Source: an optimization exercise on an open RTL-to-GDS flow (aim: small area and a short achievable clock period). Production flows keep margins and buffers that such runs may drop.
In this exercise RTL edits were held to simulation tests only and were not proved equivalent to the original.
Not every run is shown, and edits may drop behaviour that the tests do not exercise.

**flow/config.mk**
```make
export PLATFORM = sky130hd
export DESIGN_NAME = alu
export DESIGN_NICKNAME = alu
export VERILOG_FILES = /design/flow/design.v
export SDC_FILE = /design/flow/constraint.sdc
export NUM_CORES = 4
export LEC_CHECK = 0
export ABC_AREA = 1
export CAP_MARGIN = 20
export CORE_MARGIN = 2
export CORE_UTILIZATION = 40
export GPL_TIMING_DRIVEN = 0
export SLEW_MARGIN = 20
```
**flow/flow/run.sh**
```bash
#!/bin/bash
# The standard layout (standard.sh, all of its steps), with two changes:
#  - synthesis: Yosys's synth command also gets -noabc, so its quick generic
#    ABC pass does not rewrite the full adders before extract_fa maps them (that
#    pass leaves an inverter between most pairs of adder cells).  The rest of
#    the synthesis script is synth_recipe.tcl unchanged (-nofsm -noshare,
#    flatten, renames), and ORFS's own ABC mapping still runs afterwards.
#  - placement: buffer_ports uses sky130_fd_sc_hd__buf_1 for the port buffers
#    instead of the delay cell it picks by default; every input and output port
#    still gets its own buffer.
# The make output is kept in standard.log.
set -euo pipefail
{
  echo 'proc synth {args} { yosys synth -nofsm -noshare -noabc {*}$args }'
  tail -n +2 synth_recipe.tcl
} > synth_noabc.tcl
bash standard.sh SYNTH_SCRIPT="$PWD/synth_noabc.tcl" \
  BUFFER_PORTS_ARGS="-buffer_cell sky130_fd_sc_hd__buf_1" finish > standard.log 2>&1
```
**flow/design.v**
```verilog
module alu # ( parameter WIDTH = 16, CMD_WIDTH = 4 ) (
	input clk, rst,
	input CE,
	input CIN,
	input mode,
	input [1:0] INP_INVALID,
	input [ CMD_WIDTH-1 :0] CMD,
	input [ WIDTH-1 :0] opa,
	input [ WIDTH-1 :0] opb,
	output reg ERR, OFLOW, g , l, e, cout,
	output reg [ 2 * WIDTH :0] RES
);
    wire [15:0] a = opa;
    wire [15:0] b = opb;
    wire v11 = INP_INVALID == 2'b11;
    wire v10 = INP_INVALID == 2'b10;
    wire v01 = INP_INVALID == 2'b01;
    wire v00 = INP_INVALID == 2'b00;
    wire ar  = mode;
    wire lo  = ~mode;
    wire op_add  = ar & v11 & (CMD == 4'd0);
    wire op_sub  = ar & v11 & (CMD == 4'd1);
    wire op_addc = ar & v11 & (CMD == 4'd2);
    wire op_subc = ar & v11 & (CMD == 4'd3);
    wire op_cmp  = ar & v11 & (CMD == 4'd8);
    wire op_amul = ar & v11 & (CMD == 4'd9);
    wire op_smul = ar & v11 & (CMD == 4'd10);
    wire op_adds = ar & v11 & (CMD == 4'd11);
    wire op_subs = ar & v11 & (CMD == 4'd12);
    wire op_inca = ar & v10 & (CMD == 4'd4);
    wire op_deca = ar & v10 & (CMD == 4'd6);
    wire op_incb = ar & v01 & (CMD == 4'd5);
    wire op_decb = ar & v01 & (CMD == 4'd7);
    wire op_nop  = ar & v00;                
    wire op_and  = lo & v11 & (CMD == 4'd0);
    wire op_nand = lo & v11 & (CMD == 4'd1);
    wire op_or   = lo & v11 & (CMD == 4'd2);
    wire op_nor  = lo & v11 & (CMD == 4'd3);
    wire op_xor  = lo & v11 & (CMD == 4'd4);
    wire op_xnor = lo & v11 & (CMD == 4'd5);
    wire op_rol  = lo & v11 & (CMD == 4'd12);
    wire op_ror  = lo & v11 & (CMD == 4'd13);
    wire op_nota = lo & v10 & (CMD == 4'd6);
    wire op_shra = lo & v10 & (CMD == 4'd8);
    wire op_shla = lo & v10 & (CMD == 4'd9);
    wire op_notb = lo & v01 & (CMD == 4'd7);
    wire op_shrb = lo & v01 & (CMD == 4'd10);
    wire op_shlb = lo & v01 & (CMD == 4'd11);
    wire op_sig  = op_adds | op_subs;
    wire op_mul  = op_amul | op_smul;
    wire op_shq  = op_rol | op_ror | op_shla | op_shra;
    wire op_addt = op_add | op_sub | op_addc | op_subc | op_inca | op_deca |
                   op_incb | op_decb | op_sig;
    wire op_ext  = op_sub | op_subc | op_deca | op_decb | op_sig;
    wire op_lut  = op_and | op_nand | op_or | op_nor | op_xor | op_xnor | op_nota | op_notb;
    wire op_ok   = op_addt | op_cmp | op_mul | op_nop | op_lut | op_shq | op_shrb | op_shlb;
    wire op_err  = ~op_ok;
    wire [15:0] dec = 16'd1 << b[3:0];
    wire [15:0] dec_r = {dec[1], dec[2], dec[3], dec[4], dec[5], dec[6], dec[7], dec[8],
                         dec[9], dec[10], dec[11], dec[12], dec[13], dec[14], dec[15], dec[0]};
    wire [15:0] onehot = ({16{op_rol}} & dec) | ({16{op_ror}} & dec_r) |
                         {op_shra, 13'd0, op_shla, 1'b0};
    wire [15:0] m  = op_smul ? {a[14:0], 1'b0} : a;
    wire [15:0] q  = ({16{op_mul}} & b) | onehot;
    wire ena  = op_add | op_sub | op_addc | op_subc | op_cmp | op_amul | op_sig | op_inca | op_deca;
    wire enb1 = op_incb | op_decb;
    wire enb2 = op_add | op_sub | op_addc | op_subc | op_cmp | op_amul | op_sig;
    wire inv  = op_sub | op_subc | op_cmp | op_subs | op_deca | op_decb;
    wire [15:0] r1 = ({16{ena}} & a) | ({16{enb1}} & b);
    wire [15:0] r2 = ({16{enb2}} & b) ^ {16{inv}};
    wire cin = op_sub | op_cmp | op_subs | op_amul | op_inca | op_incb |
               (op_addc & CIN) | (op_subc & ~CIN);
    wire [32:0] p;
  wire pp0_0 = q[0] & m[0];
  wire pp0_1 = q[0] & m[1];
  wire pp0_2 = q[0] & m[2];
  wire pp0_3 = q[0] & m[3];
  wire pp0_4 = q[0] & m[4];
  wire pp0_5 = q[0] & m[5];
  wire pp0_6 = q[0] & m[6];
  wire pp0_7 = q[0] & m[7];
  wire pp0_8 = q[0] & m[8];
  wire pp0_9 = q[0] & m[9];
  wire pp0_10 = q[0] & m[10];
  wire pp0_11 = q[0] & m[11];
  wire pp0_12 = q[0] & m[12];
  wire pp0_13 = q[0] & m[13];
  wire pp0_14 = q[0] & m[14];
  wire pp0_15 = q[0] & m[15];
  wire pp1_0 = q[1] & m[0];
  wire pp1_1 = q[1] & m[1];
  wire pp1_2 = q[1] & m[2];
  wire pp1_3 = q[1] & m[3];
  wire pp1_4 = q[1] & m[4];
  wire pp1_5 = q[1] & m[5];
  wire pp1_6 = q[1] & m[6];
  wire pp1_7 = q[1] & m[7];
  wire pp1_8 = q[1] & m[8];
  wire pp1_9 = q[1] & m[9];
  wire pp1_10 = q[1] & m[10];
  wire pp1_11 = q[1] & m[11];
  wire pp1_12 = q[1] & m[12];
  wire pp1_13 = q[1] & m[13];
  wire pp1_14 = q[1] & m[14];
  wire pp1_15 = q[1] & m[15];
  wire pp2_0 = q[2] & m[0];
  wire pp2_1 = q[2] & m[1];
  wire pp2_2 = q[2] & m[2];
  wire pp2_3 = q[2] & m[3];
  wire pp2_4 = q[2] & m[4];
  wire pp2_5 = q[2] & m[5];
  wire pp2_6 = q[2] & m[6];
  wire pp2_7 = q[2] & m[7];
  wire pp2_8 = q[2] & m[8];
  wire pp2_9 = q[2] & m[9];
  wire pp2_10 = q[2] & m[10];
  wire pp2_11 = q[2] & m[11];
  wire pp2_12 = q[2] & m[12];
  wire pp2_13 = q[2] & m[13];
  wire pp2_14 = q[2] & m[14];
  wire pp2_15 = q[2] & m[15];
  wire pp3_0 = q[3] & m[0];
  wire pp3_1 = q[3] & m[1];
  wire pp3_2 = q[3] & m[2];
  wire pp3_3 = q[3] & m[3];
  wire pp3_4 = q[3] & m[4];
  wire pp3_5 = q[3] & m[5];
  wire pp3_6 = q[3] & m[6];
  wire pp3_7 = q[3] & m[7];
  wire pp3_8 = q[3] & m[8];
  wire pp3_9 = q[3] & m[9];
  wire pp3_10 = q[3] & m[10];
  wire pp3_11 = q[3] & m[11];
  wire pp3_12 = q[3] & m[12];
  wire pp3_13 = q[3] & m[13];
  wire pp3_14 = q[3] & m[14];
  wire pp3_15 = q[3] & m[15];
  wire pp4_0 = q[4] & m[0];
  wire pp4_1 = q[4] & m[1];
  wire pp4_2 = q[4] & m[2];
  wire pp4_3 = q[4] & m[3];
  wire pp4_4 = q[4] & m[4];
  wire pp4_5 = q[4] & m[5];
  wire pp4_6 = q[4] & m[6];
  wire pp4_7 = q[4] & m[7];
  wire pp4_8 = q[4] & m[8];
  wire pp4_9 = q[4] & m[9];
  wire pp4_10 = q[4] & m[10];
  wire pp4_11 = q[4] & m[11];
  wire pp4_12 = q[4] & m[12];
  wire pp4_13 = q[4] & m[13];
  wire pp4_14 = q[4] & m[14];
  wire pp4_15 = q[4] & m[15];
  wire pp5_0 = q[5] & m[0];
  wire pp5_1 = q[5] & m[1];
  wire pp5_2 = q[5] & m[2];
  wire pp5_3 = q[5] & m[3];
  wire pp5_4 = q[5] & m[4];
  wire pp5_5 = q[5] & m[5];
  wire pp5_6 = q[5] & m[6];
  wire pp5_7 = q[5] & m[7];
  wire pp5_8 = q[5] & m[8];
  wire pp5_9 = q[5] & m[9];
  wire pp5_10 = q[5] & m[10];
  wire pp5_11 = q[5] & m[11];
  wire pp5_12 = q[5] & m[12];
  wire pp5_13 = q[5] & m[13];
  wire pp5_14 = q[5] & m[14];
  wire pp5_15 = q[5] & m[15];
  wire pp6_0 = q[6] & m[0];
  wire pp6_1 = q[6] & m[1];
  wire pp6_2 = q[6] & m[2];
  wire pp6_3 = q[6] & m[3];
  wire pp6_4 = q[6] & m[4];
  wire pp6_5 = q[6] & m[5];
  wire pp6_6 = q[6] & m[6];
  wire pp6_7 = q[6] & m[7];
  wire pp6_8 = q[6] & m[8];
  wire pp6_9 = q[6] & m[9];
  wire pp6_10 = q[6] & m[10];
  wire pp6_11 = q[6] & m[11];
  wire pp6_12 = q[6] & m[12];
  wire pp6_13 = q[6] & m[13];
  wire pp6_14 = q[6] & m[14];
  wire pp6_15 = q[6] & m[15];
  wire pp7_0 = q[7] & m[0];
  wire pp7_1 = q[7] & m[1];
  wire pp7_2 = q[7] & m[2];
  wire pp7_3 = q[7] & m[3];
  wire pp7_4 = q[7] & m[4];
  wire pp7_5 = q[7] & m[5];
  wire pp7_6 = q[7] & m[6];
  wire pp7_7 = q[7] & m[7];
  wire pp7_8 = q[7] & m[8];
  wire pp7_9 = q[7] & m[9];
  wire pp7_10 = q[7] & m[10];
  wire pp7_11 = q[7] & m[11];
  wire pp7_12 = q[7] & m[12];
  wire pp7_13 = q[7] & m[13];
  wire pp7_14 = q[7] & m[14];
  wire pp7_15 = q[7] & m[15];
  wire pp8_0 = q[8] & m[0];
  wire pp8_1 = q[8] & m[1];
  wire pp8_2 = q[8] & m[2];
  wire pp8_3 = q[8] & m[3];
  wire pp8_4 = q[8] & m[4];
  wire pp8_5 = q[8] & m[5];
  wire pp8_6 = q[8] & m[6];
  wire pp8_7 = q[8] & m[7];
  wire pp8_8 = q[8] & m[8];
  wire pp8_9 = q[8] & m[9];
  wire pp8_10 = q[8] & m[10];
  wire pp8_11 = q[8] & m[11];
  wire pp8_12 = q[8] & m[12];
  wire pp8_13 = q[8] & m[13];
  wire pp8_14 = q[8] & m[14];
  wire pp8_15 = q[8] & m[15];
  wire pp9_0 = q[9] & m[0];
  wire pp9_1 = q[9] & m[1];
  wire pp9_2 = q[9] & m[2];
  wire pp9_3 = q[9] & m[3];
  wire pp9_4 = q[9] & m[4];
  wire pp9_5 = q[9] & m[5];
  wire pp9_6 = q[9] & m[6];
  wire pp9_7 = q[9] & m[7];
  wire pp9_8 = q[9] & m[8];
  wire pp9_9 = q[9] & m[9];
  wire pp9_10 = q[9] & m[10];
  wire pp9_11 = q[9] & m[11];
  wire pp9_12 = q[9] & m[12];
  wire pp9_13 = q[9] & m[13];
  wire pp9_14 = q[9] & m[14];
  wire pp9_15 = q[9] & m[15];
  wire pp10_0 = q[10] & m[0];
  wire pp10_1 = q[10] & m[1];
  wire pp10_2 = q[10] & m[2];
  wire pp10_3 = q[10] & m[3];
  wire pp10_4 = q[10] & m[4];
  wire pp10_5 = q[10] & m[5];
  wire pp10_6 = q[10] & m[6];
  wire pp10_7 = q[10] & m[7];
  wire pp10_8 = q[10] & m[8];
  wire pp10_9 = q[10] & m[9];
  wire pp10_10 = q[10] & m[10];
  wire pp10_11 = q[10] & m[11];
  wire pp10_12 = q[10] & m[12];
  wire pp10_13 = q[10] & m[13];
  wire pp10_14 = q[10] & m[14];
  wire pp10_15 = q[10] & m[15];
  wire pp11_0 = q[11] & m[0];
  wire pp11_1 = q[11] & m[1];
  wire pp11_2 = q[11] & m[2];
  wire pp11_3 = q[11] & m[3];
  wire pp11_4 = q[11] & m[4];
  wire pp11_5 = q[11] & m[5];
  wire pp11_6 = q[11] & m[6];
  wire pp11_7 = q[11] & m[7];
  wire pp11_8 = q[11] & m[8];
  wire pp11_9 = q[11] & m[9];
  wire pp11_10 = q[11] & m[10];
  wire pp11_11 = q[11] & m[11];
  wire pp11_12 = q[11] & m[12];
  wire pp11_13 = q[11] & m[13];
  wire pp11_14 = q[11] & m[14];
  wire pp11_15 = q[11] & m[15];
  wire pp12_0 = q[12] & m[0];
  wire pp12_1 = q[12] & m[1];
  wire pp12_2 = q[12] & m[2];
  wire pp12_3 = q[12] & m[3];
  wire pp12_4 = q[12] & m[4];
  wire pp12_5 = q[12] & m[5];
  wire pp12_6 = q[12] & m[6];
  wire pp12_7 = q[12] & m[7];
  wire pp12_8 = q[12] & m[8];
  wire pp12_9 = q[12] & m[9];
  wire pp12_10 = q[12] & m[10];
  wire pp12_11 = q[12] & m[11];
  wire pp12_12 = q[12] & m[12];
  wire pp12_13 = q[12] & m[13];
  wire pp12_14 = q[12] & m[14];
  wire pp12_15 = q[12] & m[15];
  wire pp13_0 = q[13] & m[0];
  wire pp13_1 = q[13] & m[1];
  wire pp13_2 = q[13] & m[2];
  wire pp13_3 = q[13] & m[3];
  wire pp13_4 = q[13] & m[4];
  wire pp13_5 = q[13] & m[5];
  wire pp13_6 = q[13] & m[6];
  wire pp13_7 = q[13] & m[7];
  wire pp13_8 = q[13] & m[8];
  wire pp13_9 = q[13] & m[9];
  wire pp13_10 = q[13] & m[10];
  wire pp13_11 = q[13] & m[11];
  wire pp13_12 = q[13] & m[12];
  wire pp13_13 = q[13] & m[13];
  wire pp13_14 = q[13] & m[14];
  wire pp13_15 = q[13] & m[15];
  wire pp14_0 = q[14] & m[0];
  wire pp14_1 = q[14] & m[1];
  wire pp14_2 = q[14] & m[2];
  wire pp14_3 = q[14] & m[3];
  wire pp14_4 = q[14] & m[4];
  wire pp14_5 = q[14] & m[5];
  wire pp14_6 = q[14] & m[6];
  wire pp14_7 = q[14] & m[7];
  wire pp14_8 = q[14] & m[8];
  wire pp14_9 = q[14] & m[9];
  wire pp14_10 = q[14] & m[10];
  wire pp14_11 = q[14] & m[11];
  wire pp14_12 = q[14] & m[12];
  wire pp14_13 = q[14] & m[13];
  wire pp14_14 = q[14] & m[14];
  wire pp14_15 = q[14] & m[15];
  wire pp15_0 = q[15] & m[0];
  wire pp15_1 = q[15] & m[1];
  wire pp15_2 = q[15] & m[2];
  wire pp15_3 = q[15] & m[3];
  wire pp15_4 = q[15] & m[4];
  wire pp15_5 = q[15] & m[5];
  wire pp15_6 = q[15] & m[6];
  wire pp15_7 = q[15] & m[7];
  wire pp15_8 = q[15] & m[8];
  wire pp15_9 = q[15] & m[9];
  wire pp15_10 = q[15] & m[10];
  wire pp15_11 = q[15] & m[11];
  wire pp15_12 = q[15] & m[12];
  wire pp15_13 = q[15] & m[13];
  wire pp15_14 = q[15] & m[14];
  wire pp15_15 = q[15] & m[15];
  wire s1 = r1[11] ^ r2[11];
  wire c2 = r1[11] & r2[11];
  wire s3 = r1[12] ^ r2[12] ^ pp0_12;
  wire c4 = (r1[12] & r2[12]) | (r1[12] & pp0_12) | (r2[12] & pp0_12);
  wire s5 = pp10_2 ^ pp11_1;
  wire c6 = pp10_2 & pp11_1;
  wire s7 = r1[13] ^ r2[13] ^ pp0_13;
  wire c8 = (r1[13] & r2[13]) | (r1[13] & pp0_13) | (r2[13] & pp0_13);
  wire s9 = pp10_3 ^ pp11_2 ^ pp12_1;
  wire c10 = (pp10_3 & pp11_2) | (pp10_3 & pp12_1) | (pp11_2 & pp12_1);
  wire s11 = pp13_0 ^ pp1_12;
  wire c12 = pp13_0 & pp1_12;
  wire s13 = r1[14] ^ r2[14] ^ pp0_14;
  wire c14 = (r1[14] & r2[14]) | (r1[14] & pp0_14) | (r2[14] & pp0_14);
  wire s15 = pp10_4 ^ pp11_3 ^ pp12_2;
  wire c16 = (pp10_4 & pp11_3) | (pp10_4 & pp12_2) | (pp11_3 & pp12_2);
  wire s17 = pp13_1 ^ pp14_0 ^ pp1_13;
  wire c18 = (pp13_1 & pp14_0) | (pp13_1 & pp1_13) | (pp14_0 & pp1_13);
  wire s19 = pp2_12 ^ pp3_11;
  wire c20 = pp2_12 & pp3_11;
  wire s21 = r1[15] ^ r2[15] ^ pp0_15;
  wire c22 = (r1[15] & r2[15]) | (r1[15] & pp0_15) | (r2[15] & pp0_15);
  wire s23 = pp10_5 ^ pp11_4 ^ pp12_3;
  wire c24 = (pp10_5 & pp11_4) | (pp10_5 & pp12_3) | (pp11_4 & pp12_3);
  wire s25 = pp13_2 ^ pp14_1 ^ pp15_0;
  wire c26 = (pp13_2 & pp14_1) | (pp13_2 & pp15_0) | (pp14_1 & pp15_0);
  wire s27 = pp1_14 ^ pp2_13 ^ pp3_12;
  wire c28 = (pp1_14 & pp2_13) | (pp1_14 & pp3_12) | (pp2_13 & pp3_12);
  wire s29 = pp4_11 ^ pp5_10;
  wire c30 = pp4_11 & pp5_10;
  wire s31 = pp10_6 ^ pp11_5 ^ pp12_4;
  wire c32 = (pp10_6 & pp11_5) | (pp10_6 & pp12_4) | (pp11_5 & pp12_4);
  wire s33 = pp13_3 ^ pp14_2 ^ pp15_1;
  wire c34 = (pp13_3 & pp14_2) | (pp13_3 & pp15_1) | (pp14_2 & pp15_1);
  wire s35 = pp1_15 ^ pp2_14 ^ pp3_13;
  wire c36 = (pp1_15 & pp2_14) | (pp1_15 & pp3_13) | (pp2_14 & pp3_13);
  wire s37 = pp4_12 ^ pp5_11;
  wire c38 = pp4_12 & pp5_11;
  wire s39 = pp10_7 ^ pp11_6 ^ pp12_5;
  wire c40 = (pp10_7 & pp11_6) | (pp10_7 & pp12_5) | (pp11_6 & pp12_5);
  wire s41 = pp13_4 ^ pp14_3 ^ pp15_2;
  wire c42 = (pp13_4 & pp14_3) | (pp13_4 & pp15_2) | (pp14_3 & pp15_2);
  wire s43 = pp2_15 ^ pp3_14;
  wire c44 = pp2_15 & pp3_14;
  wire s45 = pp10_8 ^ pp11_7 ^ pp12_6;
  wire c46 = (pp10_8 & pp11_7) | (pp10_8 & pp12_6) | (pp11_7 & pp12_6);
  wire s47 = pp13_5 ^ pp14_4;
  wire c48 = pp13_5 & pp14_4;
  wire s49 = pp10_9 ^ pp11_8;
  wire c50 = pp10_9 & pp11_8;
  wire s51 = r1[7] ^ r2[7];
  wire c52 = r1[7] & r2[7];
  wire s53 = r1[8] ^ r2[8] ^ pp0_8;
  wire c54 = (r1[8] & r2[8]) | (r1[8] & pp0_8) | (r2[8] & pp0_8);
  wire s55 = pp1_7 ^ pp2_6;
  wire c56 = pp1_7 & pp2_6;
  wire s57 = r1[9] ^ r2[9] ^ pp0_9;
  wire c58 = (r1[9] & r2[9]) | (r1[9] & pp0_9) | (r2[9] & pp0_9);
  wire s59 = pp1_8 ^ pp2_7 ^ pp3_6;
  wire c60 = (pp1_8 & pp2_7) | (pp1_8 & pp3_6) | (pp2_7 & pp3_6);
  wire s61 = pp4_5 ^ pp5_4;
  wire c62 = pp4_5 & pp5_4;
  wire s63 = r1[10] ^ r2[10] ^ pp0_10;
  wire c64 = (r1[10] & r2[10]) | (r1[10] & pp0_10) | (r2[10] & pp0_10);
  wire s65 = pp10_0 ^ pp1_9 ^ pp2_8;
  wire c66 = (pp10_0 & pp1_9) | (pp10_0 & pp2_8) | (pp1_9 & pp2_8);
  wire s67 = pp3_7 ^ pp4_6 ^ pp5_5;
  wire c68 = (pp3_7 & pp4_6) | (pp3_7 & pp5_5) | (pp4_6 & pp5_5);
  wire s69 = pp6_4 ^ pp7_3;
  wire c70 = pp6_4 & pp7_3;
  wire s71 = pp0_11 ^ pp10_1 ^ pp11_0;
  wire c72 = (pp0_11 & pp10_1) | (pp0_11 & pp11_0) | (pp10_1 & pp11_0);
  wire s73 = pp1_10 ^ pp2_9 ^ pp3_8;
  wire c74 = (pp1_10 & pp2_9) | (pp1_10 & pp3_8) | (pp2_9 & pp3_8);
  wire s75 = pp4_7 ^ pp5_6 ^ pp6_5;
  wire c76 = (pp4_7 & pp5_6) | (pp4_7 & pp6_5) | (pp5_6 & pp6_5);
  wire s77 = pp7_4 ^ pp8_3 ^ pp9_2;
  wire c78 = (pp7_4 & pp8_3) | (pp7_4 & pp9_2) | (pp8_3 & pp9_2);
  wire s79 = pp12_0 ^ pp1_11 ^ pp2_10;
  wire c80 = (pp12_0 & pp1_11) | (pp12_0 & pp2_10) | (pp1_11 & pp2_10);
  wire s81 = pp3_9 ^ pp4_8 ^ pp5_7;
  wire c82 = (pp3_9 & pp4_8) | (pp3_9 & pp5_7) | (pp4_8 & pp5_7);
  wire s83 = pp6_6 ^ pp7_5 ^ pp8_4;
  wire c84 = (pp6_6 & pp7_5) | (pp6_6 & pp8_4) | (pp7_5 & pp8_4);
  wire s85 = pp9_3 ^ c2 ^ s5;
  wire c86 = (pp9_3 & c2) | (pp9_3 & s5) | (c2 & s5);
  wire s87 = pp2_11 ^ pp3_10 ^ pp4_9;
  wire c88 = (pp2_11 & pp3_10) | (pp2_11 & pp4_9) | (pp3_10 & pp4_9);
  wire s89 = pp5_8 ^ pp6_7 ^ pp7_6;
  wire c90 = (pp5_8 & pp6_7) | (pp5_8 & pp7_6) | (pp6_7 & pp7_6);
  wire s91 = pp8_5 ^ pp9_4 ^ c6;
  wire c92 = (pp8_5 & pp9_4) | (pp8_5 & c6) | (pp9_4 & c6);
  wire s93 = s11 ^ c4 ^ s7;
  wire c94 = (s11 & c4) | (s11 & s7) | (c4 & s7);
  wire s95 = pp4_10 ^ pp5_9 ^ pp6_8;
  wire c96 = (pp4_10 & pp5_9) | (pp4_10 & pp6_8) | (pp5_9 & pp6_8);
  wire s97 = pp7_7 ^ pp8_6 ^ pp9_5;
  wire c98 = (pp7_7 & pp8_6) | (pp7_7 & pp9_5) | (pp8_6 & pp9_5);
  wire s99 = c12 ^ s19 ^ c10;
  wire c100 = (c12 & s19) | (c12 & c10) | (s19 & c10);
  wire s101 = c8 ^ s13 ^ s15;
  wire c102 = (c8 & s13) | (c8 & s15) | (s13 & s15);
  wire s103 = pp6_9 ^ pp7_8 ^ pp8_7;
  wire c104 = (pp6_9 & pp7_8) | (pp6_9 & pp8_7) | (pp7_8 & pp8_7);
  wire s105 = pp9_6 ^ c20 ^ s29;
  wire c106 = (pp9_6 & c20) | (pp9_6 & s29) | (c20 & s29);
  wire s107 = c14 ^ c16 ^ c18;
  wire c108 = (c14 & c16) | (c14 & c18) | (c16 & c18);
  wire s109 = s21 ^ s23 ^ s25;
  wire c110 = (s21 & s23) | (s21 & s25) | (s23 & s25);
  wire s111 = pp6_10 ^ pp7_9 ^ pp8_8;
  wire c112 = (pp6_10 & pp7_9) | (pp6_10 & pp8_8) | (pp7_9 & pp8_8);
  wire s113 = pp9_7 ^ c30 ^ s37;
  wire c114 = (pp9_7 & c30) | (pp9_7 & s37) | (c30 & s37);
  wire s115 = c22 ^ c24 ^ c26;
  wire c116 = (c22 & c24) | (c22 & c26) | (c24 & c26);
  wire s117 = c28 ^ s31 ^ s33;
  wire c118 = (c28 & s31) | (c28 & s33) | (s31 & s33);
  wire s119 = pp4_13 ^ pp5_12 ^ pp6_11;
  wire c120 = (pp4_13 & pp5_12) | (pp4_13 & pp6_11) | (pp5_12 & pp6_11);
  wire s121 = pp7_10 ^ pp8_9 ^ pp9_8;
  wire c122 = (pp7_10 & pp8_9) | (pp7_10 & pp9_8) | (pp8_9 & pp9_8);
  wire s123 = c38 ^ s43 ^ c32;
  wire c124 = (c38 & s43) | (c38 & c32) | (s43 & c32);
  wire s125 = c34 ^ c36 ^ s39;
  wire c126 = (c34 & c36) | (c34 & s39) | (c36 & s39);
  wire s127 = pp15_3 ^ pp3_15 ^ pp4_14;
  wire c128 = (pp15_3 & pp3_15) | (pp15_3 & pp4_14) | (pp3_15 & pp4_14);
  wire s129 = pp5_13 ^ pp6_12 ^ pp7_11;
  wire c130 = (pp5_13 & pp6_12) | (pp5_13 & pp7_11) | (pp6_12 & pp7_11);
  wire s131 = pp8_10 ^ pp9_9 ^ c44;
  wire c132 = (pp8_10 & pp9_9) | (pp8_10 & c44) | (pp9_9 & c44);
  wire s133 = s47 ^ c40 ^ c42;
  wire c134 = (s47 & c40) | (s47 & c42) | (c40 & c42);
  wire s135 = pp12_7 ^ pp13_6 ^ pp14_5;
  wire c136 = (pp12_7 & pp13_6) | (pp12_7 & pp14_5) | (pp13_6 & pp14_5);
  wire s137 = pp15_4 ^ pp4_15 ^ pp5_14;
  wire c138 = (pp15_4 & pp4_15) | (pp15_4 & pp5_14) | (pp4_15 & pp5_14);
  wire s139 = pp6_13 ^ pp7_12 ^ pp8_11;
  wire c140 = (pp6_13 & pp7_12) | (pp6_13 & pp8_11) | (pp7_12 & pp8_11);
  wire s141 = pp9_10 ^ c48 ^ s49;
  wire c142 = (pp9_10 & c48) | (pp9_10 & s49) | (c48 & s49);
  wire s143 = pp10_10 ^ pp11_9 ^ pp12_8;
  wire c144 = (pp10_10 & pp11_9) | (pp10_10 & pp12_8) | (pp11_9 & pp12_8);
  wire s145 = pp13_7 ^ pp14_6 ^ pp15_5;
  wire c146 = (pp13_7 & pp14_6) | (pp13_7 & pp15_5) | (pp14_6 & pp15_5);
  wire s147 = pp5_15 ^ pp6_14 ^ pp7_13;
  wire c148 = (pp5_15 & pp6_14) | (pp5_15 & pp7_13) | (pp6_14 & pp7_13);
  wire s149 = pp8_12 ^ pp9_11;
  wire c150 = pp8_12 & pp9_11;
  wire s151 = pp10_11 ^ pp11_10 ^ pp12_9;
  wire c152 = (pp10_11 & pp11_10) | (pp10_11 & pp12_9) | (pp11_10 & pp12_9);
  wire s153 = pp13_8 ^ pp14_7 ^ pp15_6;
  wire c154 = (pp13_8 & pp14_7) | (pp13_8 & pp15_6) | (pp14_7 & pp15_6);
  wire s155 = pp6_15 ^ pp7_14;
  wire c156 = pp6_15 & pp7_14;
  wire s157 = pp10_12 ^ pp11_11 ^ pp12_10;
  wire c158 = (pp10_12 & pp11_11) | (pp10_12 & pp12_10) | (pp11_11 & pp12_10);
  wire s159 = pp13_9 ^ pp14_8;
  wire c160 = pp13_9 & pp14_8;
  wire s161 = pp10_13 ^ pp11_12;
  wire c162 = pp10_13 & pp11_12;
  wire s163 = r1[4] ^ r2[4];
  wire c164 = r1[4] & r2[4];
  wire s165 = r1[5] ^ r2[5] ^ pp0_5;
  wire c166 = (r1[5] & r2[5]) | (r1[5] & pp0_5) | (r2[5] & pp0_5);
  wire s167 = pp1_4 ^ pp2_3;
  wire c168 = pp1_4 & pp2_3;
  wire s169 = r1[6] ^ r2[6] ^ pp0_6;
  wire c170 = (r1[6] & r2[6]) | (r1[6] & pp0_6) | (r2[6] & pp0_6);
  wire s171 = pp1_5 ^ pp2_4 ^ pp3_3;
  wire c172 = (pp1_5 & pp2_4) | (pp1_5 & pp3_3) | (pp2_4 & pp3_3);
  wire s173 = pp4_2 ^ pp5_1;
  wire c174 = pp4_2 & pp5_1;
  wire s175 = pp0_7 ^ pp1_6 ^ pp2_5;
  wire c176 = (pp0_7 & pp1_6) | (pp0_7 & pp2_5) | (pp1_6 & pp2_5);
  wire s177 = pp3_4 ^ pp4_3 ^ pp5_2;
  wire c178 = (pp3_4 & pp4_3) | (pp3_4 & pp5_2) | (pp4_3 & pp5_2);
  wire s179 = pp6_1 ^ pp7_0 ^ s51;
  wire c180 = (pp6_1 & pp7_0) | (pp6_1 & s51) | (pp7_0 & s51);
  wire s181 = pp3_5 ^ pp4_4 ^ pp5_3;
  wire c182 = (pp3_5 & pp4_4) | (pp3_5 & pp5_3) | (pp4_4 & pp5_3);
  wire s183 = pp6_2 ^ pp7_1 ^ pp8_0;
  wire c184 = (pp6_2 & pp7_1) | (pp6_2 & pp8_0) | (pp7_1 & pp8_0);
  wire s185 = c52 ^ s55 ^ s53;
  wire c186 = (c52 & s55) | (c52 & s53) | (s55 & s53);
  wire s187 = pp6_3 ^ pp7_2 ^ pp8_1;
  wire c188 = (pp6_3 & pp7_2) | (pp6_3 & pp8_1) | (pp7_2 & pp8_1);
  wire s189 = pp9_0 ^ c56 ^ s61;
  wire c190 = (pp9_0 & c56) | (pp9_0 & s61) | (c56 & s61);
  wire s191 = c54 ^ s57 ^ s59;
  wire c192 = (c54 & s57) | (c54 & s59) | (s57 & s59);
  wire s193 = pp8_2 ^ pp9_1 ^ c62;
  wire c194 = (pp8_2 & pp9_1) | (pp8_2 & c62) | (pp9_1 & c62);
  wire s195 = s69 ^ c58 ^ c60;
  wire c196 = (s69 & c58) | (s69 & c60) | (c58 & c60);
  wire s197 = s63 ^ s65 ^ s67;
  wire c198 = (s63 & s65) | (s63 & s67) | (s65 & s67);
  wire s199 = c70 ^ s1 ^ c64;
  wire c200 = (c70 & s1) | (c70 & c64) | (s1 & c64);
  wire s201 = c66 ^ c68 ^ s71;
  wire c202 = (c66 & c68) | (c66 & s71) | (c68 & s71);
  wire s203 = s73 ^ s75 ^ s77;
  wire c204 = (s73 & s75) | (s73 & s77) | (s75 & s77);
  wire s205 = c72 ^ c74 ^ c76;
  wire c206 = (c72 & c74) | (c72 & c76) | (c74 & c76);
  wire s207 = c78 ^ s3 ^ s79;
  wire c208 = (c78 & s3) | (c78 & s79) | (s3 & s79);
  wire s209 = s81 ^ s83 ^ s85;
  wire c210 = (s81 & s83) | (s81 & s85) | (s83 & s85);
  wire s211 = c80 ^ c82 ^ c84;
  wire c212 = (c80 & c82) | (c80 & c84) | (c82 & c84);
  wire s213 = s87 ^ s89 ^ s9;
  wire c214 = (s87 & s89) | (s87 & s9) | (s89 & s9);
  wire s215 = s91 ^ c86 ^ s93;
  wire c216 = (s91 & c86) | (s91 & s93) | (c86 & s93);
  wire s217 = c88 ^ c90 ^ s17;
  wire c218 = (c88 & c90) | (c88 & s17) | (c90 & s17);
  wire s219 = s95 ^ s97 ^ c92;
  wire c220 = (s95 & s97) | (s95 & c92) | (s97 & c92);
  wire s221 = c94 ^ s99 ^ s101;
  wire c222 = (c94 & s99) | (c94 & s101) | (s99 & s101);
  wire s223 = c96 ^ c98 ^ s103;
  wire c224 = (c96 & c98) | (c96 & s103) | (c98 & s103);
  wire s225 = s27 ^ s105 ^ c100;
  wire c226 = (s27 & s105) | (s27 & c100) | (s105 & c100);
  wire s227 = c102 ^ s107 ^ s109;
  wire c228 = (c102 & s107) | (c102 & s109) | (s107 & s109);
  wire s229 = c104 ^ s111 ^ s35;
  wire c230 = (c104 & s111) | (c104 & s35) | (s111 & s35);
  wire s231 = c106 ^ s113 ^ c108;
  wire c232 = (c106 & s113) | (c106 & c108) | (s113 & c108);
  wire s233 = c110 ^ s115 ^ s117;
  wire c234 = (c110 & s115) | (c110 & s117) | (s115 & s117);
  wire s235 = c112 ^ s119 ^ s121;
  wire c236 = (c112 & s119) | (c112 & s121) | (s119 & s121);
  wire s237 = s41 ^ c114 ^ c116;
  wire c238 = (s41 & c114) | (s41 & c116) | (c114 & c116);
  wire s239 = c118 ^ s123 ^ s125;
  wire c240 = (c118 & s123) | (c118 & s125) | (s123 & s125);
  wire s241 = c120 ^ c122 ^ s127;
  wire c242 = (c120 & c122) | (c120 & s127) | (c122 & s127);
  wire s243 = s129 ^ s45 ^ s131;
  wire c244 = (s129 & s45) | (s129 & s131) | (s45 & s131);
  wire s245 = c124 ^ c126 ^ s133;
  wire c246 = (c124 & c126) | (c124 & s133) | (c126 & s133);
  wire s247 = c128 ^ c130 ^ c46;
  wire c248 = (c128 & c130) | (c128 & c46) | (c130 & c46);
  wire s249 = s135 ^ s137 ^ s139;
  wire c250 = (s135 & s137) | (s135 & s139) | (s137 & s139);
  wire s251 = c132 ^ s141 ^ c134;
  wire c252 = (c132 & s141) | (c132 & c134) | (s141 & c134);
  wire s253 = c50 ^ s149 ^ c136;
  wire c254 = (c50 & s149) | (c50 & c136) | (s149 & c136);
  wire s255 = c138 ^ c140 ^ s143;
  wire c256 = (c138 & c140) | (c138 & s143) | (c140 & s143);
  wire s257 = s145 ^ s147 ^ c142;
  wire c258 = (s145 & s147) | (s145 & c142) | (s147 & c142);
  wire s259 = pp8_13 ^ pp9_12 ^ c150;
  wire c260 = (pp8_13 & pp9_12) | (pp8_13 & c150) | (pp9_12 & c150);
  wire s261 = s155 ^ c144 ^ c146;
  wire c262 = (s155 & c144) | (s155 & c146) | (c144 & c146);
  wire s263 = c148 ^ s151 ^ s153;
  wire c264 = (c148 & s151) | (c148 & s153) | (s151 & s153);
  wire s265 = pp15_7 ^ pp7_15 ^ pp8_14;
  wire c266 = (pp15_7 & pp7_15) | (pp15_7 & pp8_14) | (pp7_15 & pp8_14);
  wire s267 = pp9_13 ^ c156 ^ s159;
  wire c268 = (pp9_13 & c156) | (pp9_13 & s159) | (c156 & s159);
  wire s269 = c152 ^ c154 ^ s157;
  wire c270 = (c152 & c154) | (c152 & s157) | (c154 & s157);
  wire s271 = pp12_11 ^ pp13_10 ^ pp14_9;
  wire c272 = (pp12_11 & pp13_10) | (pp12_11 & pp14_9) | (pp13_10 & pp14_9);
  wire s273 = pp15_8 ^ pp8_15 ^ pp9_14;
  wire c274 = (pp15_8 & pp8_15) | (pp15_8 & pp9_14) | (pp8_15 & pp9_14);
  wire s275 = c160 ^ s161 ^ c158;
  wire c276 = (c160 & s161) | (c160 & c158) | (s161 & c158);
  wire s277 = pp10_14 ^ pp11_13 ^ pp12_12;
  wire c278 = (pp10_14 & pp11_13) | (pp10_14 & pp12_12) | (pp11_13 & pp12_12);
  wire s279 = pp13_11 ^ pp14_10 ^ pp15_9;
  wire c280 = (pp13_11 & pp14_10) | (pp13_11 & pp15_9) | (pp14_10 & pp15_9);
  wire s281 = pp9_15 ^ c162;
  wire c282 = pp9_15 & c162;
  wire s283 = pp10_15 ^ pp11_14 ^ pp12_13;
  wire c284 = (pp10_15 & pp11_14) | (pp10_15 & pp12_13) | (pp11_14 & pp12_13);
  wire s285 = pp13_12 ^ pp14_11;
  wire c286 = pp13_12 & pp14_11;
  wire s287 = pp11_15 ^ pp12_14;
  wire c288 = pp11_15 & pp12_14;
  wire s289 = r1[2] ^ r2[2];
  wire c290 = r1[2] & r2[2];
  wire s291 = r1[3] ^ r2[3] ^ pp0_3;
  wire c292 = (r1[3] & r2[3]) | (r1[3] & pp0_3) | (r2[3] & pp0_3);
  wire s293 = pp1_2 ^ pp2_1;
  wire c294 = pp1_2 & pp2_1;
  wire s295 = pp0_4 ^ pp1_3 ^ pp2_2;
  wire c296 = (pp0_4 & pp1_3) | (pp0_4 & pp2_2) | (pp1_3 & pp2_2);
  wire s297 = pp3_1 ^ pp4_0 ^ s163;
  wire c298 = (pp3_1 & pp4_0) | (pp3_1 & s163) | (pp4_0 & s163);
  wire s299 = pp3_2 ^ pp4_1 ^ pp5_0;
  wire c300 = (pp3_2 & pp4_1) | (pp3_2 & pp5_0) | (pp4_1 & pp5_0);
  wire s301 = c164 ^ s167 ^ s165;
  wire c302 = (c164 & s167) | (c164 & s165) | (s167 & s165);
  wire s303 = pp6_0 ^ c168 ^ s173;
  wire c304 = (pp6_0 & c168) | (pp6_0 & s173) | (c168 & s173);
  wire s305 = c166 ^ s169 ^ s171;
  wire c306 = (c166 & s169) | (c166 & s171) | (s169 & s171);
  wire s307 = c174 ^ c170 ^ c172;
  wire c308 = (c174 & c170) | (c174 & c172) | (c170 & c172);
  wire s309 = s175 ^ s177 ^ s179;
  wire c310 = (s175 & s177) | (s175 & s179) | (s177 & s179);
  wire s311 = c176 ^ c178 ^ s181;
  wire c312 = (c176 & c178) | (c176 & s181) | (c178 & s181);
  wire s313 = s183 ^ c180 ^ s185;
  wire c314 = (s183 & c180) | (s183 & s185) | (c180 & s185);
  wire s315 = c182 ^ c184 ^ s187;
  wire c316 = (c182 & c184) | (c182 & s187) | (c184 & s187);
  wire s317 = s189 ^ c186 ^ s191;
  wire c318 = (s189 & c186) | (s189 & s191) | (c186 & s191);
  wire s319 = c188 ^ s193 ^ c190;
  wire c320 = (c188 & s193) | (c188 & c190) | (s193 & c190);
  wire s321 = c192 ^ s195 ^ s197;
  wire c322 = (c192 & s195) | (c192 & s197) | (s195 & s197);
  wire s323 = c194 ^ c196 ^ c198;
  wire c324 = (c194 & c196) | (c194 & c198) | (c196 & c198);
  wire s325 = s199 ^ s201 ^ s203;
  wire c326 = (s199 & s201) | (s199 & s203) | (s201 & s203);
  wire s327 = c200 ^ c202 ^ c204;
  wire c328 = (c200 & c202) | (c200 & c204) | (c202 & c204);
  wire s329 = s205 ^ s207 ^ s209;
  wire c330 = (s205 & s207) | (s205 & s209) | (s207 & s209);
  wire s331 = c206 ^ c208 ^ s211;
  wire c332 = (c206 & c208) | (c206 & s211) | (c208 & s211);
  wire s333 = s213 ^ c210 ^ s215;
  wire c334 = (s213 & c210) | (s213 & s215) | (c210 & s215);
  wire s335 = c212 ^ c214 ^ s217;
  wire c336 = (c212 & c214) | (c212 & s217) | (c214 & s217);
  wire s337 = s219 ^ c216 ^ s221;
  wire c338 = (s219 & c216) | (s219 & s221) | (c216 & s221);
  wire s339 = c218 ^ s223 ^ c220;
  wire c340 = (c218 & s223) | (c218 & c220) | (s223 & c220);
  wire s341 = s225 ^ c222 ^ s227;
  wire c342 = (s225 & c222) | (s225 & s227) | (c222 & s227);
  wire s343 = c224 ^ s229 ^ c226;
  wire c344 = (c224 & s229) | (c224 & c226) | (s229 & c226);
  wire s345 = s231 ^ c228 ^ s233;
  wire c346 = (s231 & c228) | (s231 & s233) | (c228 & s233);
  wire s347 = c230 ^ s235 ^ c232;
  wire c348 = (c230 & s235) | (c230 & c232) | (s235 & c232);
  wire s349 = s237 ^ c234 ^ s239;
  wire c350 = (s237 & c234) | (s237 & s239) | (c234 & s239);
  wire s351 = c236 ^ s241 ^ s243;
  wire c352 = (c236 & s241) | (c236 & s243) | (s241 & s243);
  wire s353 = c238 ^ c240 ^ s245;
  wire c354 = (c238 & c240) | (c238 & s245) | (c240 & s245);
  wire s355 = c242 ^ s247 ^ s249;
  wire c356 = (c242 & s247) | (c242 & s249) | (s247 & s249);
  wire s357 = c244 ^ s251 ^ c246;
  wire c358 = (c244 & s251) | (c244 & c246) | (s251 & c246);
  wire s359 = c248 ^ c250 ^ s253;
  wire c360 = (c248 & c250) | (c248 & s253) | (c250 & s253);
  wire s361 = s255 ^ s257 ^ c252;
  wire c362 = (s255 & s257) | (s255 & c252) | (s257 & c252);
  wire s363 = s259 ^ c254 ^ c256;
  wire c364 = (s259 & c254) | (s259 & c256) | (c254 & c256);
  wire s365 = s261 ^ s263 ^ c258;
  wire c366 = (s261 & s263) | (s261 & c258) | (s263 & c258);
  wire s367 = s265 ^ c260 ^ s267;
  wire c368 = (s265 & c260) | (s265 & s267) | (c260 & s267);
  wire s369 = c262 ^ c264 ^ s269;
  wire c370 = (c262 & c264) | (c262 & s269) | (c264 & s269);
  wire s371 = c266 ^ s271 ^ s273;
  wire c372 = (c266 & s271) | (c266 & s273) | (s271 & s273);
  wire s373 = c268 ^ c270 ^ s275;
  wire c374 = (c268 & c270) | (c268 & s275) | (c270 & s275);
  wire s375 = c272 ^ c274 ^ s277;
  wire c376 = (c272 & c274) | (c272 & s277) | (c274 & s277);
  wire s377 = s279 ^ s281 ^ c276;
  wire c378 = (s279 & s281) | (s279 & c276) | (s281 & c276);
  wire s379 = pp15_10 ^ s285 ^ c278;
  wire c380 = (pp15_10 & s285) | (pp15_10 & c278) | (s285 & c278);
  wire s381 = c280 ^ c282 ^ s283;
  wire c382 = (c280 & c282) | (c280 & s283) | (c282 & s283);
  wire s383 = pp13_13 ^ pp14_12 ^ pp15_11;
  wire c384 = (pp13_13 & pp14_12) | (pp13_13 & pp15_11) | (pp14_12 & pp15_11);
  wire s385 = c286 ^ s287 ^ c284;
  wire c386 = (c286 & s287) | (c286 & c284) | (s287 & c284);
  wire s387 = pp12_15 ^ pp13_14 ^ pp14_13;
  wire c388 = (pp12_15 & pp13_14) | (pp12_15 & pp14_13) | (pp13_14 & pp14_13);
  wire s389 = pp15_12 ^ c288;
  wire c390 = pp15_12 & c288;
  wire s391 = pp13_15 ^ pp14_14;
  wire c392 = pp13_15 & pp14_14;
  wire s393 = cin ^ r1[0];
  wire c394 = cin & r1[0];
  wire s395 = r1[1] ^ r2[1] ^ pp0_1;
  wire c396 = (r1[1] & r2[1]) | (r1[1] & pp0_1) | (r2[1] & pp0_1);
  wire s397 = pp0_2 ^ pp1_1 ^ pp2_0;
  wire c398 = (pp0_2 & pp1_1) | (pp0_2 & pp2_0) | (pp1_1 & pp2_0);
  wire s399 = pp3_0 ^ c290 ^ s293;
  wire c400 = (pp3_0 & c290) | (pp3_0 & s293) | (c290 & s293);
  wire s401 = c294 ^ c292 ^ s295;
  wire c402 = (c294 & c292) | (c294 & s295) | (c292 & s295);
  wire s403 = c296 ^ s299 ^ c298;
  wire c404 = (c296 & s299) | (c296 & c298) | (s299 & c298);
  wire s405 = c300 ^ s303 ^ c302;
  wire c406 = (c300 & s303) | (c300 & c302) | (s303 & c302);
  wire s407 = c304 ^ c306 ^ s307;
  wire c408 = (c304 & c306) | (c304 & s307) | (c306 & s307);
  wire s409 = c308 ^ s311 ^ c310;
  wire c410 = (c308 & s311) | (c308 & c310) | (s311 & c310);
  wire s411 = c312 ^ s315 ^ c314;
  wire c412 = (c312 & s315) | (c312 & c314) | (s315 & c314);
  wire s413 = c316 ^ s319 ^ c318;
  wire c414 = (c316 & s319) | (c316 & c318) | (s319 & c318);
  wire s415 = c320 ^ c322 ^ s323;
  wire c416 = (c320 & c322) | (c320 & s323) | (c322 & s323);
  wire s417 = c324 ^ c326 ^ s327;
  wire c418 = (c324 & c326) | (c324 & s327) | (c326 & s327);
  wire s419 = c328 ^ s331 ^ c330;
  wire c420 = (c328 & s331) | (c328 & c330) | (s331 & c330);
  wire s421 = c332 ^ s335 ^ c334;
  wire c422 = (c332 & s335) | (c332 & c334) | (s335 & c334);
  wire s423 = c336 ^ s339 ^ c338;
  wire c424 = (c336 & s339) | (c336 & c338) | (s339 & c338);
  wire s425 = c340 ^ s343 ^ c342;
  wire c426 = (c340 & s343) | (c340 & c342) | (s343 & c342);
  wire s427 = c344 ^ s347 ^ c346;
  wire c428 = (c344 & s347) | (c344 & c346) | (s347 & c346);
  wire s429 = s351 ^ c348 ^ s353;
  wire c430 = (s351 & c348) | (s351 & s353) | (c348 & s353);
  wire s431 = s355 ^ c352 ^ c354;
  wire c432 = (s355 & c352) | (s355 & c354) | (c352 & c354);
  wire s433 = c356 ^ s359 ^ s361;
  wire c434 = (c356 & s359) | (c356 & s361) | (s359 & s361);
  wire s435 = c360 ^ s363 ^ s365;
  wire c436 = (c360 & s363) | (c360 & s365) | (s363 & s365);
  wire s437 = s367 ^ c364 ^ s369;
  wire c438 = (s367 & c364) | (s367 & s369) | (c364 & s369);
  wire s439 = s371 ^ c368 ^ c370;
  wire c440 = (s371 & c368) | (s371 & c370) | (c368 & c370);
  wire s441 = c372 ^ s375 ^ s377;
  wire c442 = (c372 & s375) | (c372 & s377) | (s375 & s377);
  wire s443 = c376 ^ s379 ^ s381;
  wire c444 = (c376 & s379) | (c376 & s381) | (s379 & s381);
  wire s445 = s383 ^ c380 ^ c382;
  wire c446 = (s383 & c380) | (s383 & c382) | (c380 & c382);
  wire s447 = c384 ^ s387 ^ s389;
  wire c448 = (c384 & s387) | (c384 & s389) | (s387 & s389);
  wire s449 = pp15_13 ^ s391 ^ c388;
  wire c450 = (pp15_13 & s391) | (pp15_13 & c388) | (s391 & c388);
  wire s451 = pp14_15 ^ pp15_14;
  wire c452 = pp14_15 & pp15_14;
  wire s453 = r2[0] ^ pp0_0;
  wire c454 = r2[0] & pp0_0;
  wire s455 = pp1_0 ^ c394 ^ s395;
  wire c456 = (pp1_0 & c394) | (pp1_0 & s395) | (c394 & s395);
  wire s457 = s289 ^ c396 ^ s397;
  wire c458 = (s289 & c396) | (s289 & s397) | (c396 & s397);
  wire s459 = c398 ^ s291 ^ s399;
  wire c460 = (c398 & s291) | (c398 & s399) | (s291 & s399);
  wire s461 = s297 ^ c400 ^ s401;
  wire c462 = (s297 & c400) | (s297 & s401) | (c400 & s401);
  wire s463 = c402 ^ s301 ^ s403;
  wire c464 = (c402 & s301) | (c402 & s403) | (s301 & s403);
  wire s465 = s305 ^ c404 ^ s405;
  wire c466 = (s305 & c404) | (s305 & s405) | (c404 & s405);
  wire s467 = s309 ^ c406 ^ s407;
  wire c468 = (s309 & c406) | (s309 & s407) | (c406 & s407);
  wire s469 = c408 ^ s313 ^ s409;
  wire c470 = (c408 & s313) | (c408 & s409) | (s313 & s409);
  wire s471 = s317 ^ c410 ^ s411;
  wire c472 = (s317 & c410) | (s317 & s411) | (c410 & s411);
  wire s473 = s321 ^ c412 ^ s413;
  wire c474 = (s321 & c412) | (s321 & s413) | (c412 & s413);
  wire s475 = s325 ^ c414 ^ s415;
  wire c476 = (s325 & c414) | (s325 & s415) | (c414 & s415);
  wire s477 = s329 ^ c416 ^ s417;
  wire c478 = (s329 & c416) | (s329 & s417) | (c416 & s417);
  wire s479 = c418 ^ s333 ^ s419;
  wire c480 = (c418 & s333) | (c418 & s419) | (s333 & s419);
  wire s481 = s337 ^ c420 ^ s421;
  wire c482 = (s337 & c420) | (s337 & s421) | (c420 & s421);
  wire s483 = s341 ^ c422 ^ s423;
  wire c484 = (s341 & c422) | (s341 & s423) | (c422 & s423);
  wire s485 = s345 ^ c424 ^ s425;
  wire c486 = (s345 & c424) | (s345 & s425) | (c424 & s425);
  wire s487 = s349 ^ c426 ^ s427;
  wire c488 = (s349 & c426) | (s349 & s427) | (c426 & s427);
  wire s489 = c350 ^ c428 ^ s429;
  wire c490 = (c350 & c428) | (c350 & s429) | (c428 & s429);
  wire s491 = s357 ^ c430 ^ s431;
  wire c492 = (s357 & c430) | (s357 & s431) | (c430 & s431);
  wire s493 = c358 ^ s433 ^ c432;
  wire c494 = (c358 & s433) | (c358 & c432) | (s433 & c432);
  wire s495 = c362 ^ s435 ^ c434;
  wire c496 = (c362 & s435) | (c362 & c434) | (s435 & c434);
  wire s497 = c366 ^ s437 ^ c436;
  wire c498 = (c366 & s437) | (c366 & c436) | (s437 & c436);
  wire s499 = s373 ^ s439 ^ c438;
  wire c500 = (s373 & s439) | (s373 & c438) | (s439 & c438);
  wire s501 = c374 ^ s441 ^ c440;
  wire c502 = (c374 & s441) | (c374 & c440) | (s441 & c440);
  wire s503 = c378 ^ s443 ^ c442;
  wire c504 = (c378 & s443) | (c378 & c442) | (s443 & c442);
  wire s505 = s385 ^ c444 ^ s445;
  wire c506 = (s385 & c444) | (s385 & s445) | (c444 & s445);
  wire s507 = c386 ^ s447 ^ c446;
  wire c508 = (c386 & s447) | (c386 & c446) | (s447 & c446);
  wire s509 = c390 ^ s449 ^ c448;
  wire c510 = (c390 & s449) | (c390 & c448) | (s449 & c448);
  wire s511 = c392 ^ s451 ^ c450;
  wire c512 = (c392 & s451) | (c392 & c450) | (s451 & c450);
  wire s513 = pp15_15 ^ c452;
  wire c514 = pp15_15 & c452;
  wire [32:0] fa_x = {1'b0, c514, c512, c510, c508, c506, c504, c502, c500, c498, c496, c494, c492, c490, c488, c486, c484, c482, c480, c478, c476, c474, c472, c470, c468, c466, c464, c462, c460, c458, c456, c454, s453};
  wire [32:0] fa_y = {1'b0, 1'b0, s513, s511, s509, s507, s505, s503, s501, s499, s497, s495, s493, s491, s489, s487, s485, s483, s481, s479, s477, s475, s473, s471, s469, s467, s465, s463, s461, s459, s457, s455, s393};
  wire [32:0] gg0 = fa_x & fa_y;
  wire [32:0] pp0 = fa_x ^ fa_y;
  wire g515 = gg0[1] | (pp0[1] & gg0[0]);
  wire p516 = pp0[1] & pp0[0];
  wire g517 = gg0[3] | (pp0[3] & gg0[2]);
  wire p518 = pp0[3] & pp0[2];
  wire g519 = gg0[5] | (pp0[5] & gg0[4]);
  wire p520 = pp0[5] & pp0[4];
  wire g521 = gg0[7] | (pp0[7] & gg0[6]);
  wire p522 = pp0[7] & pp0[6];
  wire g523 = gg0[9] | (pp0[9] & gg0[8]);
  wire p524 = pp0[9] & pp0[8];
  wire g525 = gg0[11] | (pp0[11] & gg0[10]);
  wire p526 = pp0[11] & pp0[10];
  wire g527 = gg0[13] | (pp0[13] & gg0[12]);
  wire p528 = pp0[13] & pp0[12];
  wire g529 = gg0[15] | (pp0[15] & gg0[14]);
  wire p530 = pp0[15] & pp0[14];
  wire g531 = gg0[17] | (pp0[17] & gg0[16]);
  wire p532 = pp0[17] & pp0[16];
  wire g533 = gg0[19] | (pp0[19] & gg0[18]);
  wire p534 = pp0[19] & pp0[18];
  wire g535 = gg0[21] | (pp0[21] & gg0[20]);
  wire p536 = pp0[21] & pp0[20];
  wire g537 = gg0[23] | (pp0[23] & gg0[22]);
  wire p538 = pp0[23] & pp0[22];
  wire g539 = gg0[25] | (pp0[25] & gg0[24]);
  wire p540 = pp0[25] & pp0[24];
  wire g541 = gg0[27] | (pp0[27] & gg0[26]);
  wire p542 = pp0[27] & pp0[26];
  wire g543 = gg0[29] | (pp0[29] & gg0[28]);
  wire p544 = pp0[29] & pp0[28];
  wire g545 = gg0[31] | (pp0[31] & gg0[30]);
  wire p546 = pp0[31] & pp0[30];
  wire g547 = gg0[2] | (pp0[2] & g515);
  wire p548 = pp0[2] & p516;
  wire g549 = g517 | (p518 & g515);
  wire p550 = p518 & p516;
  wire g551 = gg0[6] | (pp0[6] & g519);
  wire p552 = pp0[6] & p520;
  wire g553 = g521 | (p522 & g519);
  wire p554 = p522 & p520;
  wire g555 = gg0[10] | (pp0[10] & g523);
  wire p556 = pp0[10] & p524;
  wire g557 = g525 | (p526 & g523);
  wire p558 = p526 & p524;
  wire g559 = gg0[14] | (pp0[14] & g527);
  wire p560 = pp0[14] & p528;
  wire g561 = g529 | (p530 & g527);
  wire p562 = p530 & p528;
  wire g563 = gg0[18] | (pp0[18] & g531);
  wire p564 = pp0[18] & p532;
  wire g565 = g533 | (p534 & g531);
  wire p566 = p534 & p532;
  wire g567 = gg0[22] | (pp0[22] & g535);
  wire p568 = pp0[22] & p536;
  wire g569 = g537 | (p538 & g535);
  wire p570 = p538 & p536;
  wire g571 = gg0[26] | (pp0[26] & g539);
  wire p572 = pp0[26] & p540;
  wire g573 = g541 | (p542 & g539);
  wire p574 = p542 & p540;
  wire g575 = gg0[30] | (pp0[30] & g543);
  wire p576 = pp0[30] & p544;
  wire g577 = g545 | (p546 & g543);
  wire p578 = p546 & p544;
  wire g579 = gg0[4] | (pp0[4] & g549);
  wire p580 = pp0[4] & p550;
  wire g581 = g519 | (p520 & g549);
  wire p582 = p520 & p550;
  wire g583 = g551 | (p552 & g549);
  wire p584 = p552 & p550;
  wire g585 = g553 | (p554 & g549);
  wire p586 = p554 & p550;
  wire g587 = gg0[12] | (pp0[12] & g557);
  wire p588 = pp0[12] & p558;
  wire g589 = g527 | (p528 & g557);
  wire p590 = p528 & p558;
  wire g591 = g559 | (p560 & g557);
  wire p592 = p560 & p558;
  wire g593 = g561 | (p562 & g557);
  wire p594 = p562 & p558;
  wire g595 = gg0[20] | (pp0[20] & g565);
  wire p596 = pp0[20] & p566;
  wire g597 = g535 | (p536 & g565);
  wire p598 = p536 & p566;
  wire g599 = g567 | (p568 & g565);
  wire p600 = p568 & p566;
  wire g601 = g569 | (p570 & g565);
  wire p602 = p570 & p566;
  wire g603 = gg0[28] | (pp0[28] & g573);
  wire p604 = pp0[28] & p574;
  wire g605 = g543 | (p544 & g573);
  wire p606 = p544 & p574;
  wire g607 = g575 | (p576 & g573);
  wire p608 = p576 & p574;
  wire g609 = g577 | (p578 & g573);
  wire p610 = p578 & p574;
  wire g611 = gg0[8] | (pp0[8] & g585);
  wire p612 = pp0[8] & p586;
  wire g613 = g523 | (p524 & g585);
  wire p614 = p524 & p586;
  wire g615 = g555 | (p556 & g585);
  wire p616 = p556 & p586;
  wire g617 = g557 | (p558 & g585);
  wire p618 = p558 & p586;
  wire g619 = g587 | (p588 & g585);
  wire p620 = p588 & p586;
  wire g621 = g589 | (p590 & g585);
  wire p622 = p590 & p586;
  wire g623 = g591 | (p592 & g585);
  wire p624 = p592 & p586;
  wire g625 = g593 | (p594 & g585);
  wire p626 = p594 & p586;
  wire g627 = gg0[24] | (pp0[24] & g601);
  wire p628 = pp0[24] & p602;
  wire g629 = g539 | (p540 & g601);
  wire p630 = p540 & p602;
  wire g631 = g571 | (p572 & g601);
  wire p632 = p572 & p602;
  wire g633 = g573 | (p574 & g601);
  wire p634 = p574 & p602;
  wire g635 = g603 | (p604 & g601);
  wire p636 = p604 & p602;
  wire g637 = g605 | (p606 & g601);
  wire p638 = p606 & p602;
  wire g639 = g607 | (p608 & g601);
  wire p640 = p608 & p602;
  wire g641 = g609 | (p610 & g601);
  wire p642 = p610 & p602;
  wire g643 = gg0[16] | (pp0[16] & g625);
  wire p644 = pp0[16] & p626;
  wire g645 = g531 | (p532 & g625);
  wire p646 = p532 & p626;
  wire g647 = g563 | (p564 & g625);
  wire p648 = p564 & p626;
  wire g649 = g565 | (p566 & g625);
  wire p650 = p566 & p626;
  wire g651 = g595 | (p596 & g625);
  wire p652 = p596 & p626;
  wire g653 = g597 | (p598 & g625);
  wire p654 = p598 & p626;
  wire g655 = g599 | (p600 & g625);
  wire p656 = p600 & p626;
  wire g657 = g601 | (p602 & g625);
  wire p658 = p602 & p626;
  wire g659 = g627 | (p628 & g625);
  wire p660 = p628 & p626;
  wire g661 = g629 | (p630 & g625);
  wire p662 = p630 & p626;
  wire g663 = g631 | (p632 & g625);
  wire p664 = p632 & p626;
  wire g665 = g633 | (p634 & g625);
  wire p666 = p634 & p626;
  wire g667 = g635 | (p636 & g625);
  wire p668 = p636 & p626;
  wire g669 = g637 | (p638 & g625);
  wire p670 = p638 & p626;
  wire g671 = g639 | (p640 & g625);
  wire p672 = p640 & p626;
  wire g673 = g641 | (p642 & g625);
  wire p674 = p642 & p626;
  wire g675 = gg0[32] | (pp0[32] & g673);
  wire p676 = pp0[32] & p674;
  assign p[0] = pp0[0];
  assign p[1] = pp0[1] ^ gg0[0];
  assign p[2] = pp0[2] ^ g515;
  assign p[3] = pp0[3] ^ g547;
  assign p[4] = pp0[4] ^ g549;
  assign p[5] = pp0[5] ^ g579;
  assign p[6] = pp0[6] ^ g581;
  assign p[7] = pp0[7] ^ g583;
  assign p[8] = pp0[8] ^ g585;
  assign p[9] = pp0[9] ^ g611;
  assign p[10] = pp0[10] ^ g613;
  assign p[11] = pp0[11] ^ g615;
  assign p[12] = pp0[12] ^ g617;
  assign p[13] = pp0[13] ^ g619;
  assign p[14] = pp0[14] ^ g621;
  assign p[15] = pp0[15] ^ g623;
  assign p[16] = pp0[16] ^ g625;
  assign p[17] = pp0[17] ^ g643;
  assign p[18] = pp0[18] ^ g645;
  assign p[19] = pp0[19] ^ g647;
  assign p[20] = pp0[20] ^ g649;
  assign p[21] = pp0[21] ^ g651;
  assign p[22] = pp0[22] ^ g653;
  assign p[23] = pp0[23] ^ g655;
  assign p[24] = pp0[24] ^ g657;
  assign p[25] = pp0[25] ^ g659;
  assign p[26] = pp0[26] ^ g661;
  assign p[27] = pp0[27] ^ g663;
  assign p[28] = pp0[28] ^ g665;
  assign p[29] = pp0[29] ^ g667;
  assign p[30] = pp0[30] ^ g669;
  assign p[31] = pp0[31] ^ g671;
  assign p[32] = pp0[32] ^ g673;
    wire z = ~|p[15:0];
    wire kinv = op_sub | op_subc | op_cmp | op_deca | op_decb | (op_sig & (r1[15] ^ r2[15]));
    wire hb   = p[16] ^ kinv;
    wire t00 = op_nand | op_nor | op_xnor | op_nota | op_notb;
    wire t01 = op_nand | op_or  | op_xor  | op_nota;
    wire t10 = op_nand | op_or  | op_xor  | op_notb;
    wire t11 = op_and  | op_or  | op_xnor;
    wire [15:0] lut = ({16{t00}} & ~a & ~b) | ({16{t01}} & ~a & b) |
                      ({16{t10}} & a & ~b) | ({16{t11}} & a & b);
    wire sel_p  = op_addt | op_mul;
    wire sel_lo = sel_p | op_rol | op_ror | op_shla;
    wire sel_hi = op_rol | op_ror | op_shra;
    wire [15:0] res_lo = ({16{sel_lo}} & p[15:0]) | ({16{sel_hi}} & p[31:16]) | lut |
                         ({16{op_shlb}} & {b[14:0], 1'b0}) | ({16{op_shrb}} & {1'b0, b[15:1]});
    wire res_16 = (op_mul & p[16]) | (op_addt & hb);
    wire [15:0] res_hi = ({16{op_mul}} & p[32:17]) | {16{op_ext & hb}};
    wire [32:0] res_n = {res_hi, res_16, res_lo};
    wire op_fl   = op_cmp | op_sig;
    wire cout_n  = op_addt & hb;
    wire oflow_n = ((op_addc | op_subc | op_inca | op_incb) & hb) | (op_sig & (hb ^ p[15]));
    wire g_n     = op_fl & ~hb & ~z;
    wire l_n     = op_fl & hb;
    wire e_n     = op_fl & ~hb & z;
    wire err_n   = op_err | ((op_rol | op_ror) & (|b[15:4]));
    always @(posedge clk or posedge rst) begin
        if (rst) begin
            RES <= 33'd0;
            {g, l, e, ERR, cout, OFLOW} <= 6'b0;
        end else if (CE) begin
            RES <= res_n;
            if (!op_nop)
                {g, l, e, ERR, cout, OFLOW} <= {g_n, l_n, e_n, err_n, cout_n, oflow_n};
        end
    end
endmodule
```
**flow/standard.sh**
```bash
#!/bin/bash
# synth_recipe.tcl (not shown) runs the flow's synth.tcl, then flattens the netlist and writes it again
# the make line also repeats each setting of config.mk as NAME=value (left out here)
make -C /OpenROAD-flow-scripts/flow DESIGN_CONFIG=/design/flow/config.mk WORK_HOME=/design/flow/orfs CLKGATE_MAP_FILE= SYNTH_SCRIPT=/design/flow/synth_recipe.tcl "${@:-finish}"
```
**flow/constraint.sdc**
```tcl
create_clock -name core_clock -period 9.0 [get_ports {clk}]
set_input_delay 1.8000 -clock core_clock [delete_from_list [all_inputs] [get_ports {clk}]]
set_output_delay 1.8000 -clock core_clock [all_outputs]
set_load 0.01 [all_outputs]
```
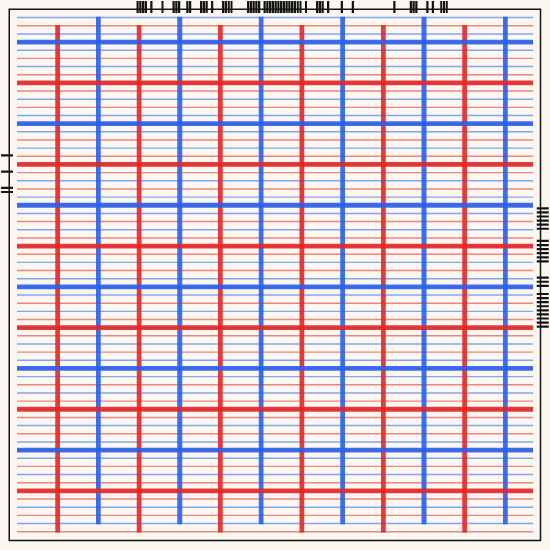
Run 1: supply network
Scale: 3 px per um. Pins as bars on the die edge.
[blue] VDD
[red] VSS
met5 straps: 12
signal pins: 82
rows: 63
met1 rails: 64
met4 straps: 12
Die Y: 177 um
core area: 0.0295 sq mm
Die X: 177 um

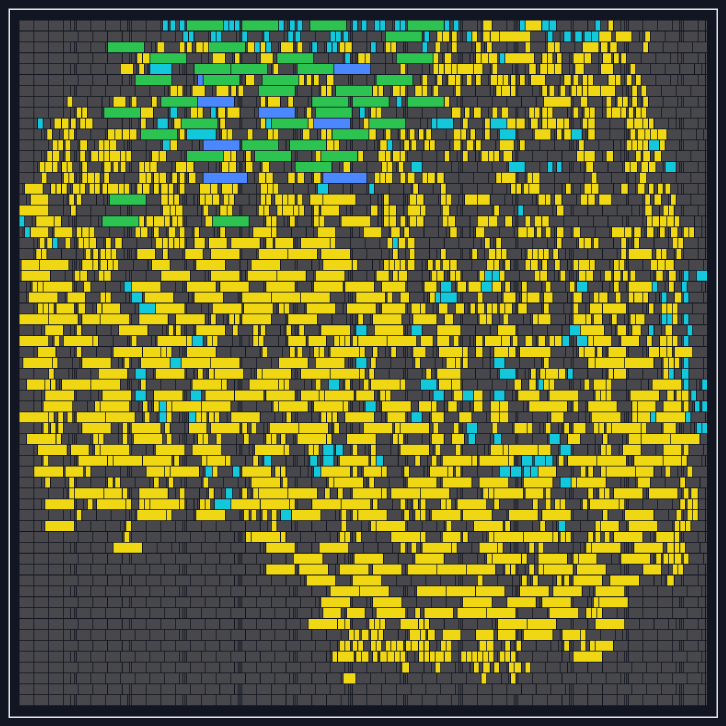
Run 1: placed cells, one color a class
Scale: 4 px per um. Fill, decap, tap and diode cells in gray.
[cyan] other buffers and delay cells | cells: 162
[green] flops | cells: 39
[blue] clock drivers and dummy loads | cells: 8
[yellow] all other logic | cells: 1436
final design instance area without fill: 0.0133 sq mm
FP Rows: 63
Seq/total area: 0.0735

==> results by group, run 1 <==
STA
  – Setup TNS: 0 ns
  – Final period util: 0.960
  – Worst slew pin tran: 0.947 ns
  – Worst hold margin: 0.486 ns
  – Max_slew headroom: 0.366
  – Fin worst setup slack: 0.361 ns

Clocking
  – Cts hold-fix bufs: 0
  – CTS resizes: 12
  – H-tree Lvls: 2
  – CTS buffer count: 5
  – CTS tree: yes

Cells and area
  – Final non-filler cell total: 2035
  – Commonest non-fill, non-tap cells in the layout: nor2_1 (394), nand2_1 (262), fa_1 (230)
  – Layout cell share with drive strength beyond 1: 0.0985
  – Fin nets: 1980
  – Most common cell after layout, fill and taps aside: nor2_1
  – Non-clock buffering overhead: 0.0668

Critical path
  – Slowest-stage cell, CP: fa_2
  – Buf/Inv on CP: 9
  – Crit. End Element: flip-flop
  – R2r endpoint: RES[3]

Logic synthesis
  – Asr flop ratio synth: 1.00
  – Combinational family with the most area after synthesis: adder cells
  – Synth area leader: fa_1
  – Main flop type after synthesis: dfrtp_1
  – Xor/xnor share of the synthesized area: 0.0140
  – Synth Area in Simple Gates: 0.278
  – Register bit total from synthesis: 39
  – Compound-Gate Fraction of Synth Area: 0.0999
  – Synth cell types: 52

Floorplanning
  – Initial Util: 0.404

GRT
  – First-pass GRT wire length: 66000 um
  – Pin count of the biggest net entering global routing: 34

Routing
  – Routed WL: 42600 um
  – Detailed router's first-iteration violation count: 978
  – WL/cell: 20.9 um

Place
  – Area after DPL: 0.0127 sq mm

Min path
  – Hold depth: 2
  – Hold Crit Start: g

Outcome
  – Status: timing/DRC/antenna clean

Run
  – Max cap viols: 0
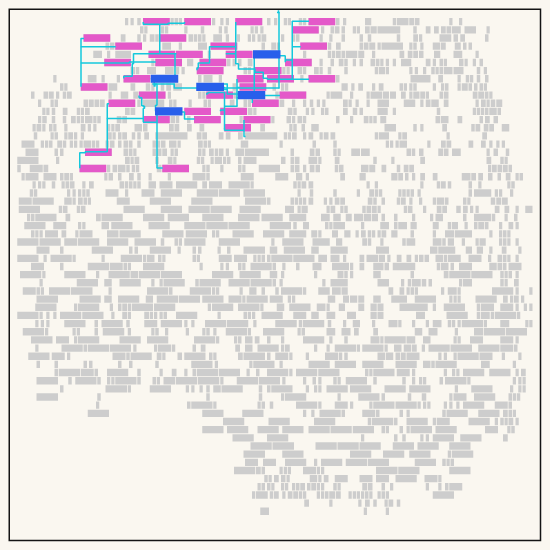
Run 1: clock wires, drivers and flops
Scale: 3 px per um.
[magenta] flip-flops | count: 39
[cyan] clock wires | length: 500 um
[blue] cells driving clock nets | count: 5
routed clock nets: 6
worst skew pair latency: 0.28 ns
Layout Skew: 0 ns

## Run 2: what changed since run 1
--- a/flow/config.mk
+++ b/flow/config.mk
@@ -11,3 +11,2 @@
 export CORE_UTILIZATION = 40
-export GPL_TIMING_DRIVEN = 0
 export SLEW_MARGIN = 20
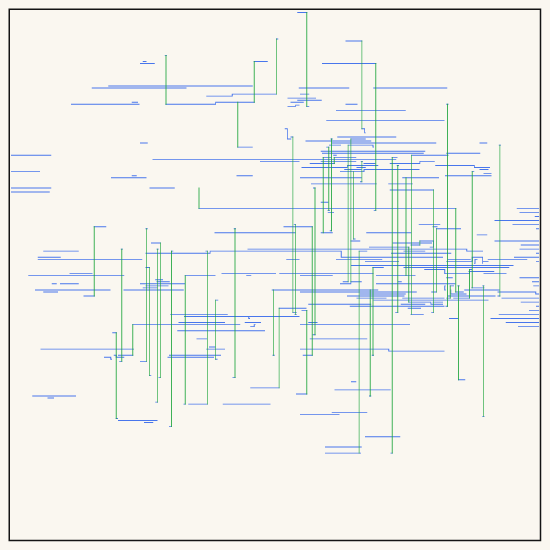
Run 2: routed metal, one color a layer
Scale: 3 px per um. Two of the layers only.
[green] met4 | wire length: 1850 um
[blue] met3 | wire length: 2840 um
WL/cell: 20.8 um
routed vias: 11200

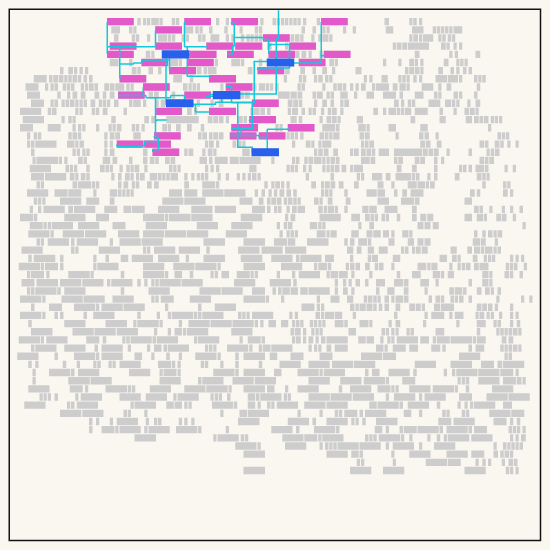
Run 2: clock wires, drivers and flops
Scale: 3 px per um.
[cyan] clock wires | length: 479 um
[blue] cells driving clock nets | count: 5
[magenta] flip-flops | count: 39
routed clock nets: 6

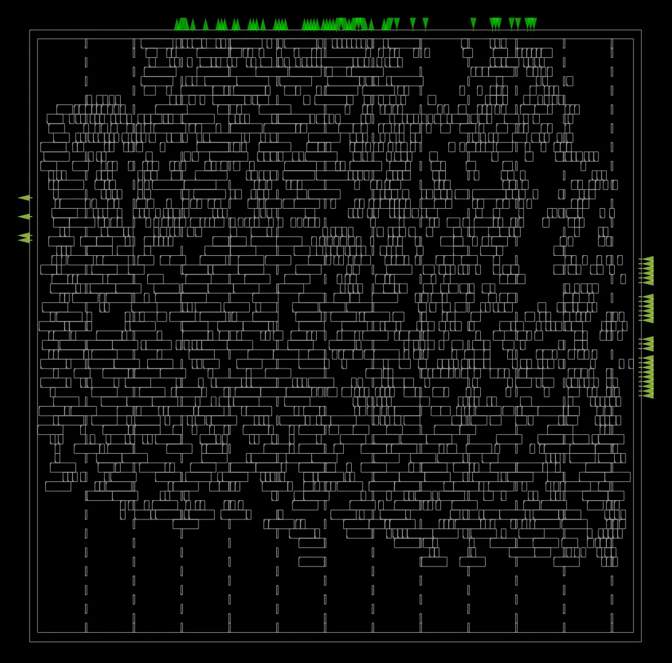
Run 2: cell outlines without signal wires
final non-filler cell total: 2010
Seq/total area: 0.0756

==> run 2 against run 1 <==
  * Synthesized cell count stayed put
  * Critical endpoint is now RES[15]
  * Die area stayed put
  * Maximum frequency is 3.7% higher
  * Wire length is 2.1% lower
  * Worst hold slack better by 0.0041 ns
==> results by group, run 2 <==
STA
  – Final period util: 0.926 (-0.0339)
  – Max_slew headroom: 0.412 (+0.0457)
  – Layout Skew: 0 ns (unchanged)
  – Setup TNS: 0 ns (unchanged)
  – Worst hold margin: 0.490 ns (+0.00414 ns)
  – RSZ-0062 raised after global routing: no
  – Min cycle time layout: 8.33 ns
  – Fin worst setup slack: 0.666 ns (+0.305 ns)
  – Worst slew pin tran: 0.878 ns (-0.0684 ns)

Critical path
  – Crit. End Element: flip-flop
  – Buf/Inv on CP: 5 (-4)
  – R2R setup slack: 8.30 ns
  – R2r endpoint: RES[6]
  – Critical path launch point type: primary input
  – Slowest-stage cell, CP: fa_1
  – Max incr delay on CP: 0.59 ns
  – Critical path class: in2reg
  – CP top delay family: adder cells

Logic synthesis
  – Yosys warns: 1
  – Synth cell count leaders: nor2_1 (396), nand2_1 (263), fa_1 (231), inv_1 (121), nand3_1 (83)
  – Register bit total from synthesis: 39 (unchanged)
  – Main flop type after synthesis: dfrtp_1
  – Synth Area per Inst: 7.75 sq um
  – Mux share of post-synthesis cell area: 0
  – Asr flop ratio synth: 1.00 (unchanged)
  – Compound-Gate Fraction of Synth Area: 0.0999 (unchanged)
  – Combinational family with the most area after synthesis: adder cells
  – Synth area leader: fa_1
  – Top cells by area, synth: fa_1 (39%), nor2_1 (12%), nand2_1 (8.3%)
  – Synth cell types: 52 (unchanged)
  – Register area share after synthesis: 0.0819
  – Synth Area in Simple Gates: 0.278 (unchanged)
  – Xor/xnor share of the synthesized area: 0.0140 (unchanged)
  – Most frequent cell after synthesis: nor2_1

GRT
  – Vias in the first global route: 11500
  – GRT Util Overall: 0.275
  – First-pass GRT wire length: 65500 um (-0.82%)
  – Pin count of the biggest net entering global routing: 52 (+53%)

Cells and area
  – CLK BUF: 5
  – Layout cell share with drive strength beyond 1: 0.0723 (-0.0262)
  – Non-Clock Inverter Count: 126
  – Largest cell class by area: multi-input combinational cells
  – Sequential Area: 976 sq um
  – Commonest non-fill, non-tap cells in the layout: nor2_1 (396), nand2_1 (263), fa_1 (231)
  – Non-clock buffering overhead: 0.0556 (-0.0112)
  – Final design instance area without fill: 0.0129 sq mm (-2.8%)
  – N_diodes: 1
  – Fin nets: 1954 (-1.3%)
  – Most common cell after layout, fill and taps aside: nor2_1

Place
  – Area after DPL: 0.0127 sq mm (+0.11%)
  – Place WS: 0.453 ns

Clocking
  – Post-CTS Setup Inserts: 0
  – Cts hold-fix bufs: 0 (unchanged)
  – CTS buffer count: 5 (unchanged)
  – CTS tree: yes
  – Worst skew pair latency: 0.28 ns (about the same)
  – H-tree Lvls: 2 (unchanged)
  – CTS resizes: 0 (-12)

Floorplanning
  – # IOs: 82
  – Core area: 0.0295 sq mm (unchanged)
  – Die Y: 177 um (unchanged)
  – Initial Util: 0.404 (unchanged)
  – FP Rows: 63 (unchanged)
  – Die X: 177 um (unchanged)
  – Tap Cells: 390

Routing
  – Detailed router's first-iteration violation count: 1003 (+2.6%)
  – Routed WL: 41700 um (-2.1%)

Outcome
  – Status: timing/DRC/antenna clean

Min path
  – Hold depth: 2 (unchanged)
  – Hold Crit Start: e

Run
  – Max cap viols: 0 (unchanged)
## Run 3: what changed since run 2
--- a/flow/config.mk
+++ b/flow/config.mk
@@ -7,3 +7,2 @@
 export LEC_CHECK = 0
-export ABC_AREA = 1
 export CAP_MARGIN = 20
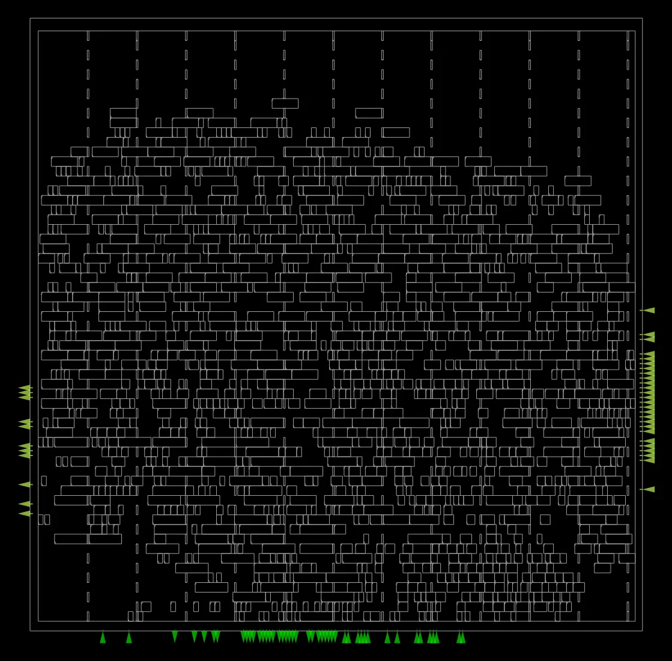
Run 3: cell outlines without signal wires
Seq/total area: 0.0768
Seq Cell Count: 39
final non-filler cell total: 1681
final core utilization: 0.456

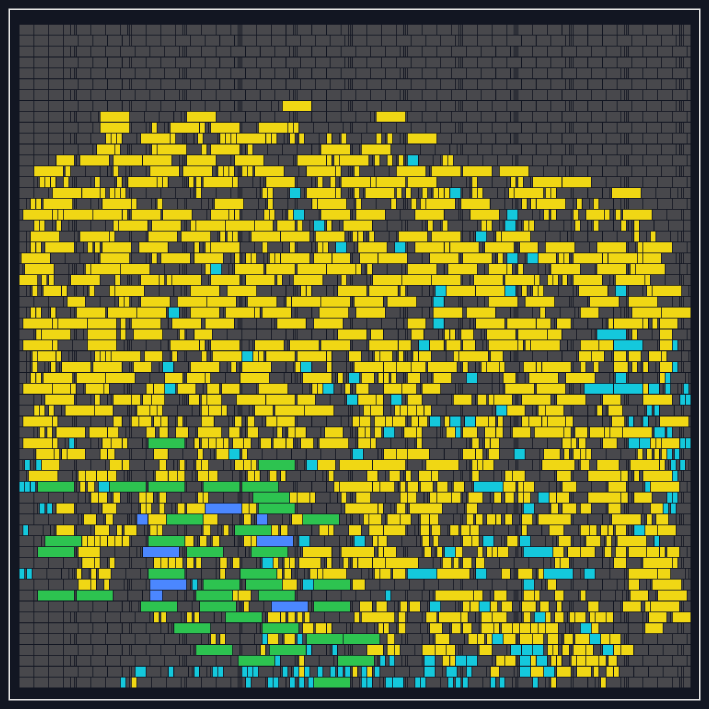
Run 3: placed cells, one color a class
Scale: 4 px per um. Fill, decap, tap and diode cells in gray.
[green] flops | cells: 39
[cyan] other buffers and delay cells | cells: 167
[yellow] all other logic | cells: 1088
[blue] clock drivers and dummy loads | cells: 8

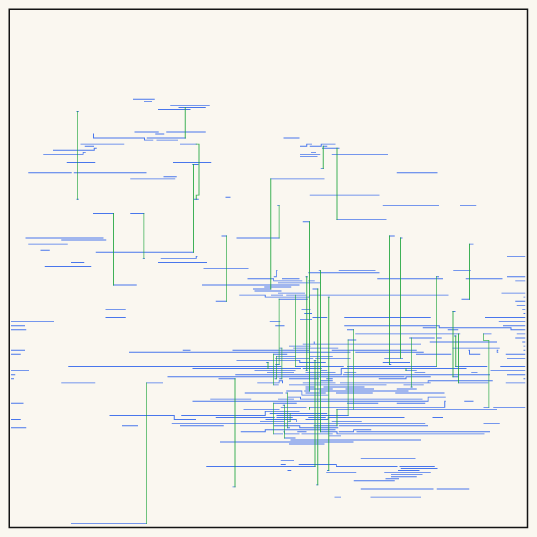
Run 3: routed metal, one color a layer
Scale: 3 px per um. Two of the layers only.
[green] met4 | wire length: 1000 um
[blue] met3 | wire length: 3520 um

==> run 3 against run 2 <==
  * Worst hold slack got worse by 0.0083 ns
  * Register-to-register slack got worse by 0.40 ns
  * Final cell count fell by 16%
  * Critical path type unchanged
  * Critical path depth fell by 4
  * Die area fell by 4.9%
  * Design area fell by 1.6%
  * First-iteration DRC count rose by 3.3%
  * Core utilization rose by 1.8 points
  * Global-route usage fell by 0.51 points
==> results by group, run 3 <==
Logic synthesis
  – Synth Area in Simple Gates: 0.182 (-0.0964)
  – Yosys warns: 1 (unchanged)
  – Top cells by area, synth: fa_1 (41%), nor2_1 (11%), dfrtp_1 (8.6%)
  – Synth cell count leaders: nor2_1 (321), fa_1 (231), nand2_1 (63), ha_1 (62), clkbuf_1 (59)
  – Register area share after synthesis: 0.0862 (+0.00433)
  – Mux share of post-synthesis cell area: 0.0474 (+0.0474)
  – Adder-cell area share of the yosys netlist: 0.477
  – Asr flop ratio synth: 1.00 (unchanged)
  – Synth area leader: fa_1
  – Xor/xnor share of the synthesized area: 0.0277 (+0.0138)
  – Combinational family with the most area after synthesis: adder cells
  – Register bit total from synthesis: 39 (unchanged)
  – Compound-Gate Fraction of Synth Area: 0.146 (+0.0461)
  – Main flop type after synthesis: dfrtp_1
  – Synth cell types: 75 (+44%)
  – Synth Area per Inst: 9.39 sq um (+21%)
  – Most frequent cell after synthesis: nor2_1
  – Synth Cell Area: 0.0113 sq mm

Critical path
  – R2R Path Start: RES[15]
  – R2r endpoint: RES[15]
  – CP startpoint: INP_INVALID[0]
  – Max incr delay on CP: 0.58 ns (about the same)
  – Worst EP arrival: 8.83 ns
  – Slowest-stage cell, CP: fa_1
  – Buf/Inv on CP: 3 (-2)
  – R2R setup slack: 7.90 ns (-0.40 ns)
  – Critical path launch point type: primary input
  – CP top delay family: adder cells
  – Crit. End Element: flip-flop
  – Crit path top cell by count: fa_1
  – Critical path class: in2reg

Routing
  – Highest routed layer: met5
  – Routed vias: 10100 (-10%)
  – Detailed router's first-iteration violation count: 1036 (+3.3%)
  – Wire length on met3: 3520 um
  – Routed WL: 38800 um (-7.1%)
  – WL/cell: 23.1 um (+11%)

Cells and area
  – Fin nets: 1637 (-16%)
  – Multi-In Gates: 1073
  – Final design instance area without fill: 0.0127 sq mm (-1.6%)
  – N_diodes: 1 (unchanged)
  – Non-Clock Inverter Count: 15 (-88%)
  – Commonest non-fill, non-tap cells in the layout: nor2_1 (321), fa_1 (231), buf_1 (80)
  – CLK BUF: 5 (unchanged)
  – Layout cell share with drive strength beyond 1: 0.108 (+0.0360)
  – Fillers: 2732
  – Sequential Area: 976 sq um (unchanged)
  – Register name with the most flops: RES
  – Most common cell after layout, fill and taps aside: nor2_1
  – Clock-cell share: 0.0117
  – Non-clock buffering overhead: 0.0827 (+0.0271)
  – Largest cell class by area: multi-input combinational cells

Min path
  – Hold Crit Start: cout
  – Hold depth: 2 (unchanged)

GRT
  – Vias in the first global route: 10400 (-9.7%)
  – Met1 global-route usage: 0.359
  – First-pass GRT wire length: 60000 um (-8.4%)
  – GRT overflow: 0
  – Pin count of the biggest net entering global routing: 48 (-7.7%)
  – GRT Util Overall: 0.270 (-0.00515)

Run
  – Max cap viols: 0 (unchanged)

Clocking
  – Worst skew pair latency: 0.28 ns (about the same)
  – CTS tree: yes
  – CTS resizes: 0 (unchanged)
  – Post-CTS Setup Inserts: 0 (unchanged)
  – H-tree Lvls: 2 (unchanged)
  – Root Buffer: clkbuf_16
  – Cts hold-fix bufs: 0 (unchanged)
  – CTS max path bufs: 2
  – CTS buffer count: 5 (unchanged)
  – Clk slew on worst S/H paths: 0.06 ns

STA
  – Max_slew headroom: 0.249 (-0.164)
  – Final period util: 0.963 (+0.0371)
  – Layout Skew: 0 ns (unchanged)
  – RSZ-0062 raised after global routing: no
  – Fin worst setup slack: 0.332 ns (-0.334 ns)
  – Worst hold margin: 0.482 ns (-0.00834 ns)
  – Setup TNS: 0 ns (unchanged)
  – Min cycle time layout: 8.67 ns (+0.334 ns)
  – Worst slew pin tran: 1.13 ns (+0.249 ns)
  – Pins Over Slew Limit: 0

Floorplanning
  – Die Y: 172 um (-2.5%)
  – FP Rows: 61 (-3.2%)
  – Die area: 0.0297 sq mm
  – Initial Util: 0.406 (+0.00208)
  – Tap Cells: 378 (-3.1%)
  – Core area: 0.0279 sq mm (-5.5%)
  – Die X: 172 um (-2.5%)
  – # IOs: 82 (unchanged)

Place
  – Area after DPL: 0.0125 sq mm (-1.6%)
  – Port Buffer Count: 81
  – Place WS: -0.0400 ns (-0.493 ns)
  – Placed cells: 1672
  – Detail Placement HPWL: 30800 um

Outcome
  – Status: timing/DRC/antenna clean
## Run 4: what changed since run 3
--- a/flow/config.mk
+++ b/flow/config.mk
@@ -10,2 +10,3 @@
 export CORE_UTILIZATION = 40
+export SETUP_SLACK_MARGIN = 0.8
 export SLEW_MARGIN = 20
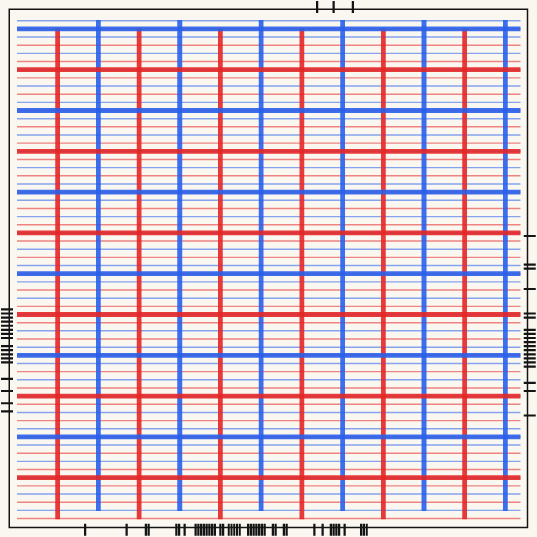
Run 4: supply network
Scale: 3 px per um. Pins as bars on the die edge.
[blue] VDD
[red] VSS
signal pins: 82
met1 rails: 62
met4 straps: 12
Die X: 172 um
Die Y: 172 um
core area: 0.0279 sq mm

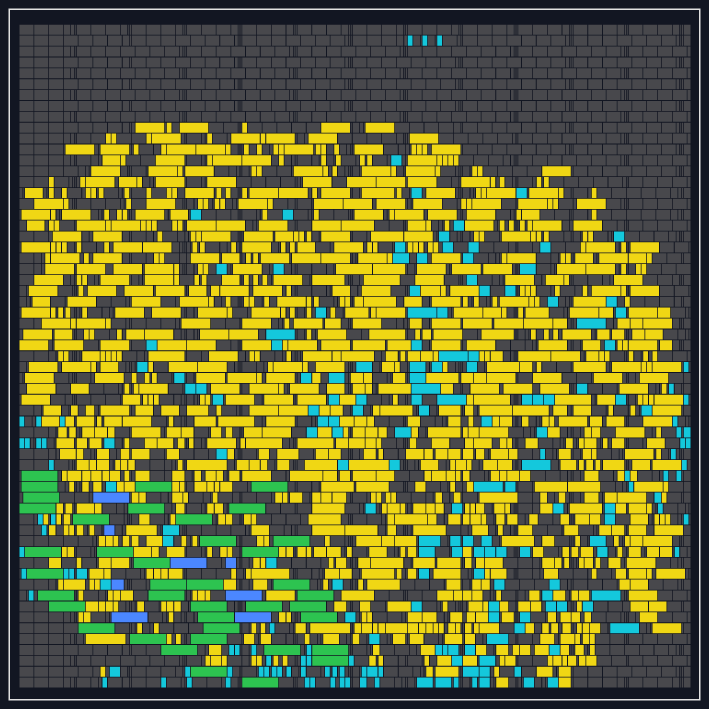
Run 4: placed cells, one color a class
Scale: 4 px per um. Fill, decap, tap and diode cells in gray.
[green] flops | cells: 39
[yellow] all other logic | cells: 1088
[blue] clock drivers and dummy loads | cells: 8
[cyan] other buffers and delay cells | cells: 208

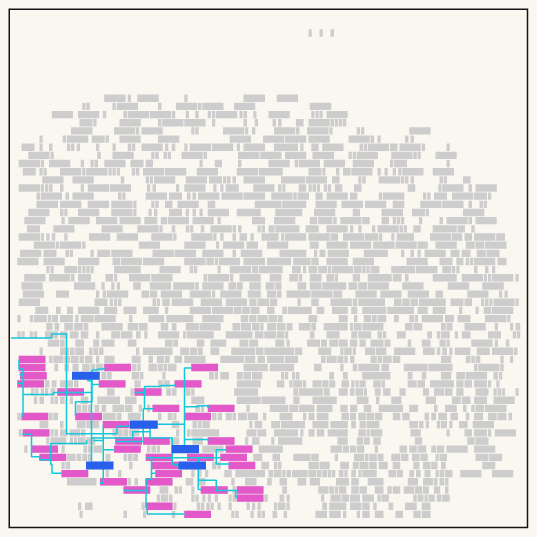
Run 4: clock wires, drivers and flops
Scale: 3 px per um.
[cyan] clock wires | length: 529 um
[blue] cells driving clock nets | count: 5
[magenta] flip-flops | count: 39
routed clock nets: 6

==> run 4 against run 3 <==
  * Still clean on timing, DRC and antenna
  * Via count increased by 2.3%
  * Sequential cell count unchanged
  * Synthesized area unchanged
  * Worst hold slack improved by 0.0087 ns
  * Largest cell class unchanged
==> results by group, run 4 <==
Place
  – Area after DPL: 0.0126 sq mm (+0.34%)
  – Detail Placement HPWL: 31200 um (+1.3%)
  – Place WS: 0.0255 ns (+0.0656 ns)
  – Port Buffer Count: 81 (unchanged)

STA
  – Worst hold margin: 0.491 ns (+0.00874 ns)
  – Layout Skew: 0 ns (unchanged)
  – Pins Over Slew Limit: 0 (unchanged)
  – Worst slew pin tran: 0.818 ns (-0.310 ns)
  – Max_slew headroom: 0.453 (+0.204)
  – Fin worst setup slack: 0.876 ns (+0.544 ns)
  – Final period util: 0.903 (-0.0604)

Logic synthesis
  – Adder-cell area share of the yosys netlist: 0.477 (unchanged)
  – Yosys warns: 1 (unchanged)
  – Mux share of post-synthesis cell area: 0.0474 (unchanged)
  – Synth Area per Inst: 9.39 sq um (unchanged)
  – Register bit total from synthesis: 39 (unchanged)
  – Compound-Gate Fraction of Synth Area: 0.146 (unchanged)
  – Synth area leader: fa_1
  – Register area share after synthesis: 0.0862 (unchanged)
  – Synth Area in Simple Gates: 0.182 (unchanged)

Floorplanning
  – Tap Cells: 378 (unchanged)
  – # IOs: 82 (unchanged)
  – Die area: 0.0297 sq mm (unchanged)

Critical path
  – CP startpoint: INP_INVALID[0]
  – Buf/Inv on CP: 4 (+1)
  – Worst EP arrival: 8.35 ns (-0.48 ns)
  – R2r endpoint: RES[15]
  – Slowest-stage cell, CP: fa_1

Cells and area
  – Sequential Area: 976 sq um (unchanged)
  – Seq/total area: 0.0705 (-0.00628)
  – Final design instance area without fill: 0.0138 sq mm (+8.9%)
  – Multi-In Gates: 1073 (unchanged)
  – Commonest non-fill, non-tap cells in the layout: nor2_1 (312), fa_1 (220), buf_4 (106)
  – Most common cell after layout, fill and taps aside: nor2_1
  – Seq Cell Count: 39 (unchanged)
  – N_diodes: 0 (-1)
  – Register name with the most flops: RES
  – Final core utilization: 0.497 (+0.0406)
  – Largest cell class by area: multi-input combinational cells
  – Clock-cell share: 0.0108 (-0.000958)

Clocking
  – CTS buffer count: 5 (unchanged)
  – H-tree Lvls: 2 (unchanged)
  – Cts hold-fix bufs: 0 (unchanged)
  – CTS resizes: 37 (+37)
  – Worst skew pair latency: 0.28 ns (about the same)
  – Clk slew on worst S/H paths: 0.06 ns (about the same)
  – CTS tree: yes

GRT
  – First-pass GRT wire length: 60600 um (+1.0%)
  – Vias in the first global route: 10500 (+1.8%)
  – GRT overflow: 0 (unchanged)
  – GRT Util Overall: 0.272 (+0.00244)
  – Pin count of the biggest net entering global routing: 48 (unchanged)

Routing
  – Highest routed layer: met4
  – WL/cell: 23.4 um (+1.3%)
  – Routed vias: 10300 (+2.3%)

Outcome
  – Status: timing/DRC/antenna clean

Min path
  – Hold Crit Start: g
  – Hold depth: 2 (unchanged)
## Run 5: what changed since run 4
--- a/flow/config.mk
+++ b/flow/config.mk
@@ -7,2 +7,3 @@
 export LEC_CHECK = 0
+export ABC_AREA = 1
 export CAP_MARGIN = 20
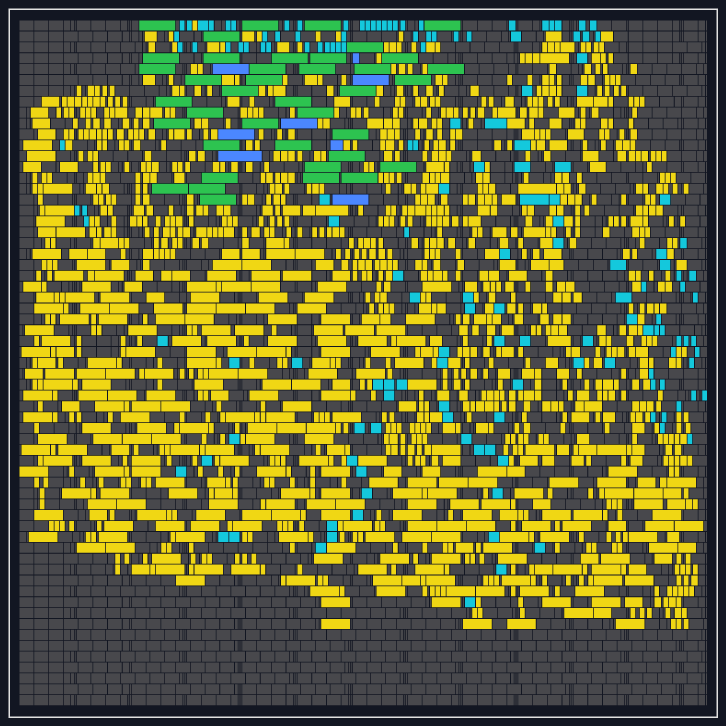
Run 5: placed cells, one color a class
Scale: 4 px per um. Fill, decap, tap and diode cells in gray.
[cyan] other buffers and delay cells | cells: 154
[green] flops | cells: 39
[yellow] all other logic | cells: 1436
[blue] clock drivers and dummy loads | cells: 8
final design instance area without fill: 0.0131 sq mm
core area: 0.0295 sq mm
Seq/total area: 0.0742
final core utilization: 0.446

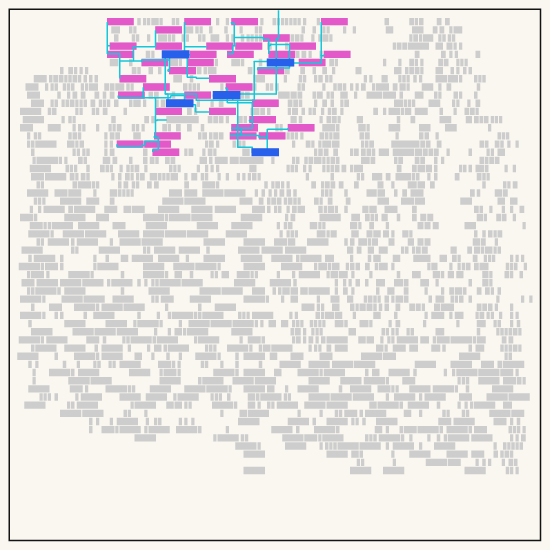
Run 5: clock wires, drivers and flops
Scale: 3 px per um.
[magenta] flip-flops | count: 39
[blue] cells driving clock nets | count: 5
[cyan] clock wires | length: 469 um
routed clock nets: 6

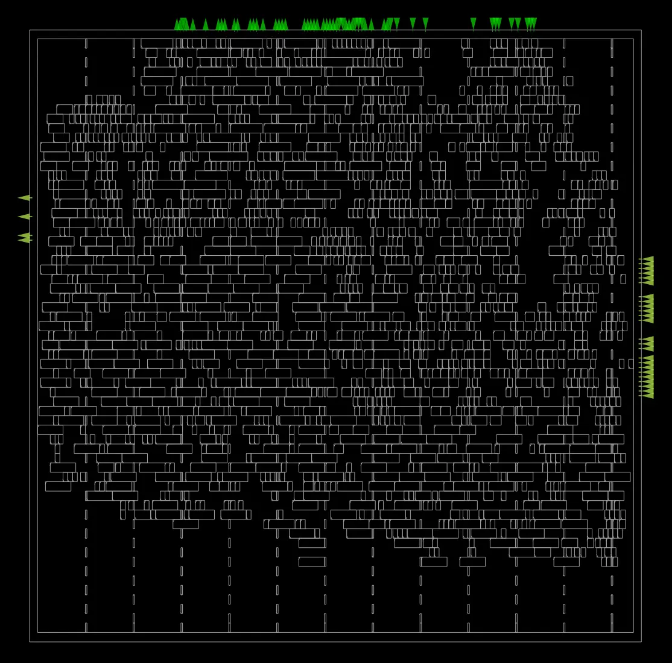
Run 5: cell outlines without signal wires
Tap Cells: 390
final non-filler cell total: 2028
fillers: 3025

==> run 5 against run 4 <==
  * Die area is 5.2% higher
  * Sequential share of layout area is 0.37 points higher
  * Core utilization is 5.1 points lower
  * Critical endpoint is now RES[22]
  * Count of clock-buffer cells in the layout stayed put
  * Final cell count is 18% higher
  * Still clean
  * Wire length is 4.6% higher
  * Largest cell class unchanged
==> results by group, run 5 <==
Outcome
  – Status: timing/DRC/antenna clean

Routing
  – Highest routed layer: met5
  – WL/cell: 20.7 um (-11%)
  – Router iterations before antenna repair: 8
  – Wire length on met2: 20300 um

Logic synthesis
  – Compound-Gate Fraction of Synth Area: 0.0999 (-0.0461)
  – Synth area leader: fa_1
  – Adder-cell area share of the yosys netlist: 0.453 (-0.0239)
  – Register bit total from synthesis: 39 (unchanged)
  – Synth Area in Simple Gates: 0.278 (+0.0964)
  – Yosys warns: 1 (unchanged)
  – Synth Area per Inst: 7.75 sq um (-18%)
  – Register area share after synthesis: 0.0819 (-0.00433)
  – Combinational family with the most area after synthesis: adder cells
  – Mux share of post-synthesis cell area: 0 (-0.0474)
  – Syn Nets: 1874

STA
  – Final period util: 0.877 (-0.0253)
  – Pins Over Slew Limit: 0 (unchanged)
  – Worst slew pin tran: 0.878 ns (+0.0605 ns)
  – Layout Skew: 0 ns (unchanged)
  – Fin worst setup slack: 1.10 ns (+0.227 ns)
  – Max_slew headroom: 0.412 (-0.0405)
  – Worst hold margin: 0.493 ns (+0.00266 ns)

Critical path
  – Reg2Reg Depth: 2
  – Worst EP arrival: 8.06 ns (-0.29 ns)
  – Critical path launch point type: primary input
  – Slowest-stage cell, CP: fa_1
  – CP startpoint: mode
  – Buf/Inv on CP: 6 (+2)
  – R2r endpoint: RES[6]
  – R2R Path Start: RES[6]
  – Required time worst endpoint: 9.17 ns

Clocking
  – Clk slew on worst S/H paths: 0.06 ns (about the same)
  – Cts hold-fix bufs: 0 (unchanged)
  – H-tree Lvls: 2 (unchanged)
  – CTS resizes: 1 (-97%)
  – CTS max path bufs: 2
  – CTS buffer count: 5 (unchanged)
  – CTS tree: yes
  – Worst skew pair latency: 0.28 ns (about the same)

GRT
  – Pin count of the biggest net entering global routing: 52 (+8.3%)
  – Vias in the first global route: 11500 (+8.8%)
  – GRT Util Overall: 0.275 (+0.00271)
  – Initial antenna violation count: 2
  – First-pass GRT wire length: 65500 um (+8.1%)

Place
  – Area after DPL: 0.0127 sq mm (+1.3%)
  – Detail Placement HPWL: 33800 um (+8.2%)
  – Place WS: 0.453 ns (+0.427 ns)
  – Port Buffer Count: 81 (unchanged)
  – GPL Wtd Cong: 0.963

Cells and area
  – Commonest non-fill, non-tap cells in the layout: nor2_1 (394), nand2_1 (262), fa_1 (230)
  – Clock-cell share: 0.0128 (+0.00209)
  – Seq Cell Count: 39 (unchanged)
  – Largest cell class by area: multi-input combinational cells
  – Max FFs per register: 33
  – Sequential Area: 976 sq um (unchanged)
  – Area of the multi-input gates: 0.0101 sq mm
  – Most common cell after layout, fill and taps aside: nor2_1
  – Multi-In Gates: 1310 (+22%)
  – N_diodes: 1 (+1)
  – Register name with the most flops: RES

Min path
  – Hold depth: 2 (unchanged)
  – Hold crit path type: reg2reg
  – Hold Crit Start: e

Floorplanning
  – # IOs: 82 (unchanged)
  – Die area: 0.0312 sq mm (+5.2%)
  – Die X: 177 um (+2.5%)
  – Die Y: 177 um (+2.5%)
## Run 6: what changed since run 5
--- a/flow/config.mk
+++ b/flow/config.mk
@@ -11,2 +11,3 @@
 export CORE_UTILIZATION = 40
+export GPL_ROUTABILITY_DRIVEN = 0
 export SETUP_SLACK_MARGIN = 0.8
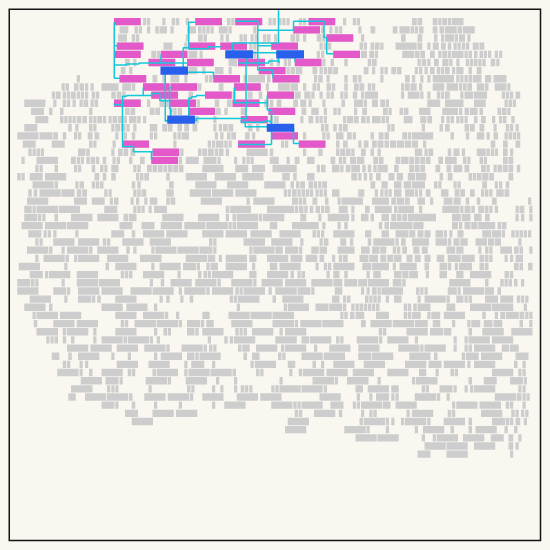
Run 6: clock wires, drivers and flops
Scale: 3 px per um.
[magenta] flip-flops | count: 39
[cyan] clock wires | length: 466 um
[blue] cells driving clock nets | count: 5
routed clock nets: 6

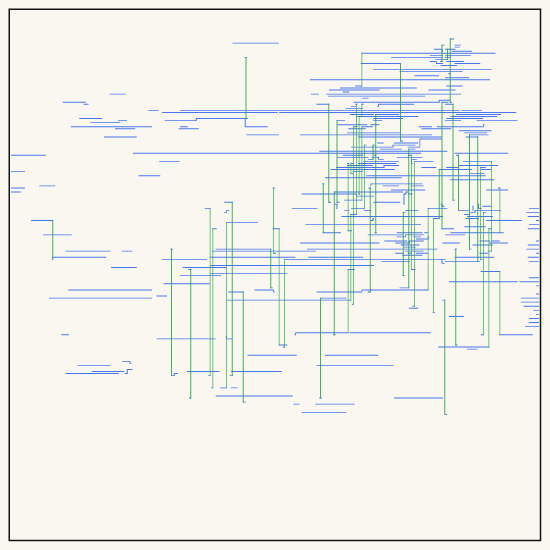
Run 6: routed metal, one color a layer
Scale: 3 px per um. Two of the layers only.
[blue] met3 | wire length: 3130 um
[green] met4 | wire length: 1680 um

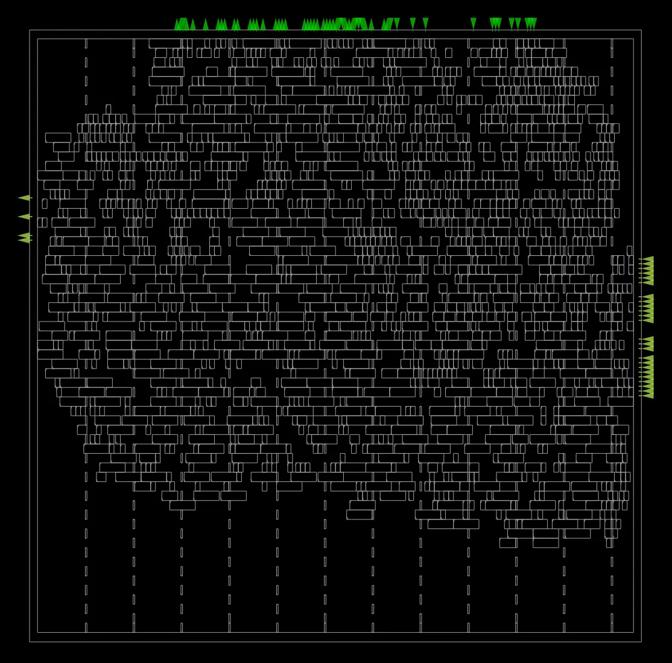
Run 6: cell outlines without signal wires
Seq/total area: 0.0729
fillers: 3030
final core utilization: 0.454
final non-filler cell total: 2031

==> run 6 against run 5 <==
  * Still clean on timing, DRC and antenna
  * Design area increased by 1.8%
  * Via count is 1.8% higher
  * Global-route usage shrank 0.57 points
  * Clock skew unchanged
  * Setup slack improved by 0.0021 ns
  * Count of clock-buffer cells in the layout up 2
  * Largest cell class unchanged
==> results by group, run 6 <==
Clocking
  – CTS resizes: 10 (+9)
  – Clk slew on worst S/H paths: 0.06 ns (about the same)
  – Worst skew pair latency: 0.28 ns (about the same)
  – CTS max path bufs: 2 (unchanged)
  – Cts hold-fix bufs: 0 (unchanged)
  – Root Buffer: clkbuf_16
  – H-tree Lvls: 2 (unchanged)
  – CTS buffer count: 5 (unchanged)
  – CTS tree: yes

Critical path
  – R2r endpoint: RES[5]
  – Critical path launch point type: primary input
  – Worst EP arrival: 8.09 ns (+0.03 ns)
  – CP startpoint: opb[2]
  – Required time worst endpoint: 9.20 ns (+0.03 ns)
  – Buf/Inv on CP: 4 (-2)
  – Slowest-stage cell, CP: fa_2
  – R2R Path Start: RES[5]

Cells and area
  – Commonest non-fill, non-tap cells in the layout: nor2_1 (389), nand2_1 (258), fa_1 (230)
  – Clock-cell share: 0.0103 (-0.00256)
  – N_diodes: 0 (-1)
  – Final design instance area without fill: 0.0134 sq mm (+1.8%)
  – Largest cell class by area: multi-input combinational cells
  – Max FFs per register: 33 (unchanged)
  – Area of the multi-input gates: 0.0103 sq mm (+1.9%)
  – Sequential Area: 976 sq um (unchanged)
  – Multi-In Gates: 1310 (unchanged)

Logic synthesis
  – Mux share of post-synthesis cell area: 0 (unchanged)
  – Share of the synthesized area in the top cell type: 0.388
  – Synth Area per Inst: 7.75 sq um (unchanged)
  – Synth Area in Simple Gates: 0.278 (unchanged)
  – Yosys warns: 1 (unchanged)
  – Synth area leader: fa_1
  – Register area share after synthesis: 0.0819 (unchanged)
  – Syn Nets: 1874 (unchanged)

Place
  – Detail Placement HPWL: 32500 um (-3.9%)
  – Place WS: 0.154 ns (-0.298 ns)
  – Area after DPL: 0.0127 sq mm (-0.59%)
  – Port Buffer Count: 81 (unchanged)

Floorplanning
  – Die Y: 177 um (unchanged)
  – Die area: 0.0312 sq mm (unchanged)
  – Tap Cells: 390 (unchanged)

STA
  – Worst slew pin tran: 1.09 ns (+0.209 ns)
  – Final period util: 0.877 (about the same)
  – Max_slew headroom: 0.275 (-0.137)
  – Pins Over Slew Limit: 0 (unchanged)
  – Fin worst setup slack: 1.11 ns (+0.00206 ns)

Min path
  – Hold Crit Start: e
  – Hold crit path type: reg2reg
  – Hold depth: 2 (unchanged)

GRT
  – Pin count of the biggest net entering global routing: 52 (unchanged)
  – Vias in the first global route: 11600 (+1.0%)
  – First-pass GRT wire length: 64700 um (-1.1%)
  – Initial antenna violation count: 0 (-2)

Routing
  – Wire length on met2: 20000 um (-1.7%)
  – Router iterations before antenna repair: 6 (-2)

Outcome
  – Status: timing/DRC/antenna clean
## Run 7: what changed since run 6
--- a/flow/config.mk
+++ b/flow/config.mk
@@ -11,4 +11,3 @@
 export CORE_UTILIZATION = 40
-export GPL_ROUTABILITY_DRIVEN = 0
-export SETUP_SLACK_MARGIN = 0.8
+export SETUP_SLACK_MARGIN = 1.0
 export SLEW_MARGIN = 20
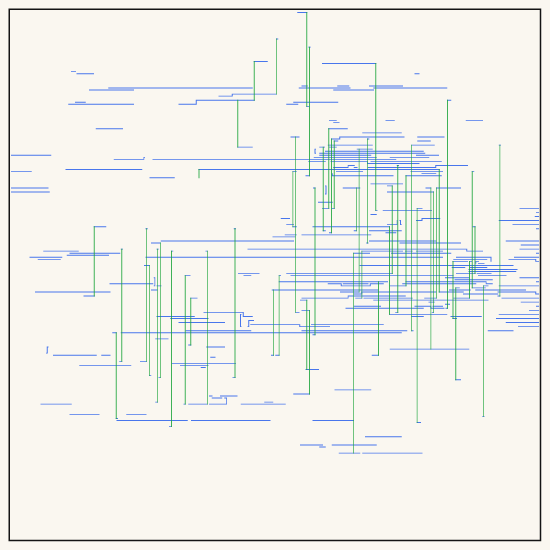
Run 7: routed metal, one color a layer
Scale: 3 px per um. Two of the layers only.
[blue] met3 | wire length: 3010 um
[green] met4 | wire length: 1920 um
Routed WL: 42500 um
GRT Util Overall: 0.275
WL/cell: 20.8 um
routed vias: 11500

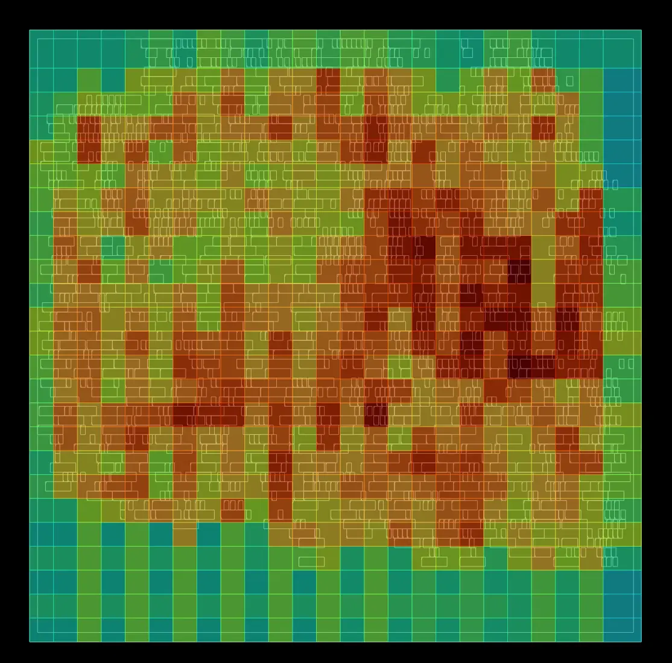
Run 7: routing congestion
GRT Max-Usage Layer: met2
GR Util met3: 0.0380

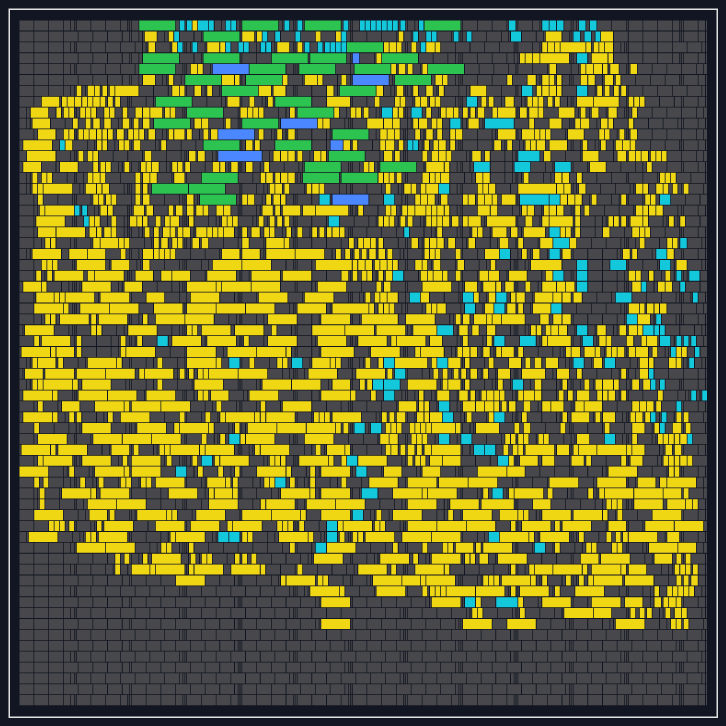
Run 7: placed cells, one color a class
Scale: 4 px per um. Fill, decap, tap and diode cells in gray.
[green] flops | cells: 39
[yellow] all other logic | cells: 1436
[blue] clock drivers and dummy loads | cells: 8
[cyan] other buffers and delay cells | cells: 171
final design instance area without fill: 0.0136 sq mm
Seq/total area: 0.0720

==> run 7 against run 6 <==
  * Still clean on timing, DRC and antenna
  * Global-route usage increased by 0.55 points
  * Synthesized area unchanged
  * Maximum frequency is 1.9% higher
  * Via count fell by 0.23%
  * Sequential share of layout area down 0.095 points
  * Critical endpoint is now RES[22]
==> results by group, run 7 <==
STA
  – Pins Over Slew Limit: 0 (unchanged)
  – Fin worst setup slack: 1.25 ns (+0.148 ns)
  – Final period util: 0.861 (-0.0164)
  – Max_slew headroom: 0.427 (+0.152)
  – Worst slew pin tran: 0.856 ns (-0.231 ns)
  – Fmax: 0.129 GHz

Place
  – Port Buffer Count: 81 (unchanged)
  – Area after DPL: 0.0127 sq mm (+0.59%)
  – Detail Placement HPWL: 33800 um (+4.0%)
  – GPL Wtd Cong: 0.963
  – Placed cells: 2001
  – Place WS: 0.453 ns (+0.298 ns)

Critical path
  – Required time worst endpoint: 9.20 ns (about the same)
  – Worst EP arrival: 7.95 ns (-0.14 ns)
  – CP startpoint: opb[2]
  – Buf/Inv on CP: 5 (+1)
  – Critical path launch point type: primary input
  – Slowest-stage cell, CP: fa_2
  – R2r endpoint: RES[6]
  – R2R Path Start: RES[6]

Logic synthesis
  – Yosys warns: 1 (unchanged)
  – Share of the synthesized area in the top cell type: 0.388 (unchanged)
  – Mux share of post-synthesis cell area: 0 (unchanged)
  – Compound-Gate Fraction of Synth Area: 0.0999
  – Register bit total from synthesis: 39
  – Syn Nets: 1874 (unchanged)
  – Asr flop ratio synth: 1.00
  – Synth Area per Inst: 7.75 sq um (unchanged)
  – Register area share after synthesis: 0.0819 (unchanged)
  – Synth area leader: fa_1
  – Synth Area in Simple Gates: 0.278 (unchanged)
  – Synth cell types: 52

Floorplanning
  – Die Y: 177 um (unchanged)
  – Die X: 177 um
  – Die area: 0.0312 sq mm (unchanged)
  – # IOs: 82
  – Tap Cells: 390 (unchanged)

Clocking
  – Root Buffer: clkbuf_16
  – CTS max path bufs: 2 (unchanged)
  – Clk slew on worst S/H paths: 0.06 ns (about the same)
  – CTS buffer count: 5 (unchanged)
  – Worst skew pair latency: 0.28 ns (about the same)
  – Cts hold-fix bufs: 0 (unchanged)
  – CTS resizes: 12 (+2)
  – H-tree Lvls: 2 (unchanged)
  – CTS tree: yes

Outcome
  – Status: timing/DRC/antenna clean

Cells and area
  – Fillers: 2989 (-1.4%)
  – N_diodes: 1 (+1)
  – Area of the multi-input gates: 0.0103 sq mm (+0.25%)
  – Clock-cell share: 0.0125 (+0.00217)
  – Final core utilization: 0.460 (+0.00598)
  – Largest cell class by area: multi-input combinational cells
  – Sequential Area: 976 sq um (unchanged)
  – Multi-In Gates: 1310 (unchanged)
  – Commonest non-fill, non-tap cells in the layout: nor2_1 (387), nand2_1 (256), fa_1 (226)
  – Layout area overhead: 13.8%
  – Final non-filler cell total: 2045 (+0.69%)
  – Max FFs per register: 33 (unchanged)

GRT
  – Vias in the first global route: 11500 (-0.89%)
  – Initial antenna violation count: 2 (+2)
  – First-pass GRT wire length: 65400 um (+1.1%)
  – Pin count of the biggest net entering global routing: 52 (unchanged)

Routing
  – Met1 wire length: 16900 um
  – Wire length on met2: 20600 um (+3.2%)
  – Router iterations before antenna repair: 5 (-1)

Min path
  – Hold crit path type: reg2reg
  – Hold Crit Start: e
  – Hold depth: 2 (unchanged)

Run
  – Max cap viols: 0
## Run 8: what changed since run 7
--- a/flow/config.mk
+++ b/flow/config.mk
@@ -13 +13,2 @@
 export SLEW_MARGIN = 20
+export TNS_END_PERCENT = 30
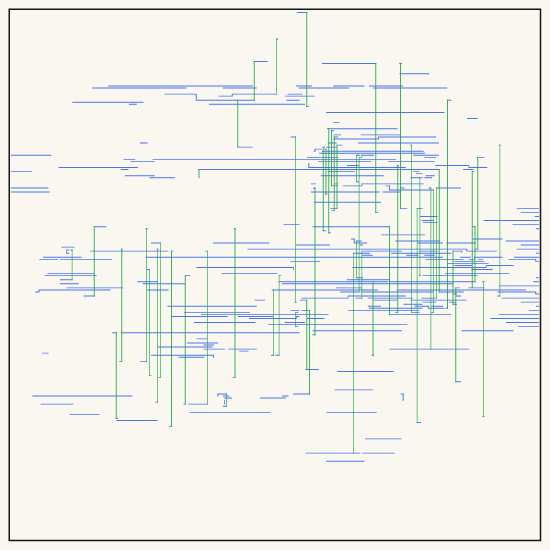
Run 8: routed metal, one color a layer
Scale: 3 px per um. Two of the layers only.
[blue] met3 | wire length: 3220 um
[green] met4 | wire length: 1890 um

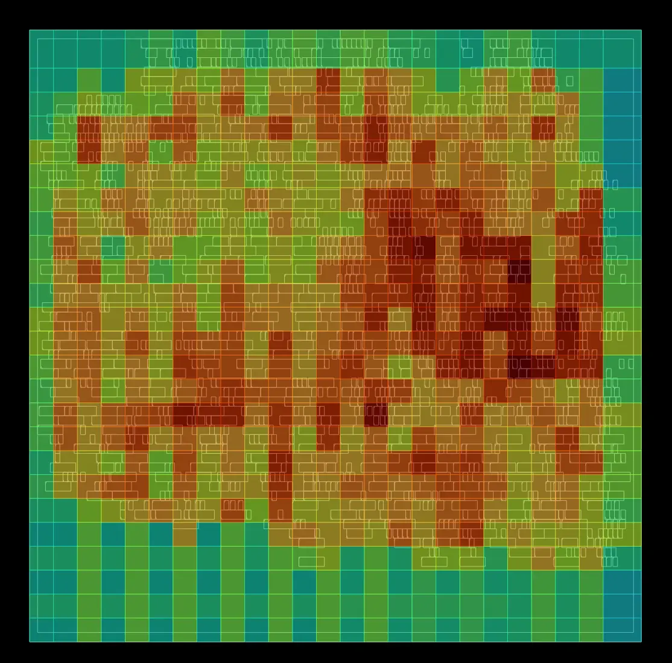
Run 8: routing congestion
WL/cell: 20.7 um
final core utilization: 0.459

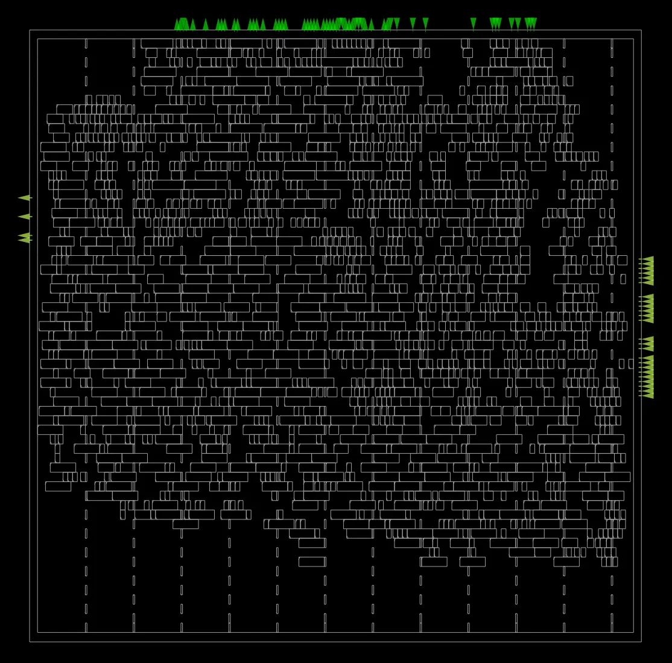
Run 8: cell outlines without signal wires
Seq/total area: 0.0721
final non-filler cell total: 2045

==> run 8 against run 7 <==
  * Highest routed layer unchanged
  * Critical endpoint unchanged
  * Setup slack worse by 0.024 ns
  * Core utilization fell by 0.051 points
  * Worst hold slack got worse by 0.0034 ns
  * First-iteration DRC count grew 2.3%
==> results by group, run 8 <==
Run
  – Max cap viols: 0 (unchanged)

GRT
  – GR Util met3: 0.0380 (unchanged)
  – GRT Max-Usage Layer: met2
  – Initial antenna violation count: 2 (unchanged)
  – Vias in the first global route: 11500 (unchanged)
  – Pin count of the biggest net entering global routing: 52 (unchanged)
  – GRT Util Overall: 0.275 (unchanged)
  – First-pass GRT wire length: 65400 um (unchanged)

Logic synthesis
  – Yosys warns: 1 (unchanged)
  – Syn Nets: 1874 (unchanged)
  – Post-Syn Instances: 1538
  – Combinational family with the most area after synthesis: adder cells
  – Synth Area per Inst: 7.75 sq um (unchanged)
  – Synth area leader: fa_1
  – Synth Area in Simple Gates: 0.278 (unchanged)
  – Register area share after synthesis: 0.0819 (unchanged)
  – Share of the synthesized area in the top cell type: 0.388 (unchanged)
  – Compound-Gate Fraction of Synth Area: 0.0999 (unchanged)
  – Asr flop ratio synth: 1.00 (unchanged)
  – Post-synth EDFFs: 0
  – Mux share of post-synthesis cell area: 0 (unchanged)
  – Synth cell types: 52 (unchanged)

Min path
  – Hold depth: 2 (unchanged)
  – Hold Crit Start: e

Clocking
  – Worst skew pair latency: 0.28 ns (about the same)
  – CTS tree: yes
  – Root Buffer: clkbuf_16
  – CTS max path bufs: 2 (unchanged)
  – Cts hold-fix bufs: 0 (unchanged)
  – CTS resizes: 12 (unchanged)

Routing
  – Router iterations before antenna repair: 5 (unchanged)
  – Routed vias: 11500 (-0.061%)
  – Wire length on met2: 20500 um (-0.29%)
  – Routed WL: 42400 um (-0.19%)
  – Met1 wire length: 16700 um (-1.2%)

Cells and area
  – Area of the multi-input gates: 0.0103 sq mm (-0.14%)
  – Final design instance area without fill: 0.0135 sq mm (-0.11%)
  – Non-clock buffering overhead: 0.0789
  – Fillers: 2995 (+0.20%)
  – Max FFs per register: 33 (unchanged)
  – Multi-In Gates: 1310 (unchanged)
  – Clock-cell share: 0.0125 (+0.0000139)
  – Sequential Area: 976 sq um (unchanged)
  – Layout area overhead: 13.6%
  – N_diodes: 1 (unchanged)
  – Largest cell class by area: multi-input combinational cells

STA
  – Final period util: 0.863 (+0.00269)
  – Max_slew headroom: 0.420 (-0.00666)
  – Pins Over Slew Limit: 0 (unchanged)

Critical path
  – Critical path class: in2reg
  – Required time worst endpoint: 9.20 ns (about the same)
  – R2R Path Start: RES[6]
  – Max incr delay on CP: 0.64 ns
  – R2r endpoint: RES[6]
  – CP startpoint: opb[2]
  – Slowest-stage cell, CP: fa_2
  – Worst EP arrival: 7.98 ns (+0.03 ns)

Floorplanning
  – Die X: 177 um (unchanged)
  – Die Y: 177 um (unchanged)
  – Die area: 0.0312 sq mm (unchanged)
  – Tap Cells: 390 (unchanged)
  – # IOs: 82 (unchanged)

Place
  – Area after DPL: 0.0127 sq mm (unchanged)
  – Port Buffer Count: 81 (unchanged)
  – Place WS: 0.453 ns (unchanged)
  – GPL Wtd Cong: 0.963 (unchanged)
  – Detail Placement HPWL: 33800 um (unchanged)

Outcome
  – Status: timing/DRC/antenna clean
## Run 9: what changed since run 8
--- a/flow/config.mk
+++ b/flow/config.mk
@@ -11,4 +11,3 @@
 export CORE_UTILIZATION = 40
-export SETUP_SLACK_MARGIN = 1.0
+export SETUP_SLACK_MARGIN = 2.0
 export SLEW_MARGIN = 20
-export TNS_END_PERCENT = 30
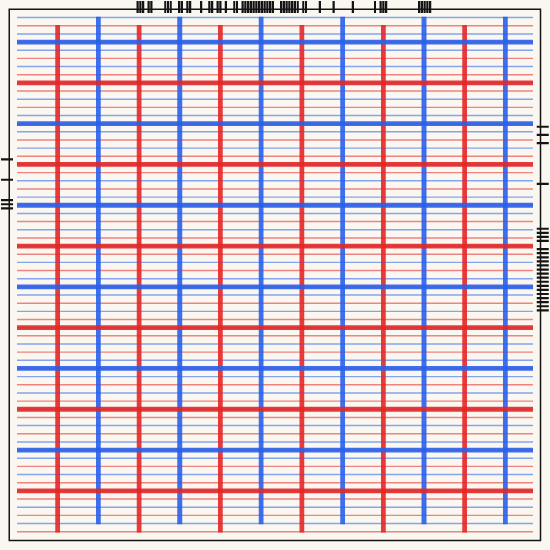
Run 9: supply network
Scale: 3 px per um. Pins as bars on the die edge.
[blue] VDD
[red] VSS
rows: 63
signal pins: 82
met4 straps: 12
Die X: 177 um

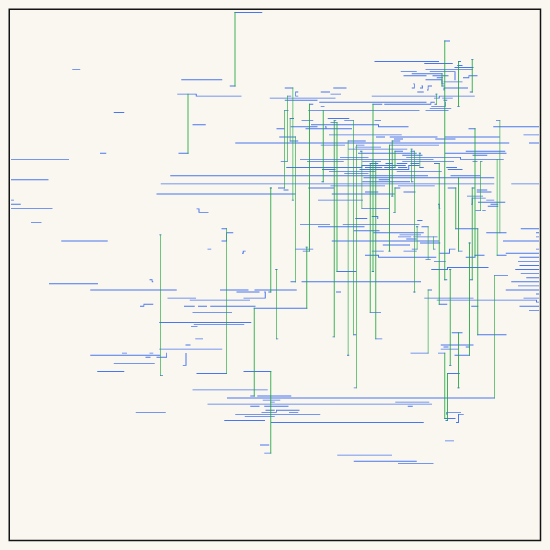
Run 9: routed metal, one color a layer
Scale: 3 px per um. Two of the layers only.
[blue] met3 | wire length: 2890 um
[green] met4 | wire length: 1750 um
WL/cell: 21.2 um
GRT Util Overall: 0.284
routed vias: 11900
Routed WL: 44400 um

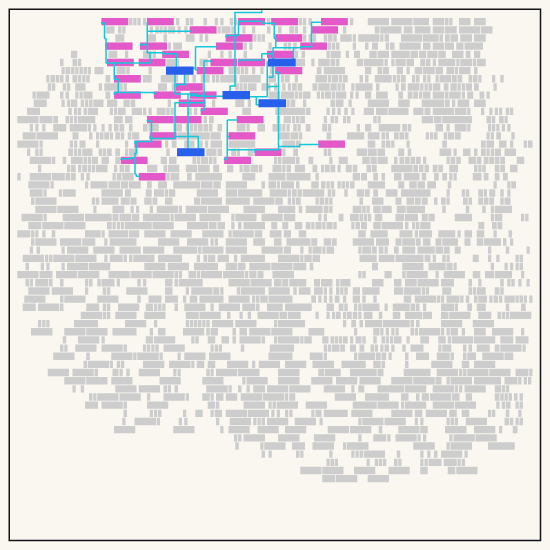
Run 9: clock wires, drivers and flops
Scale: 3 px per um.
[magenta] flip-flops | count: 39
[blue] cells driving clock nets | count: 5
[cyan] clock wires | length: 522 um
routed clock nets: 6

==> run 9 against run 8 <==
  * Design area grew 14%
  * Register-to-register slack lost 0.04 ns
  * Sequential cell count is the same
  * Final cell count grew 2.7%
  * Clock skew is the same
  * Wire length grew 4.9%
  * Die area is the same
  * Critical path depth grew 5
  * Global-route usage grew 0.94 points
  * Critical path type unchanged
  * Critical endpoint is now RES[23]
==> results by group, run 9 <==
Critical path
  – R2R Path Start: RES[4]
  – Critical path launch point type: primary input
  – Slowest-stage cell, CP: fa_2
  – Worst EP arrival: 7.74 ns (-0.24 ns)
  – CP startpoint: INP_INVALID[1]
  – CP top delay family: adder cells
  – Required time worst endpoint: 9.22 ns (+0.02 ns)
  – R2r endpoint: RES[4]
  – Max incr delay on CP: 0.60 ns (-0.04 ns)
  – Reg2Reg Depth: 2
  – Crit path top cell by count: fa_1
  – Critical path class: in2reg

Cells and area
  – Layout area overhead: 29.1%
  – Fillers: 2788 (-6.9%)
  – Largest cell class by area: multi-input combinational cells
  – Non-clock buffering overhead: 0.116 (+0.0375)
  – Multi-In Gates: 1311 (+0.076%)
  – Seq/total area: 0.0634 (-0.00864)
  – Clock-cell share: 0.0111 (-0.00133)
  – Final non-filler cell total: 2101 (+2.7%)
  – N_diodes: 0 (-1)
  – Final core utilization: 0.522 (+0.0626)
  – Final design instance area without fill: 0.0154 sq mm (+14%)
  – Area of the multi-input gates: 0.0114 sq mm (+11%)
  – Non-Clock Inverter Count: 127
  – Max FFs per register: 33 (unchanged)
  – Sequential Area: 976 sq um (unchanged)

GRT
  – GR Util met3: 0.0378 (-0.000215)
  – Vias in the first global route: 12200 (+6.5%)
  – First-pass GRT wire length: 68200 um (+4.3%)
  – Pin count of the biggest net entering global routing: 52 (unchanged)
  – Met1 global-route usage: 0.372
  – GRT Max-Usage Layer: met2
  – Initial antenna violation count: 0 (-2)

STA
  – Fin worst setup slack: 1.48 ns
  – Pins Over Slew Limit: 0 (unchanged)
  – RSZ-0062 raised after global routing: yes
  – Worst hold margin: 0.489 ns
  – Max_slew headroom: 0.312 (-0.108)
  – Fmax: 0.133 GHz
  – Final period util: 0.836 (-0.0278)

Logic synthesis
  – Asr flop ratio synth: 1.00 (unchanged)
  – Compound-Gate Fraction of Synth Area: 0.0999 (unchanged)
  – Synth Area in Simple Gates: 0.278 (unchanged)
  – Synth area leader: fa_1
  – Post-Syn Instances: 1538 (unchanged)
  – Yosys warns: 1 (unchanged)
  – Syn Nets: 1874 (unchanged)
  – Mux share of post-synthesis cell area: 0 (unchanged)
  – Register area share after synthesis: 0.0819 (unchanged)
  – Combinational family with the most area after synthesis: adder cells
  – Synth cell types: 52 (unchanged)
  – Post-synth EDFFs: 0 (unchanged)
  – Share of the synthesized area in the top cell type: 0.388 (unchanged)
  – Synth Area per Inst: 7.75 sq um (unchanged)
  – Top cells by area, synth: fa_1 (39%), nor2_1 (12%), nand2_1 (8.3%)

Min path
  – Hold depth: 2 (unchanged)
  – Hold Crit Start: e
  – Hold EP: e

Clocking
  – Clock sink count: 39
  – Post-CTS Setup Inserts: 89
  – Cts hold-fix bufs: 0 (unchanged)
  – CTS resizes: 160 (+148)
  – Worst skew pair latency: 0.28 ns (about the same)
  – Root Buffer: clkbuf_16
  – CTS max path bufs: 2 (unchanged)
  – CTS tree: yes

Routing
  – Met1 wire length: 17900 um (+6.9%)
  – Wire length on met2: 21900 um (+6.8%)
  – Router iterations before antenna repair: 7 (+2)

Place
  – Detail Placement HPWL: 32500 um (-3.8%)
  – GPL Wtd Cong: 1.03 (+7.3%)
  – Place WS: 0.377 ns (-0.0756 ns)
  – Port Buffer Count: 81 (unchanged)
  – Area after DPL: 0.0129 sq mm (+1.4%)

Run
  – Max cap viols: 0 (unchanged)

Floorplanning
  – FP Rows: 63
  – Die area: 0.0312 sq mm (unchanged)
  – # IOs: 82 (unchanged)
  – Tap Cells: 390 (unchanged)

Outcome
  – Status: timing/DRC/antenna clean
## Run 10: what changed since run 9
--- a/flow/config.mk
+++ b/flow/config.mk
@@ -11,3 +11,3 @@
 export CORE_UTILIZATION = 40
-export SETUP_SLACK_MARGIN = 2.0
+export SETUP_SLACK_MARGIN = 1.5
 export SLEW_MARGIN = 20
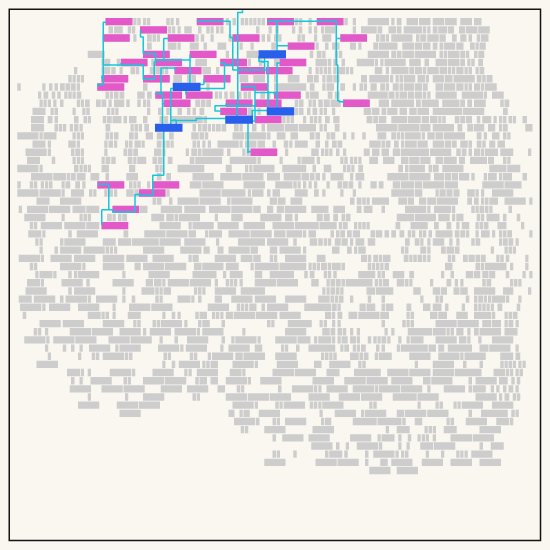
Run 10: clock wires, drivers and flops
Scale: 3 px per um.
[blue] cells driving clock nets | count: 5
[magenta] flip-flops | count: 39
[cyan] clock wires | length: 552 um
routed clock nets: 6

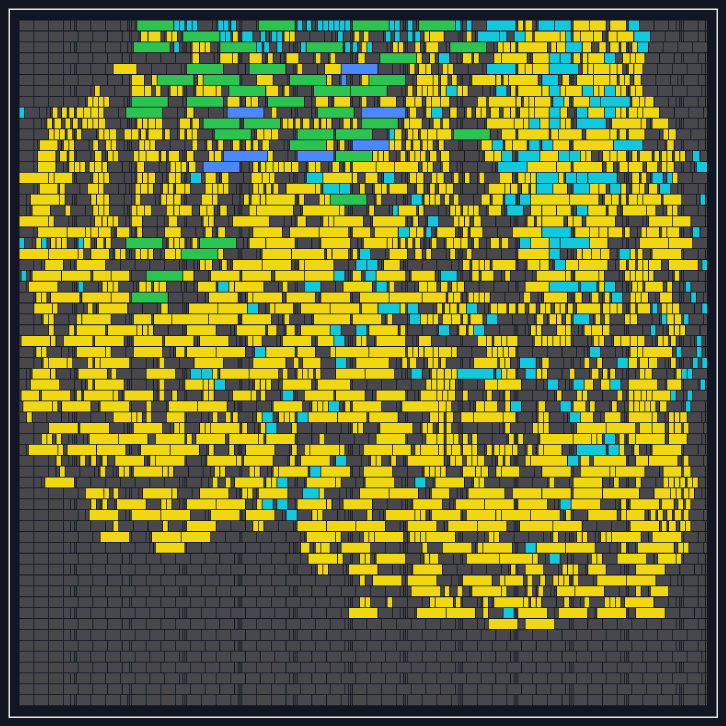
Run 10: placed cells, one color a class
Scale: 4 px per um. Fill, decap, tap and diode cells in gray.
[yellow] all other logic | cells: 1439
[blue] clock drivers and dummy loads | cells: 8
[green] flops | cells: 39
[cyan] other buffers and delay cells | cells: 206
Seq/total area: 0.0661
final core utilization: 0.501
final design instance area without fill: 0.0148 sq mm

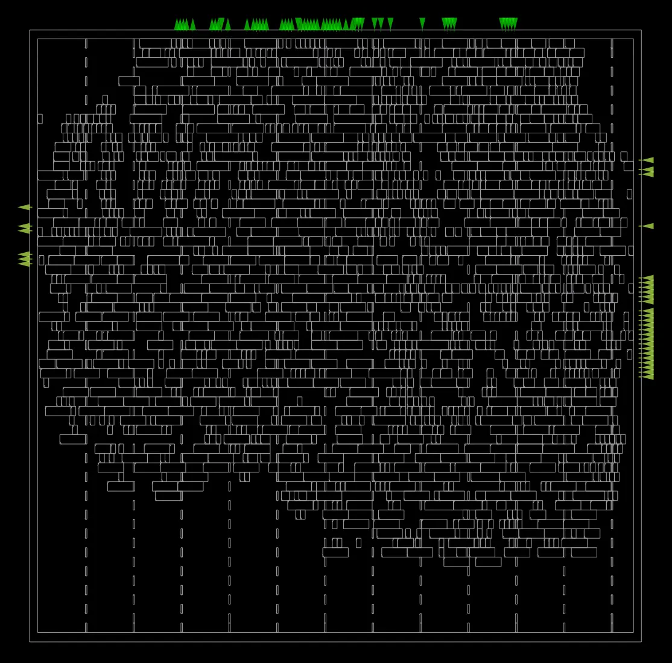
Run 10: cell outlines without signal wires
final non-filler cell total: 2083
fillers: 2789

==> run 10 against run 9 <==
  * Wire length fell by 0.84%
  * Worst hold slack improved by 0.0018 ns
  * Critical endpoint is now RES[26]
  * Design area decreased by 4.0%
  * Die area stayed put
  * Synthesized area stayed put
==> results by group, run 10 <==
Place
  – Detail Placement HPWL: 32700 um (+0.82%)
  – GPL Wtd Cong: 0.974 (-5.8%)
  – Port Buffer Count: 81 (unchanged)
  – Place WS: 0.289 ns (-0.0876 ns)
  – Area after DPL: 0.0129 sq mm (about the same)

Cells and area
  – Sequential Area: 976 sq um (unchanged)
  – Multi-In Gates: 1311 (unchanged)
  – Area of the multi-input gates: 0.0110 sq mm (-3.4%)
  – Multi-input gate share of total cell area: 0.747
  – Non-clock buffering overhead: 0.104 (-0.0126)
  – Clock-cell share: 0.0128 (+0.00165)
  – Layout area overhead: 23.9%
  – N_diodes: 1 (+1)
  – Largest cell class by area: multi-input combinational cells
  – Seq Cell Count: 39
  – Non-Clock Inverter Count: 128 (+0.79%)
  – Max FFs per register: 33 (unchanged)

Logic synthesis
  – Syn Nets: 1874 (unchanged)
  – Register area share after synthesis: 0.0819 (unchanged)
  – Combinational family with the most area after synthesis: adder cells
  – Top cells by area, synth: fa_1 (39%), nor2_1 (12%), nand2_1 (8.3%)
  – Post-synth EDFFs: 0 (unchanged)
  – Synth Area in Simple Gates: 0.278 (unchanged)
  – Synth Cell Area: 0.0119 sq mm
  – Post-Syn Instances: 1538 (unchanged)
  – Xor/xnor share of the synthesized area: 0.0140
  – Main flop type after synthesis: dfrtp_1
  – Synth cell types: 52 (unchanged)
  – Share of the synthesized area in the top cell type: 0.388 (unchanged)
  – Synth area leader: fa_1
  – Mux share of post-synthesis cell area: 0 (unchanged)
  – Compound-Gate Fraction of Synth Area: 0.0999 (unchanged)
  – Synth Area per Inst: 7.75 sq um (unchanged)
  – Yosys warns: 1 (unchanged)
  – Asr flop ratio synth: 1.00 (unchanged)
  – Adder-cell area share of the yosys netlist: 0.453

STA
  – Max_slew headroom: 0.324 (+0.0119)
  – Setup TNS: 0 ns
  – Layout Skew: 0 ns
  – Min cycle time layout: 7.55 ns
  – Worst hold margin: 0.491 ns (+0.00183 ns)
  – RSZ-0062 raised after global routing: yes
  – Fmax: 0.132 GHz (-0.41%)
  – Final period util: 0.839 (+0.00347)
  – Pins Over Slew Limit: 0 (unchanged)
  – Fin worst setup slack: 1.45 ns (-0.0312 ns)

GRT
  – Vias in the first global route: 12100 (-1.3%)
  – Pin count of the biggest net entering global routing: 52 (unchanged)
  – GRT Max-Usage Layer: met2
  – Met1 global-route usage: 0.382 (+0.00944)
  – GRT Util Overall: 0.281 (-0.00289)
  – First-pass GRT wire length: 67300 um (-1.4%)
  – Met2 usage: 0.474
  – Initial antenna violation count: 0 (unchanged)
  – GR Util met3: 0.0294 (-0.00838)

Routing
  – DRT antenna net count: 0
  – Routed vias: 11800 (-0.72%)
  – Met1 wire length: 17400 um (-2.9%)
  – Router iterations before antenna repair: 6 (-1)
  – Routed WL: 44100 um (-0.84%)
  – Wire length on met2: 21200 um (-3.2%)
  – Wire length on met3: 3600 um
  – WL/cell: 21.2 um (about the same)

Min path
  – Hold EP: g
  – Hold depth: 2 (unchanged)
  – Hold Crit Start: g

Critical path
  – Critical Path Stages: 29
  – CP top delay family: adder cells
  – CP startpoint: opb[2]
  – Critical path launch point type: primary input
  – Max incr delay on CP: 0.63 ns (+0.03 ns)
  – R2r endpoint: RES[4]
  – Required time worst endpoint: 9.17 ns (-0.05 ns)
  – Critical Path Fanout Max: 11
  – Critical path class: in2reg
  – Reg2Reg Depth: 2 (unchanged)
  – Slowest-stage cell, CP: fa_2
  – Worst EP arrival: 7.72 ns (-0.02 ns)
  – R2R Path Start: RES[4]

Clocking
  – Clock sink count: 39 (unchanged)
  – Post-CTS Setup Inserts: 46 (-48%)
  – Root Buffer: clkbuf_16
  – CTS max path bufs: 2 (unchanged)
  – Cts hold-fix bufs: 0 (unchanged)
  – Worst skew pair latency: 0.28 ns (about the same)
  – CTS tree: yes
  – CTS resizes: 98 (-39%)

Floorplanning
  – Die X: 177 um (unchanged)
  – Tap Cells: 390 (unchanged)
  – Die area: 0.0312 sq mm (unchanged)
  – # IOs: 82 (unchanged)
  – FP Rows: 63 (unchanged)

Outcome
  – Status: timing/DRC/antenna clean

Run
  – Max cap viols: 0 (unchanged)
## Run 11: what changed since run 10
--- a/flow/config.mk
+++ b/flow/config.mk
@@ -11,3 +11,3 @@
 export CORE_UTILIZATION = 40
-export SETUP_SLACK_MARGIN = 1.5
+export SETUP_SLACK_MARGIN = 1.2
 export SLEW_MARGIN = 20
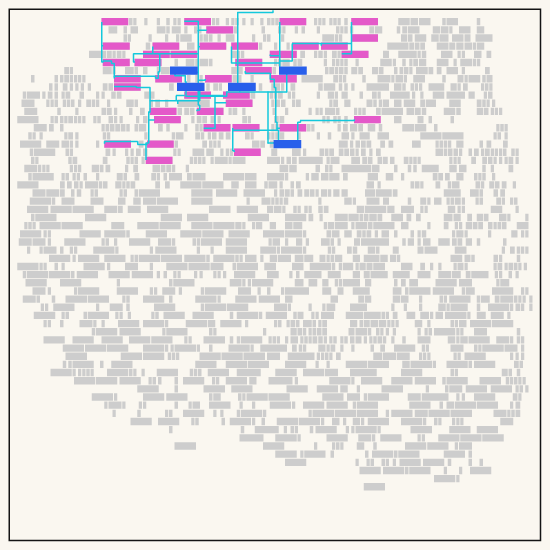
Run 11: clock wires, drivers and flops
Scale: 3 px per um.
[blue] cells driving clock nets | count: 5
[cyan] clock wires | length: 534 um
[magenta] flip-flops | count: 39
routed clock nets: 6

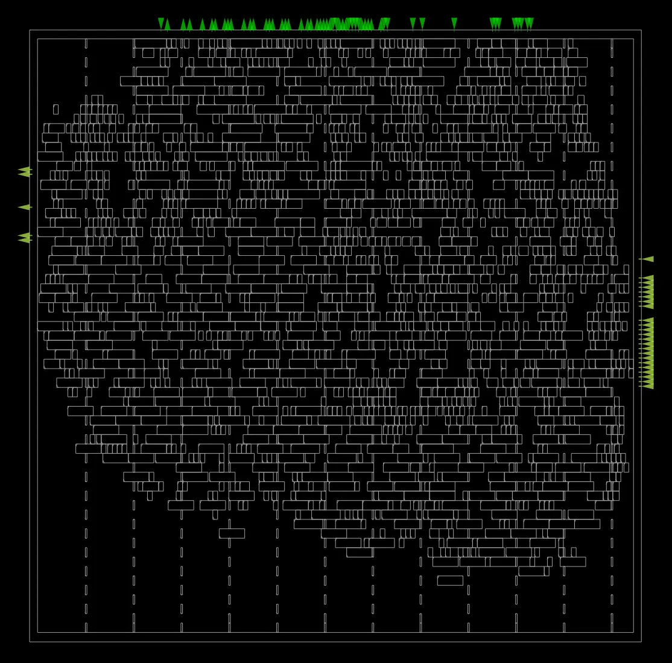
Run 11: cell outlines without signal wires
final core utilization: 0.475
Seq/total area: 0.0697

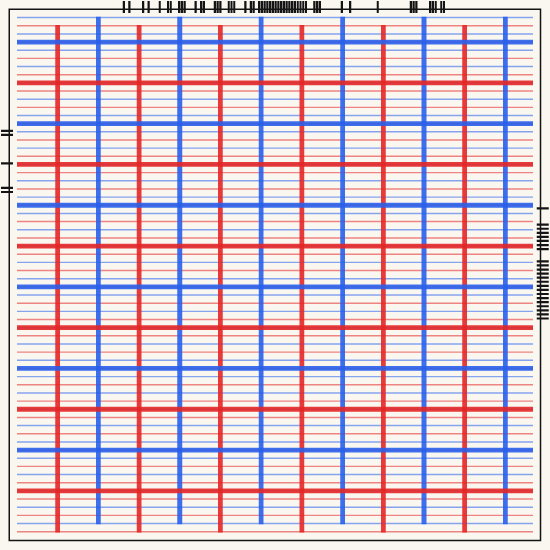
Run 11: supply network
Scale: 3 px per um. Pins as bars on the die edge.
[blue] VDD
[red] VSS
met1 rails: 64
met4 straps: 12
Die Y: 177 um

==> run 11 against run 10 <==
  * Maximum frequency decreased by 0.83%
  * Largest cell class unchanged
  * Sequential cell count is the same
  * Critical path type unchanged
  * Register-to-register slack is essentially flat
  * Wire length decreased by 3.0%
  * Design area is 5.2% lower
  * Synthesized cell count stayed put
  * Via count is 1.3% lower
==> results by group, run 11 <==
Min path
  – Hold depth: 2 (unchanged)
  – Hold EP: e
  – Hold Crit Start: e

Routing
  – WL/cell: 20.8 um (-1.7%)
  – Router iterations before antenna repair: 5 (-1)
  – Met1 wire length: 17000 um (-2.1%)
  – Wire length on met2: 21100 um (-0.67%)
  – Wire length on met3: 2740 um (-24%)
  – DRT antenna net count: 0 (unchanged)
  – Routed WL: 42700 um (-3.0%)

Critical path
  – Critical Path Stages: 30 (+3.4%)
  – Worst EP arrival: 7.79 ns (+0.07 ns)
  – Critical path class: in2reg
  – Critical path launch point type: primary input
  – Slowest-stage cell, CP: fa_2
  – Reg2Reg Depth: 2 (unchanged)
  – Required time worst endpoint: 9.17 ns (about the same)
  – R2r endpoint: RES[6]
  – Critical Path Fanout Max: 8 (-3)
  – CP startpoint: CMD[0]

GRT
  – First-pass GRT wire length: 66300 um (-1.5%)
  – GR Util met3: 0.0318 (+0.00236)
  – Met2 usage: 0.474 (+0.000651)
  – GRT Util Overall: 0.276 (-0.00533)
  – Vias in the first global route: 11900 (-1.2%)
  – Initial antenna violation count: 0 (unchanged)
  – Met1 global-route usage: 0.360 (-0.0220)

Cells and area
  – Clock-cell share: 0.0122 (-0.000547)
  – Layout area overhead: 17.5%
  – N_diodes: 1 (unchanged)
  – Sequential Area: 976 sq um (unchanged)
  – Max FFs per register: 33 (unchanged)
  – Final non-filler cell total: 2054 (-1.4%)
  – Seq Cell Count: 39 (unchanged)
  – Non-clock buffering overhead: 0.0886 (-0.0153)
  – Non-Clock Inverter Count: 127 (-0.78%)
  – Multi-input gate share of total cell area: 0.758 (+0.0107)
  – Multi-In Gates: 1310 (-0.076%)
  – Fillers: 2928 (+5.0%)
  – Final design instance area without fill: 0.0140 sq mm (-5.2%)

STA
  – Max_slew headroom: 0.389 (+0.0650)
  – Fin worst setup slack: 1.38 ns (-0.0635 ns)
  – Final period util: 0.846 (+0.00705)
  – Worst hold margin: 0.496 ns (+0.00495 ns)
  – Setup TNS: 0 ns (unchanged)
  – RSZ-0062 raised after global routing: no
  – Fmax: 0.131 GHz (-0.83%)
  – Min cycle time layout: 7.62 ns (+0.0635 ns)
  – Pins Over Slew Limit: 0 (unchanged)
  – Layout Skew: 0 ns (unchanged)

Place
  – GPL Wtd Cong: 0.964 (-0.95%)
  – Place WS: 0.329 ns (+0.0396 ns)
  – Area after DPL: 0.0127 sq mm (-1.4%)
  – Detail Placement HPWL: 32500 um (-0.58%)
  – Port Buffer Count: 81 (unchanged)

Logic synthesis
  – Adder-cell area share of the yosys netlist: 0.453 (unchanged)
  – Yosys warns: 1 (unchanged)
  – Post-Syn Instances: 1538 (unchanged)
  – Synth area leader: fa_1
  – Main flop type after synthesis: dfrtp_1
  – Xor/xnor share of the synthesized area: 0.0140 (unchanged)
  – Combinational family with the most area after synthesis: adder cells
  – Synth Cell Area: 0.0119 sq mm (unchanged)
  – Post-synth EDFFs: 0 (unchanged)
  – Register area share after synthesis: 0.0819 (unchanged)
  – Syn Nets: 1874 (unchanged)
  – Mux share of post-synthesis cell area: 0 (unchanged)
  – Top cells by area, synth: fa_1 (39%), nor2_1 (12%), nand2_1 (8.3%)
  – Synth Area in Simple Gates: 0.278 (unchanged)
  – Compound-Gate Fraction of Synth Area: 0.0999 (unchanged)

Floorplanning
  – FP Rows: 63 (unchanged)
  – Die area: 0.0312 sq mm (unchanged)
  – # IOs: 82 (unchanged)
  – Die X: 177 um (unchanged)

Outcome
  – Status: timing/DRC/antenna clean

Clocking
  – Clock sink count: 39 (unchanged)
  – CTS tree: yes
  – Post-CTS Setup Inserts: 24 (-48%)
  – Cts hold-fix bufs: 0 (unchanged)
  – Worst skew pair latency: 0.28 ns (about the same)
  – CTS resizes: 49 (-50%)
  – CTS max path bufs: 2 (unchanged)
  – Root Buffer: clkbuf_16

Run
  – Max cap viols: 0 (unchanged)
## Run 12: what changed since run 11
--- a/flow/config.mk
+++ b/flow/config.mk
@@ -13 +13,2 @@
 export SLEW_MARGIN = 20
+export TNS_END_PERCENT = 0
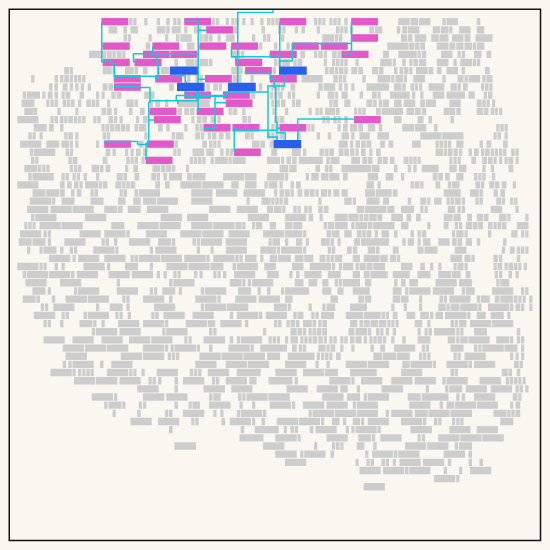
Run 12: clock wires, drivers and flops
Scale: 3 px per um.
[blue] cells driving clock nets | count: 5
[magenta] flip-flops | count: 39
[cyan] clock wires | length: 530 um
routed clock nets: 6

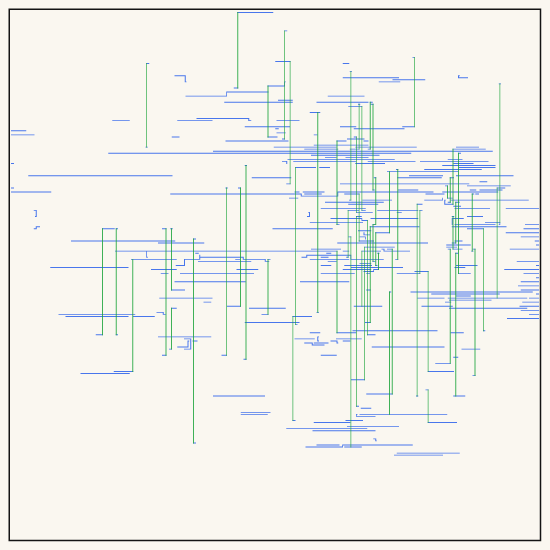
Run 12: routed metal, one color a layer
Scale: 3 px per um. Two of the layers only.
[green] met4 | wire length: 1940 um
[blue] met3 | wire length: 2880 um

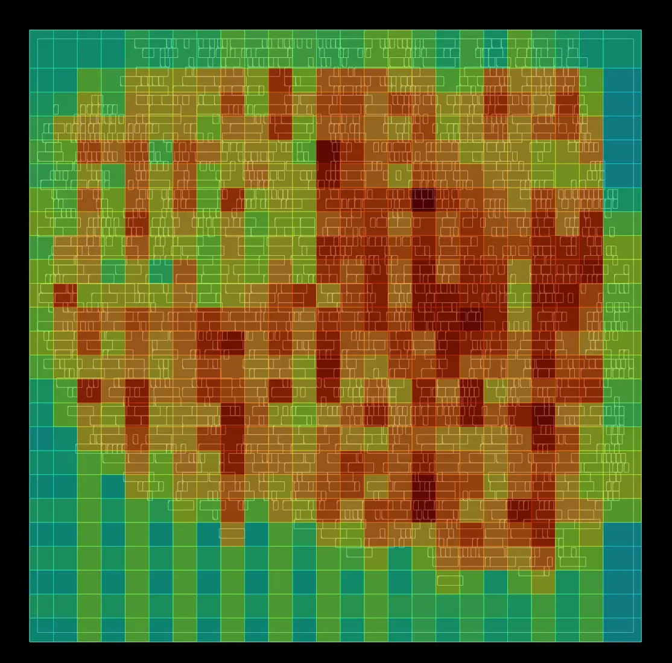
Run 12: routing congestion
GRT Util Overall: 0.276
final core utilization: 0.475

==> run 12 against run 11 <==
  * Via count decreased by 0.53%
  * Synthesized area unchanged
  * Critical path depth increased by 1
  * Register-to-register slack about the same
  * Global-route usage unchanged
  * First-iteration DRC count increased by 3.9%
  * Design area about the same
  * Non-clock buffer count unchanged
  * Count of clock-buffer cells in the layout unchanged
  * Final cell count unchanged
  * Largest cell class unchanged
  * Highest routed layer unchanged
==> results by group, run 12 <==
STA
  – Worst hold margin: 0.496 ns (+0.000114 ns)
  – Pins Over Slew Limit: 0 (unchanged)
  – Setup TNS: 0 ns (unchanged)
  – Fin worst setup slack: 1.39 ns (+0.00765 ns)
  – Min cycle time layout: 7.61 ns (-0.00765 ns)
  – Layout Skew: 0 ns (unchanged)
  – Max_slew headroom: 0.387 (-0.00215)
  – Final period util: 0.845 (-0.000850)

Logic synthesis
  – Asr flop ratio synth: 1.00
  – Register area share after synthesis: 0.0819 (unchanged)
  – Post-synth EDFFs: 0 (unchanged)
  – Post-Syn Instances: 1538 (unchanged)
  – Mux share of post-synthesis cell area: 0 (unchanged)
  – Combinational family with the most area after synthesis: adder cells
  – Adder-cell area share of the yosys netlist: 0.453 (unchanged)
  – Top cells by area, synth: fa_1 (39%), nor2_1 (12%), nand2_1 (8.3%)
  – Yosys warns: 1 (unchanged)
  – Main flop type after synthesis: dfrtp_1
  – Xor/xnor share of the synthesized area: 0.0140 (unchanged)
  – Synth Cell Area: 0.0119 sq mm (unchanged)
  – Synth area leader: fa_1
  – Compound-Gate Fraction of Synth Area: 0.0999 (unchanged)
  – Synth Area in Simple Gates: 0.278 (unchanged)

GRT
  – GR Util met3: 0.0318 (unchanged)
  – Met1 global-route usage: 0.360 (unchanged)
  – Met2 usage: 0.474 (unchanged)
  – Initial antenna violation count: 0 (unchanged)
  – Vias in the first global route: 11900 (unchanged)
  – First-pass GRT wire length: 66300 um (unchanged)

Cells and area
  – Final non-filler cell total: 2054 (unchanged)
  – Non-Clock Inverter Count: 127 (unchanged)
  – Layout area overhead: 17.4% (about the same)
  – Commonest non-fill, non-tap cells in the layout: nor2_1 (381), nand2_1 (246), fa_1 (225)
  – Sequential Area: 976 sq um (unchanged)
  – Fillers: 2927 (-0.034%)
  – Multi-input gate share of total cell area: 0.758 (about the same)
  – Max FFs per register: 33 (unchanged)
  – Seq/total area: 0.0697 (about the same)
  – Final design instance area without fill: 0.0140 sq mm (about the same)
  – Clock-cell share: 0.0123 (about the same)
  – N_diodes: 1 (unchanged)
  – Seq Cell Count: 39 (unchanged)

Critical path
  – R2r endpoint: RES[6]
  – Reg2Reg Depth: 2 (unchanged)
  – Critical path class: in2reg
  – Worst EP arrival: 7.78 ns (about the same)
  – Required time worst endpoint: 9.17 ns (about the same)
  – CP startpoint: CMD[3]
  – Slowest-stage cell, CP: fa_2
  – Critical Path Stages: 31 (+3.3%)
  – Critical path launch point type: primary input
  – Critical Path Fanout Max: 8 (unchanged)

Outcome
  – Status: timing/DRC/antenna clean

Place
  – Place WS: 0.329 ns (unchanged)
  – GPL Wtd Cong: 0.964 (unchanged)
  – Port Buffer Count: 81 (unchanged)
  – Area after DPL: 0.0127 sq mm (unchanged)
  – Detail Placement HPWL: 32500 um (unchanged)

Floorplanning
  – Die X: 177 um (unchanged)
  – Die Y: 177 um (unchanged)
  – # IOs: 82 (unchanged)
  – FP Rows: 63 (unchanged)

Clocking
  – Cts hold-fix bufs: 0 (unchanged)
  – Worst skew pair latency: 0.28 ns (about the same)
  – Clock sink count: 39 (unchanged)
  – CTS resizes: 49 (unchanged)
  – CTS tree: yes
  – Post-CTS Setup Inserts: 24 (unchanged)
  – CTS max path bufs: 2 (unchanged)
  – Root Buffer: clkbuf_16

Routing
  – WL/cell: 20.8 um (about the same)
  – Met1 wire length: 16900 um (-0.34%)
  – Wire length on met2: 20900 um (-0.81%)
  – Routed vias: 11600
  – DRT antenna net count: 0 (unchanged)
  – Router iterations before antenna repair: 5 (unchanged)
  – Wire length on met3: 2880 um (+4.9%)
  – Routed WL: 42700 um (about the same)

Min path
  – Hold EP: e
  – Hold depth: 2 (unchanged)
  – Hold Crit Start: e

Run
  – Max cap viols: 0 (unchanged)
## Run 13: what changed since run 12
--- a/flow/config.mk
+++ b/flow/config.mk
@@ -11,4 +11,3 @@
 export CORE_UTILIZATION = 40
-export SETUP_SLACK_MARGIN = 1.2
+export SETUP_SLACK_MARGIN = 0.6
 export SLEW_MARGIN = 20
-export TNS_END_PERCENT = 0
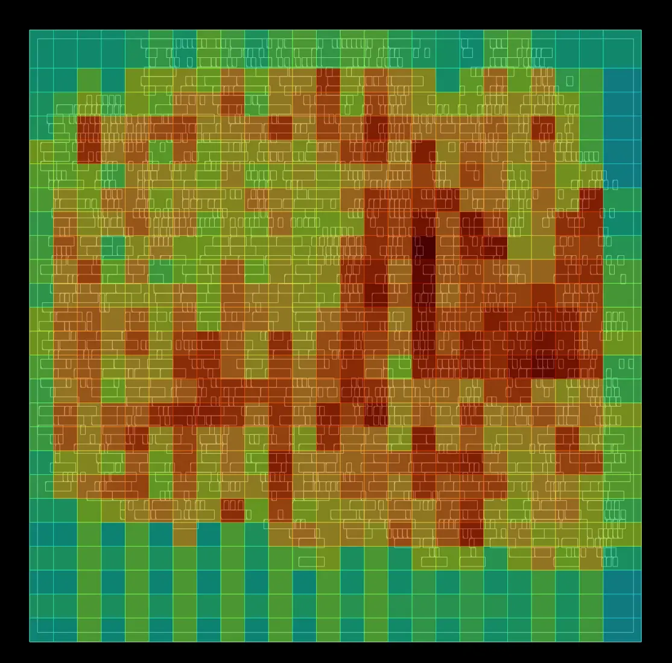
Run 13: routing congestion
met1 global-route usage: 0.361
WL/cell: 20.8 um
met2 usage: 0.464
final core utilization: 0.439

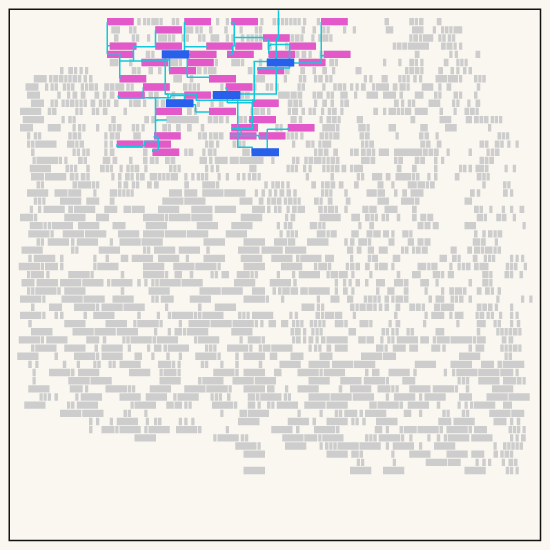
Run 13: clock wires, drivers and flops
Scale: 3 px per um.
[cyan] clock wires | length: 468 um
[blue] cells driving clock nets | count: 5
[magenta] flip-flops | count: 39
routed clock nets: 6

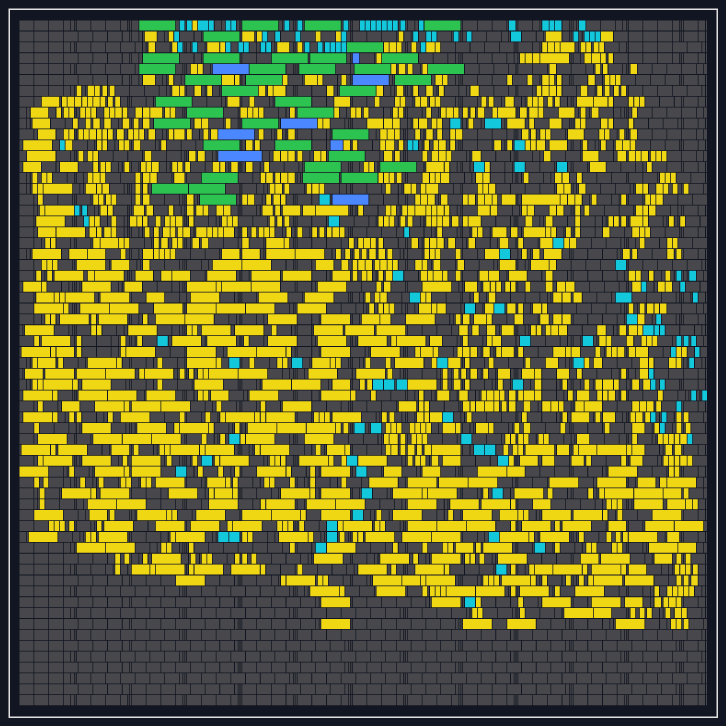
Run 13: placed cells, one color a class
Scale: 4 px per um. Fill, decap, tap and diode cells in gray.
[cyan] other buffers and delay cells | cells: 136
[blue] clock drivers and dummy loads | cells: 8
[green] flops | cells: 39
[yellow] all other logic | cells: 1436

==> run 13 against run 12 <==
  * Non-clock buffer count is 43 lower
  * Via count shrank 3.0%
  * Critical path type unchanged
  * Highest routed layer is now met5
  * Critical endpoint is now RES[22]
==> results by group, run 13 <==
Outcome
  – Status: timing/DRC/antenna clean

Routing
  – DRT antenna net count: 0 (unchanged)
  – Routed WL: 41800 um (-2.1%)
  – Wire length on met3: 2710 um (-5.8%)
  – Wire length on met2: 20200 um (-3.4%)
  – Router iterations before antenna repair: 5 (unchanged)
  – Routed vias: 11300 (-3.0%)

Cells and area
  – Seq Cell Count: 39 (unchanged)
  – Non-Clock Inverter Count: 126 (-0.79%)
  – Layout area overhead: 8.64%
  – Max FFs per register: 33 (unchanged)
  – Clock-cell share: 0.0130 (+0.000795)
  – N_diodes: 1 (unchanged)
  – Fillers: 3024 (+3.3%)
  – Final design instance area without fill: 0.0129 sq mm (-7.5%)

Clocking
  – Clock sink count: 39 (unchanged)
  – CTS tree: yes
  – Worst skew pair latency: 0.28 ns (about the same)
  – Root Buffer: clkbuf_16
  – Cts hold-fix bufs: 0 (unchanged)
  – CTS resizes: 0 (-100%)

Logic synthesis
  – Adder-cell area share of the yosys netlist: 0.453 (unchanged)
  – Post-synth EDFFs: 0 (unchanged)
  – Post-Syn Instances: 1538 (unchanged)
  – Yosys warns: 1 (unchanged)
  – Compound-Gate Fraction of Synth Area: 0.0999 (unchanged)
  – Synth Cell Area: 0.0119 sq mm (unchanged)
  – Combinational family with the most area after synthesis: adder cells
  – Asr flop ratio synth: 1.00 (unchanged)
  – Synth area leader: fa_1
  – Top cells by area, synth: fa_1 (39%), nor2_1 (12%), nand2_1 (8.3%)
  – Mux share of post-synthesis cell area: 0 (unchanged)

STA
  – Pins Over Slew Limit: 0 (unchanged)
  – Min cycle time layout: 8.02 ns (+0.407 ns)
  – Fin worst setup slack: 0.985 ns (-0.407 ns)
  – Setup TNS: 0 ns (unchanged)

Critical path
  – Required time worst endpoint: 9.17 ns (about the same)
  – Reg2Reg Depth: 2 (unchanged)
  – Critical Path Fanout Max: 16 (+8)
  – CP startpoint: mode

GRT
  – First-pass GRT wire length: 65500 um (-1.2%)
  – Vias in the first global route: 11500 (-3.9%)
  – GRT Util Overall: 0.275 (-0.000985)

Place
  – Place WS: 0.453 ns (+0.124 ns)
  – Detail Placement HPWL: 33800 um (+3.7%)
  – Port Buffer Count: 81 (unchanged)

Floorplanning
  – FP Rows: 63 (unchanged)
  – Die Y: 177 um (unchanged)
  – # IOs: 82 (unchanged)

Min path
  – Hold EP: e
  – Hold depth: 2 (unchanged)
## Run 14: what changed since run 13
--- a/flow/config.mk
+++ b/flow/config.mk
@@ -11,3 +11,3 @@
 export CORE_UTILIZATION = 40
-export SETUP_SLACK_MARGIN = 0.6
+export SETUP_SLACK_MARGIN = 0.7
 export SLEW_MARGIN = 20
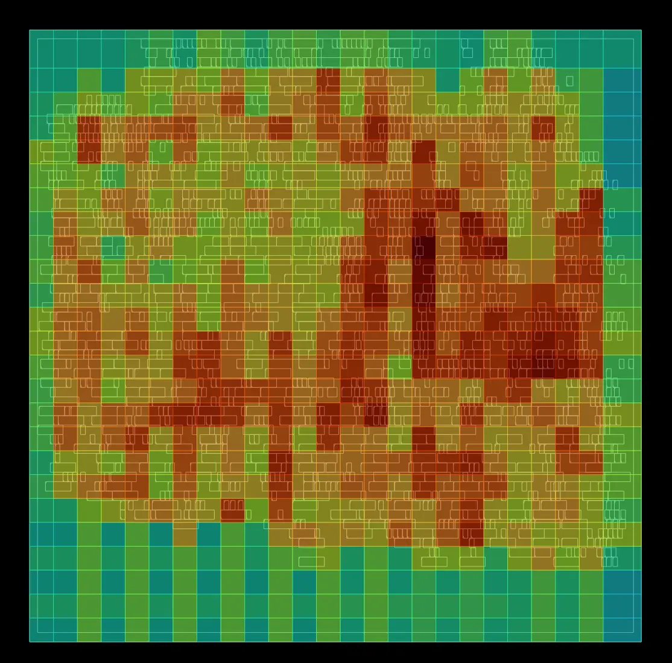
Run 14: routing congestion
GR Util met3: 0.0365
GRT Util Overall: 0.275
WL/cell: 20.8 um

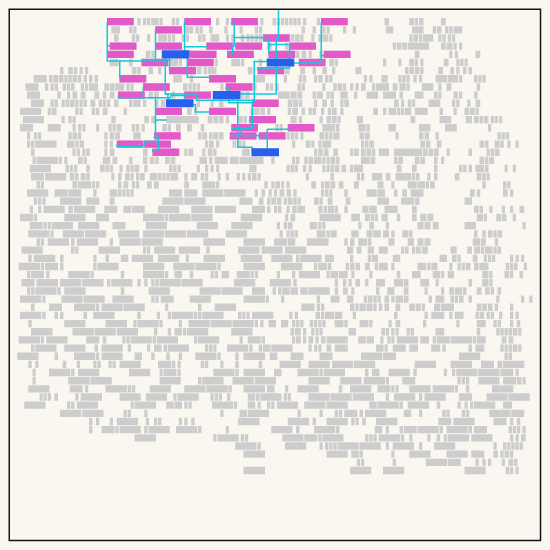
Run 14: clock wires, drivers and flops
Scale: 3 px per um.
[blue] cells driving clock nets | count: 5
[cyan] clock wires | length: 460 um
[magenta] flip-flops | count: 39
routed clock nets: 6

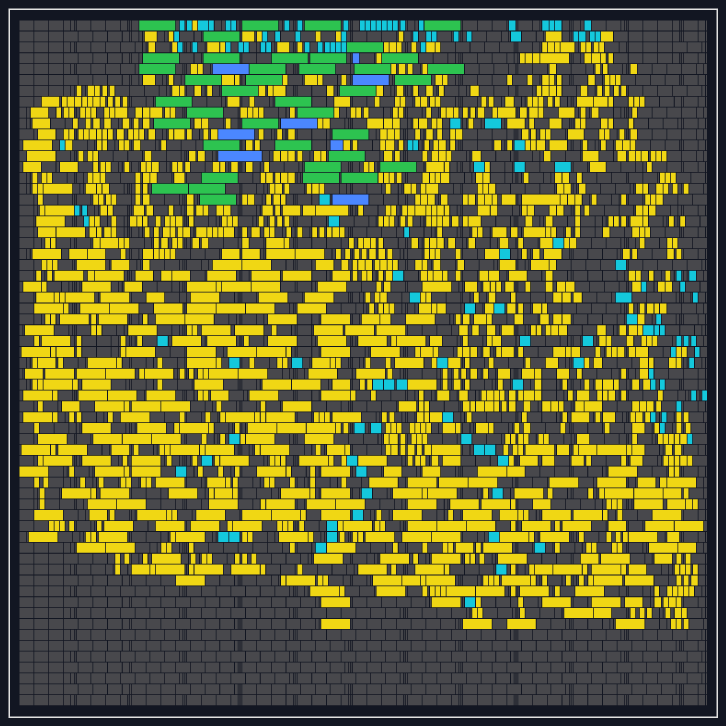
Run 14: placed cells, one color a class
Scale: 4 px per um. Fill, decap, tap and diode cells in gray.
[green] flops | cells: 39
[blue] clock drivers and dummy loads | cells: 8
[yellow] all other logic | cells: 1436
[cyan] other buffers and delay cells | cells: 136

==> run 14 against run 13 <==
  * Wire length about the same
  * Highest routed layer unchanged
  * Critical path type unchanged
  * Setup slack improved by 0.061 ns
  * Sequential share of layout area about the same
  * Final cell count unchanged
  * Count of clock-buffer cells in the layout unchanged
  * Sequential cell count unchanged
  * Global-route usage unchanged
  * Synthesized cell count unchanged
==> results by group, run 14 <==
Logic synthesis
  – Synth Cell Area: 0.0119 sq mm (unchanged)
  – Synth cell count leaders: nor2_1 (396), nand2_1 (263), fa_1 (231), inv_1 (121), nand3_1 (83)
  – Compound-Gate Fraction of Synth Area: 0.0999 (unchanged)
  – Adder-cell area share of the yosys netlist: 0.453 (unchanged)
  – Register bit total from synthesis: 39
  – Post-Syn Instances: 1538 (unchanged)
  – Post-synth EDFFs: 0 (unchanged)
  – Synth Area in Simple Gates: 0.278
  – Mux share of post-synthesis cell area: 0 (unchanged)
  – Synth cell types: 52
  – Yosys warns: 1 (unchanged)
  – Top cells by area, synth: fa_1 (39%), nor2_1 (12%), nand2_1 (8.3%)
  – Combinational family with the most area after synthesis: adder cells
  – Asr flop ratio synth: 1.00 (unchanged)
  – Synth area leader: fa_1
  – Xor/xnor share of the synthesized area: 0.0140

Clocking
  – Clk slew on worst S/H paths: 0.06 ns
  – CTS max path bufs: 2
  – Post-CTS Setup Inserts: 0
  – CTS tree: yes
  – Worst skew pair latency: 0.28 ns (about the same)
  – Root Buffer: clkbuf_16
  – CTS resizes: 0 (unchanged)
  – Clock sink count: 39 (unchanged)
  – Cts hold-fix bufs: 0 (unchanged)

Critical path
  – Slowest-stage cell, CP: fa_2
  – Required time worst endpoint: 9.17 ns (about the same)
  – CP startpoint: CMD[0]
  – Critical path launch point type: primary input
  – R2r endpoint: RES[6]
  – Max incr delay on CP: 0.60 ns
  – Critical Path End: RES[22]
  – Critical Path Fanout Max: 16 (unchanged)
  – Critical Path Stages: 31
  – Buf/Inv on CP: 6
  – Crit path top cell by count: nand2_1
  – Reg2Reg Depth: 2 (unchanged)
  – R2R setup slack: 8.30 ns

GRT
  – Met2 usage: 0.464 (unchanged)
  – Pin count of the biggest net entering global routing: 52
  – GRT overflow: 0
  – First-pass GRT wire length: 65500 um (unchanged)
  – Vias in the first global route: 11500 (unchanged)
  – Met1 global-route usage: 0.361 (unchanged)

Cells and area
  – Multi-In Gates: 1310
  – Area of the multi-input gates: 0.0101 sq mm
  – Clock-cell share: 0.0130 (-0.0000139)
  – Multi-input gate share of total cell area: 0.780
  – Layout area overhead: 8.76%
  – Commonest non-fill, non-tap cells in the layout: nor2_1 (394), nand2_1 (262), fa_1 (230)
  – Buffers, non-clock: 136
  – Max FFs per register: 33 (unchanged)
  – Largest cell class by area: multi-input combinational cells
  – Sequential Area: 976 sq um
  – Final core utilization: 0.440 (+0.000467)
  – Final design instance area without fill: 0.0130 sq mm (+0.11%)
  – Layout cell share with drive strength beyond 1: 0.0803
  – Fillers: 3022 (-0.066%)
  – Seq Cell Count: 39 (unchanged)
  – Non-Clock Inverter Count: 126 (unchanged)
  – N_diodes: 1 (unchanged)

Min path
  – Hold crit path type: reg2reg
  – Hold EP: e
  – Hold Crit Start: e
  – Hold depth: 2 (unchanged)

Place
  – Area after DPL: 0.0127 sq mm
  – Place WS: 0.453 ns (unchanged)
  – Port Buffer Count: 81 (unchanged)
  – Detail Placement HPWL: 33800 um (unchanged)

Floorplanning
  – Die area: 0.0312 sq mm
  – # IOs: 82 (unchanged)
  – Die Y: 177 um (unchanged)
  – FP Rows: 63 (unchanged)
  – Tap Cells: 390
  – Die X: 177 um

Routing
  – Wire length on met2: 20200 um (-0.14%)
  – Met1 wire length: 17100 um
  – DR DRC count: 0
  – Routed WL: 41800 um (about the same)
  – Router iterations before antenna repair: 5 (unchanged)
  – DRT antenna net count: 0 (unchanged)
  – Via density per instance: 5.57
  – Wire length on met3: 2720 um (+0.33%)
  – Routed vias: 11200 (-0.61%)

STA
  – Worst hold margin: 0.493 ns
  – Min cycle time layout: 7.95 ns (-0.0606 ns)
  – Fmax: 0.126 GHz
  – Pins Over Slew Limit: 0 (unchanged)
  – Worst slew pin tran: 0.870 ns
  – Max_slew headroom: 0.418
  – Setup TNS: 0 ns (unchanged)
  – Layout Skew: 0 ns
  – Hold Vio Cnt, Final: 0
  – Final period util: 0.884
  – Count of final setup violators: 0
  – Fin worst setup slack: 1.05 ns (+0.0606 ns)

Outcome
  – Status: timing/DRC/antenna clean

Run
  – Max cap viols: 0
## Run 15: what changed since run 14
--- a/flow/config.mk
+++ b/flow/config.mk
@@ -10,3 +10,3 @@
 export CORE_MARGIN = 2
-export CORE_UTILIZATION = 40
+export CORE_UTILIZATION = 30
 export SETUP_SLACK_MARGIN = 0.7
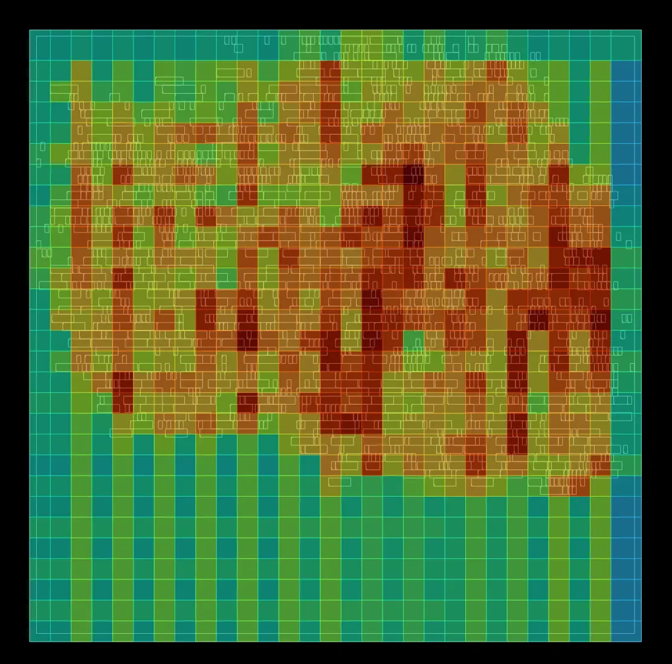
Run 15: routing congestion
GR Util met3: 0.0390
met2 usage: 0.348
met1 global-route usage: 0.291
final core utilization: 0.335
WL/cell: 20.2 um

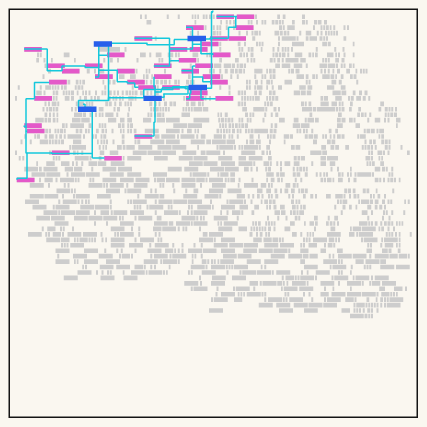
Run 15: clock wires, drivers and flops
Scale: 2 px per um.
[magenta] flip-flops | count: 39
[blue] cells driving clock nets | count: 5
[cyan] clock wires | length: 703 um
routed clock nets: 6
worst skew pair latency: 0.29 ns

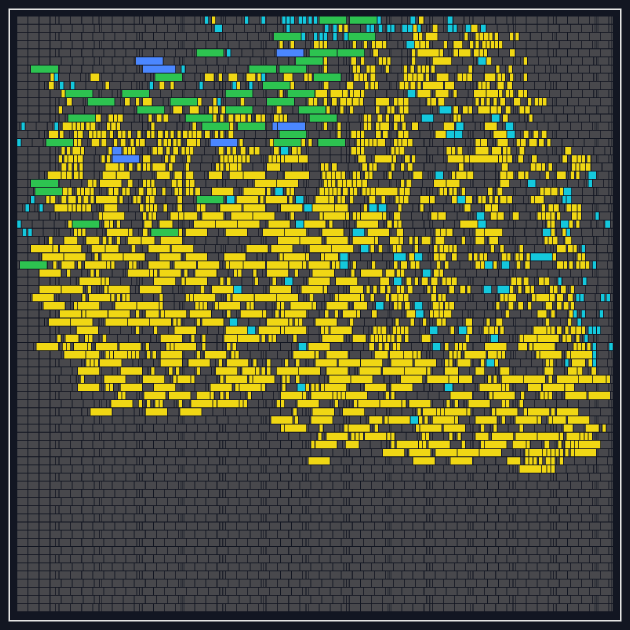
Run 15: placed cells, one color a class
Scale: 3 px per um. Fill, decap, tap and diode cells in gray.
[yellow] all other logic | cells: 1436
[green] flops | cells: 39
[blue] clock drivers and dummy loads | cells: 8
[cyan] other buffers and delay cells | cells: 139

==> run 15 against run 14 <==
  * Still clean
  * Sequential cell count unchanged
  * Worst hold slack got worse by 0.0080 ns
  * Critical path type unchanged
  * Largest cell class unchanged
==> results by group, run 15 <==
Logic synthesis
  – Mux share of post-synthesis cell area: 0 (unchanged)
  – Compound-Gate Fraction of Synth Area: 0.0999 (unchanged)
  – Synth cell count leaders: nor2_1 (396), nand2_1 (263), fa_1 (231), inv_1 (121), nand3_1 (83)
  – Synth area leader: fa_1
  – Post-synth EDFFs: 0 (unchanged)
  – Adder-cell area share of the yosys netlist: 0.453 (unchanged)
  – Xor/xnor share of the synthesized area: 0.0140 (unchanged)
  – Synth Cell Area: 0.0119 sq mm (unchanged)
  – Synth Area in Simple Gates: 0.278 (unchanged)
  – Register area share after synthesis: 0.0819
  – Synth cell types: 52 (unchanged)
  – Yosys warns: 1 (unchanged)
  – Combinational family with the most area after synthesis: adder cells

STA
  – Setup TNS: 0 ns (unchanged)
  – Fin worst setup slack: 0.986 ns (-0.0597 ns)
  – Layout Skew: 0 ns (unchanged)
  – Worst slew pin tran: 1.02 ns (+0.155 ns)
  – Max_slew headroom: 0.314 (-0.104)
  – Fmax: 0.125 GHz (-0.74%)
  – Worst hold margin: 0.485 ns (-0.00796 ns)
  – Min cycle time layout: 8.01 ns (+0.0597 ns)
  – Hold Vio Cnt, Final: 0 (unchanged)
  – Final period util: 0.890 (+0.00663)
  – Pins Over Slew Limit: 0 (unchanged)

Floorplanning
  – Die Y: 203 um (+15%)
  – Tap Cells: 525 (+35%)
  – # IOs: 82 (unchanged)
  – Die area: 0.0413 sq mm (+33%)
  – Die X: 203 um (+15%)
  – FP Rows: 73 (+16%)

Place
  – Place WS: 0.382 ns (-0.0707 ns)
  – Area after DPL: 0.0129 sq mm (+1.2%)

Clocking
  – Clk slew on worst S/H paths: 0.06 ns (about the same)
  – CTS resizes: 1 (+1)
  – Post-CTS Setup Inserts: 0 (unchanged)
  – CTS tree: yes
  – Clock sink count: 39 (unchanged)
  – CTS max path bufs: 2 (unchanged)
  – Root Buffer: clkbuf_16

Outcome
  – Status: timing/DRC/antenna clean

Routing
  – DRT antenna net count: 0 (unchanged)
  – Wire length on met2: 20400 um (+0.94%)
  – Routed vias: 11300 (+0.84%)
  – Router iterations before antenna repair: 6 (+1)
  – Wire length on met3: 3500 um (+29%)
  – Via density per instance: 5.26 (-5.6%)

Cells and area
  – N_diodes: 0 (-1)
  – Clock-cell share: 0.0128 (-0.000255)
  – Area of the multi-input gates: 0.0101 sq mm (+0.40%)
  – Non-Clock Inverter Count: 126 (unchanged)
  – Max FFs per register: 33 (unchanged)
  – Sequential Area: 976 sq um (unchanged)
  – Multi-In Gates: 1310 (unchanged)
  – Final design instance area without fill: 0.0132 sq mm (+2.0%)
  – Layout cell share with drive strength beyond 1: 0.0838 (+0.00355)
  – Fillers: 4262 (+41%)
  – Seq Cell Count: 39 (unchanged)
  – Buffers, non-clock: 139 (+2.2%)

Critical path
  – Slowest-stage cell, CP: fa_2
  – Critical Path End: RES[26]
  – Buf/Inv on CP: 6 (unchanged)
  – Max incr delay on CP: 0.61 ns (about the same)
  – Critical Path Fanout Max: 16 (unchanged)
  – R2R setup slack: 8.29 ns (about the same)
  – Reg2Reg Depth: 2 (unchanged)
  – R2r endpoint: RES[5]
  – Crit path top cell by count: fa_1
  – Required time worst endpoint: 9.18 ns (about the same)
  – Critical path launch point type: primary input

GRT
  – GRT Util Overall: 0.213 (-0.0620)
  – GRT overflow: 0 (unchanged)
  – First-pass GRT wire length: 67600 um (+3.3%)
  – Vias in the first global route: 11500 (+0.62%)
  – Pin count of the biggest net entering global routing: 52 (unchanged)

Min path
  – Hold crit path type: reg2reg
  – Hold depth: 2 (unchanged)
  – Hold EP: g

Run
  – Max cap viols: 0 (unchanged)
## Run 16: what changed since run 15
--- a/flow/config.mk
+++ b/flow/config.mk
@@ -10,4 +10,5 @@
 export CORE_MARGIN = 2
-export CORE_UTILIZATION = 30
-export SETUP_SLACK_MARGIN = 0.7
+export CORE_UTILIZATION = 55
+export PLACE_DENSITY = 0.7
+export SETUP_SLACK_MARGIN = 0.8
 export SLEW_MARGIN = 20
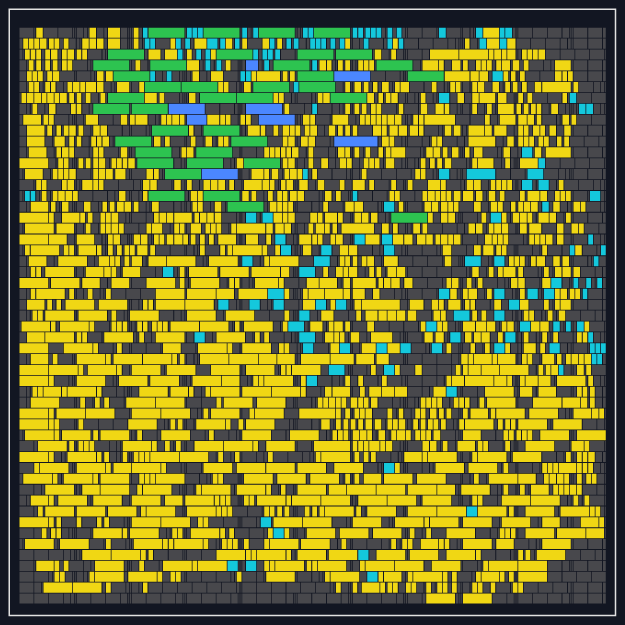
Run 16: placed cells, one color a class
Scale: 4 px per um. Fill, decap, tap and diode cells in gray.
[blue] clock drivers and dummy loads | cells: 8
[green] flops | cells: 39
[cyan] other buffers and delay cells | cells: 149
[yellow] all other logic | cells: 1437

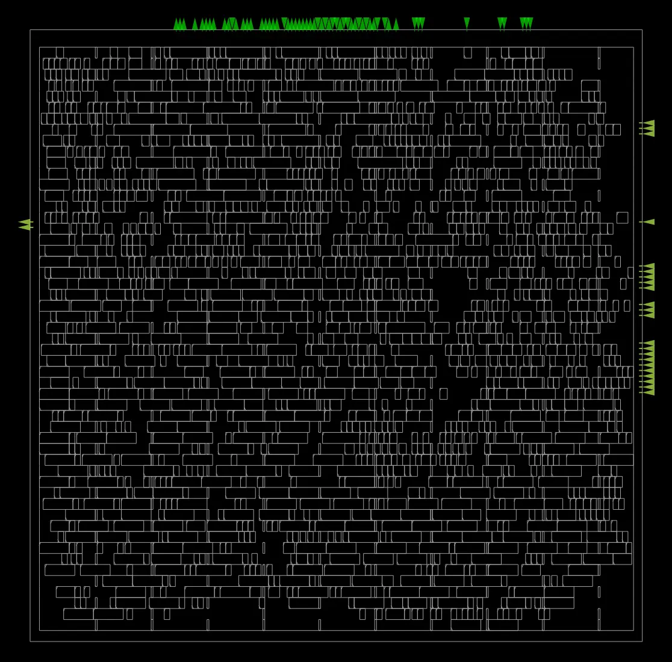
Run 16: cell outlines without signal wires
Tap Cells: 275
final core utilization: 0.621
Seq/total area: 0.0742
final non-filler cell total: 1908
fillers: 1997

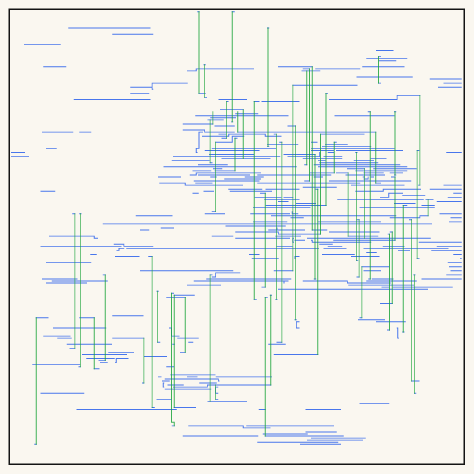
Run 16: routed metal, one color a layer
Scale: 3 px per um. Two of the layers only.
[green] met4 | wire length: 1840 um
[blue] met3 | wire length: 3360 um
Routed WL: 40300 um
WL/cell: 21.1 um
GRT Util Overall: 0.359

==> run 16 against run 15 <==
  * Non-clock buffer count up 10
  * Register-to-register slack about the same
  * Worst hold slack better by 0.010 ns
  * Setup slack better by 0.067 ns
  * First-iteration DRC count up 1.6%
  * Sequential cell count unchanged
  * Sequential share of layout area about the same
  * Highest routed layer unchanged
==> results by group, run 16 <==
Outcome
  – Status: timing/DRC/antenna clean

Critical path
  – Max incr delay on CP: 0.66 ns (+0.05 ns)
  – R2r endpoint: RES[6]
  – Crit path top cell by count: fa_1
  – Required time worst endpoint: 9.21 ns (+0.03 ns)
  – Buf/Inv on CP: 5 (-1)
  – Critical Path End: RES[23]
  – R2R setup slack: 8.29 ns (about the same)
  – Critical Path Fanout Max: 8 (-8)
  – R2R Path Start: RES[6]
  – Slowest-stage cell, CP: fa_2
  – Critical path class: in2reg
  – Reg2Reg Depth: 2 (unchanged)
  – Critical path launch point type: primary input

Cells and area
  – Clock-cell share: 0.0135 (+0.000738)
  – Buffers, non-clock: 149 (+7.2%)
  – Most common cell after layout, fill and taps aside: nor2_1
  – Non-Clock Inverter Count: 127 (+0.79%)
  – Max FFs per register: 33 (unchanged)
  – Multi-In Gates: 1310 (unchanged)
  – Commonest non-fill, non-tap cells in the layout: nor2_1 (389), nand2_1 (256), fa_1 (230)
  – Final design instance area without fill: 0.0131 sq mm (-0.56%)
  – Sequential Area: 976 sq um (unchanged)
  – N_diodes: 0 (unchanged)
  – Area of the multi-input gates: 0.0103 sq mm (+1.2%)
  – Largest cell class by area: multi-input combinational cells
  – CLK BUF: 6
  – Seq Cell Count: 39 (unchanged)
  – Layout cell share with drive strength beyond 1: 0.106 (+0.0221)

Clocking
  – Worst skew pair latency: 0.28 ns (about the same)
  – Clk slew on worst S/H paths: 0.06 ns (about the same)
  – CTS tree: yes
  – Cts hold-fix bufs: 0
  – CTS resizes: 13 (+12)
  – Root Buffer: clkbuf_16
  – Post-CTS Setup Inserts: 0 (unchanged)
  – CTS max path bufs: 2 (unchanged)
  – Clock sink count: 39 (unchanged)

Min path
  – Hold depth: 2 (unchanged)
  – Hold crit path type: reg2reg
  – Hold EP: e

STA
  – RSZ-0062 raised after global routing: no
  – Worst slew pin tran: 1.06 ns (+0.0374 ns)
  – Setup TNS: 0 ns (unchanged)
  – Final period util: 0.883 (-0.00748)
  – Pins Over Slew Limit: 0 (unchanged)
  – Worst hold margin: 0.496 ns (+0.0102 ns)
  – Count of final setup violators: 0
  – Layout Skew: 0 ns (unchanged)
  – Fmax: 0.126 GHz (+0.85%)
  – Max_slew headroom: 0.292 (-0.0224)
  – Min cycle time layout: 7.95 ns (-0.0673 ns)
  – Hold Vio Cnt, Final: 0 (unchanged)
  – Fin worst setup slack: 1.05 ns (+0.0673 ns)

Routing
  – Wire length on met3: 3360 um (-3.9%)
  – Routed vias: 11400 (+0.93%)
  – DRT antenna net count: 0 (unchanged)
  – Wire length on met2: 19800 um (-2.7%)
  – Router iterations before antenna repair: 6 (unchanged)
  – Highest routed layer: met5
  – Via density per instance: 5.97 (+14%)

Logic synthesis
  – Mux share of post-synthesis cell area: 0 (unchanged)
  – Register area share after synthesis: 0.0819 (unchanged)
  – Share of the synthesized area in the top cell type: 0.388
  – Synth cell count leaders: nor2_1 (396), nand2_1 (263), fa_1 (231), inv_1 (121), nand3_1 (83)
  – Xor/xnor share of the synthesized area: 0.0140 (unchanged)
  – Combinational family with the most area after synthesis: adder cells
  – Synth Area in Simple Gates: 0.278 (unchanged)
  – Synth cell types: 52 (unchanged)
  – Synth Cell Area: 0.0119 sq mm (unchanged)
  – Asr flop ratio synth: 1.00
  – Post-synth EDFFs: 0 (unchanged)
  – Compound-Gate Fraction of Synth Area: 0.0999 (unchanged)
  – Yosys warns: 1 (unchanged)
  – Adder-cell area share of the yosys netlist: 0.453 (unchanged)
  – Synth area leader: fa_1

Place
  – Place WS: 0.293 ns (-0.0886 ns)
  – Detail Placement HPWL: 31300 um
  – Area after DPL: 0.0125 sq mm (-2.8%)

GRT
  – Met1 global-route usage: 0.474 (+0.183)
  – Vias in the first global route: 11400 (-1.5%)
  – GR Util met3: 0.0494 (+0.0104)
  – GRT overflow: 0 (unchanged)
  – First-pass GRT wire length: 62000 um (-8.3%)
  – Initial antenna violation count: 1
  – Met2 usage: 0.602 (+0.255)
  – Pin count of the biggest net entering global routing: 52 (unchanged)

Floorplanning
  – Die X: 151 um (-26%)
  – # IOs: 82 (unchanged)
  – FP Rows: 53 (-27%)
  – Core area: 0.0212 sq mm
  – Die Y: 151 um (-26%)
  – Die area: 0.0229 sq mm (-45%)

Run
  – Max cap viols: 0 (unchanged)
## Run 17: what changed since run 16
--- a/flow/config.mk
+++ b/flow/config.mk
@@ -7,8 +7,9 @@
 export LEC_CHECK = 0
-export ABC_AREA = 1
 export CAP_MARGIN = 20
 export CORE_MARGIN = 2
-export CORE_UTILIZATION = 55
-export PLACE_DENSITY = 0.7
-export SETUP_SLACK_MARGIN = 0.8
+export CORE_UTILIZATION = 40
+export CTS_BUF_LIST = sky130_fd_sc_hd__clkbuf_8 sky130_fd_sc_hd__clkbuf_16
+export CTS_CLUSTER_DIAMETER = 300
+export CTS_CLUSTER_SIZE = 50
+export GPL_TIMING_DRIVEN = 0
 export SLEW_MARGIN = 20
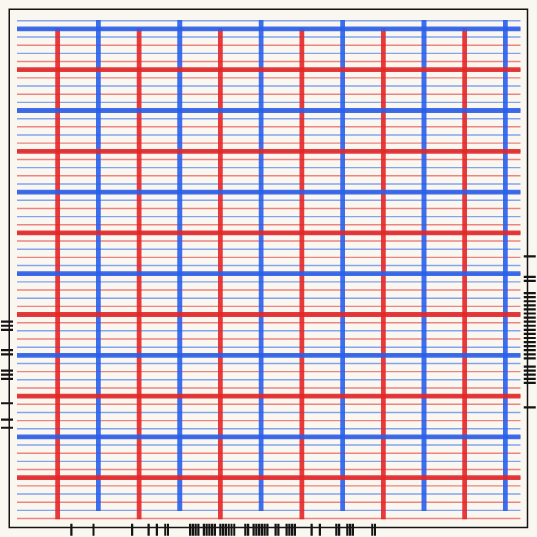
Run 17: supply network
Scale: 3 px per um. Pins as bars on the die edge.
[blue] VDD
[red] VSS
met4 straps: 12
rows: 61
signal pins: 82
met5 straps: 12
met1 rails: 62
core area: 0.0279 sq mm
Die Y: 172 um
Die X: 172 um

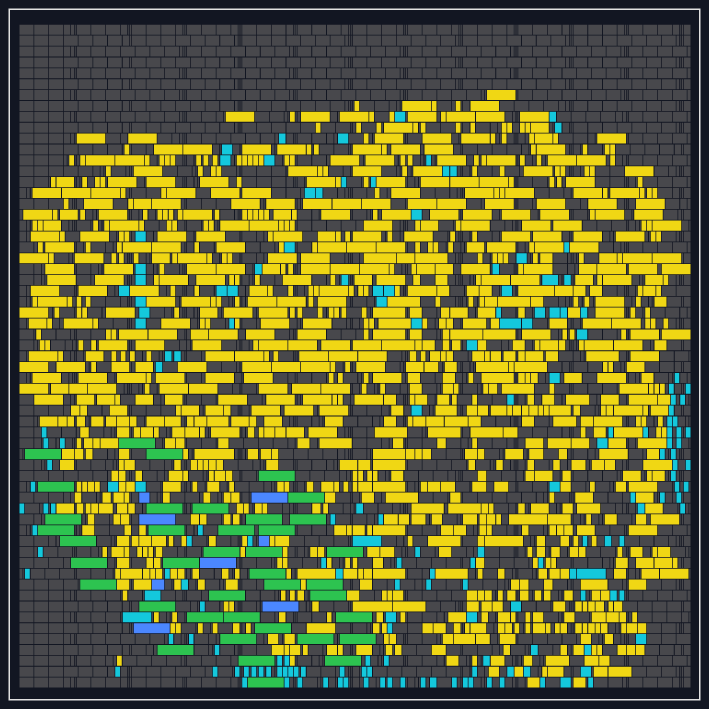
Run 17: placed cells, one color a class
Scale: 4 px per um. Fill, decap, tap and diode cells in gray.
[yellow] all other logic | cells: 1088
[green] flops | cells: 39
[blue] clock drivers and dummy loads | cells: 8
[cyan] other buffers and delay cells | cells: 181
Seq/total area: 0.0749
final design instance area without fill: 0.0130 sq mm
final core utilization: 0.467
FP Rows: 61

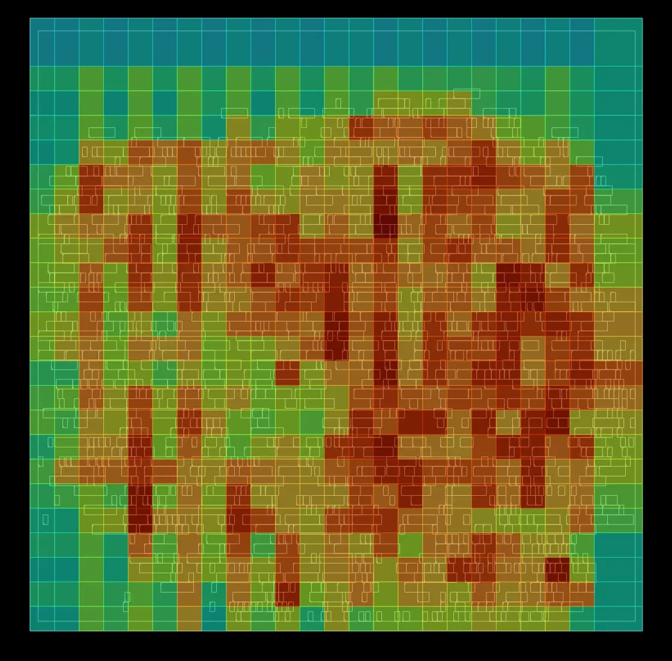
Run 17: routing congestion
GR Util met3: 0.0680
met2 usage: 0.458
met1 global-route usage: 0.389

==> run 17 against run 16 <==
  * Still clean
  * Wire length rose by 3.0%
  * Sequential cell count did not move
  * Global-route usage fell by 6.9 points
  * Worst hold slack got worse by 0.0099 ns
  * Core utilization fell by 15 points
  * Critical endpoint is now RES[22]
==> results by group, run 17 <==
Outcome
  – Status: timing/DRC/antenna clean

Critical path
  – Crit path top cell by count: fa_1
  – Reg2Reg Depth: 3 (+1)
  – R2r endpoint: RES[15]
  – R2R setup slack: 7.91 ns (-0.38 ns)
  – Critical Path End: RES[22]
  – Critical path launch point type: primary input
  – Buf/Inv on CP: 4 (-1)
  – Max incr delay on CP: 0.55 ns (-0.11 ns)

GRT
  – GRT overflow: 0 (unchanged)
  – First-pass GRT wire length: 63600 um (+2.7%)
  – Pin count of the biggest net entering global routing: 33 (-37%)

Routing
  – Wire length on met2: 19400 um (-2.4%)
  – WL/cell: 24.5 um (+16%)

STA
  – Worst slew pin tran: 1.06 ns (-0.00307 ns)
  – Max_slew headroom: 0.288 (-0.00339)
  – Count of final setup violators: 0 (unchanged)
  – Min cycle time layout: 8.81 ns (+0.867 ns)

Min path
  – Hold EP: l
  – Hold crit path type: reg2reg
  – Hold depth: 1 (-1)

Cells and area
  – CLK BUF: 5 (-1)
  – Largest cell class by area: multi-input combinational cells
  – Max FFs per register: 33 (unchanged)
  – Buffers, non-clock: 181 (+21%)
  – Final non-filler cell total: 1694 (-11%)

Logic synthesis
  – Synth area leader: fa_1
  – Yosys warns: 1 (unchanged)
  – Synth cell count leaders: nor2_1 (321), fa_1 (231), nand2_1 (63), ha_1 (62), clkbuf_1 (59)
  – Compound-Gate Fraction of Synth Area: 0.146 (+0.0461)
  – Combinational family with the most area after synthesis: adder cells

Clocking
  – CTS resizes: 82 (+69)
  – CTS max path bufs: 2 (unchanged)

Place
  – Place WS: -1.91 ns (-2.20 ns)
  – Area after DPL: 0.0121 sq mm (-3.2%)

Floorplanning
  – Tap Cells: 378 (+37%)

Run
  – Max cap viols: 0 (unchanged)
## Run 18: what changed since run 17
--- a/flow/flow/run.sh
+++ b/flow/flow/run.sh
@@ -7,3 +7,3 @@
 #    flatten, renames), and ORFS's own ABC mapping still runs afterwards.
-#  - placement: buffer_ports uses sky130_fd_sc_hd__buf_1 for the port buffers
+#  - placement: buffer_ports uses sky130_fd_sc_hd__buf_2 for the port buffers
 #    instead of the delay cell it picks by default; every input and output port
@@ -17,2 +17,2 @@
 bash standard.sh SYNTH_SCRIPT="$PWD/synth_noabc.tcl" \
-  BUFFER_PORTS_ARGS="-buffer_cell sky130_fd_sc_hd__buf_1" finish > standard.log 2>&1
+  BUFFER_PORTS_ARGS="-buffer_cell sky130_fd_sc_hd__buf_2" finish > standard.log 2>&1
==> flow/config.mk (replaced) <==
export PLATFORM = sky130hd
export DESIGN_NAME = alu
export DESIGN_NICKNAME = alu
export VERILOG_FILES = /design/flow/design.v
export SDC_FILE = /design/flow/constraint.sdc
export NUM_CORES = 4
export LEC_CHECK = 0
export ABC_AREA = 1
export CAP_MARGIN = 20
export CORE_MARGIN = 2
export CORE_UTILIZATION = 40
export SETUP_SLACK_MARGIN = 0.7
export SLEW_MARGIN = 20
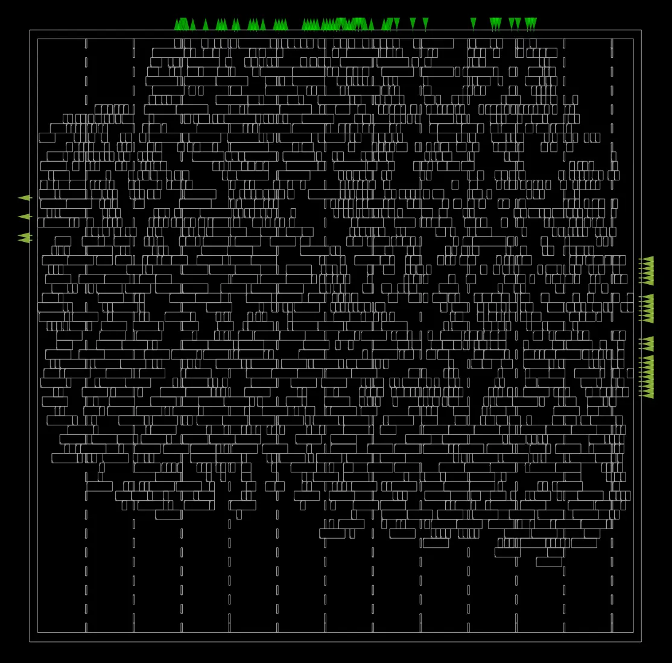
Run 18: cell outlines without signal wires
fillers: 3067
final core utilization: 0.442
final non-filler cell total: 2000
Tap Cells: 390

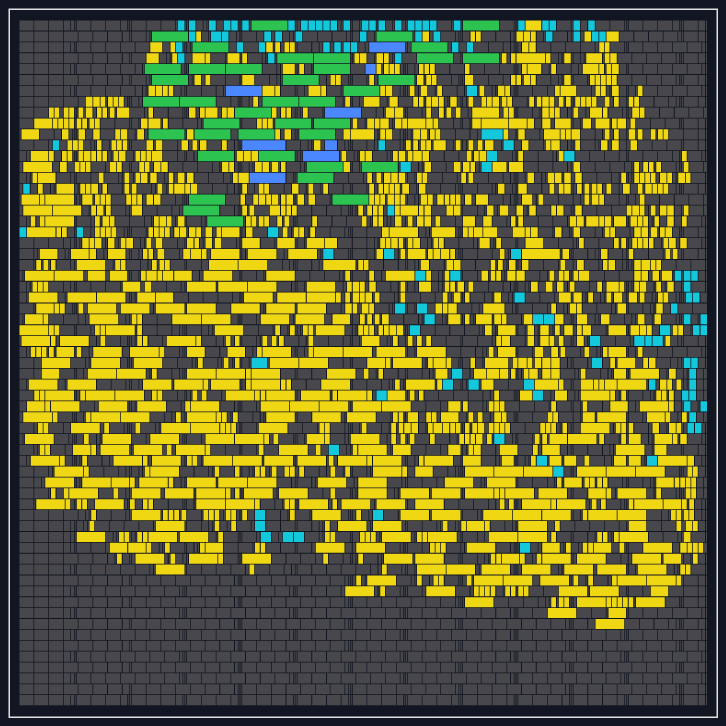
Run 18: placed cells, one color a class
Scale: 4 px per um. Fill, decap, tap and diode cells in gray.
[cyan] other buffers and delay cells | cells: 126
[blue] clock drivers and dummy loads | cells: 8
[yellow] all other logic | cells: 1436
[green] flops | cells: 39
core area: 0.0295 sq mm
Seq/total area: 0.0749

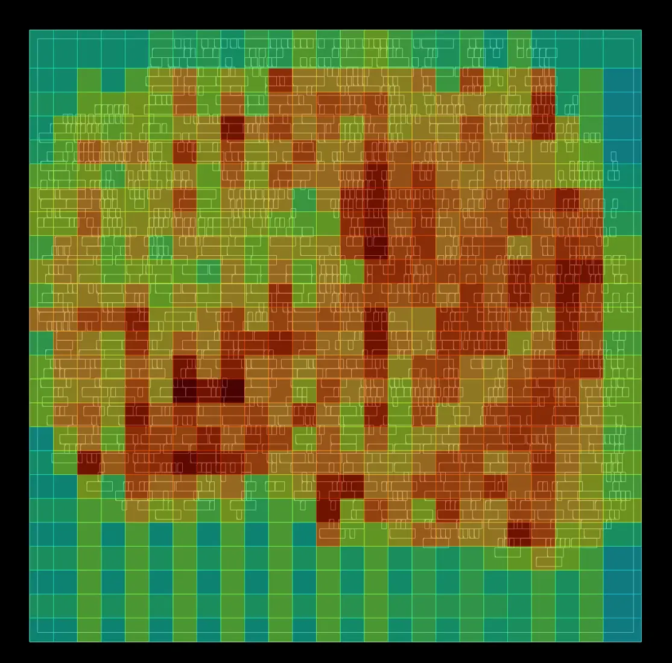
Run 18: routing congestion
met2 usage: 0.453
met1 global-route usage: 0.358

==> run 18 against run 17 <==
  * Still clean
  * Sequential cell count stayed put
  * Sequential share of layout area hardly changed
  * Via count is 11% higher
  * Maximum frequency is 9.8% higher
  * Global-route usage is 2.1 points lower
  * Critical path depth is 1 higher
  * Critical endpoint is now RES[27]
==> results by group, run 18 <==
Critical path
  – Crit path top cell by count: fa_1
  – R2R Path Start: RES[5]
  – R2r endpoint: RES[5]
  – Critical path launch point type: primary input
  – Critical path class: in2reg
  – Required time worst endpoint: 9.21 ns
  – Max incr delay on CP: 0.60 ns (+0.05 ns)
  – Critical Path Stages: 26
  – R2R setup slack: 8.30 ns (+0.39 ns)
  – Reg2Reg Depth: 2 (-1)
  – Slowest-stage cell, CP: fa_2
  – Buf/Inv on CP: 4 (unchanged)
  – Critical Path End: RES[27]

Run
  – Max cap viols: 0 (unchanged)

Logic synthesis
  – Compound-Gate Fraction of Synth Area: 0.0999 (-0.0461)
  – Synth cell count leaders: nor2_1 (396), nand2_1 (263), fa_1 (231), inv_1 (121), nand3_1 (83)
  – Yosys warns: 1 (unchanged)
  – Adder-cell area share of the yosys netlist: 0.453
  – Synth Area per Inst: 7.75 sq um
  – Register area share after synthesis: 0.0819
  – Synth cell types: 52
  – Combinational family with the most area after synthesis: adder cells
  – Synth area leader: fa_1
  – Syn Nets: 1874

STA
  – Setup TNS: 0 ns
  – Max_slew headroom: 0.360 (+0.0715)
  – Worst hold margin: 0.490 ns
  – Final period util: 0.892
  – Count of final setup violators: 0 (unchanged)
  – Hold Vio Cnt, Final: 0
  – Layout Skew: 0 ns
  – Min cycle time layout: 8.03 ns (-0.785 ns)
  – Worst slew pin tran: 0.960 ns (-0.0990 ns)

Clocking
  – Post-CTS Setup Inserts: 0
  – Clk slew on worst S/H paths: 0.06 ns
  – Cts hold-fix bufs: 0
  – CTS buffer count: 5
  – CTS tree: yes
  – CTS resizes: 0 (-100%)
  – CTS max path bufs: 2 (unchanged)

Place
  – Area after DPL: 0.0128 sq mm (+5.2%)
  – Placed cells: 1990
  – Place WS: 0.612 ns (+2.52 ns)

Cells and area
  – Most common cell after layout, fill and taps aside: nor2_1
  – Commonest non-fill, non-tap cells in the layout: nor2_1 (395), nand2_1 (263), fa_1 (230)
  – Largest cell class by area: multi-input combinational cells
  – Final design instance area without fill: 0.0130 sq mm (+0.11%)
  – Seq Cell Count: 39
  – Buffers, non-clock: 126 (-30%)
  – CLK BUF: 5 (unchanged)
  – Max FFs per register: 33 (unchanged)
  – Multi-In Gates: 1310
  – Area of the multi-input gates: 0.0102 sq mm
  – Layout cell share with drive strength beyond 1: 0.122
  – Clock-cell share: 0.0131

Routing
  – DR DRC count: 0
  – Wire length on met2: 19900 um (+2.6%)
  – Detailed router's first-iteration violation count: 1203
  – Routed vias: 11300
  – DRT antenna net count: 0
  – Met1 wire length: 16700 um
  – WL/cell: 20.6 um (-16%)

Min path
  – Hold depth: 2 (+1)
  – Hold EP: e
  – Hold crit path type: reg2reg

Floorplanning
  – FP Rows: 63 (+3.3%)
  – Die Y: 177 um (+2.5%)
  – Die X: 177 um (+2.5%)

GRT
  – First-pass GRT wire length: 64400 um (+1.2%)
  – GRT overflow: 0 (unchanged)
  – Initial antenna violation count: 1
  – GR Util met3: 0.0333 (-0.0347)
  – Pin count of the biggest net entering global routing: 52 (+58%)
  – GRT Util Overall: 0.269

Outcome
  – Status: timing/DRC/antenna clean
## Run 19: what changed since run 18
==> flow/flow/run.sh (replaced) <==
#!/bin/bash
# The standard layout (standard.sh, all of its steps), with these changes:
#  - synthesis: Yosys's synth command also gets -noabc, so its quick generic
#    ABC pass does not rewrite the full adders before extract_fa maps them (that
#    pass leaves an inverter between most pairs of adder cells); and ORFS's
#    technology-mapping ABC call runs flow/abc_map.script instead of
#    abc_area.script (same mapping, without ABC's own buffering).  Everything
#    else in the synthesis is ORFS's synth.tcl and synth_recipe.tcl unchanged
#    (-nofsm -noshare, flatten, renames).
#  - placement: buffer_ports uses sky130_fd_sc_hd__buf_1 for the port buffers
#    instead of the delay cell it picks by default; every input and output port
#    still gets its own buffer.
# The make output is kept in standard.log.
set -euo pipefail
here="$PWD"
grep -q 'log_cmd abc {\*}\$abc_args' "$FLOW_HOME/scripts/synth.tcl"
sed "s|log_cmd abc {\*}\$abc_args|log_cmd abc -script $here/flow/abc_map.script {*}[lrange \$abc_args 2 end]|" \
  "$FLOW_HOME/scripts/synth.tcl" > synth_body.tcl
{
  echo 'proc synth {args} { yosys synth -nofsm -noshare -noabc {*}$args }'
  echo "source $here/synth_body.tcl"
  tail -n +3 synth_recipe.tcl
} > synth_own.tcl
bash standard.sh SYNTH_SCRIPT="$here/synth_own.tcl" \
  BUFFER_PORTS_ARGS="-buffer_cell sky130_fd_sc_hd__buf_1" finish > standard.log 2>&1
==> flow/flow/abc_map.script (new file) <==
strash
dch
map
topo
stime -c
upsize -c
dnsize -c
--- a/flow/config.mk
+++ b/flow/config.mk
@@ -11,3 +11,2 @@
 export CORE_UTILIZATION = 40
-export SETUP_SLACK_MARGIN = 0.7
 export SLEW_MARGIN = 20
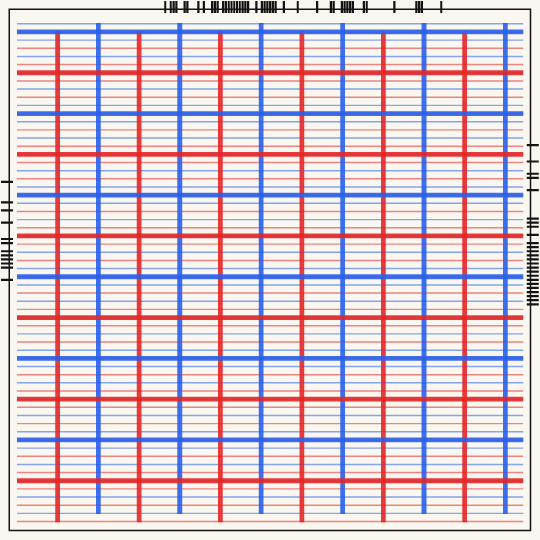
Run 19: supply network
Scale: 3 px per um. Pins as bars on the die edge.
[red] VSS
[blue] VDD
rows: 61
met1 rails: 62
met5 straps: 12
Die Y: 173 um
Die X: 173 um

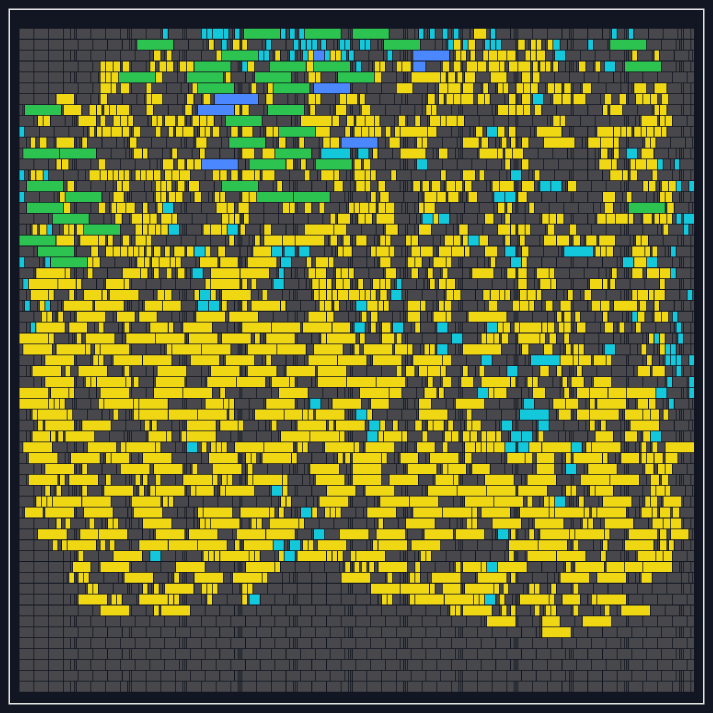
Run 19: placed cells, one color a class
Scale: 4 px per um. Fill, decap, tap and diode cells in gray.
[cyan] other buffers and delay cells | cells: 159
[blue] clock drivers and dummy loads | cells: 8
[green] flops | cells: 39
[yellow] all other logic | cells: 1303

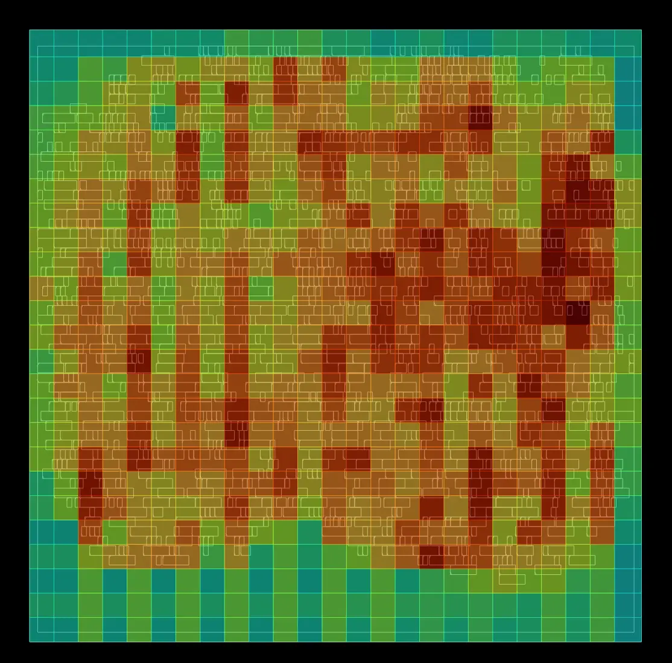
Run 19: routing congestion
final core utilization: 0.466
met2 usage: 0.520
GR Util met3: 0.0353
GRT Util Overall: 0.305

==> run 19 against run 18 <==
  * Setup slack got worse by 0.62 ns
  * Non-clock buffer count increased by 33
  * Largest cell class unchanged
  * Still clean
  * Via count increased by 2.4%
  * Worst hold slack about the same
  * Global-route usage increased by 3.6 points
==> results by group, run 19 <==
Outcome
  – Status: timing/DRC/antenna clean

GRT
  – GRT overflow: 0 (unchanged)
  – Pin count of the biggest net entering global routing: 45 (-13%)
  – Met1 global-route usage: 0.405 (+0.0476)
  – First-pass GRT wire length: 70200 um (+9.0%)
  – GRT Max-Usage Layer: met2
  – Initial antenna violation count: 0 (-1)

Critical path
  – CP Cell Sequence: buf_1 -> inv_2 -> nor2_2 -> nand3_4 -> o21ai_2 -> nor2_1 -> fa_1 -> fa_1 -> fa_1 -> fa_1 -> fa_1 -> fa_1 -> ha_1 -> a21oi_1 -> o21ai_0 -> a21oi_1 -> nand2_1 -> fa_1 -> o21ai_0 -> a31oi_4 -> buf_12 -> a21oi_1
  – Critical path launch point type: primary input
  – Critical path class: in2reg
  – R2R Path Start: RES[15]
  – CP top delay family: adder cells
  – Required time worst endpoint: 9.17 ns (-0.04 ns)
  – R2R setup slack: 8.28 ns (-0.02 ns)
  – Max incr delay on CP: 0.62 ns (+0.02 ns)
  – R2r endpoint: RES[15]
  – Slowest-stage cell, CP: o21ai_2
  – Critical Path Stages: 22 (-15%)
  – Crit path top cell by count: fa_1
  – Critical Path End: RES[27]
  – Reg2Reg Depth: 2 (unchanged)

STA
  – Worst slew pin tran: 1.06 ns (+0.103 ns)
  – Setup TNS: 0 ns (unchanged)
  – Layout Skew: 0 ns (unchanged)
  – Worst hold margin: 0.490 ns (+0.000449 ns)
  – Hold Vio Cnt, Final: 0 (unchanged)
  – Min cycle time layout: 8.65 ns (+0.618 ns)
  – Final period util: 0.961 (+0.0687)
  – Max_slew headroom: 0.291 (-0.0688)

Place
  – Place WS: -0.0118 ns (-0.624 ns)
  – Area after DPL: 0.0128 sq mm (+0.76%)
  – Placed cells: 1878 (-5.6%)

Floorplanning
  – Core area: 0.0280 sq mm (-5.0%)
  – Tap Cells: 378 (-3.1%)
  – FP Rows: 61 (-3.2%)

Clocking
  – CTS resizes: 0 (unchanged)
  – H-tree Lvls: 2
  – Worst skew pair latency: 0.29 ns
  – Cts hold-fix bufs: 0 (unchanged)
  – CTS buffer count: 5 (unchanged)
  – Clk slew on worst S/H paths: 0.07 ns (about the same)
  – CTS tree: yes
  – Post-CTS Setup Inserts: 0 (unchanged)
  – CTS max path bufs: 2 (unchanged)

Cells and area
  – Max FFs per register: 33 (unchanged)
  – Fillers: 2842 (-7.3%)
  – Commonest non-fill, non-tap cells in the layout: nor2_1 (332), fa_1 (231), nand2_1 (136)
  – Layout cell share with drive strength beyond 1: 0.0855 (-0.0363)
  – Final non-filler cell total: 1888 (-5.6%)
  – Clock-cell share: 0.0131 (-0.0000227)
  – Seq Cell Count: 39 (unchanged)
  – Layout area overhead: 14.0%
  – Area of the multi-input gates: 0.0102 sq mm (+0.36%)
  – CLK BUF: 5 (unchanged)
  – Largest cell class by area: multi-input combinational cells
  – Buffers, non-clock: 159 (+26%)
  – Final design instance area without fill: 0.0131 sq mm (+0.17%)
  – Non-clock buffering overhead: 0.0721
  – Multi-In Gates: 1222 (-6.7%)
  – Seq/total area: 0.0747 (-0.000129)
  – Most common cell after layout, fill and taps aside: nor2_1

Routing
  – Via density per instance: 6.11
  – Routed vias: 11500 (+2.4%)
  – Wire length on met2: 21900 um (+10%)
  – Detailed router's first-iteration violation count: 999 (-17%)
  – WL/cell: 23.8 um (+15%)
  – DR DRC count: 0 (unchanged)
  – Met1 wire length: 18400 um (+10%)
  – DRT antenna net count: 0 (unchanged)

Logic synthesis
  – Syn Nets: 1678 (-10%)
  – Synth Area per Inst: 8.54 sq um (+10%)
  – Compound-Gate Fraction of Synth Area: 0.161 (+0.0611)
  – Yosys warns: 1 (unchanged)
  – Combinational family with the most area after synthesis: adder cells
  – Adder-cell area share of the yosys netlist: 0.471 (+0.0183)
  – Synth cell count leaders: nor2_1 (333), fa_1 (231), nand2_1 (136), nand3_1 (93), a21oi_1 (91)
  – Asr flop ratio synth: 1.00
  – Register bit total from synthesis: 39
  – Register area share after synthesis: 0.0852 (+0.00330)
  – Synth area leader: fa_1
  – Synth cell types: 55 (+5.8%)

Min path
  – Hold EP: g
  – Hold depth: 2 (unchanged)
  – Hold crit path type: reg2reg

Run
  – Max cap viols: 0 (unchanged)
## Run 20: large edit since run 19, in outline
flow/design.v: 1077 -> 1076 lines; modules unchanged: 0
  alu: edited, 1077 -> 1076 lines
==> flow/run.sh (new file) <==
#!/bin/bash
# synth_recipe.tcl (not shown) runs the flow's synth.tcl, then flattens the netlist and writes it again
# the make line also repeats each setting of config.mk as NAME=value (left out here)
make -C /OpenROAD-flow-scripts/flow DESIGN_CONFIG=/design/flow/config.mk WORK_HOME=/design/flow/orfs CLKGATE_MAP_FILE= SYNTH_SCRIPT=/design/flow/synth_recipe.tcl finish
--- a/flow/config.mk
+++ b/flow/config.mk
@@ -10,3 +10,4 @@
 export CORE_MARGIN = 2
 export CORE_UTILIZATION = 40
+export GPL_TIMING_DRIVEN = 0
 export SLEW_MARGIN = 20
removed: flow/flow/run.sh
removed: flow/flow/abc_map.script
removed: flow/standard.sh
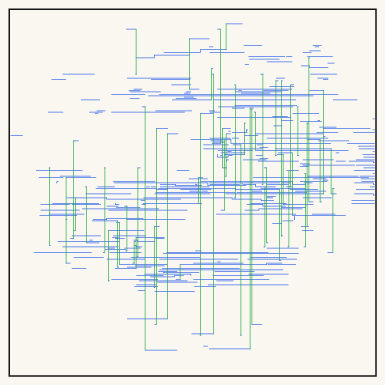
Run 20: routed metal, one color a layer
Scale: 2 px per um. Two of the layers only.
[green] met4 | wire length: 2350 um
[blue] met3 | wire length: 4440 um
Routed WL: 46200 um
WL/cell: 20.4 um
GRT Util Overall: 0.282

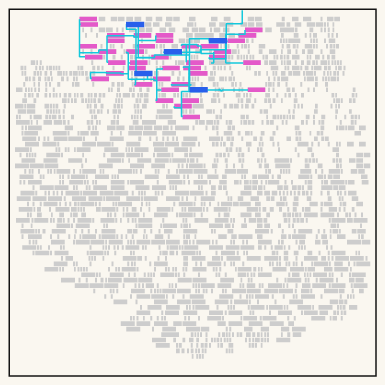
Run 20: clock wires, drivers and flops
Scale: 2 px per um.
[cyan] clock wires | length: 507 um
[magenta] flip-flops | count: 39
[blue] cells driving clock nets | count: 5
routed clock nets: 6

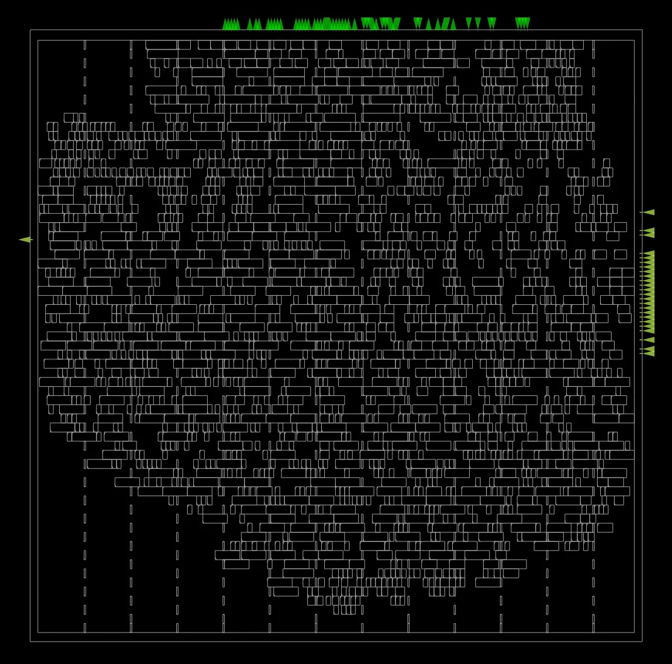
Run 20: cell outlines without signal wires
Seq/total area: 0.0656
final core utilization: 0.473
fillers: 3211

==> run 20 against run 19 <==
  * Synthesized area grew 11%
  * Wire length grew 3.1%
  * Maximum frequency down 0.18%
  * Design area grew 14%
  * Sequential share of layout area down 0.92 points
==> results by group, run 20 <==
Outcome
  – Status: timing/DRC/antenna clean

Floorplanning
  – FP Rows: 65 (+6.6%)
  – Core area: 0.0315 sq mm (+12%)
  – Tap Cells: 402 (+6.3%)
  – Die X: 183 um (+5.5%)
  – Die Y: 183 um (+5.5%)

Place
  – Place WS: -1.14 ns (-1.13 ns)
  – Placed cells: 2226 (+19%)
  – Area after DPL: 0.0141 sq mm (+9.7%)

Logic synthesis
  – Compound-Gate Fraction of Synth Area: 0.105 (-0.0565)
  – Syn Nets: 2079 (+24%)
  – Synth Area per Inst: 7.32 sq um (-14%)
  – Register area share after synthesis: 0.0764 (-0.00877)
  – Synth cell count leaders: nand2_1 (349), inv_1 (346), nor2_1 (275), fa_1 (245), nand3_1 (77)
  – Adder-cell area share of the yosys netlist: 0.430 (-0.0413)
  – Register bit total from synthesis: 39 (unchanged)
  – Synth Cell Area: 0.0128 sq mm
  – Combinational family with the most area after synthesis: adder cells
  – Synth area leader: fa_1
  – Yosys warns: 1 (unchanged)
  – Mux share of post-synthesis cell area: 0

Clocking
  – H-tree Lvls: 2 (unchanged)
  – Post-CTS Setup Inserts: 15 (+15)
  – Worst skew pair latency: 0.28 ns (about the same)
  – Clk slew on worst S/H paths: 0.06 ns (about the same)
  – Cts hold-fix bufs: 0 (unchanged)
  – CTS max path bufs: 2 (unchanged)
  – CTS resizes: 37 (+37)
  – CTS buffer count: 5 (unchanged)
  – CTS tree: yes

Critical path
  – Max incr delay on CP: 0.50 ns (-0.12 ns)
  – Crit path top cell by count: fa_1
  – Critical Path End: OFLOW
  – R2R Path Start: OFLOW
  – Buf/Inv on CP: 8
  – Critical path class: in2reg
  – R2R setup slack: 8.14 ns (-0.14 ns)
  – R2r endpoint: OFLOW
  – Required time worst endpoint: 9.15 ns (-0.02 ns)
  – Critical path launch point type: primary input
  – Reg2Reg Depth: 2 (unchanged)
  – CP top delay family: adder cells
  – Slowest-stage cell, CP: fa_1

Cells and area
  – Final non-filler cell total: 2271 (+20%)
  – CLK BUF: 5 (unchanged)
  – Clock-cell share: 0.0113 (-0.00178)
  – Area of the multi-input gates: 0.0104 sq mm (+2.1%)
  – Commonest non-fill, non-tap cells in the layout: inv_1 (344), nand2_1 (344), nor2_1 (270)
  – Seq Cell Count: 39 (unchanged)
  – Buffers, non-clock: 156 (-1.9%)
  – Layout area overhead: 16.5%
  – Max FFs per register: 33 (unchanged)
  – Multi-In Gates: 1285 (+5.2%)
  – Non-clock buffering overhead: 0.0916 (+0.0196)
  – Largest cell class by area: multi-input combinational cells
  – Final design instance area without fill: 0.0149 sq mm (+14%)

GRT
  – GRT Max-Usage Layer: met2
  – Pin count of the biggest net entering global routing: 24 (-47%)
  – Initial antenna violation count: 0 (unchanged)
  – GR Util met3: 0.0427 (+0.00740)
  – Met2 usage: 0.471 (-0.0482)
  – Met1 global-route usage: 0.367 (-0.0382)
  – First-pass GRT wire length: 70900 um (+0.90%)

Routing
  – Met1 wire length: 17600 um (-4.4%)
  – Routed vias: 12500 (+8.1%)
  – Detailed router's first-iteration violation count: 1241 (+24%)
  – Wire length on met2: 21900 um (-0.21%)
  – Via density per instance: 5.49 (-10%)

STA
  – Final period util: 0.963 (+0.00170)
  – Min cycle time layout: 8.66 ns (+0.0153 ns)
  – Worst slew pin tran: 0.806 ns (-0.257 ns)
  – Setup TNS: 0 ns (unchanged)
  – Hold Vio Cnt, Final: 0 (unchanged)
  – Worst hold margin: 0.477 ns (-0.0132 ns)

Min path
  – Hold depth: 2 (unchanged)
  – Hold EP: RES[26]

Run
  – Max cap viols: 0 (unchanged)
## Run 21: what changed since run 20
--- a/flow/design.v
+++ b/flow/design.v
@@ -1045,3 +1045,4 @@
   assign p[32] = pp0[32] ^ g673;
-    wire z = ~|p[15:0];
+    wire [15:0] zt = {r1[14:0] | r2[14:0], cin};
+    wire z = &(~(r1 ^ r2 ^ zt));
     wire t00 = op_nand | op_nor | op_xnor | op_nota | op_notb;
@@ -1050,4 +1051,7 @@
     wire t11 = op_and  | op_or  | op_xnor;
-    wire [15:0] lut = ({16{t00}} & ~a & ~b) | ({16{t01}} & ~a & b) |
-                      ({16{t10}} & a & ~b) | ({16{t11}} & a & b);
+    wire [15:0] lut;
+    genvar gi;
+    generate for (gi = 0; gi < 16; gi = gi + 1) begin : g_lut
+        assign lut[gi] = a[gi] ? (b[gi] ? t11 : t10) : (b[gi] ? t01 : t00);
+    end endgenerate
     wire sel_p  = op_addt | op_mul;
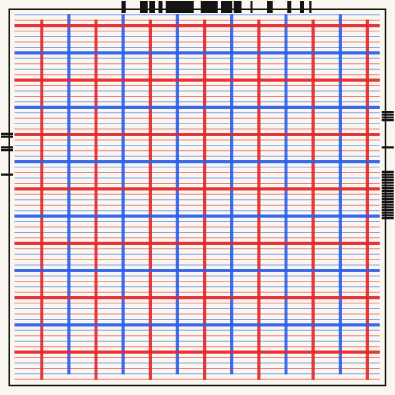
Run 21: supply network
Scale: 2 px per um. Pins as bars on the die edge.
[blue] VDD
[red] VSS
met4 straps: 13
met1 rails: 68
rows: 67
signal pins: 82
met5 straps: 13

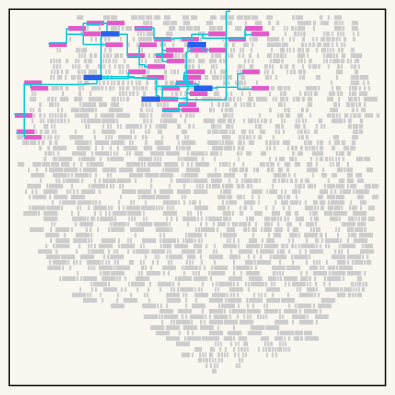
Run 21: clock wires, drivers and flops
Scale: 2 px per um.
[blue] cells driving clock nets | count: 5
[cyan] clock wires | length: 638 um
[magenta] flip-flops | count: 39
routed clock nets: 6

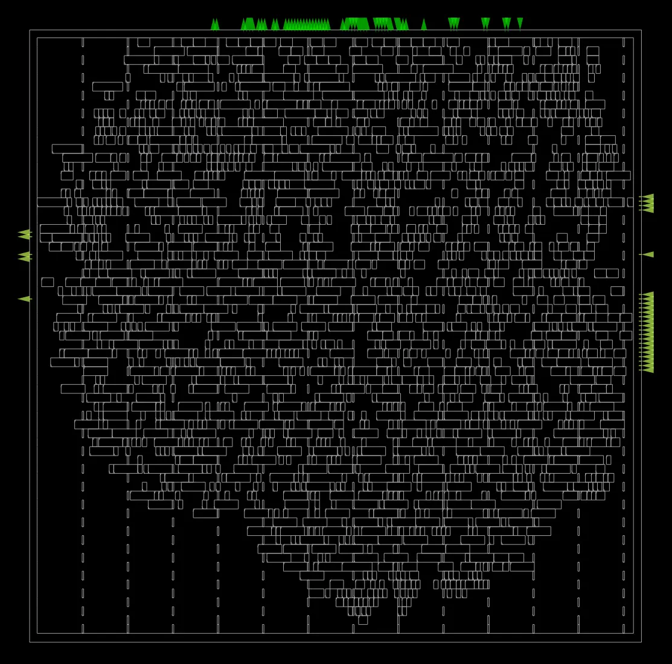
Run 21: cell outlines without signal wires
fillers: 3433
FP Rows: 67
Seq/total area: 0.0639
final core utilization: 0.459
final non-filler cell total: 2358

==> run 21 against run 20 <==
  * Maximum frequency down 1.7%
  * Count of clock-buffer cells in the layout up 1
  * Critical path depth up 5
  * Die area up 5.2%
  * Non-clock buffer count down 11
  * First-iteration DRC count down 11%
  * Register-to-register slack better by 0.11 ns
  * Sequential cell count unchanged
==> results by group, run 21 <==
Clocking
  – Clk slew on worst S/H paths: 0.06 ns (about the same)
  – CTS resizes: 44 (+19%)

GRT
  – Pin count of the biggest net entering global routing: 27 (+13%)
  – GRT Util Overall: 0.273 (-0.00926)
  – Met2 usage: 0.429 (-0.0422)
  – First-pass GRT wire length: 72600 um (+2.4%)

Routing
  – Met1 wire length: 18700 um (+6.1%)
  – Routed vias: 12600 (+1.5%)
  – Wire length on met2: 21300 um (-2.4%)
  – WL/cell: 19.9 um (-2.0%)
  – Detailed router's first-iteration violation count: 1103 (-11%)

STA
  – Hold Vio Cnt, Final: 0 (unchanged)
  – Worst slew pin tran: 0.586 ns (-0.221 ns)
  – Worst hold margin: 0.485 ns (+0.00848 ns)
  – Final period util: 0.979 (+0.0169)

Cells and area
  – Clock-cell share: 0.00925 (-0.00210)
  – Buffers, non-clock: 145 (-7.1%)
  – Final design instance area without fill: 0.0153 sq mm (+2.7%)
  – Commonest non-fill, non-tap cells in the layout: nand2_1 (365), inv_1 (364), nor2_1 (254)
  – CLK BUF: 6 (+1)
  – Non-clock buffering overhead: 0.0792 (-0.0125)
  – Seq Cell Count: 39 (unchanged)

Logic synthesis
  – Combinational family with the most area after synthesis: adder cells
  – Synth Area per Inst: 7.45 sq um (+1.7%)
  – Synth Cell Area: 0.0134 sq mm (+5.3%)
  – Yosys warns: 1 (unchanged)
  – Compound-Gate Fraction of Synth Area: 0.0976 (-0.00704)

Critical path
  – Buf/Inv on CP: 10 (+2)
  – CP top delay family: adder cells
  – R2R setup slack: 8.25 ns (+0.11 ns)
  – Max incr delay on CP: 0.58 ns (+0.08 ns)
  – Reg2Reg Depth: 2 (unchanged)
  – Crit path top cell by count: fa_1

Place
  – Place WS: -1.20 ns (-0.0594 ns)
  – Area after DPL: 0.0148 sq mm (+5.0%)

Floorplanning
  – Tap Cells: 448 (+11%)
  – Die X: 187 um (+2.6%)

Run
  – Max cap viols: 0 (unchanged)

Outcome
  – Status: timing/DRC/antenna clean
## Run 22: what changed since run 21
==> flow/flow/run.sh (new file) <==
#!/bin/bash
# The standard layout (standard.sh, all of its steps), except that the
# port buffers that buffer_ports inserts at placement are sky130_fd_sc_hd__buf_1
# instead of the delay cell it picks by default.  Every input and output port
# still gets its own buffer.  The make output is kept in standard.log.
bash standard.sh BUFFER_PORTS_ARGS="-buffer_cell sky130_fd_sc_hd__buf_1" finish > standard.log 2>&1
==> flow/standard.sh (new file) <==
#!/bin/bash
# synth_recipe.tcl (not shown) runs the flow's synth.tcl, then flattens the netlist and writes it again
# the make line also repeats each setting of config.mk as NAME=value (left out here)
make -C /OpenROAD-flow-scripts/flow DESIGN_CONFIG=/design/flow/config.mk WORK_HOME=/design/flow/orfs CLKGATE_MAP_FILE= SYNTH_SCRIPT=/design/flow/synth_recipe.tcl "${@:-finish}"
removed: flow/run.sh
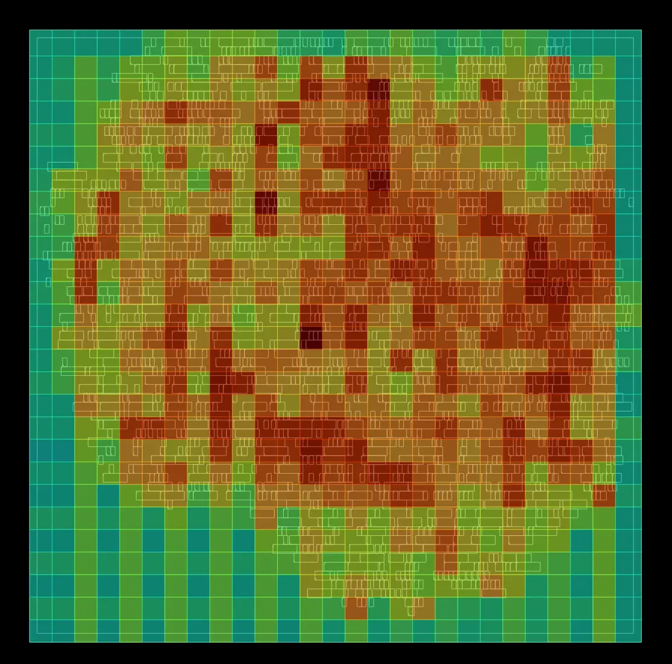
Run 22: routing congestion
GR Util met3: 0.0334
final core utilization: 0.444
WL/cell: 19.9 um
GRT Util Overall: 0.274

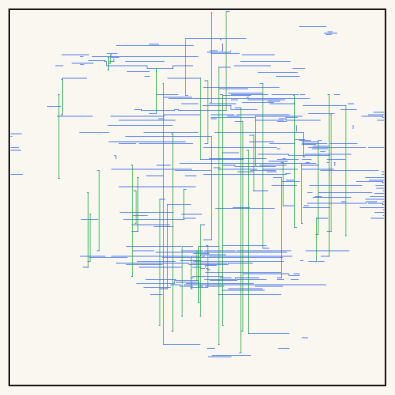
Run 22: routed metal, one color a layer
Scale: 2 px per um. Two of the layers only.
[green] met4 | wire length: 2210 um
[blue] met3 | wire length: 3790 um

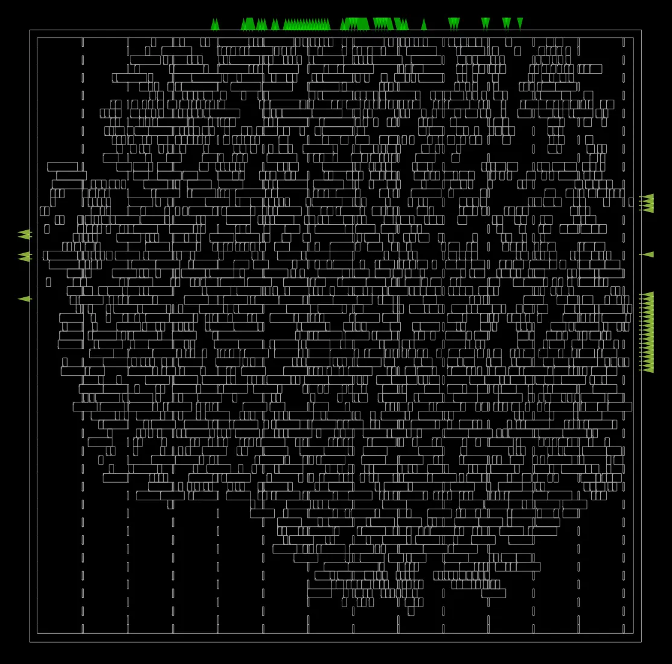
Run 22: cell outlines without signal wires
Seq/total area: 0.0661
fillers: 3494
Tap Cells: 448
core area: 0.0333 sq mm

==> run 22 against run 21 <==
  * Synthesized area unchanged
  * Synthesized cell count unchanged
  * Final cell count decreased by 0.42%
  * Non-clock buffer count decreased by 10
  * Maximum frequency increased by 0.48%
  * Still clean on timing, DRC and antenna
==> results by group, run 22 <==
Clocking
  – Root Buffer: clkbuf_16
  – Post-CTS Setup Inserts: 11
  – Cts hold-fix bufs: 0
  – CTS resizes: 19 (-57%)
  – CTS tree: yes
  – Clk slew on worst S/H paths: 0.07 ns (about the same)
  – H-tree Lvls: 2

Logic synthesis
  – Combinational family with the most area after synthesis: adder cells
  – Xor/xnor share of the synthesized area: 0.0202
  – Register area share after synthesis: 0.0726
  – Yosys warns: 1 (unchanged)
  – Synth cell types: 53
  – Synth area leader: fa_1
  – Synth Area per Inst: 7.45 sq um (unchanged)
  – Register bit total from synthesis: 39
  – Main flop type after synthesis: dfrtp_1
  – Share of the synthesized area in the top cell type: 0.365
  – Post-Syn Instances: 1806
  – Post-synth EDFFs: 0
  – Adder-cell area share of the yosys netlist: 0.432
  – Synth Cell Area: 0.0134 sq mm (unchanged)
  – Most frequent cell after synthesis: nand2_1
  – Synth cell count leaders: nand2_1 (374), inv_1 (370), nor2_1 (260), fa_1 (245), nand3_1 (82)
  – Synth Area in Simple Gates: 0.247
  – Compound-Gate Fraction of Synth Area: 0.0976 (unchanged)

Critical path
  – Worst EP arrival: 8.95 ns
  – Buf/Inv on CP: 7 (-3)
  – CP startpoint: opb[3]
  – Crit path top cell by count: fa_1
  – R2R setup slack: 8.25 ns (about the same)
  – Reg2Reg Depth: 2 (unchanged)
  – Max incr delay on CP: 0.60 ns (+0.02 ns)
  – Required time worst endpoint: 9.18 ns
  – CP top delay family: adder cells
  – Crit. End Element: flip-flop
  – Critical Path End: RES[1]
  – Slowest-stage cell, CP: fa_1

Run
  – Max cap viols: 0 (unchanged)

Cells and area
  – Final design instance area without fill: 0.0148 sq mm (-3.4%)
  – Commonest non-fill, non-tap cells in the layout: nand2_1 (367), inv_1 (364), nor2_1 (255)
  – Layout area overhead: 9.80%
  – Most common cell after layout, fill and taps aside: nand2_1
  – Buffers, non-clock: 135 (-6.9%)
  – Clock-cell share: 0.0114 (+0.00219)
  – Non-Clock Inverter Count: 399
  – Non-clock buffering overhead: 0.0463 (-0.0329)
  – Final non-filler cell total: 2348 (-0.42%)
  – Multi-In Gates: 1318
  – Max FFs per register: 33
  – Fin nets: 2258
  – Largest cell class by area: multi-input combinational cells
  – Seq Cell Count: 39 (unchanged)
  – CLK BUF: 5 (-1)

STA
  – Worst slew pin tran: 0.873 ns (+0.287 ns)
  – Layout Skew: 0 ns
  – Final period util: 0.975 (-0.00463)
  – Worst hold margin: 0.478 ns (-0.00704 ns)
  – Pins Over Slew Limit: 0
  – Hold Vio Cnt, Final: 0 (unchanged)
  – Setup TNS: 0 ns
  – Count of final setup violators: 0

Routing
  – Met1 wire length: 18900 um (+1.1%)
  – Wire length on met2: 21800 um (+2.2%)
  – Routed vias: 12600 (-0.25%)
  – Via density per instance: 5.37
  – DRT antenna net count: 0
  – Router iterations before antenna repair: 5
  – Highest routed layer: met4
  – Detailed router's first-iteration violation count: 1009 (-8.5%)

Place
  – Area after DPL: 0.0143 sq mm (-3.3%)
  – Port Buffer Count: 77
  – Place WS: -0.919 ns (+0.282 ns)
  – Detail Placement HPWL: 38800 um

Outcome
  – Status: timing/DRC/antenna clean

GRT
  – Initial antenna violation count: 0
  – First-pass GRT wire length: 73300 um (+1.0%)
  – Pin count of the biggest net entering global routing: 29 (+7.4%)
  – Met2 usage: 0.447 (+0.0176)
  – GRT Max-Usage Layer: met2

Min path
  – Hold depth: 2
  – Hold crit path type: reg2reg

Floorplanning
  – Die Y: 187 um
  – FP Rows: 67 (unchanged)
  – Die X: 187 um (unchanged)
## Run 23: what changed since run 22
--- a/flow/design.v
+++ b/flow/design.v
@@ -1045,4 +1045,3 @@
   assign p[32] = pp0[32] ^ g673;
-    wire [15:0] zt = {r1[14:0] | r2[14:0], cin};
-    wire z = &(~(r1 ^ r2 ^ zt));
+    wire z = ~|p[15:0];
     wire t00 = op_nand | op_nor | op_xnor | op_nota | op_notb;
@@ -1051,7 +1050,4 @@
     wire t11 = op_and  | op_or  | op_xnor;
-    wire [15:0] lut;
-    genvar gi;
-    generate for (gi = 0; gi < 16; gi = gi + 1) begin : g_lut
-        assign lut[gi] = a[gi] ? (b[gi] ? t11 : t10) : (b[gi] ? t01 : t00);
-    end endgenerate
+    wire [15:0] lut = ({16{t00}} & ~a & ~b) | ({16{t01}} & ~a & b) |
+                      ({16{t10}} & a & ~b) | ({16{t11}} & a & b);
     wire sel_p  = op_addt | op_mul;
==> flow/flow/run.sh (replaced) <==
#!/bin/bash
# The standard layout (standard.sh, all of its steps), with one change
# to synthesis: Yosys's synth command is run with -noabc as well, so its quick
# generic ABC pass does not rewrite the full adders before extract_fa maps them
# (that pass leaves an inverter between most pairs of adder cells).  The rest
# of the synthesis script is synth_recipe.tcl unchanged (-nofsm -noshare,
# flatten, renames), and ORFS's own ABC mapping still runs afterwards.
set -euo pipefail
{
  echo 'proc synth {args} { yosys synth -nofsm -noshare -noabc {*}$args }'
  tail -n +2 synth_recipe.tcl
} > synth_noabc.tcl
head -1 synth_recipe.tcl > synth_noabc.orig_first_line.txt
bash standard.sh SYNTH_SCRIPT="$PWD/synth_noabc.tcl" finish > standard.log 2>&1
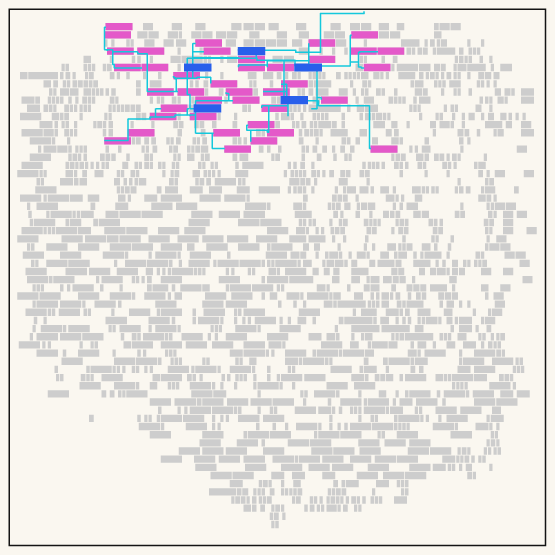
Run 23: clock wires, drivers and flops
Scale: 3 px per um.
[blue] cells driving clock nets | count: 5
[cyan] clock wires | length: 530 um
[magenta] flip-flops | count: 39
routed clock nets: 6

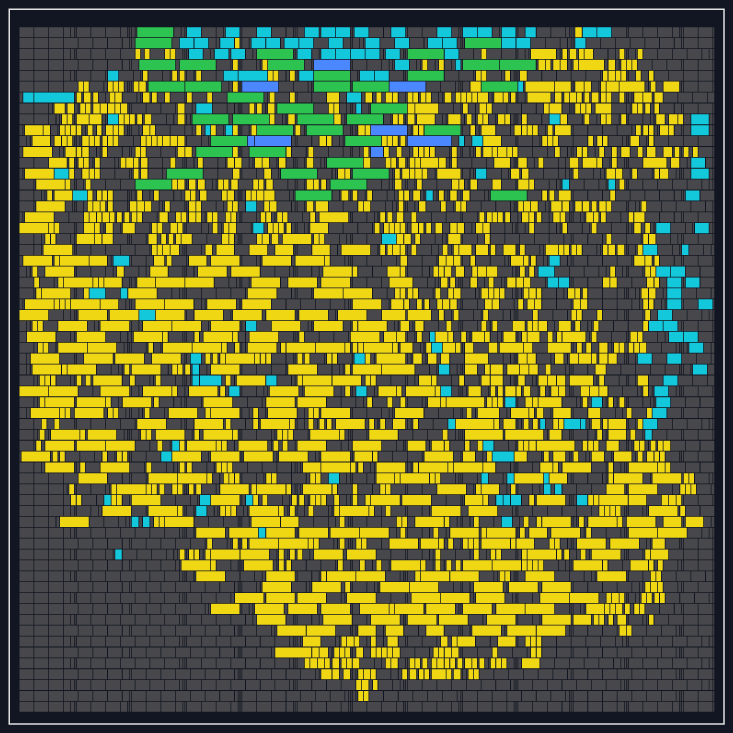
Run 23: placed cells, one color a class
Scale: 4 px per um. Fill, decap, tap and diode cells in gray.
[cyan] other buffers and delay cells | cells: 150
[blue] clock drivers and dummy loads | cells: 8
[yellow] all other logic | cells: 1446
[green] flops | cells: 39
final core utilization: 0.467
FP Rows: 63
final design instance area without fill: 0.0139 sq mm

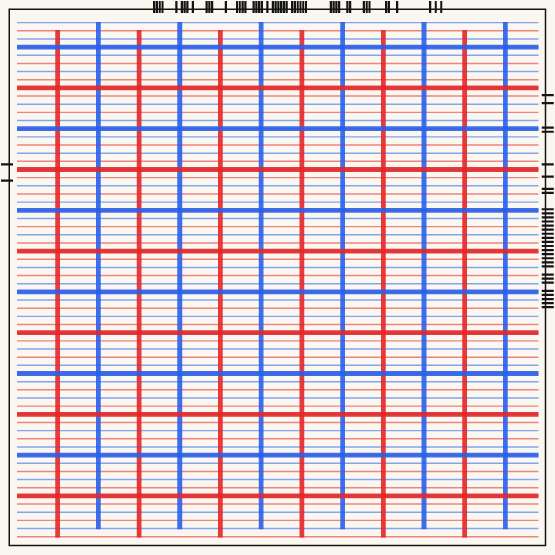
Run 23: supply network
Scale: 3 px per um. Pins as bars on the die edge.
[blue] VDD
[red] VSS
rows: 63
met5 straps: 12
signal pins: 82

==> run 23 against run 22 <==
  * Still clean
  * Maximum frequency barely moved
  * Wire length decreased by 6.2%
  * Non-clock buffer count up 15
  * Via count shrank 9.2%
  * Core utilization is 2.4 points higher
  * Highest routed layer unchanged
==> results by group, run 23 <==
Clocking
  – Post-CTS Setup Inserts: 4 (-7)
  – Clk slew on worst S/H paths: 0.06 ns (about the same)
  – Cts hold-fix bufs: 0 (unchanged)
  – CTS resizes: 14 (-5)

Logic synthesis
  – Combinational family with the most area after synthesis: adder cells
  – Share of the synthesized area in the top cell type: 0.405 (+0.0406)
  – Main flop type after synthesis: dfrtp_1
  – Synth Area per Inst: 7.87 sq um (+5.7%)
  – Most frequent cell after synthesis: nor2_1
  – Synth cell types: 50 (-5.7%)
  – Synth cell count leaders: nor2_1 (365), nand2_1 (295), fa_1 (246), inv_1 (136), nand3_1 (100)
  – Register area share after synthesis: 0.0803 (+0.00776)
  – Synth area leader: fa_1
  – Post-synth EDFFs: 0 (unchanged)

Outcome
  – Status: timing/DRC/antenna clean

STA
  – Worst hold margin: 0.474 ns (-0.00398 ns)
  – Count of final setup violators: 0 (unchanged)
  – Final period util: 0.974 (about the same)
  – Hold Vio Cnt, Final: 0 (unchanged)

Place
  – Place WS: -0.721 ns (+0.199 ns)
  – Detail Placement HPWL: 35700 um (-7.9%)
  – Area after DPL: 0.0135 sq mm (-6.0%)
  – Port Buffer Count: 76 (-1.3%)

Cells and area
  – Seq Cell Count: 39 (unchanged)
  – Final non-filler cell total: 2033 (-13%)
  – Largest cell class by area: multi-input combinational cells
  – Non-clock buffering overhead: 0.0935 (+0.0473)
  – Fillers: 2958 (-15%)
  – Non-Clock Inverter Count: 149 (-63%)
  – Most common cell after layout, fill and taps aside: nor2_1

Critical path
  – Worst EP arrival: 8.98 ns (+0.03 ns)
  – Crit path top cell by count: fa_1
  – CP top delay family: adder cells
  – R2R setup slack: 8.23 ns (-0.02 ns)
  – Required time worst endpoint: 9.22 ns (+0.04 ns)

Routing
  – Wire length on met2: 20900 um (-4.0%)
  – DRT antenna net count: 0 (unchanged)
  – WL/cell: 21.5 um (+8.3%)
  – Routed vias: 11500 (-9.2%)
  – Detailed router's first-iteration violation count: 1019 (+0.99%)
  – Via density per instance: 5.63 (+4.9%)

GRT
  – Initial antenna violation count: 0 (unchanged)
  – First-pass GRT wire length: 67900 um (-7.4%)

Floorplanning
  – Die Y: 178 um (-4.8%)
## Run 24: what changed since run 23
==> flow/flow/run.sh (replaced) <==
#!/bin/bash
# The standard layout (standard.sh, all of its steps), with two changes:
#  - synthesis: Yosys's synth command also gets -noabc, so its quick generic
#    ABC pass does not rewrite the full adders before extract_fa maps them (that
#    pass leaves an inverter between most pairs of adder cells).  The rest of
#    the synthesis script is synth_recipe.tcl unchanged (-nofsm -noshare,
#    flatten, renames), and ORFS's own ABC mapping still runs afterwards.
#  - placement: buffer_ports uses sky130_fd_sc_hd__buf_1 for the port buffers
#    instead of the delay cell it picks by default; every input and output port
#    still gets its own buffer.
# The make output is kept in standard.log.
set -euo pipefail
{
  echo 'proc synth {args} { yosys synth -nofsm -noshare -noabc {*}$args }'
  tail -n +2 synth_recipe.tcl
} > synth_noabc.tcl
bash standard.sh SYNTH_SCRIPT="$PWD/synth_noabc.tcl" \
  BUFFER_PORTS_ARGS="-buffer_cell sky130_fd_sc_hd__buf_1" finish > standard.log 2>&1
--- a/flow/config.mk
+++ b/flow/config.mk
@@ -10,3 +10,4 @@
 export CORE_MARGIN = 2
-export CORE_UTILIZATION = 40
+export CORE_UTILIZATION = 55
+export CTS_BUF_LIST = sky130_fd_sc_hd__clkbuf_4 sky130_fd_sc_hd__clkbuf_8
 export GPL_TIMING_DRIVEN = 0
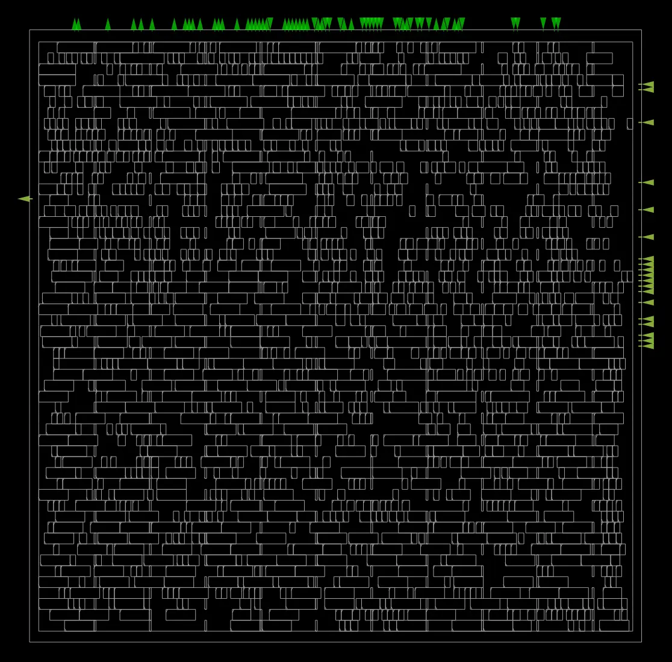
Run 24: cell outlines without signal wires
final core utilization: 0.604
FP Rows: 54
Tap Cells: 280

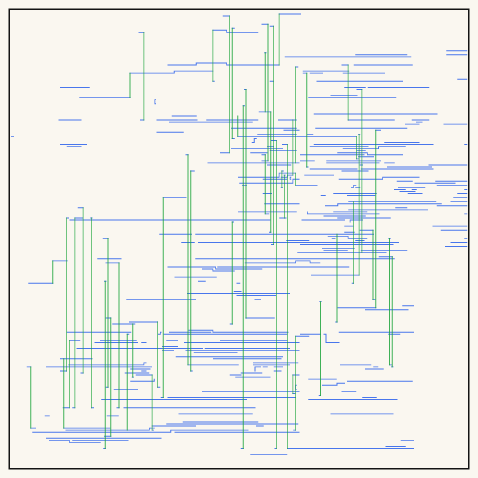
Run 24: routed metal, one color a layer
Scale: 3 px per um. Two of the layers only.
[blue] met3 | wire length: 3540 um
[green] met4 | wire length: 2100 um

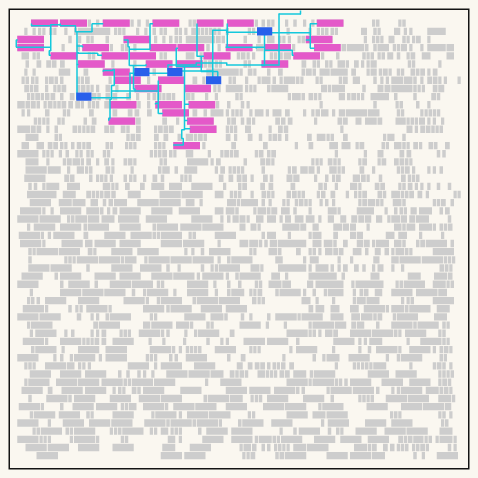
Run 24: clock wires, drivers and flops
Scale: 3 px per um.
[magenta] flip-flops | count: 39
[cyan] clock wires | length: 500 um
[blue] cells driving clock nets | count: 5
routed clock nets: 6

==> run 24 against run 23 <==
  * Die area is 27% lower
  * Wire length decreased by 3.4%
  * First-iteration DRC count is 1.3% lower
  * Clock skew is the same
  * Design area shrank 5.7%
  * Largest cell class unchanged
==> results by group, run 24 <==
Outcome
  – Status: timing/DRC/antenna clean

Routing
  – DRT antenna net count: 0 (unchanged)
  – Routed vias: 11400 (-0.77%)
  – Router iterations before antenna repair: 6
  – Routed WL: 42300 um
  – Wire length on met2: 20500 um (-2.3%)
  – Detailed router's first-iteration violation count: 1006 (-1.3%)
  – Via density per instance: 5.93 (+5.2%)
  – WL/cell: 22.1 um (+2.4%)
  – DR DRC count: 0

Logic synthesis
  – Synth cell types: 50 (unchanged)
  – Main flop type after synthesis: dfrtp_1
  – Synth Area per Inst: 7.87 sq um (unchanged)
  – Post-Syn Instances: 1543
  – Synth Area in Simple Gates: 0.280
  – Asr flop ratio synth: 1.00
  – Synth area leader: fa_1
  – Register bit total from synthesis: 39
  – Register area share after synthesis: 0.0803 (unchanged)
  – Yosys warns: 1
  – Post-synth EDFFs: 0 (unchanged)
  – Syn Nets: 1880
  – Mux share of post-synthesis cell area: 0
  – Share of the synthesized area in the top cell type: 0.405 (unchanged)
  – Most frequent cell after synthesis: nor2_1
  – Synth cell count leaders: nor2_1 (365), nand2_1 (295), fa_1 (246), inv_1 (136), nand3_1 (100)
  – Combinational family with the most area after synthesis: adder cells

Floorplanning
  – # IOs: 82
  – Initial Util: 0.558
  – Die X: 153 um
  – Die Y: 153 um (-14%)
  – Die area: 0.0233 sq mm
  – Core area: 0.0218 sq mm

Critical path
  – Worst EP arrival: 8.88 ns (-0.10 ns)
  – R2R setup slack: 8.27 ns (+0.04 ns)
  – Critical path class: in2reg
  – Max incr delay on CP: 0.56 ns
  – Critical Path Stages: 28
  – Critical Path End: RES[1]
  – CP top delay family: adder cells
  – Critical Path Fanout Max: 10
  – Crit. End Element: flip-flop
  – Required time worst endpoint: 9.19 ns (-0.03 ns)
  – Crit path top cell by count: fa_1
  – Reg2Reg Depth: 3

Place
  – Placed cells: 1901
  – Place WS: -0.292 ns (+0.429 ns)
  – Detail Placement HPWL: 34700 um (-2.9%)
  – GPL Wtd Cong: 1.02
  – Area after DPL: 0.0129 sq mm (-4.5%)
  – Port Buffer Count: 76 (unchanged)

STA
  – Worst hold margin: 0.477 ns (+0.00232 ns)
  – Layout Skew: 0 ns
  – Final period util: 0.966 (-0.00793)
  – Pins Over Slew Limit: 0
  – Count of final setup violators: 0 (unchanged)
  – Setup TNS: 0 ns
  – Hold Vio Cnt, Final: 0 (unchanged)
  – Fin worst setup slack: 0.304 ns
  – Min cycle time layout: 8.70 ns

GRT
  – GRT Max-Usage Layer: met2
  – GRT Util Overall: 0.375
  – Pin count of the biggest net entering global routing: 23
  – Met2 usage: 0.627
  – Vias in the first global route: 11800
  – First-pass GRT wire length: 67000 um (-1.3%)
  – Initial antenna violation count: 1 (+1)

Cells and area
  – N_diodes: 0
  – Register name with the most flops: RES
  – Final non-filler cell total: 1918 (-5.7%)
  – Buffers, non-clock: 145
  – Largest cell class by area: multi-input combinational cells
  – Fillers: 2100 (-29%)
  – Multi-In Gates: 1297
  – Fin nets: 1974
  – Seq/total area: 0.0743
  – Seq Cell Count: 39 (unchanged)
  – Final design instance area without fill: 0.0131 sq mm (-5.7%)
  – Layout cell share with drive strength beyond 1: 0.0885
  – Layout area overhead: 8.10%
  – Sequential Area: 976 sq um
  – Non-Clock Inverter Count: 149 (unchanged)
  – Most common cell after layout, fill and taps aside: nor2_1
  – Non-clock buffering overhead: 0.0591 (-0.0345)
  – Multi-input gate share of total cell area: 0.787

Clocking
  – Post-CTS Setup Inserts: 0 (-4)
  – Cts hold-fix bufs: 0 (unchanged)
  – Clock sink count: 39
  – CTS tree: yes
  – CTS buffer count: 5
  – H-tree Lvls: 2
  – CTS resizes: 0 (-14)
  – Clk slew on worst S/H paths: 0.07 ns (about the same)

Run
  – Max cap viols: 0
## Run 25: what changed since run 24
--- a/flow/config.mk
+++ b/flow/config.mk
@@ -10,5 +10,5 @@
 export CORE_MARGIN = 2
-export CORE_UTILIZATION = 55
-export CTS_BUF_LIST = sky130_fd_sc_hd__clkbuf_4 sky130_fd_sc_hd__clkbuf_8
+export CORE_UTILIZATION = 40
 export GPL_TIMING_DRIVEN = 0
+export SETUP_SLACK_MARGIN = 0.5
 export SLEW_MARGIN = 20
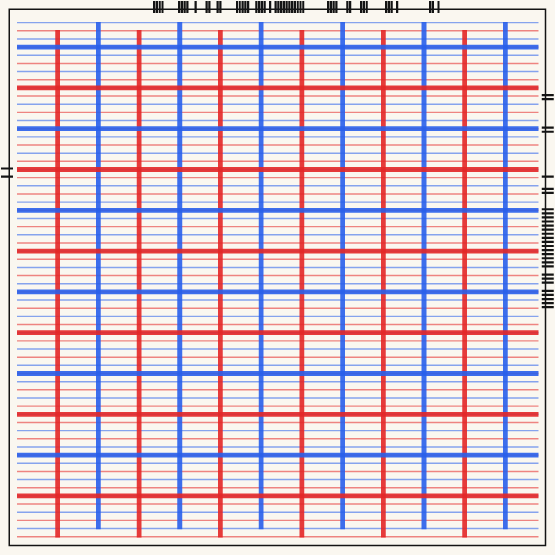
Run 25: supply network
Scale: 3 px per um. Pins as bars on the die edge.
[red] VSS
[blue] VDD
met4 straps: 12
rows: 63
met5 straps: 12
signal pins: 82
met1 rails: 64
Die Y: 178 um
Die X: 178 um
core area: 0.0298 sq mm

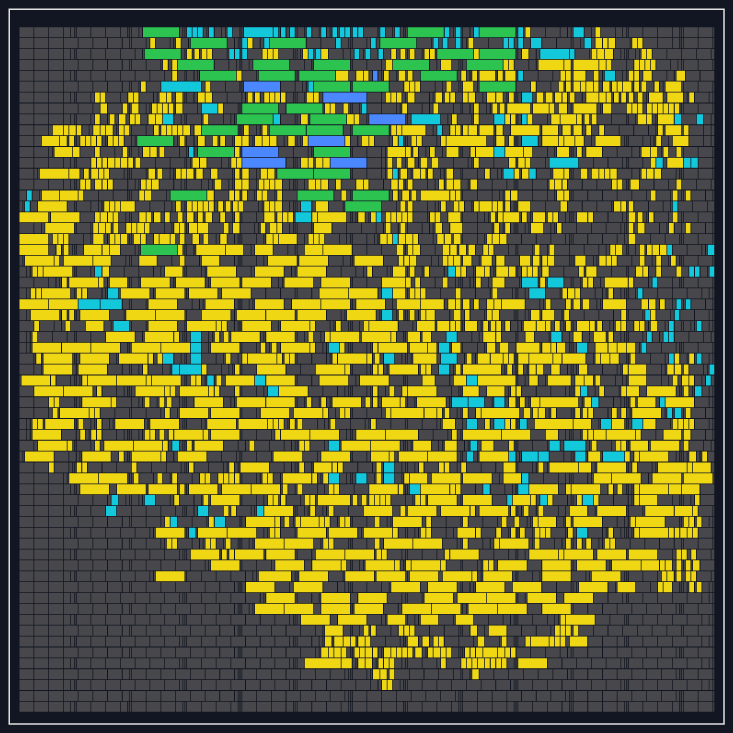
Run 25: placed cells, one color a class
Scale: 4 px per um. Fill, decap, tap and diode cells in gray.
[green] flops | cells: 39
[cyan] other buffers and delay cells | cells: 173
[yellow] all other logic | cells: 1447
[blue] clock drivers and dummy loads | cells: 8

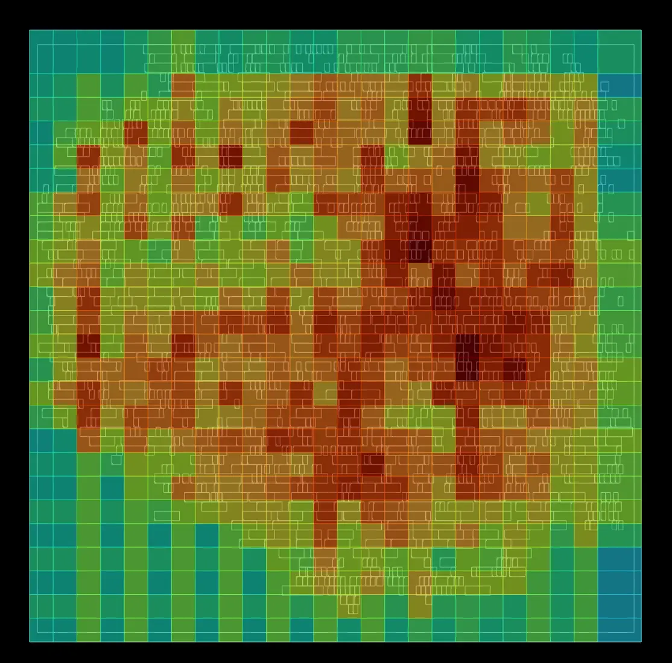
Run 25: routing congestion
met1 global-route usage: 0.377
WL/cell: 21.4 um
GRT Util Overall: 0.279
met2 usage: 0.467
GR Util met3: 0.0364

==> run 25 against run 24 <==
  * Final cell count up 7.2%
  * Maximum frequency up 5.0%
  * Non-clock buffer count up 28
  * Global-route usage down 9.5 points
  * Count of clock-buffer cells in the layout up 1
  * Critical endpoint unchanged
  * Highest routed layer is now met4
==> results by group, run 25 <==
Outcome
  – Status: timing/DRC/antenna clean

Cells and area
  – Fillers: 3018 (+44%)
  – Multi-In Gates: 1298 (+0.077%)
  – Layout cell share with drive strength beyond 1: 0.124 (+0.0351)
  – Fin nets: 2003 (+1.5%)
  – Non-clock buffering overhead: 0.0786 (+0.0196)
  – Non-Clock Inverter Count: 149 (unchanged)
  – Final design instance area without fill: 0.0139 sq mm (+5.5%)
  – Layout area overhead: 14.1%
  – Sequential Area: 976 sq um (unchanged)
  – Register name with the most flops: RES
  – Final core utilization: 0.465 (-0.139)
  – Largest cell class by area: multi-input combinational cells
  – Buffers, non-clock: 173 (+19%)
  – Seq Cell Count: 39 (unchanged)
  – Multi-input gate share of total cell area: 0.761 (-0.0259)

Logic synthesis
  – Register bit total from synthesis: 39 (unchanged)
  – Synth area leader: fa_1
  – Yosys warns: 1 (unchanged)
  – Main flop type after synthesis: dfrtp_1
  – Asr flop ratio synth: 1.00 (unchanged)
  – Post-synth EDFFs: 0 (unchanged)
  – Synth cell count leaders: nor2_1 (365), nand2_1 (295), fa_1 (246), inv_1 (136), nand3_1 (100)
  – Synth Area per Inst: 7.87 sq um (unchanged)
  – Combinational family with the most area after synthesis: adder cells
  – Synth Area in Simple Gates: 0.280 (unchanged)
  – Post-Syn Instances: 1543 (unchanged)
  – Share of the synthesized area in the top cell type: 0.405 (unchanged)

STA
  – Fin worst setup slack: 0.721 ns (+0.418 ns)
  – Count of final setup violators: 0 (unchanged)
  – Pins Over Slew Limit: 0 (unchanged)
  – Setup TNS: 0 ns (unchanged)
  – Worst hold margin: 0.476 ns (-0.000654 ns)
  – Min cycle time layout: 8.28 ns (-0.418 ns)
  – Hold Vio Cnt, Final: 0 (unchanged)
  – Layout Skew: 0 ns (unchanged)

Floorplanning
  – Die area: 0.0318 sq mm (+36%)
  – Initial Util: 0.408 (-0.151)
  – Tap Cells: 390 (+39%)

Critical path
  – Max incr delay on CP: 0.64 ns (+0.08 ns)
  – Critical Path Stages: 32 (+14%)
  – R2R setup slack: 8.28 ns (about the same)
  – R2R Path Start: RES[0]
  – Required time worst endpoint: 9.17 ns (-0.02 ns)
  – Critical Path Fanout Max: 10 (unchanged)
  – Critical Path End: RES[1]
  – Reg2Reg Depth: 3 (unchanged)
  – CP top delay family: adder cells
  – Critical path class: in2reg

Place
  – Detail Placement HPWL: 35500 um (+2.5%)
  – GPL Wtd Cong: 0.989 (-2.9%)
  – Place WS: -0.351 ns (-0.0593 ns)
  – Area after DPL: 0.0130 sq mm (+1.0%)
  – Port Buffer Count: 76 (unchanged)

Clocking
  – Clk slew on worst S/H paths: 0.06 ns (about the same)
  – CTS buffer count: 5 (unchanged)
  – Clock sink count: 39 (unchanged)
  – CTS resizes: 14 (+14)
  – Cts hold-fix bufs: 0 (unchanged)

GRT
  – Pin count of the biggest net entering global routing: 30 (+30%)
  – Initial antenna violation count: 0 (-1)
  – First-pass GRT wire length: 66400 um (-0.93%)
  – Vias in the first global route: 11500 (-2.7%)
  – GRT Max-Usage Layer: met2

Routing
  – DRT antenna net count: 0 (unchanged)
  – Via density per instance: 5.66 (-4.5%)
  – Router iterations before antenna repair: 6 (unchanged)
  – Routed WL: 44000 um (+4.0%)
  – Routed vias: 11600 (+2.4%)

Run
  – Max cap viols: 0 (unchanged)

==> separate check: timing with driven ports <==
Ports are ideal in the flow. The routed layouts listed here were re-timed in OpenROAD. Step 1 (the two cells are an assumption about what drives the block):
set clk [get_ports {clk}]
set_driving_cell -lib_cell sky130_fd_sc_hd__clkbuf_16 $clk
set_driving_cell -lib_cell sky130_fd_sc_hd__buf_2 [delete_from_list [all_inputs] $clk]
Step 2 also shifts input and output timing later by t, the mid clock arrival at the registers, as if the neighbouring blocks saw the same clock. a / b / c = ideal / step 1 / step 2; a / b = the first two.
run	t (ns)	setup WS [ns]	worst setup path after step 2	slew at the worst register clock pin (ns)	worst data-port slew with drivers (ns)
run 1	0.308	0.361 / 0.371 / 0.063	input to register	0.06 / 0.06	0.07
run 2	0.313	0.666 / 0.671 / 0.358	input to register	0.06 / 0.06	0.07
run 3	0.312	0.332 / 0.343 / 0.031	input to register	0.06 / 0.06	0.08
run 4	0.319	0.876 / 0.883 / 0.564	input to register	0.06 / 0.06	0.06
run 5	0.310	1.103 / 1.112 / 0.802	input to register	0.06 / 0.06	0.08
run 6	0.302	1.105 / 1.106 / 0.804	input to register	0.06 / 0.06	0.07
run 7	0.310	1.253 / 1.260 / 0.950	input to register	0.06 / 0.06	0.08
run 8	0.310	1.229 / 1.235 / 0.924	input to register	0.06 / 0.06	0.07
run 9	0.310	1.479 / 1.443 / 1.133	input to register	0.07 / 0.07	0.06
run 10	0.308	1.448 / 1.434 / 1.126	input to register	0.06 / 0.06	0.08
run 11	0.312	1.384 / 1.356 / 1.044	input to register	0.06 / 0.06	0.07
run 12	0.312	1.392 / 1.356 / 1.044	input to register	0.06 / 0.06	0.08
run 13	0.310	0.985 / 0.994 / 0.684	input to register	0.06 / 0.06	0.08
run 14	0.309	1.045 / 1.055 / 0.745	input to register	0.06 / 0.06	0.08
run 15	0.328	0.986 / 0.998 / 0.671	input to register	0.06 / 0.06	0.05
run 16	0.307	1.053 / 1.056 / 0.749	input to register	0.06 / 0.06	0.06
run 17	0.314	0.185 / 0.192 / -0.122	input to register	0.06 / 0.06	0.06
run 18	0.312	0.970 / 0.974 / 0.662	input to register	0.06 / 0.06	0.07
run 19	0.332	0.352 / 0.362 / 0.030	input to register	0.07 / 0.07	0.09
run 20	0.316	0.337 / 0.345 / 0.029	input to register	0.06 / 0.06	0.06
run 21	0.325	0.185 / 0.202 / -0.123	input to register	0.06 / 0.06	0.08
run 22	0.330	0.227 / 0.245 / -0.085	input to register	0.07 / 0.07	0.07
run 23	0.306	0.233 / 0.239 / -0.068	input to register	0.06 / 0.06	0.06
run 24	0.324	0.304 / 0.309 / -0.015	input to register	0.08 / 0.08	0.07
run 25	0.313	0.721 / 0.733 / 0.420	input to register	0.06 / 0.06	0.07
With both steps, setup timing fails in 5 of these runs, where it was met with ideal ports. For run 12, which loses most, drivers alone change the setup slack by -0.036 ns; drivers and shift together by -0.348 ns.
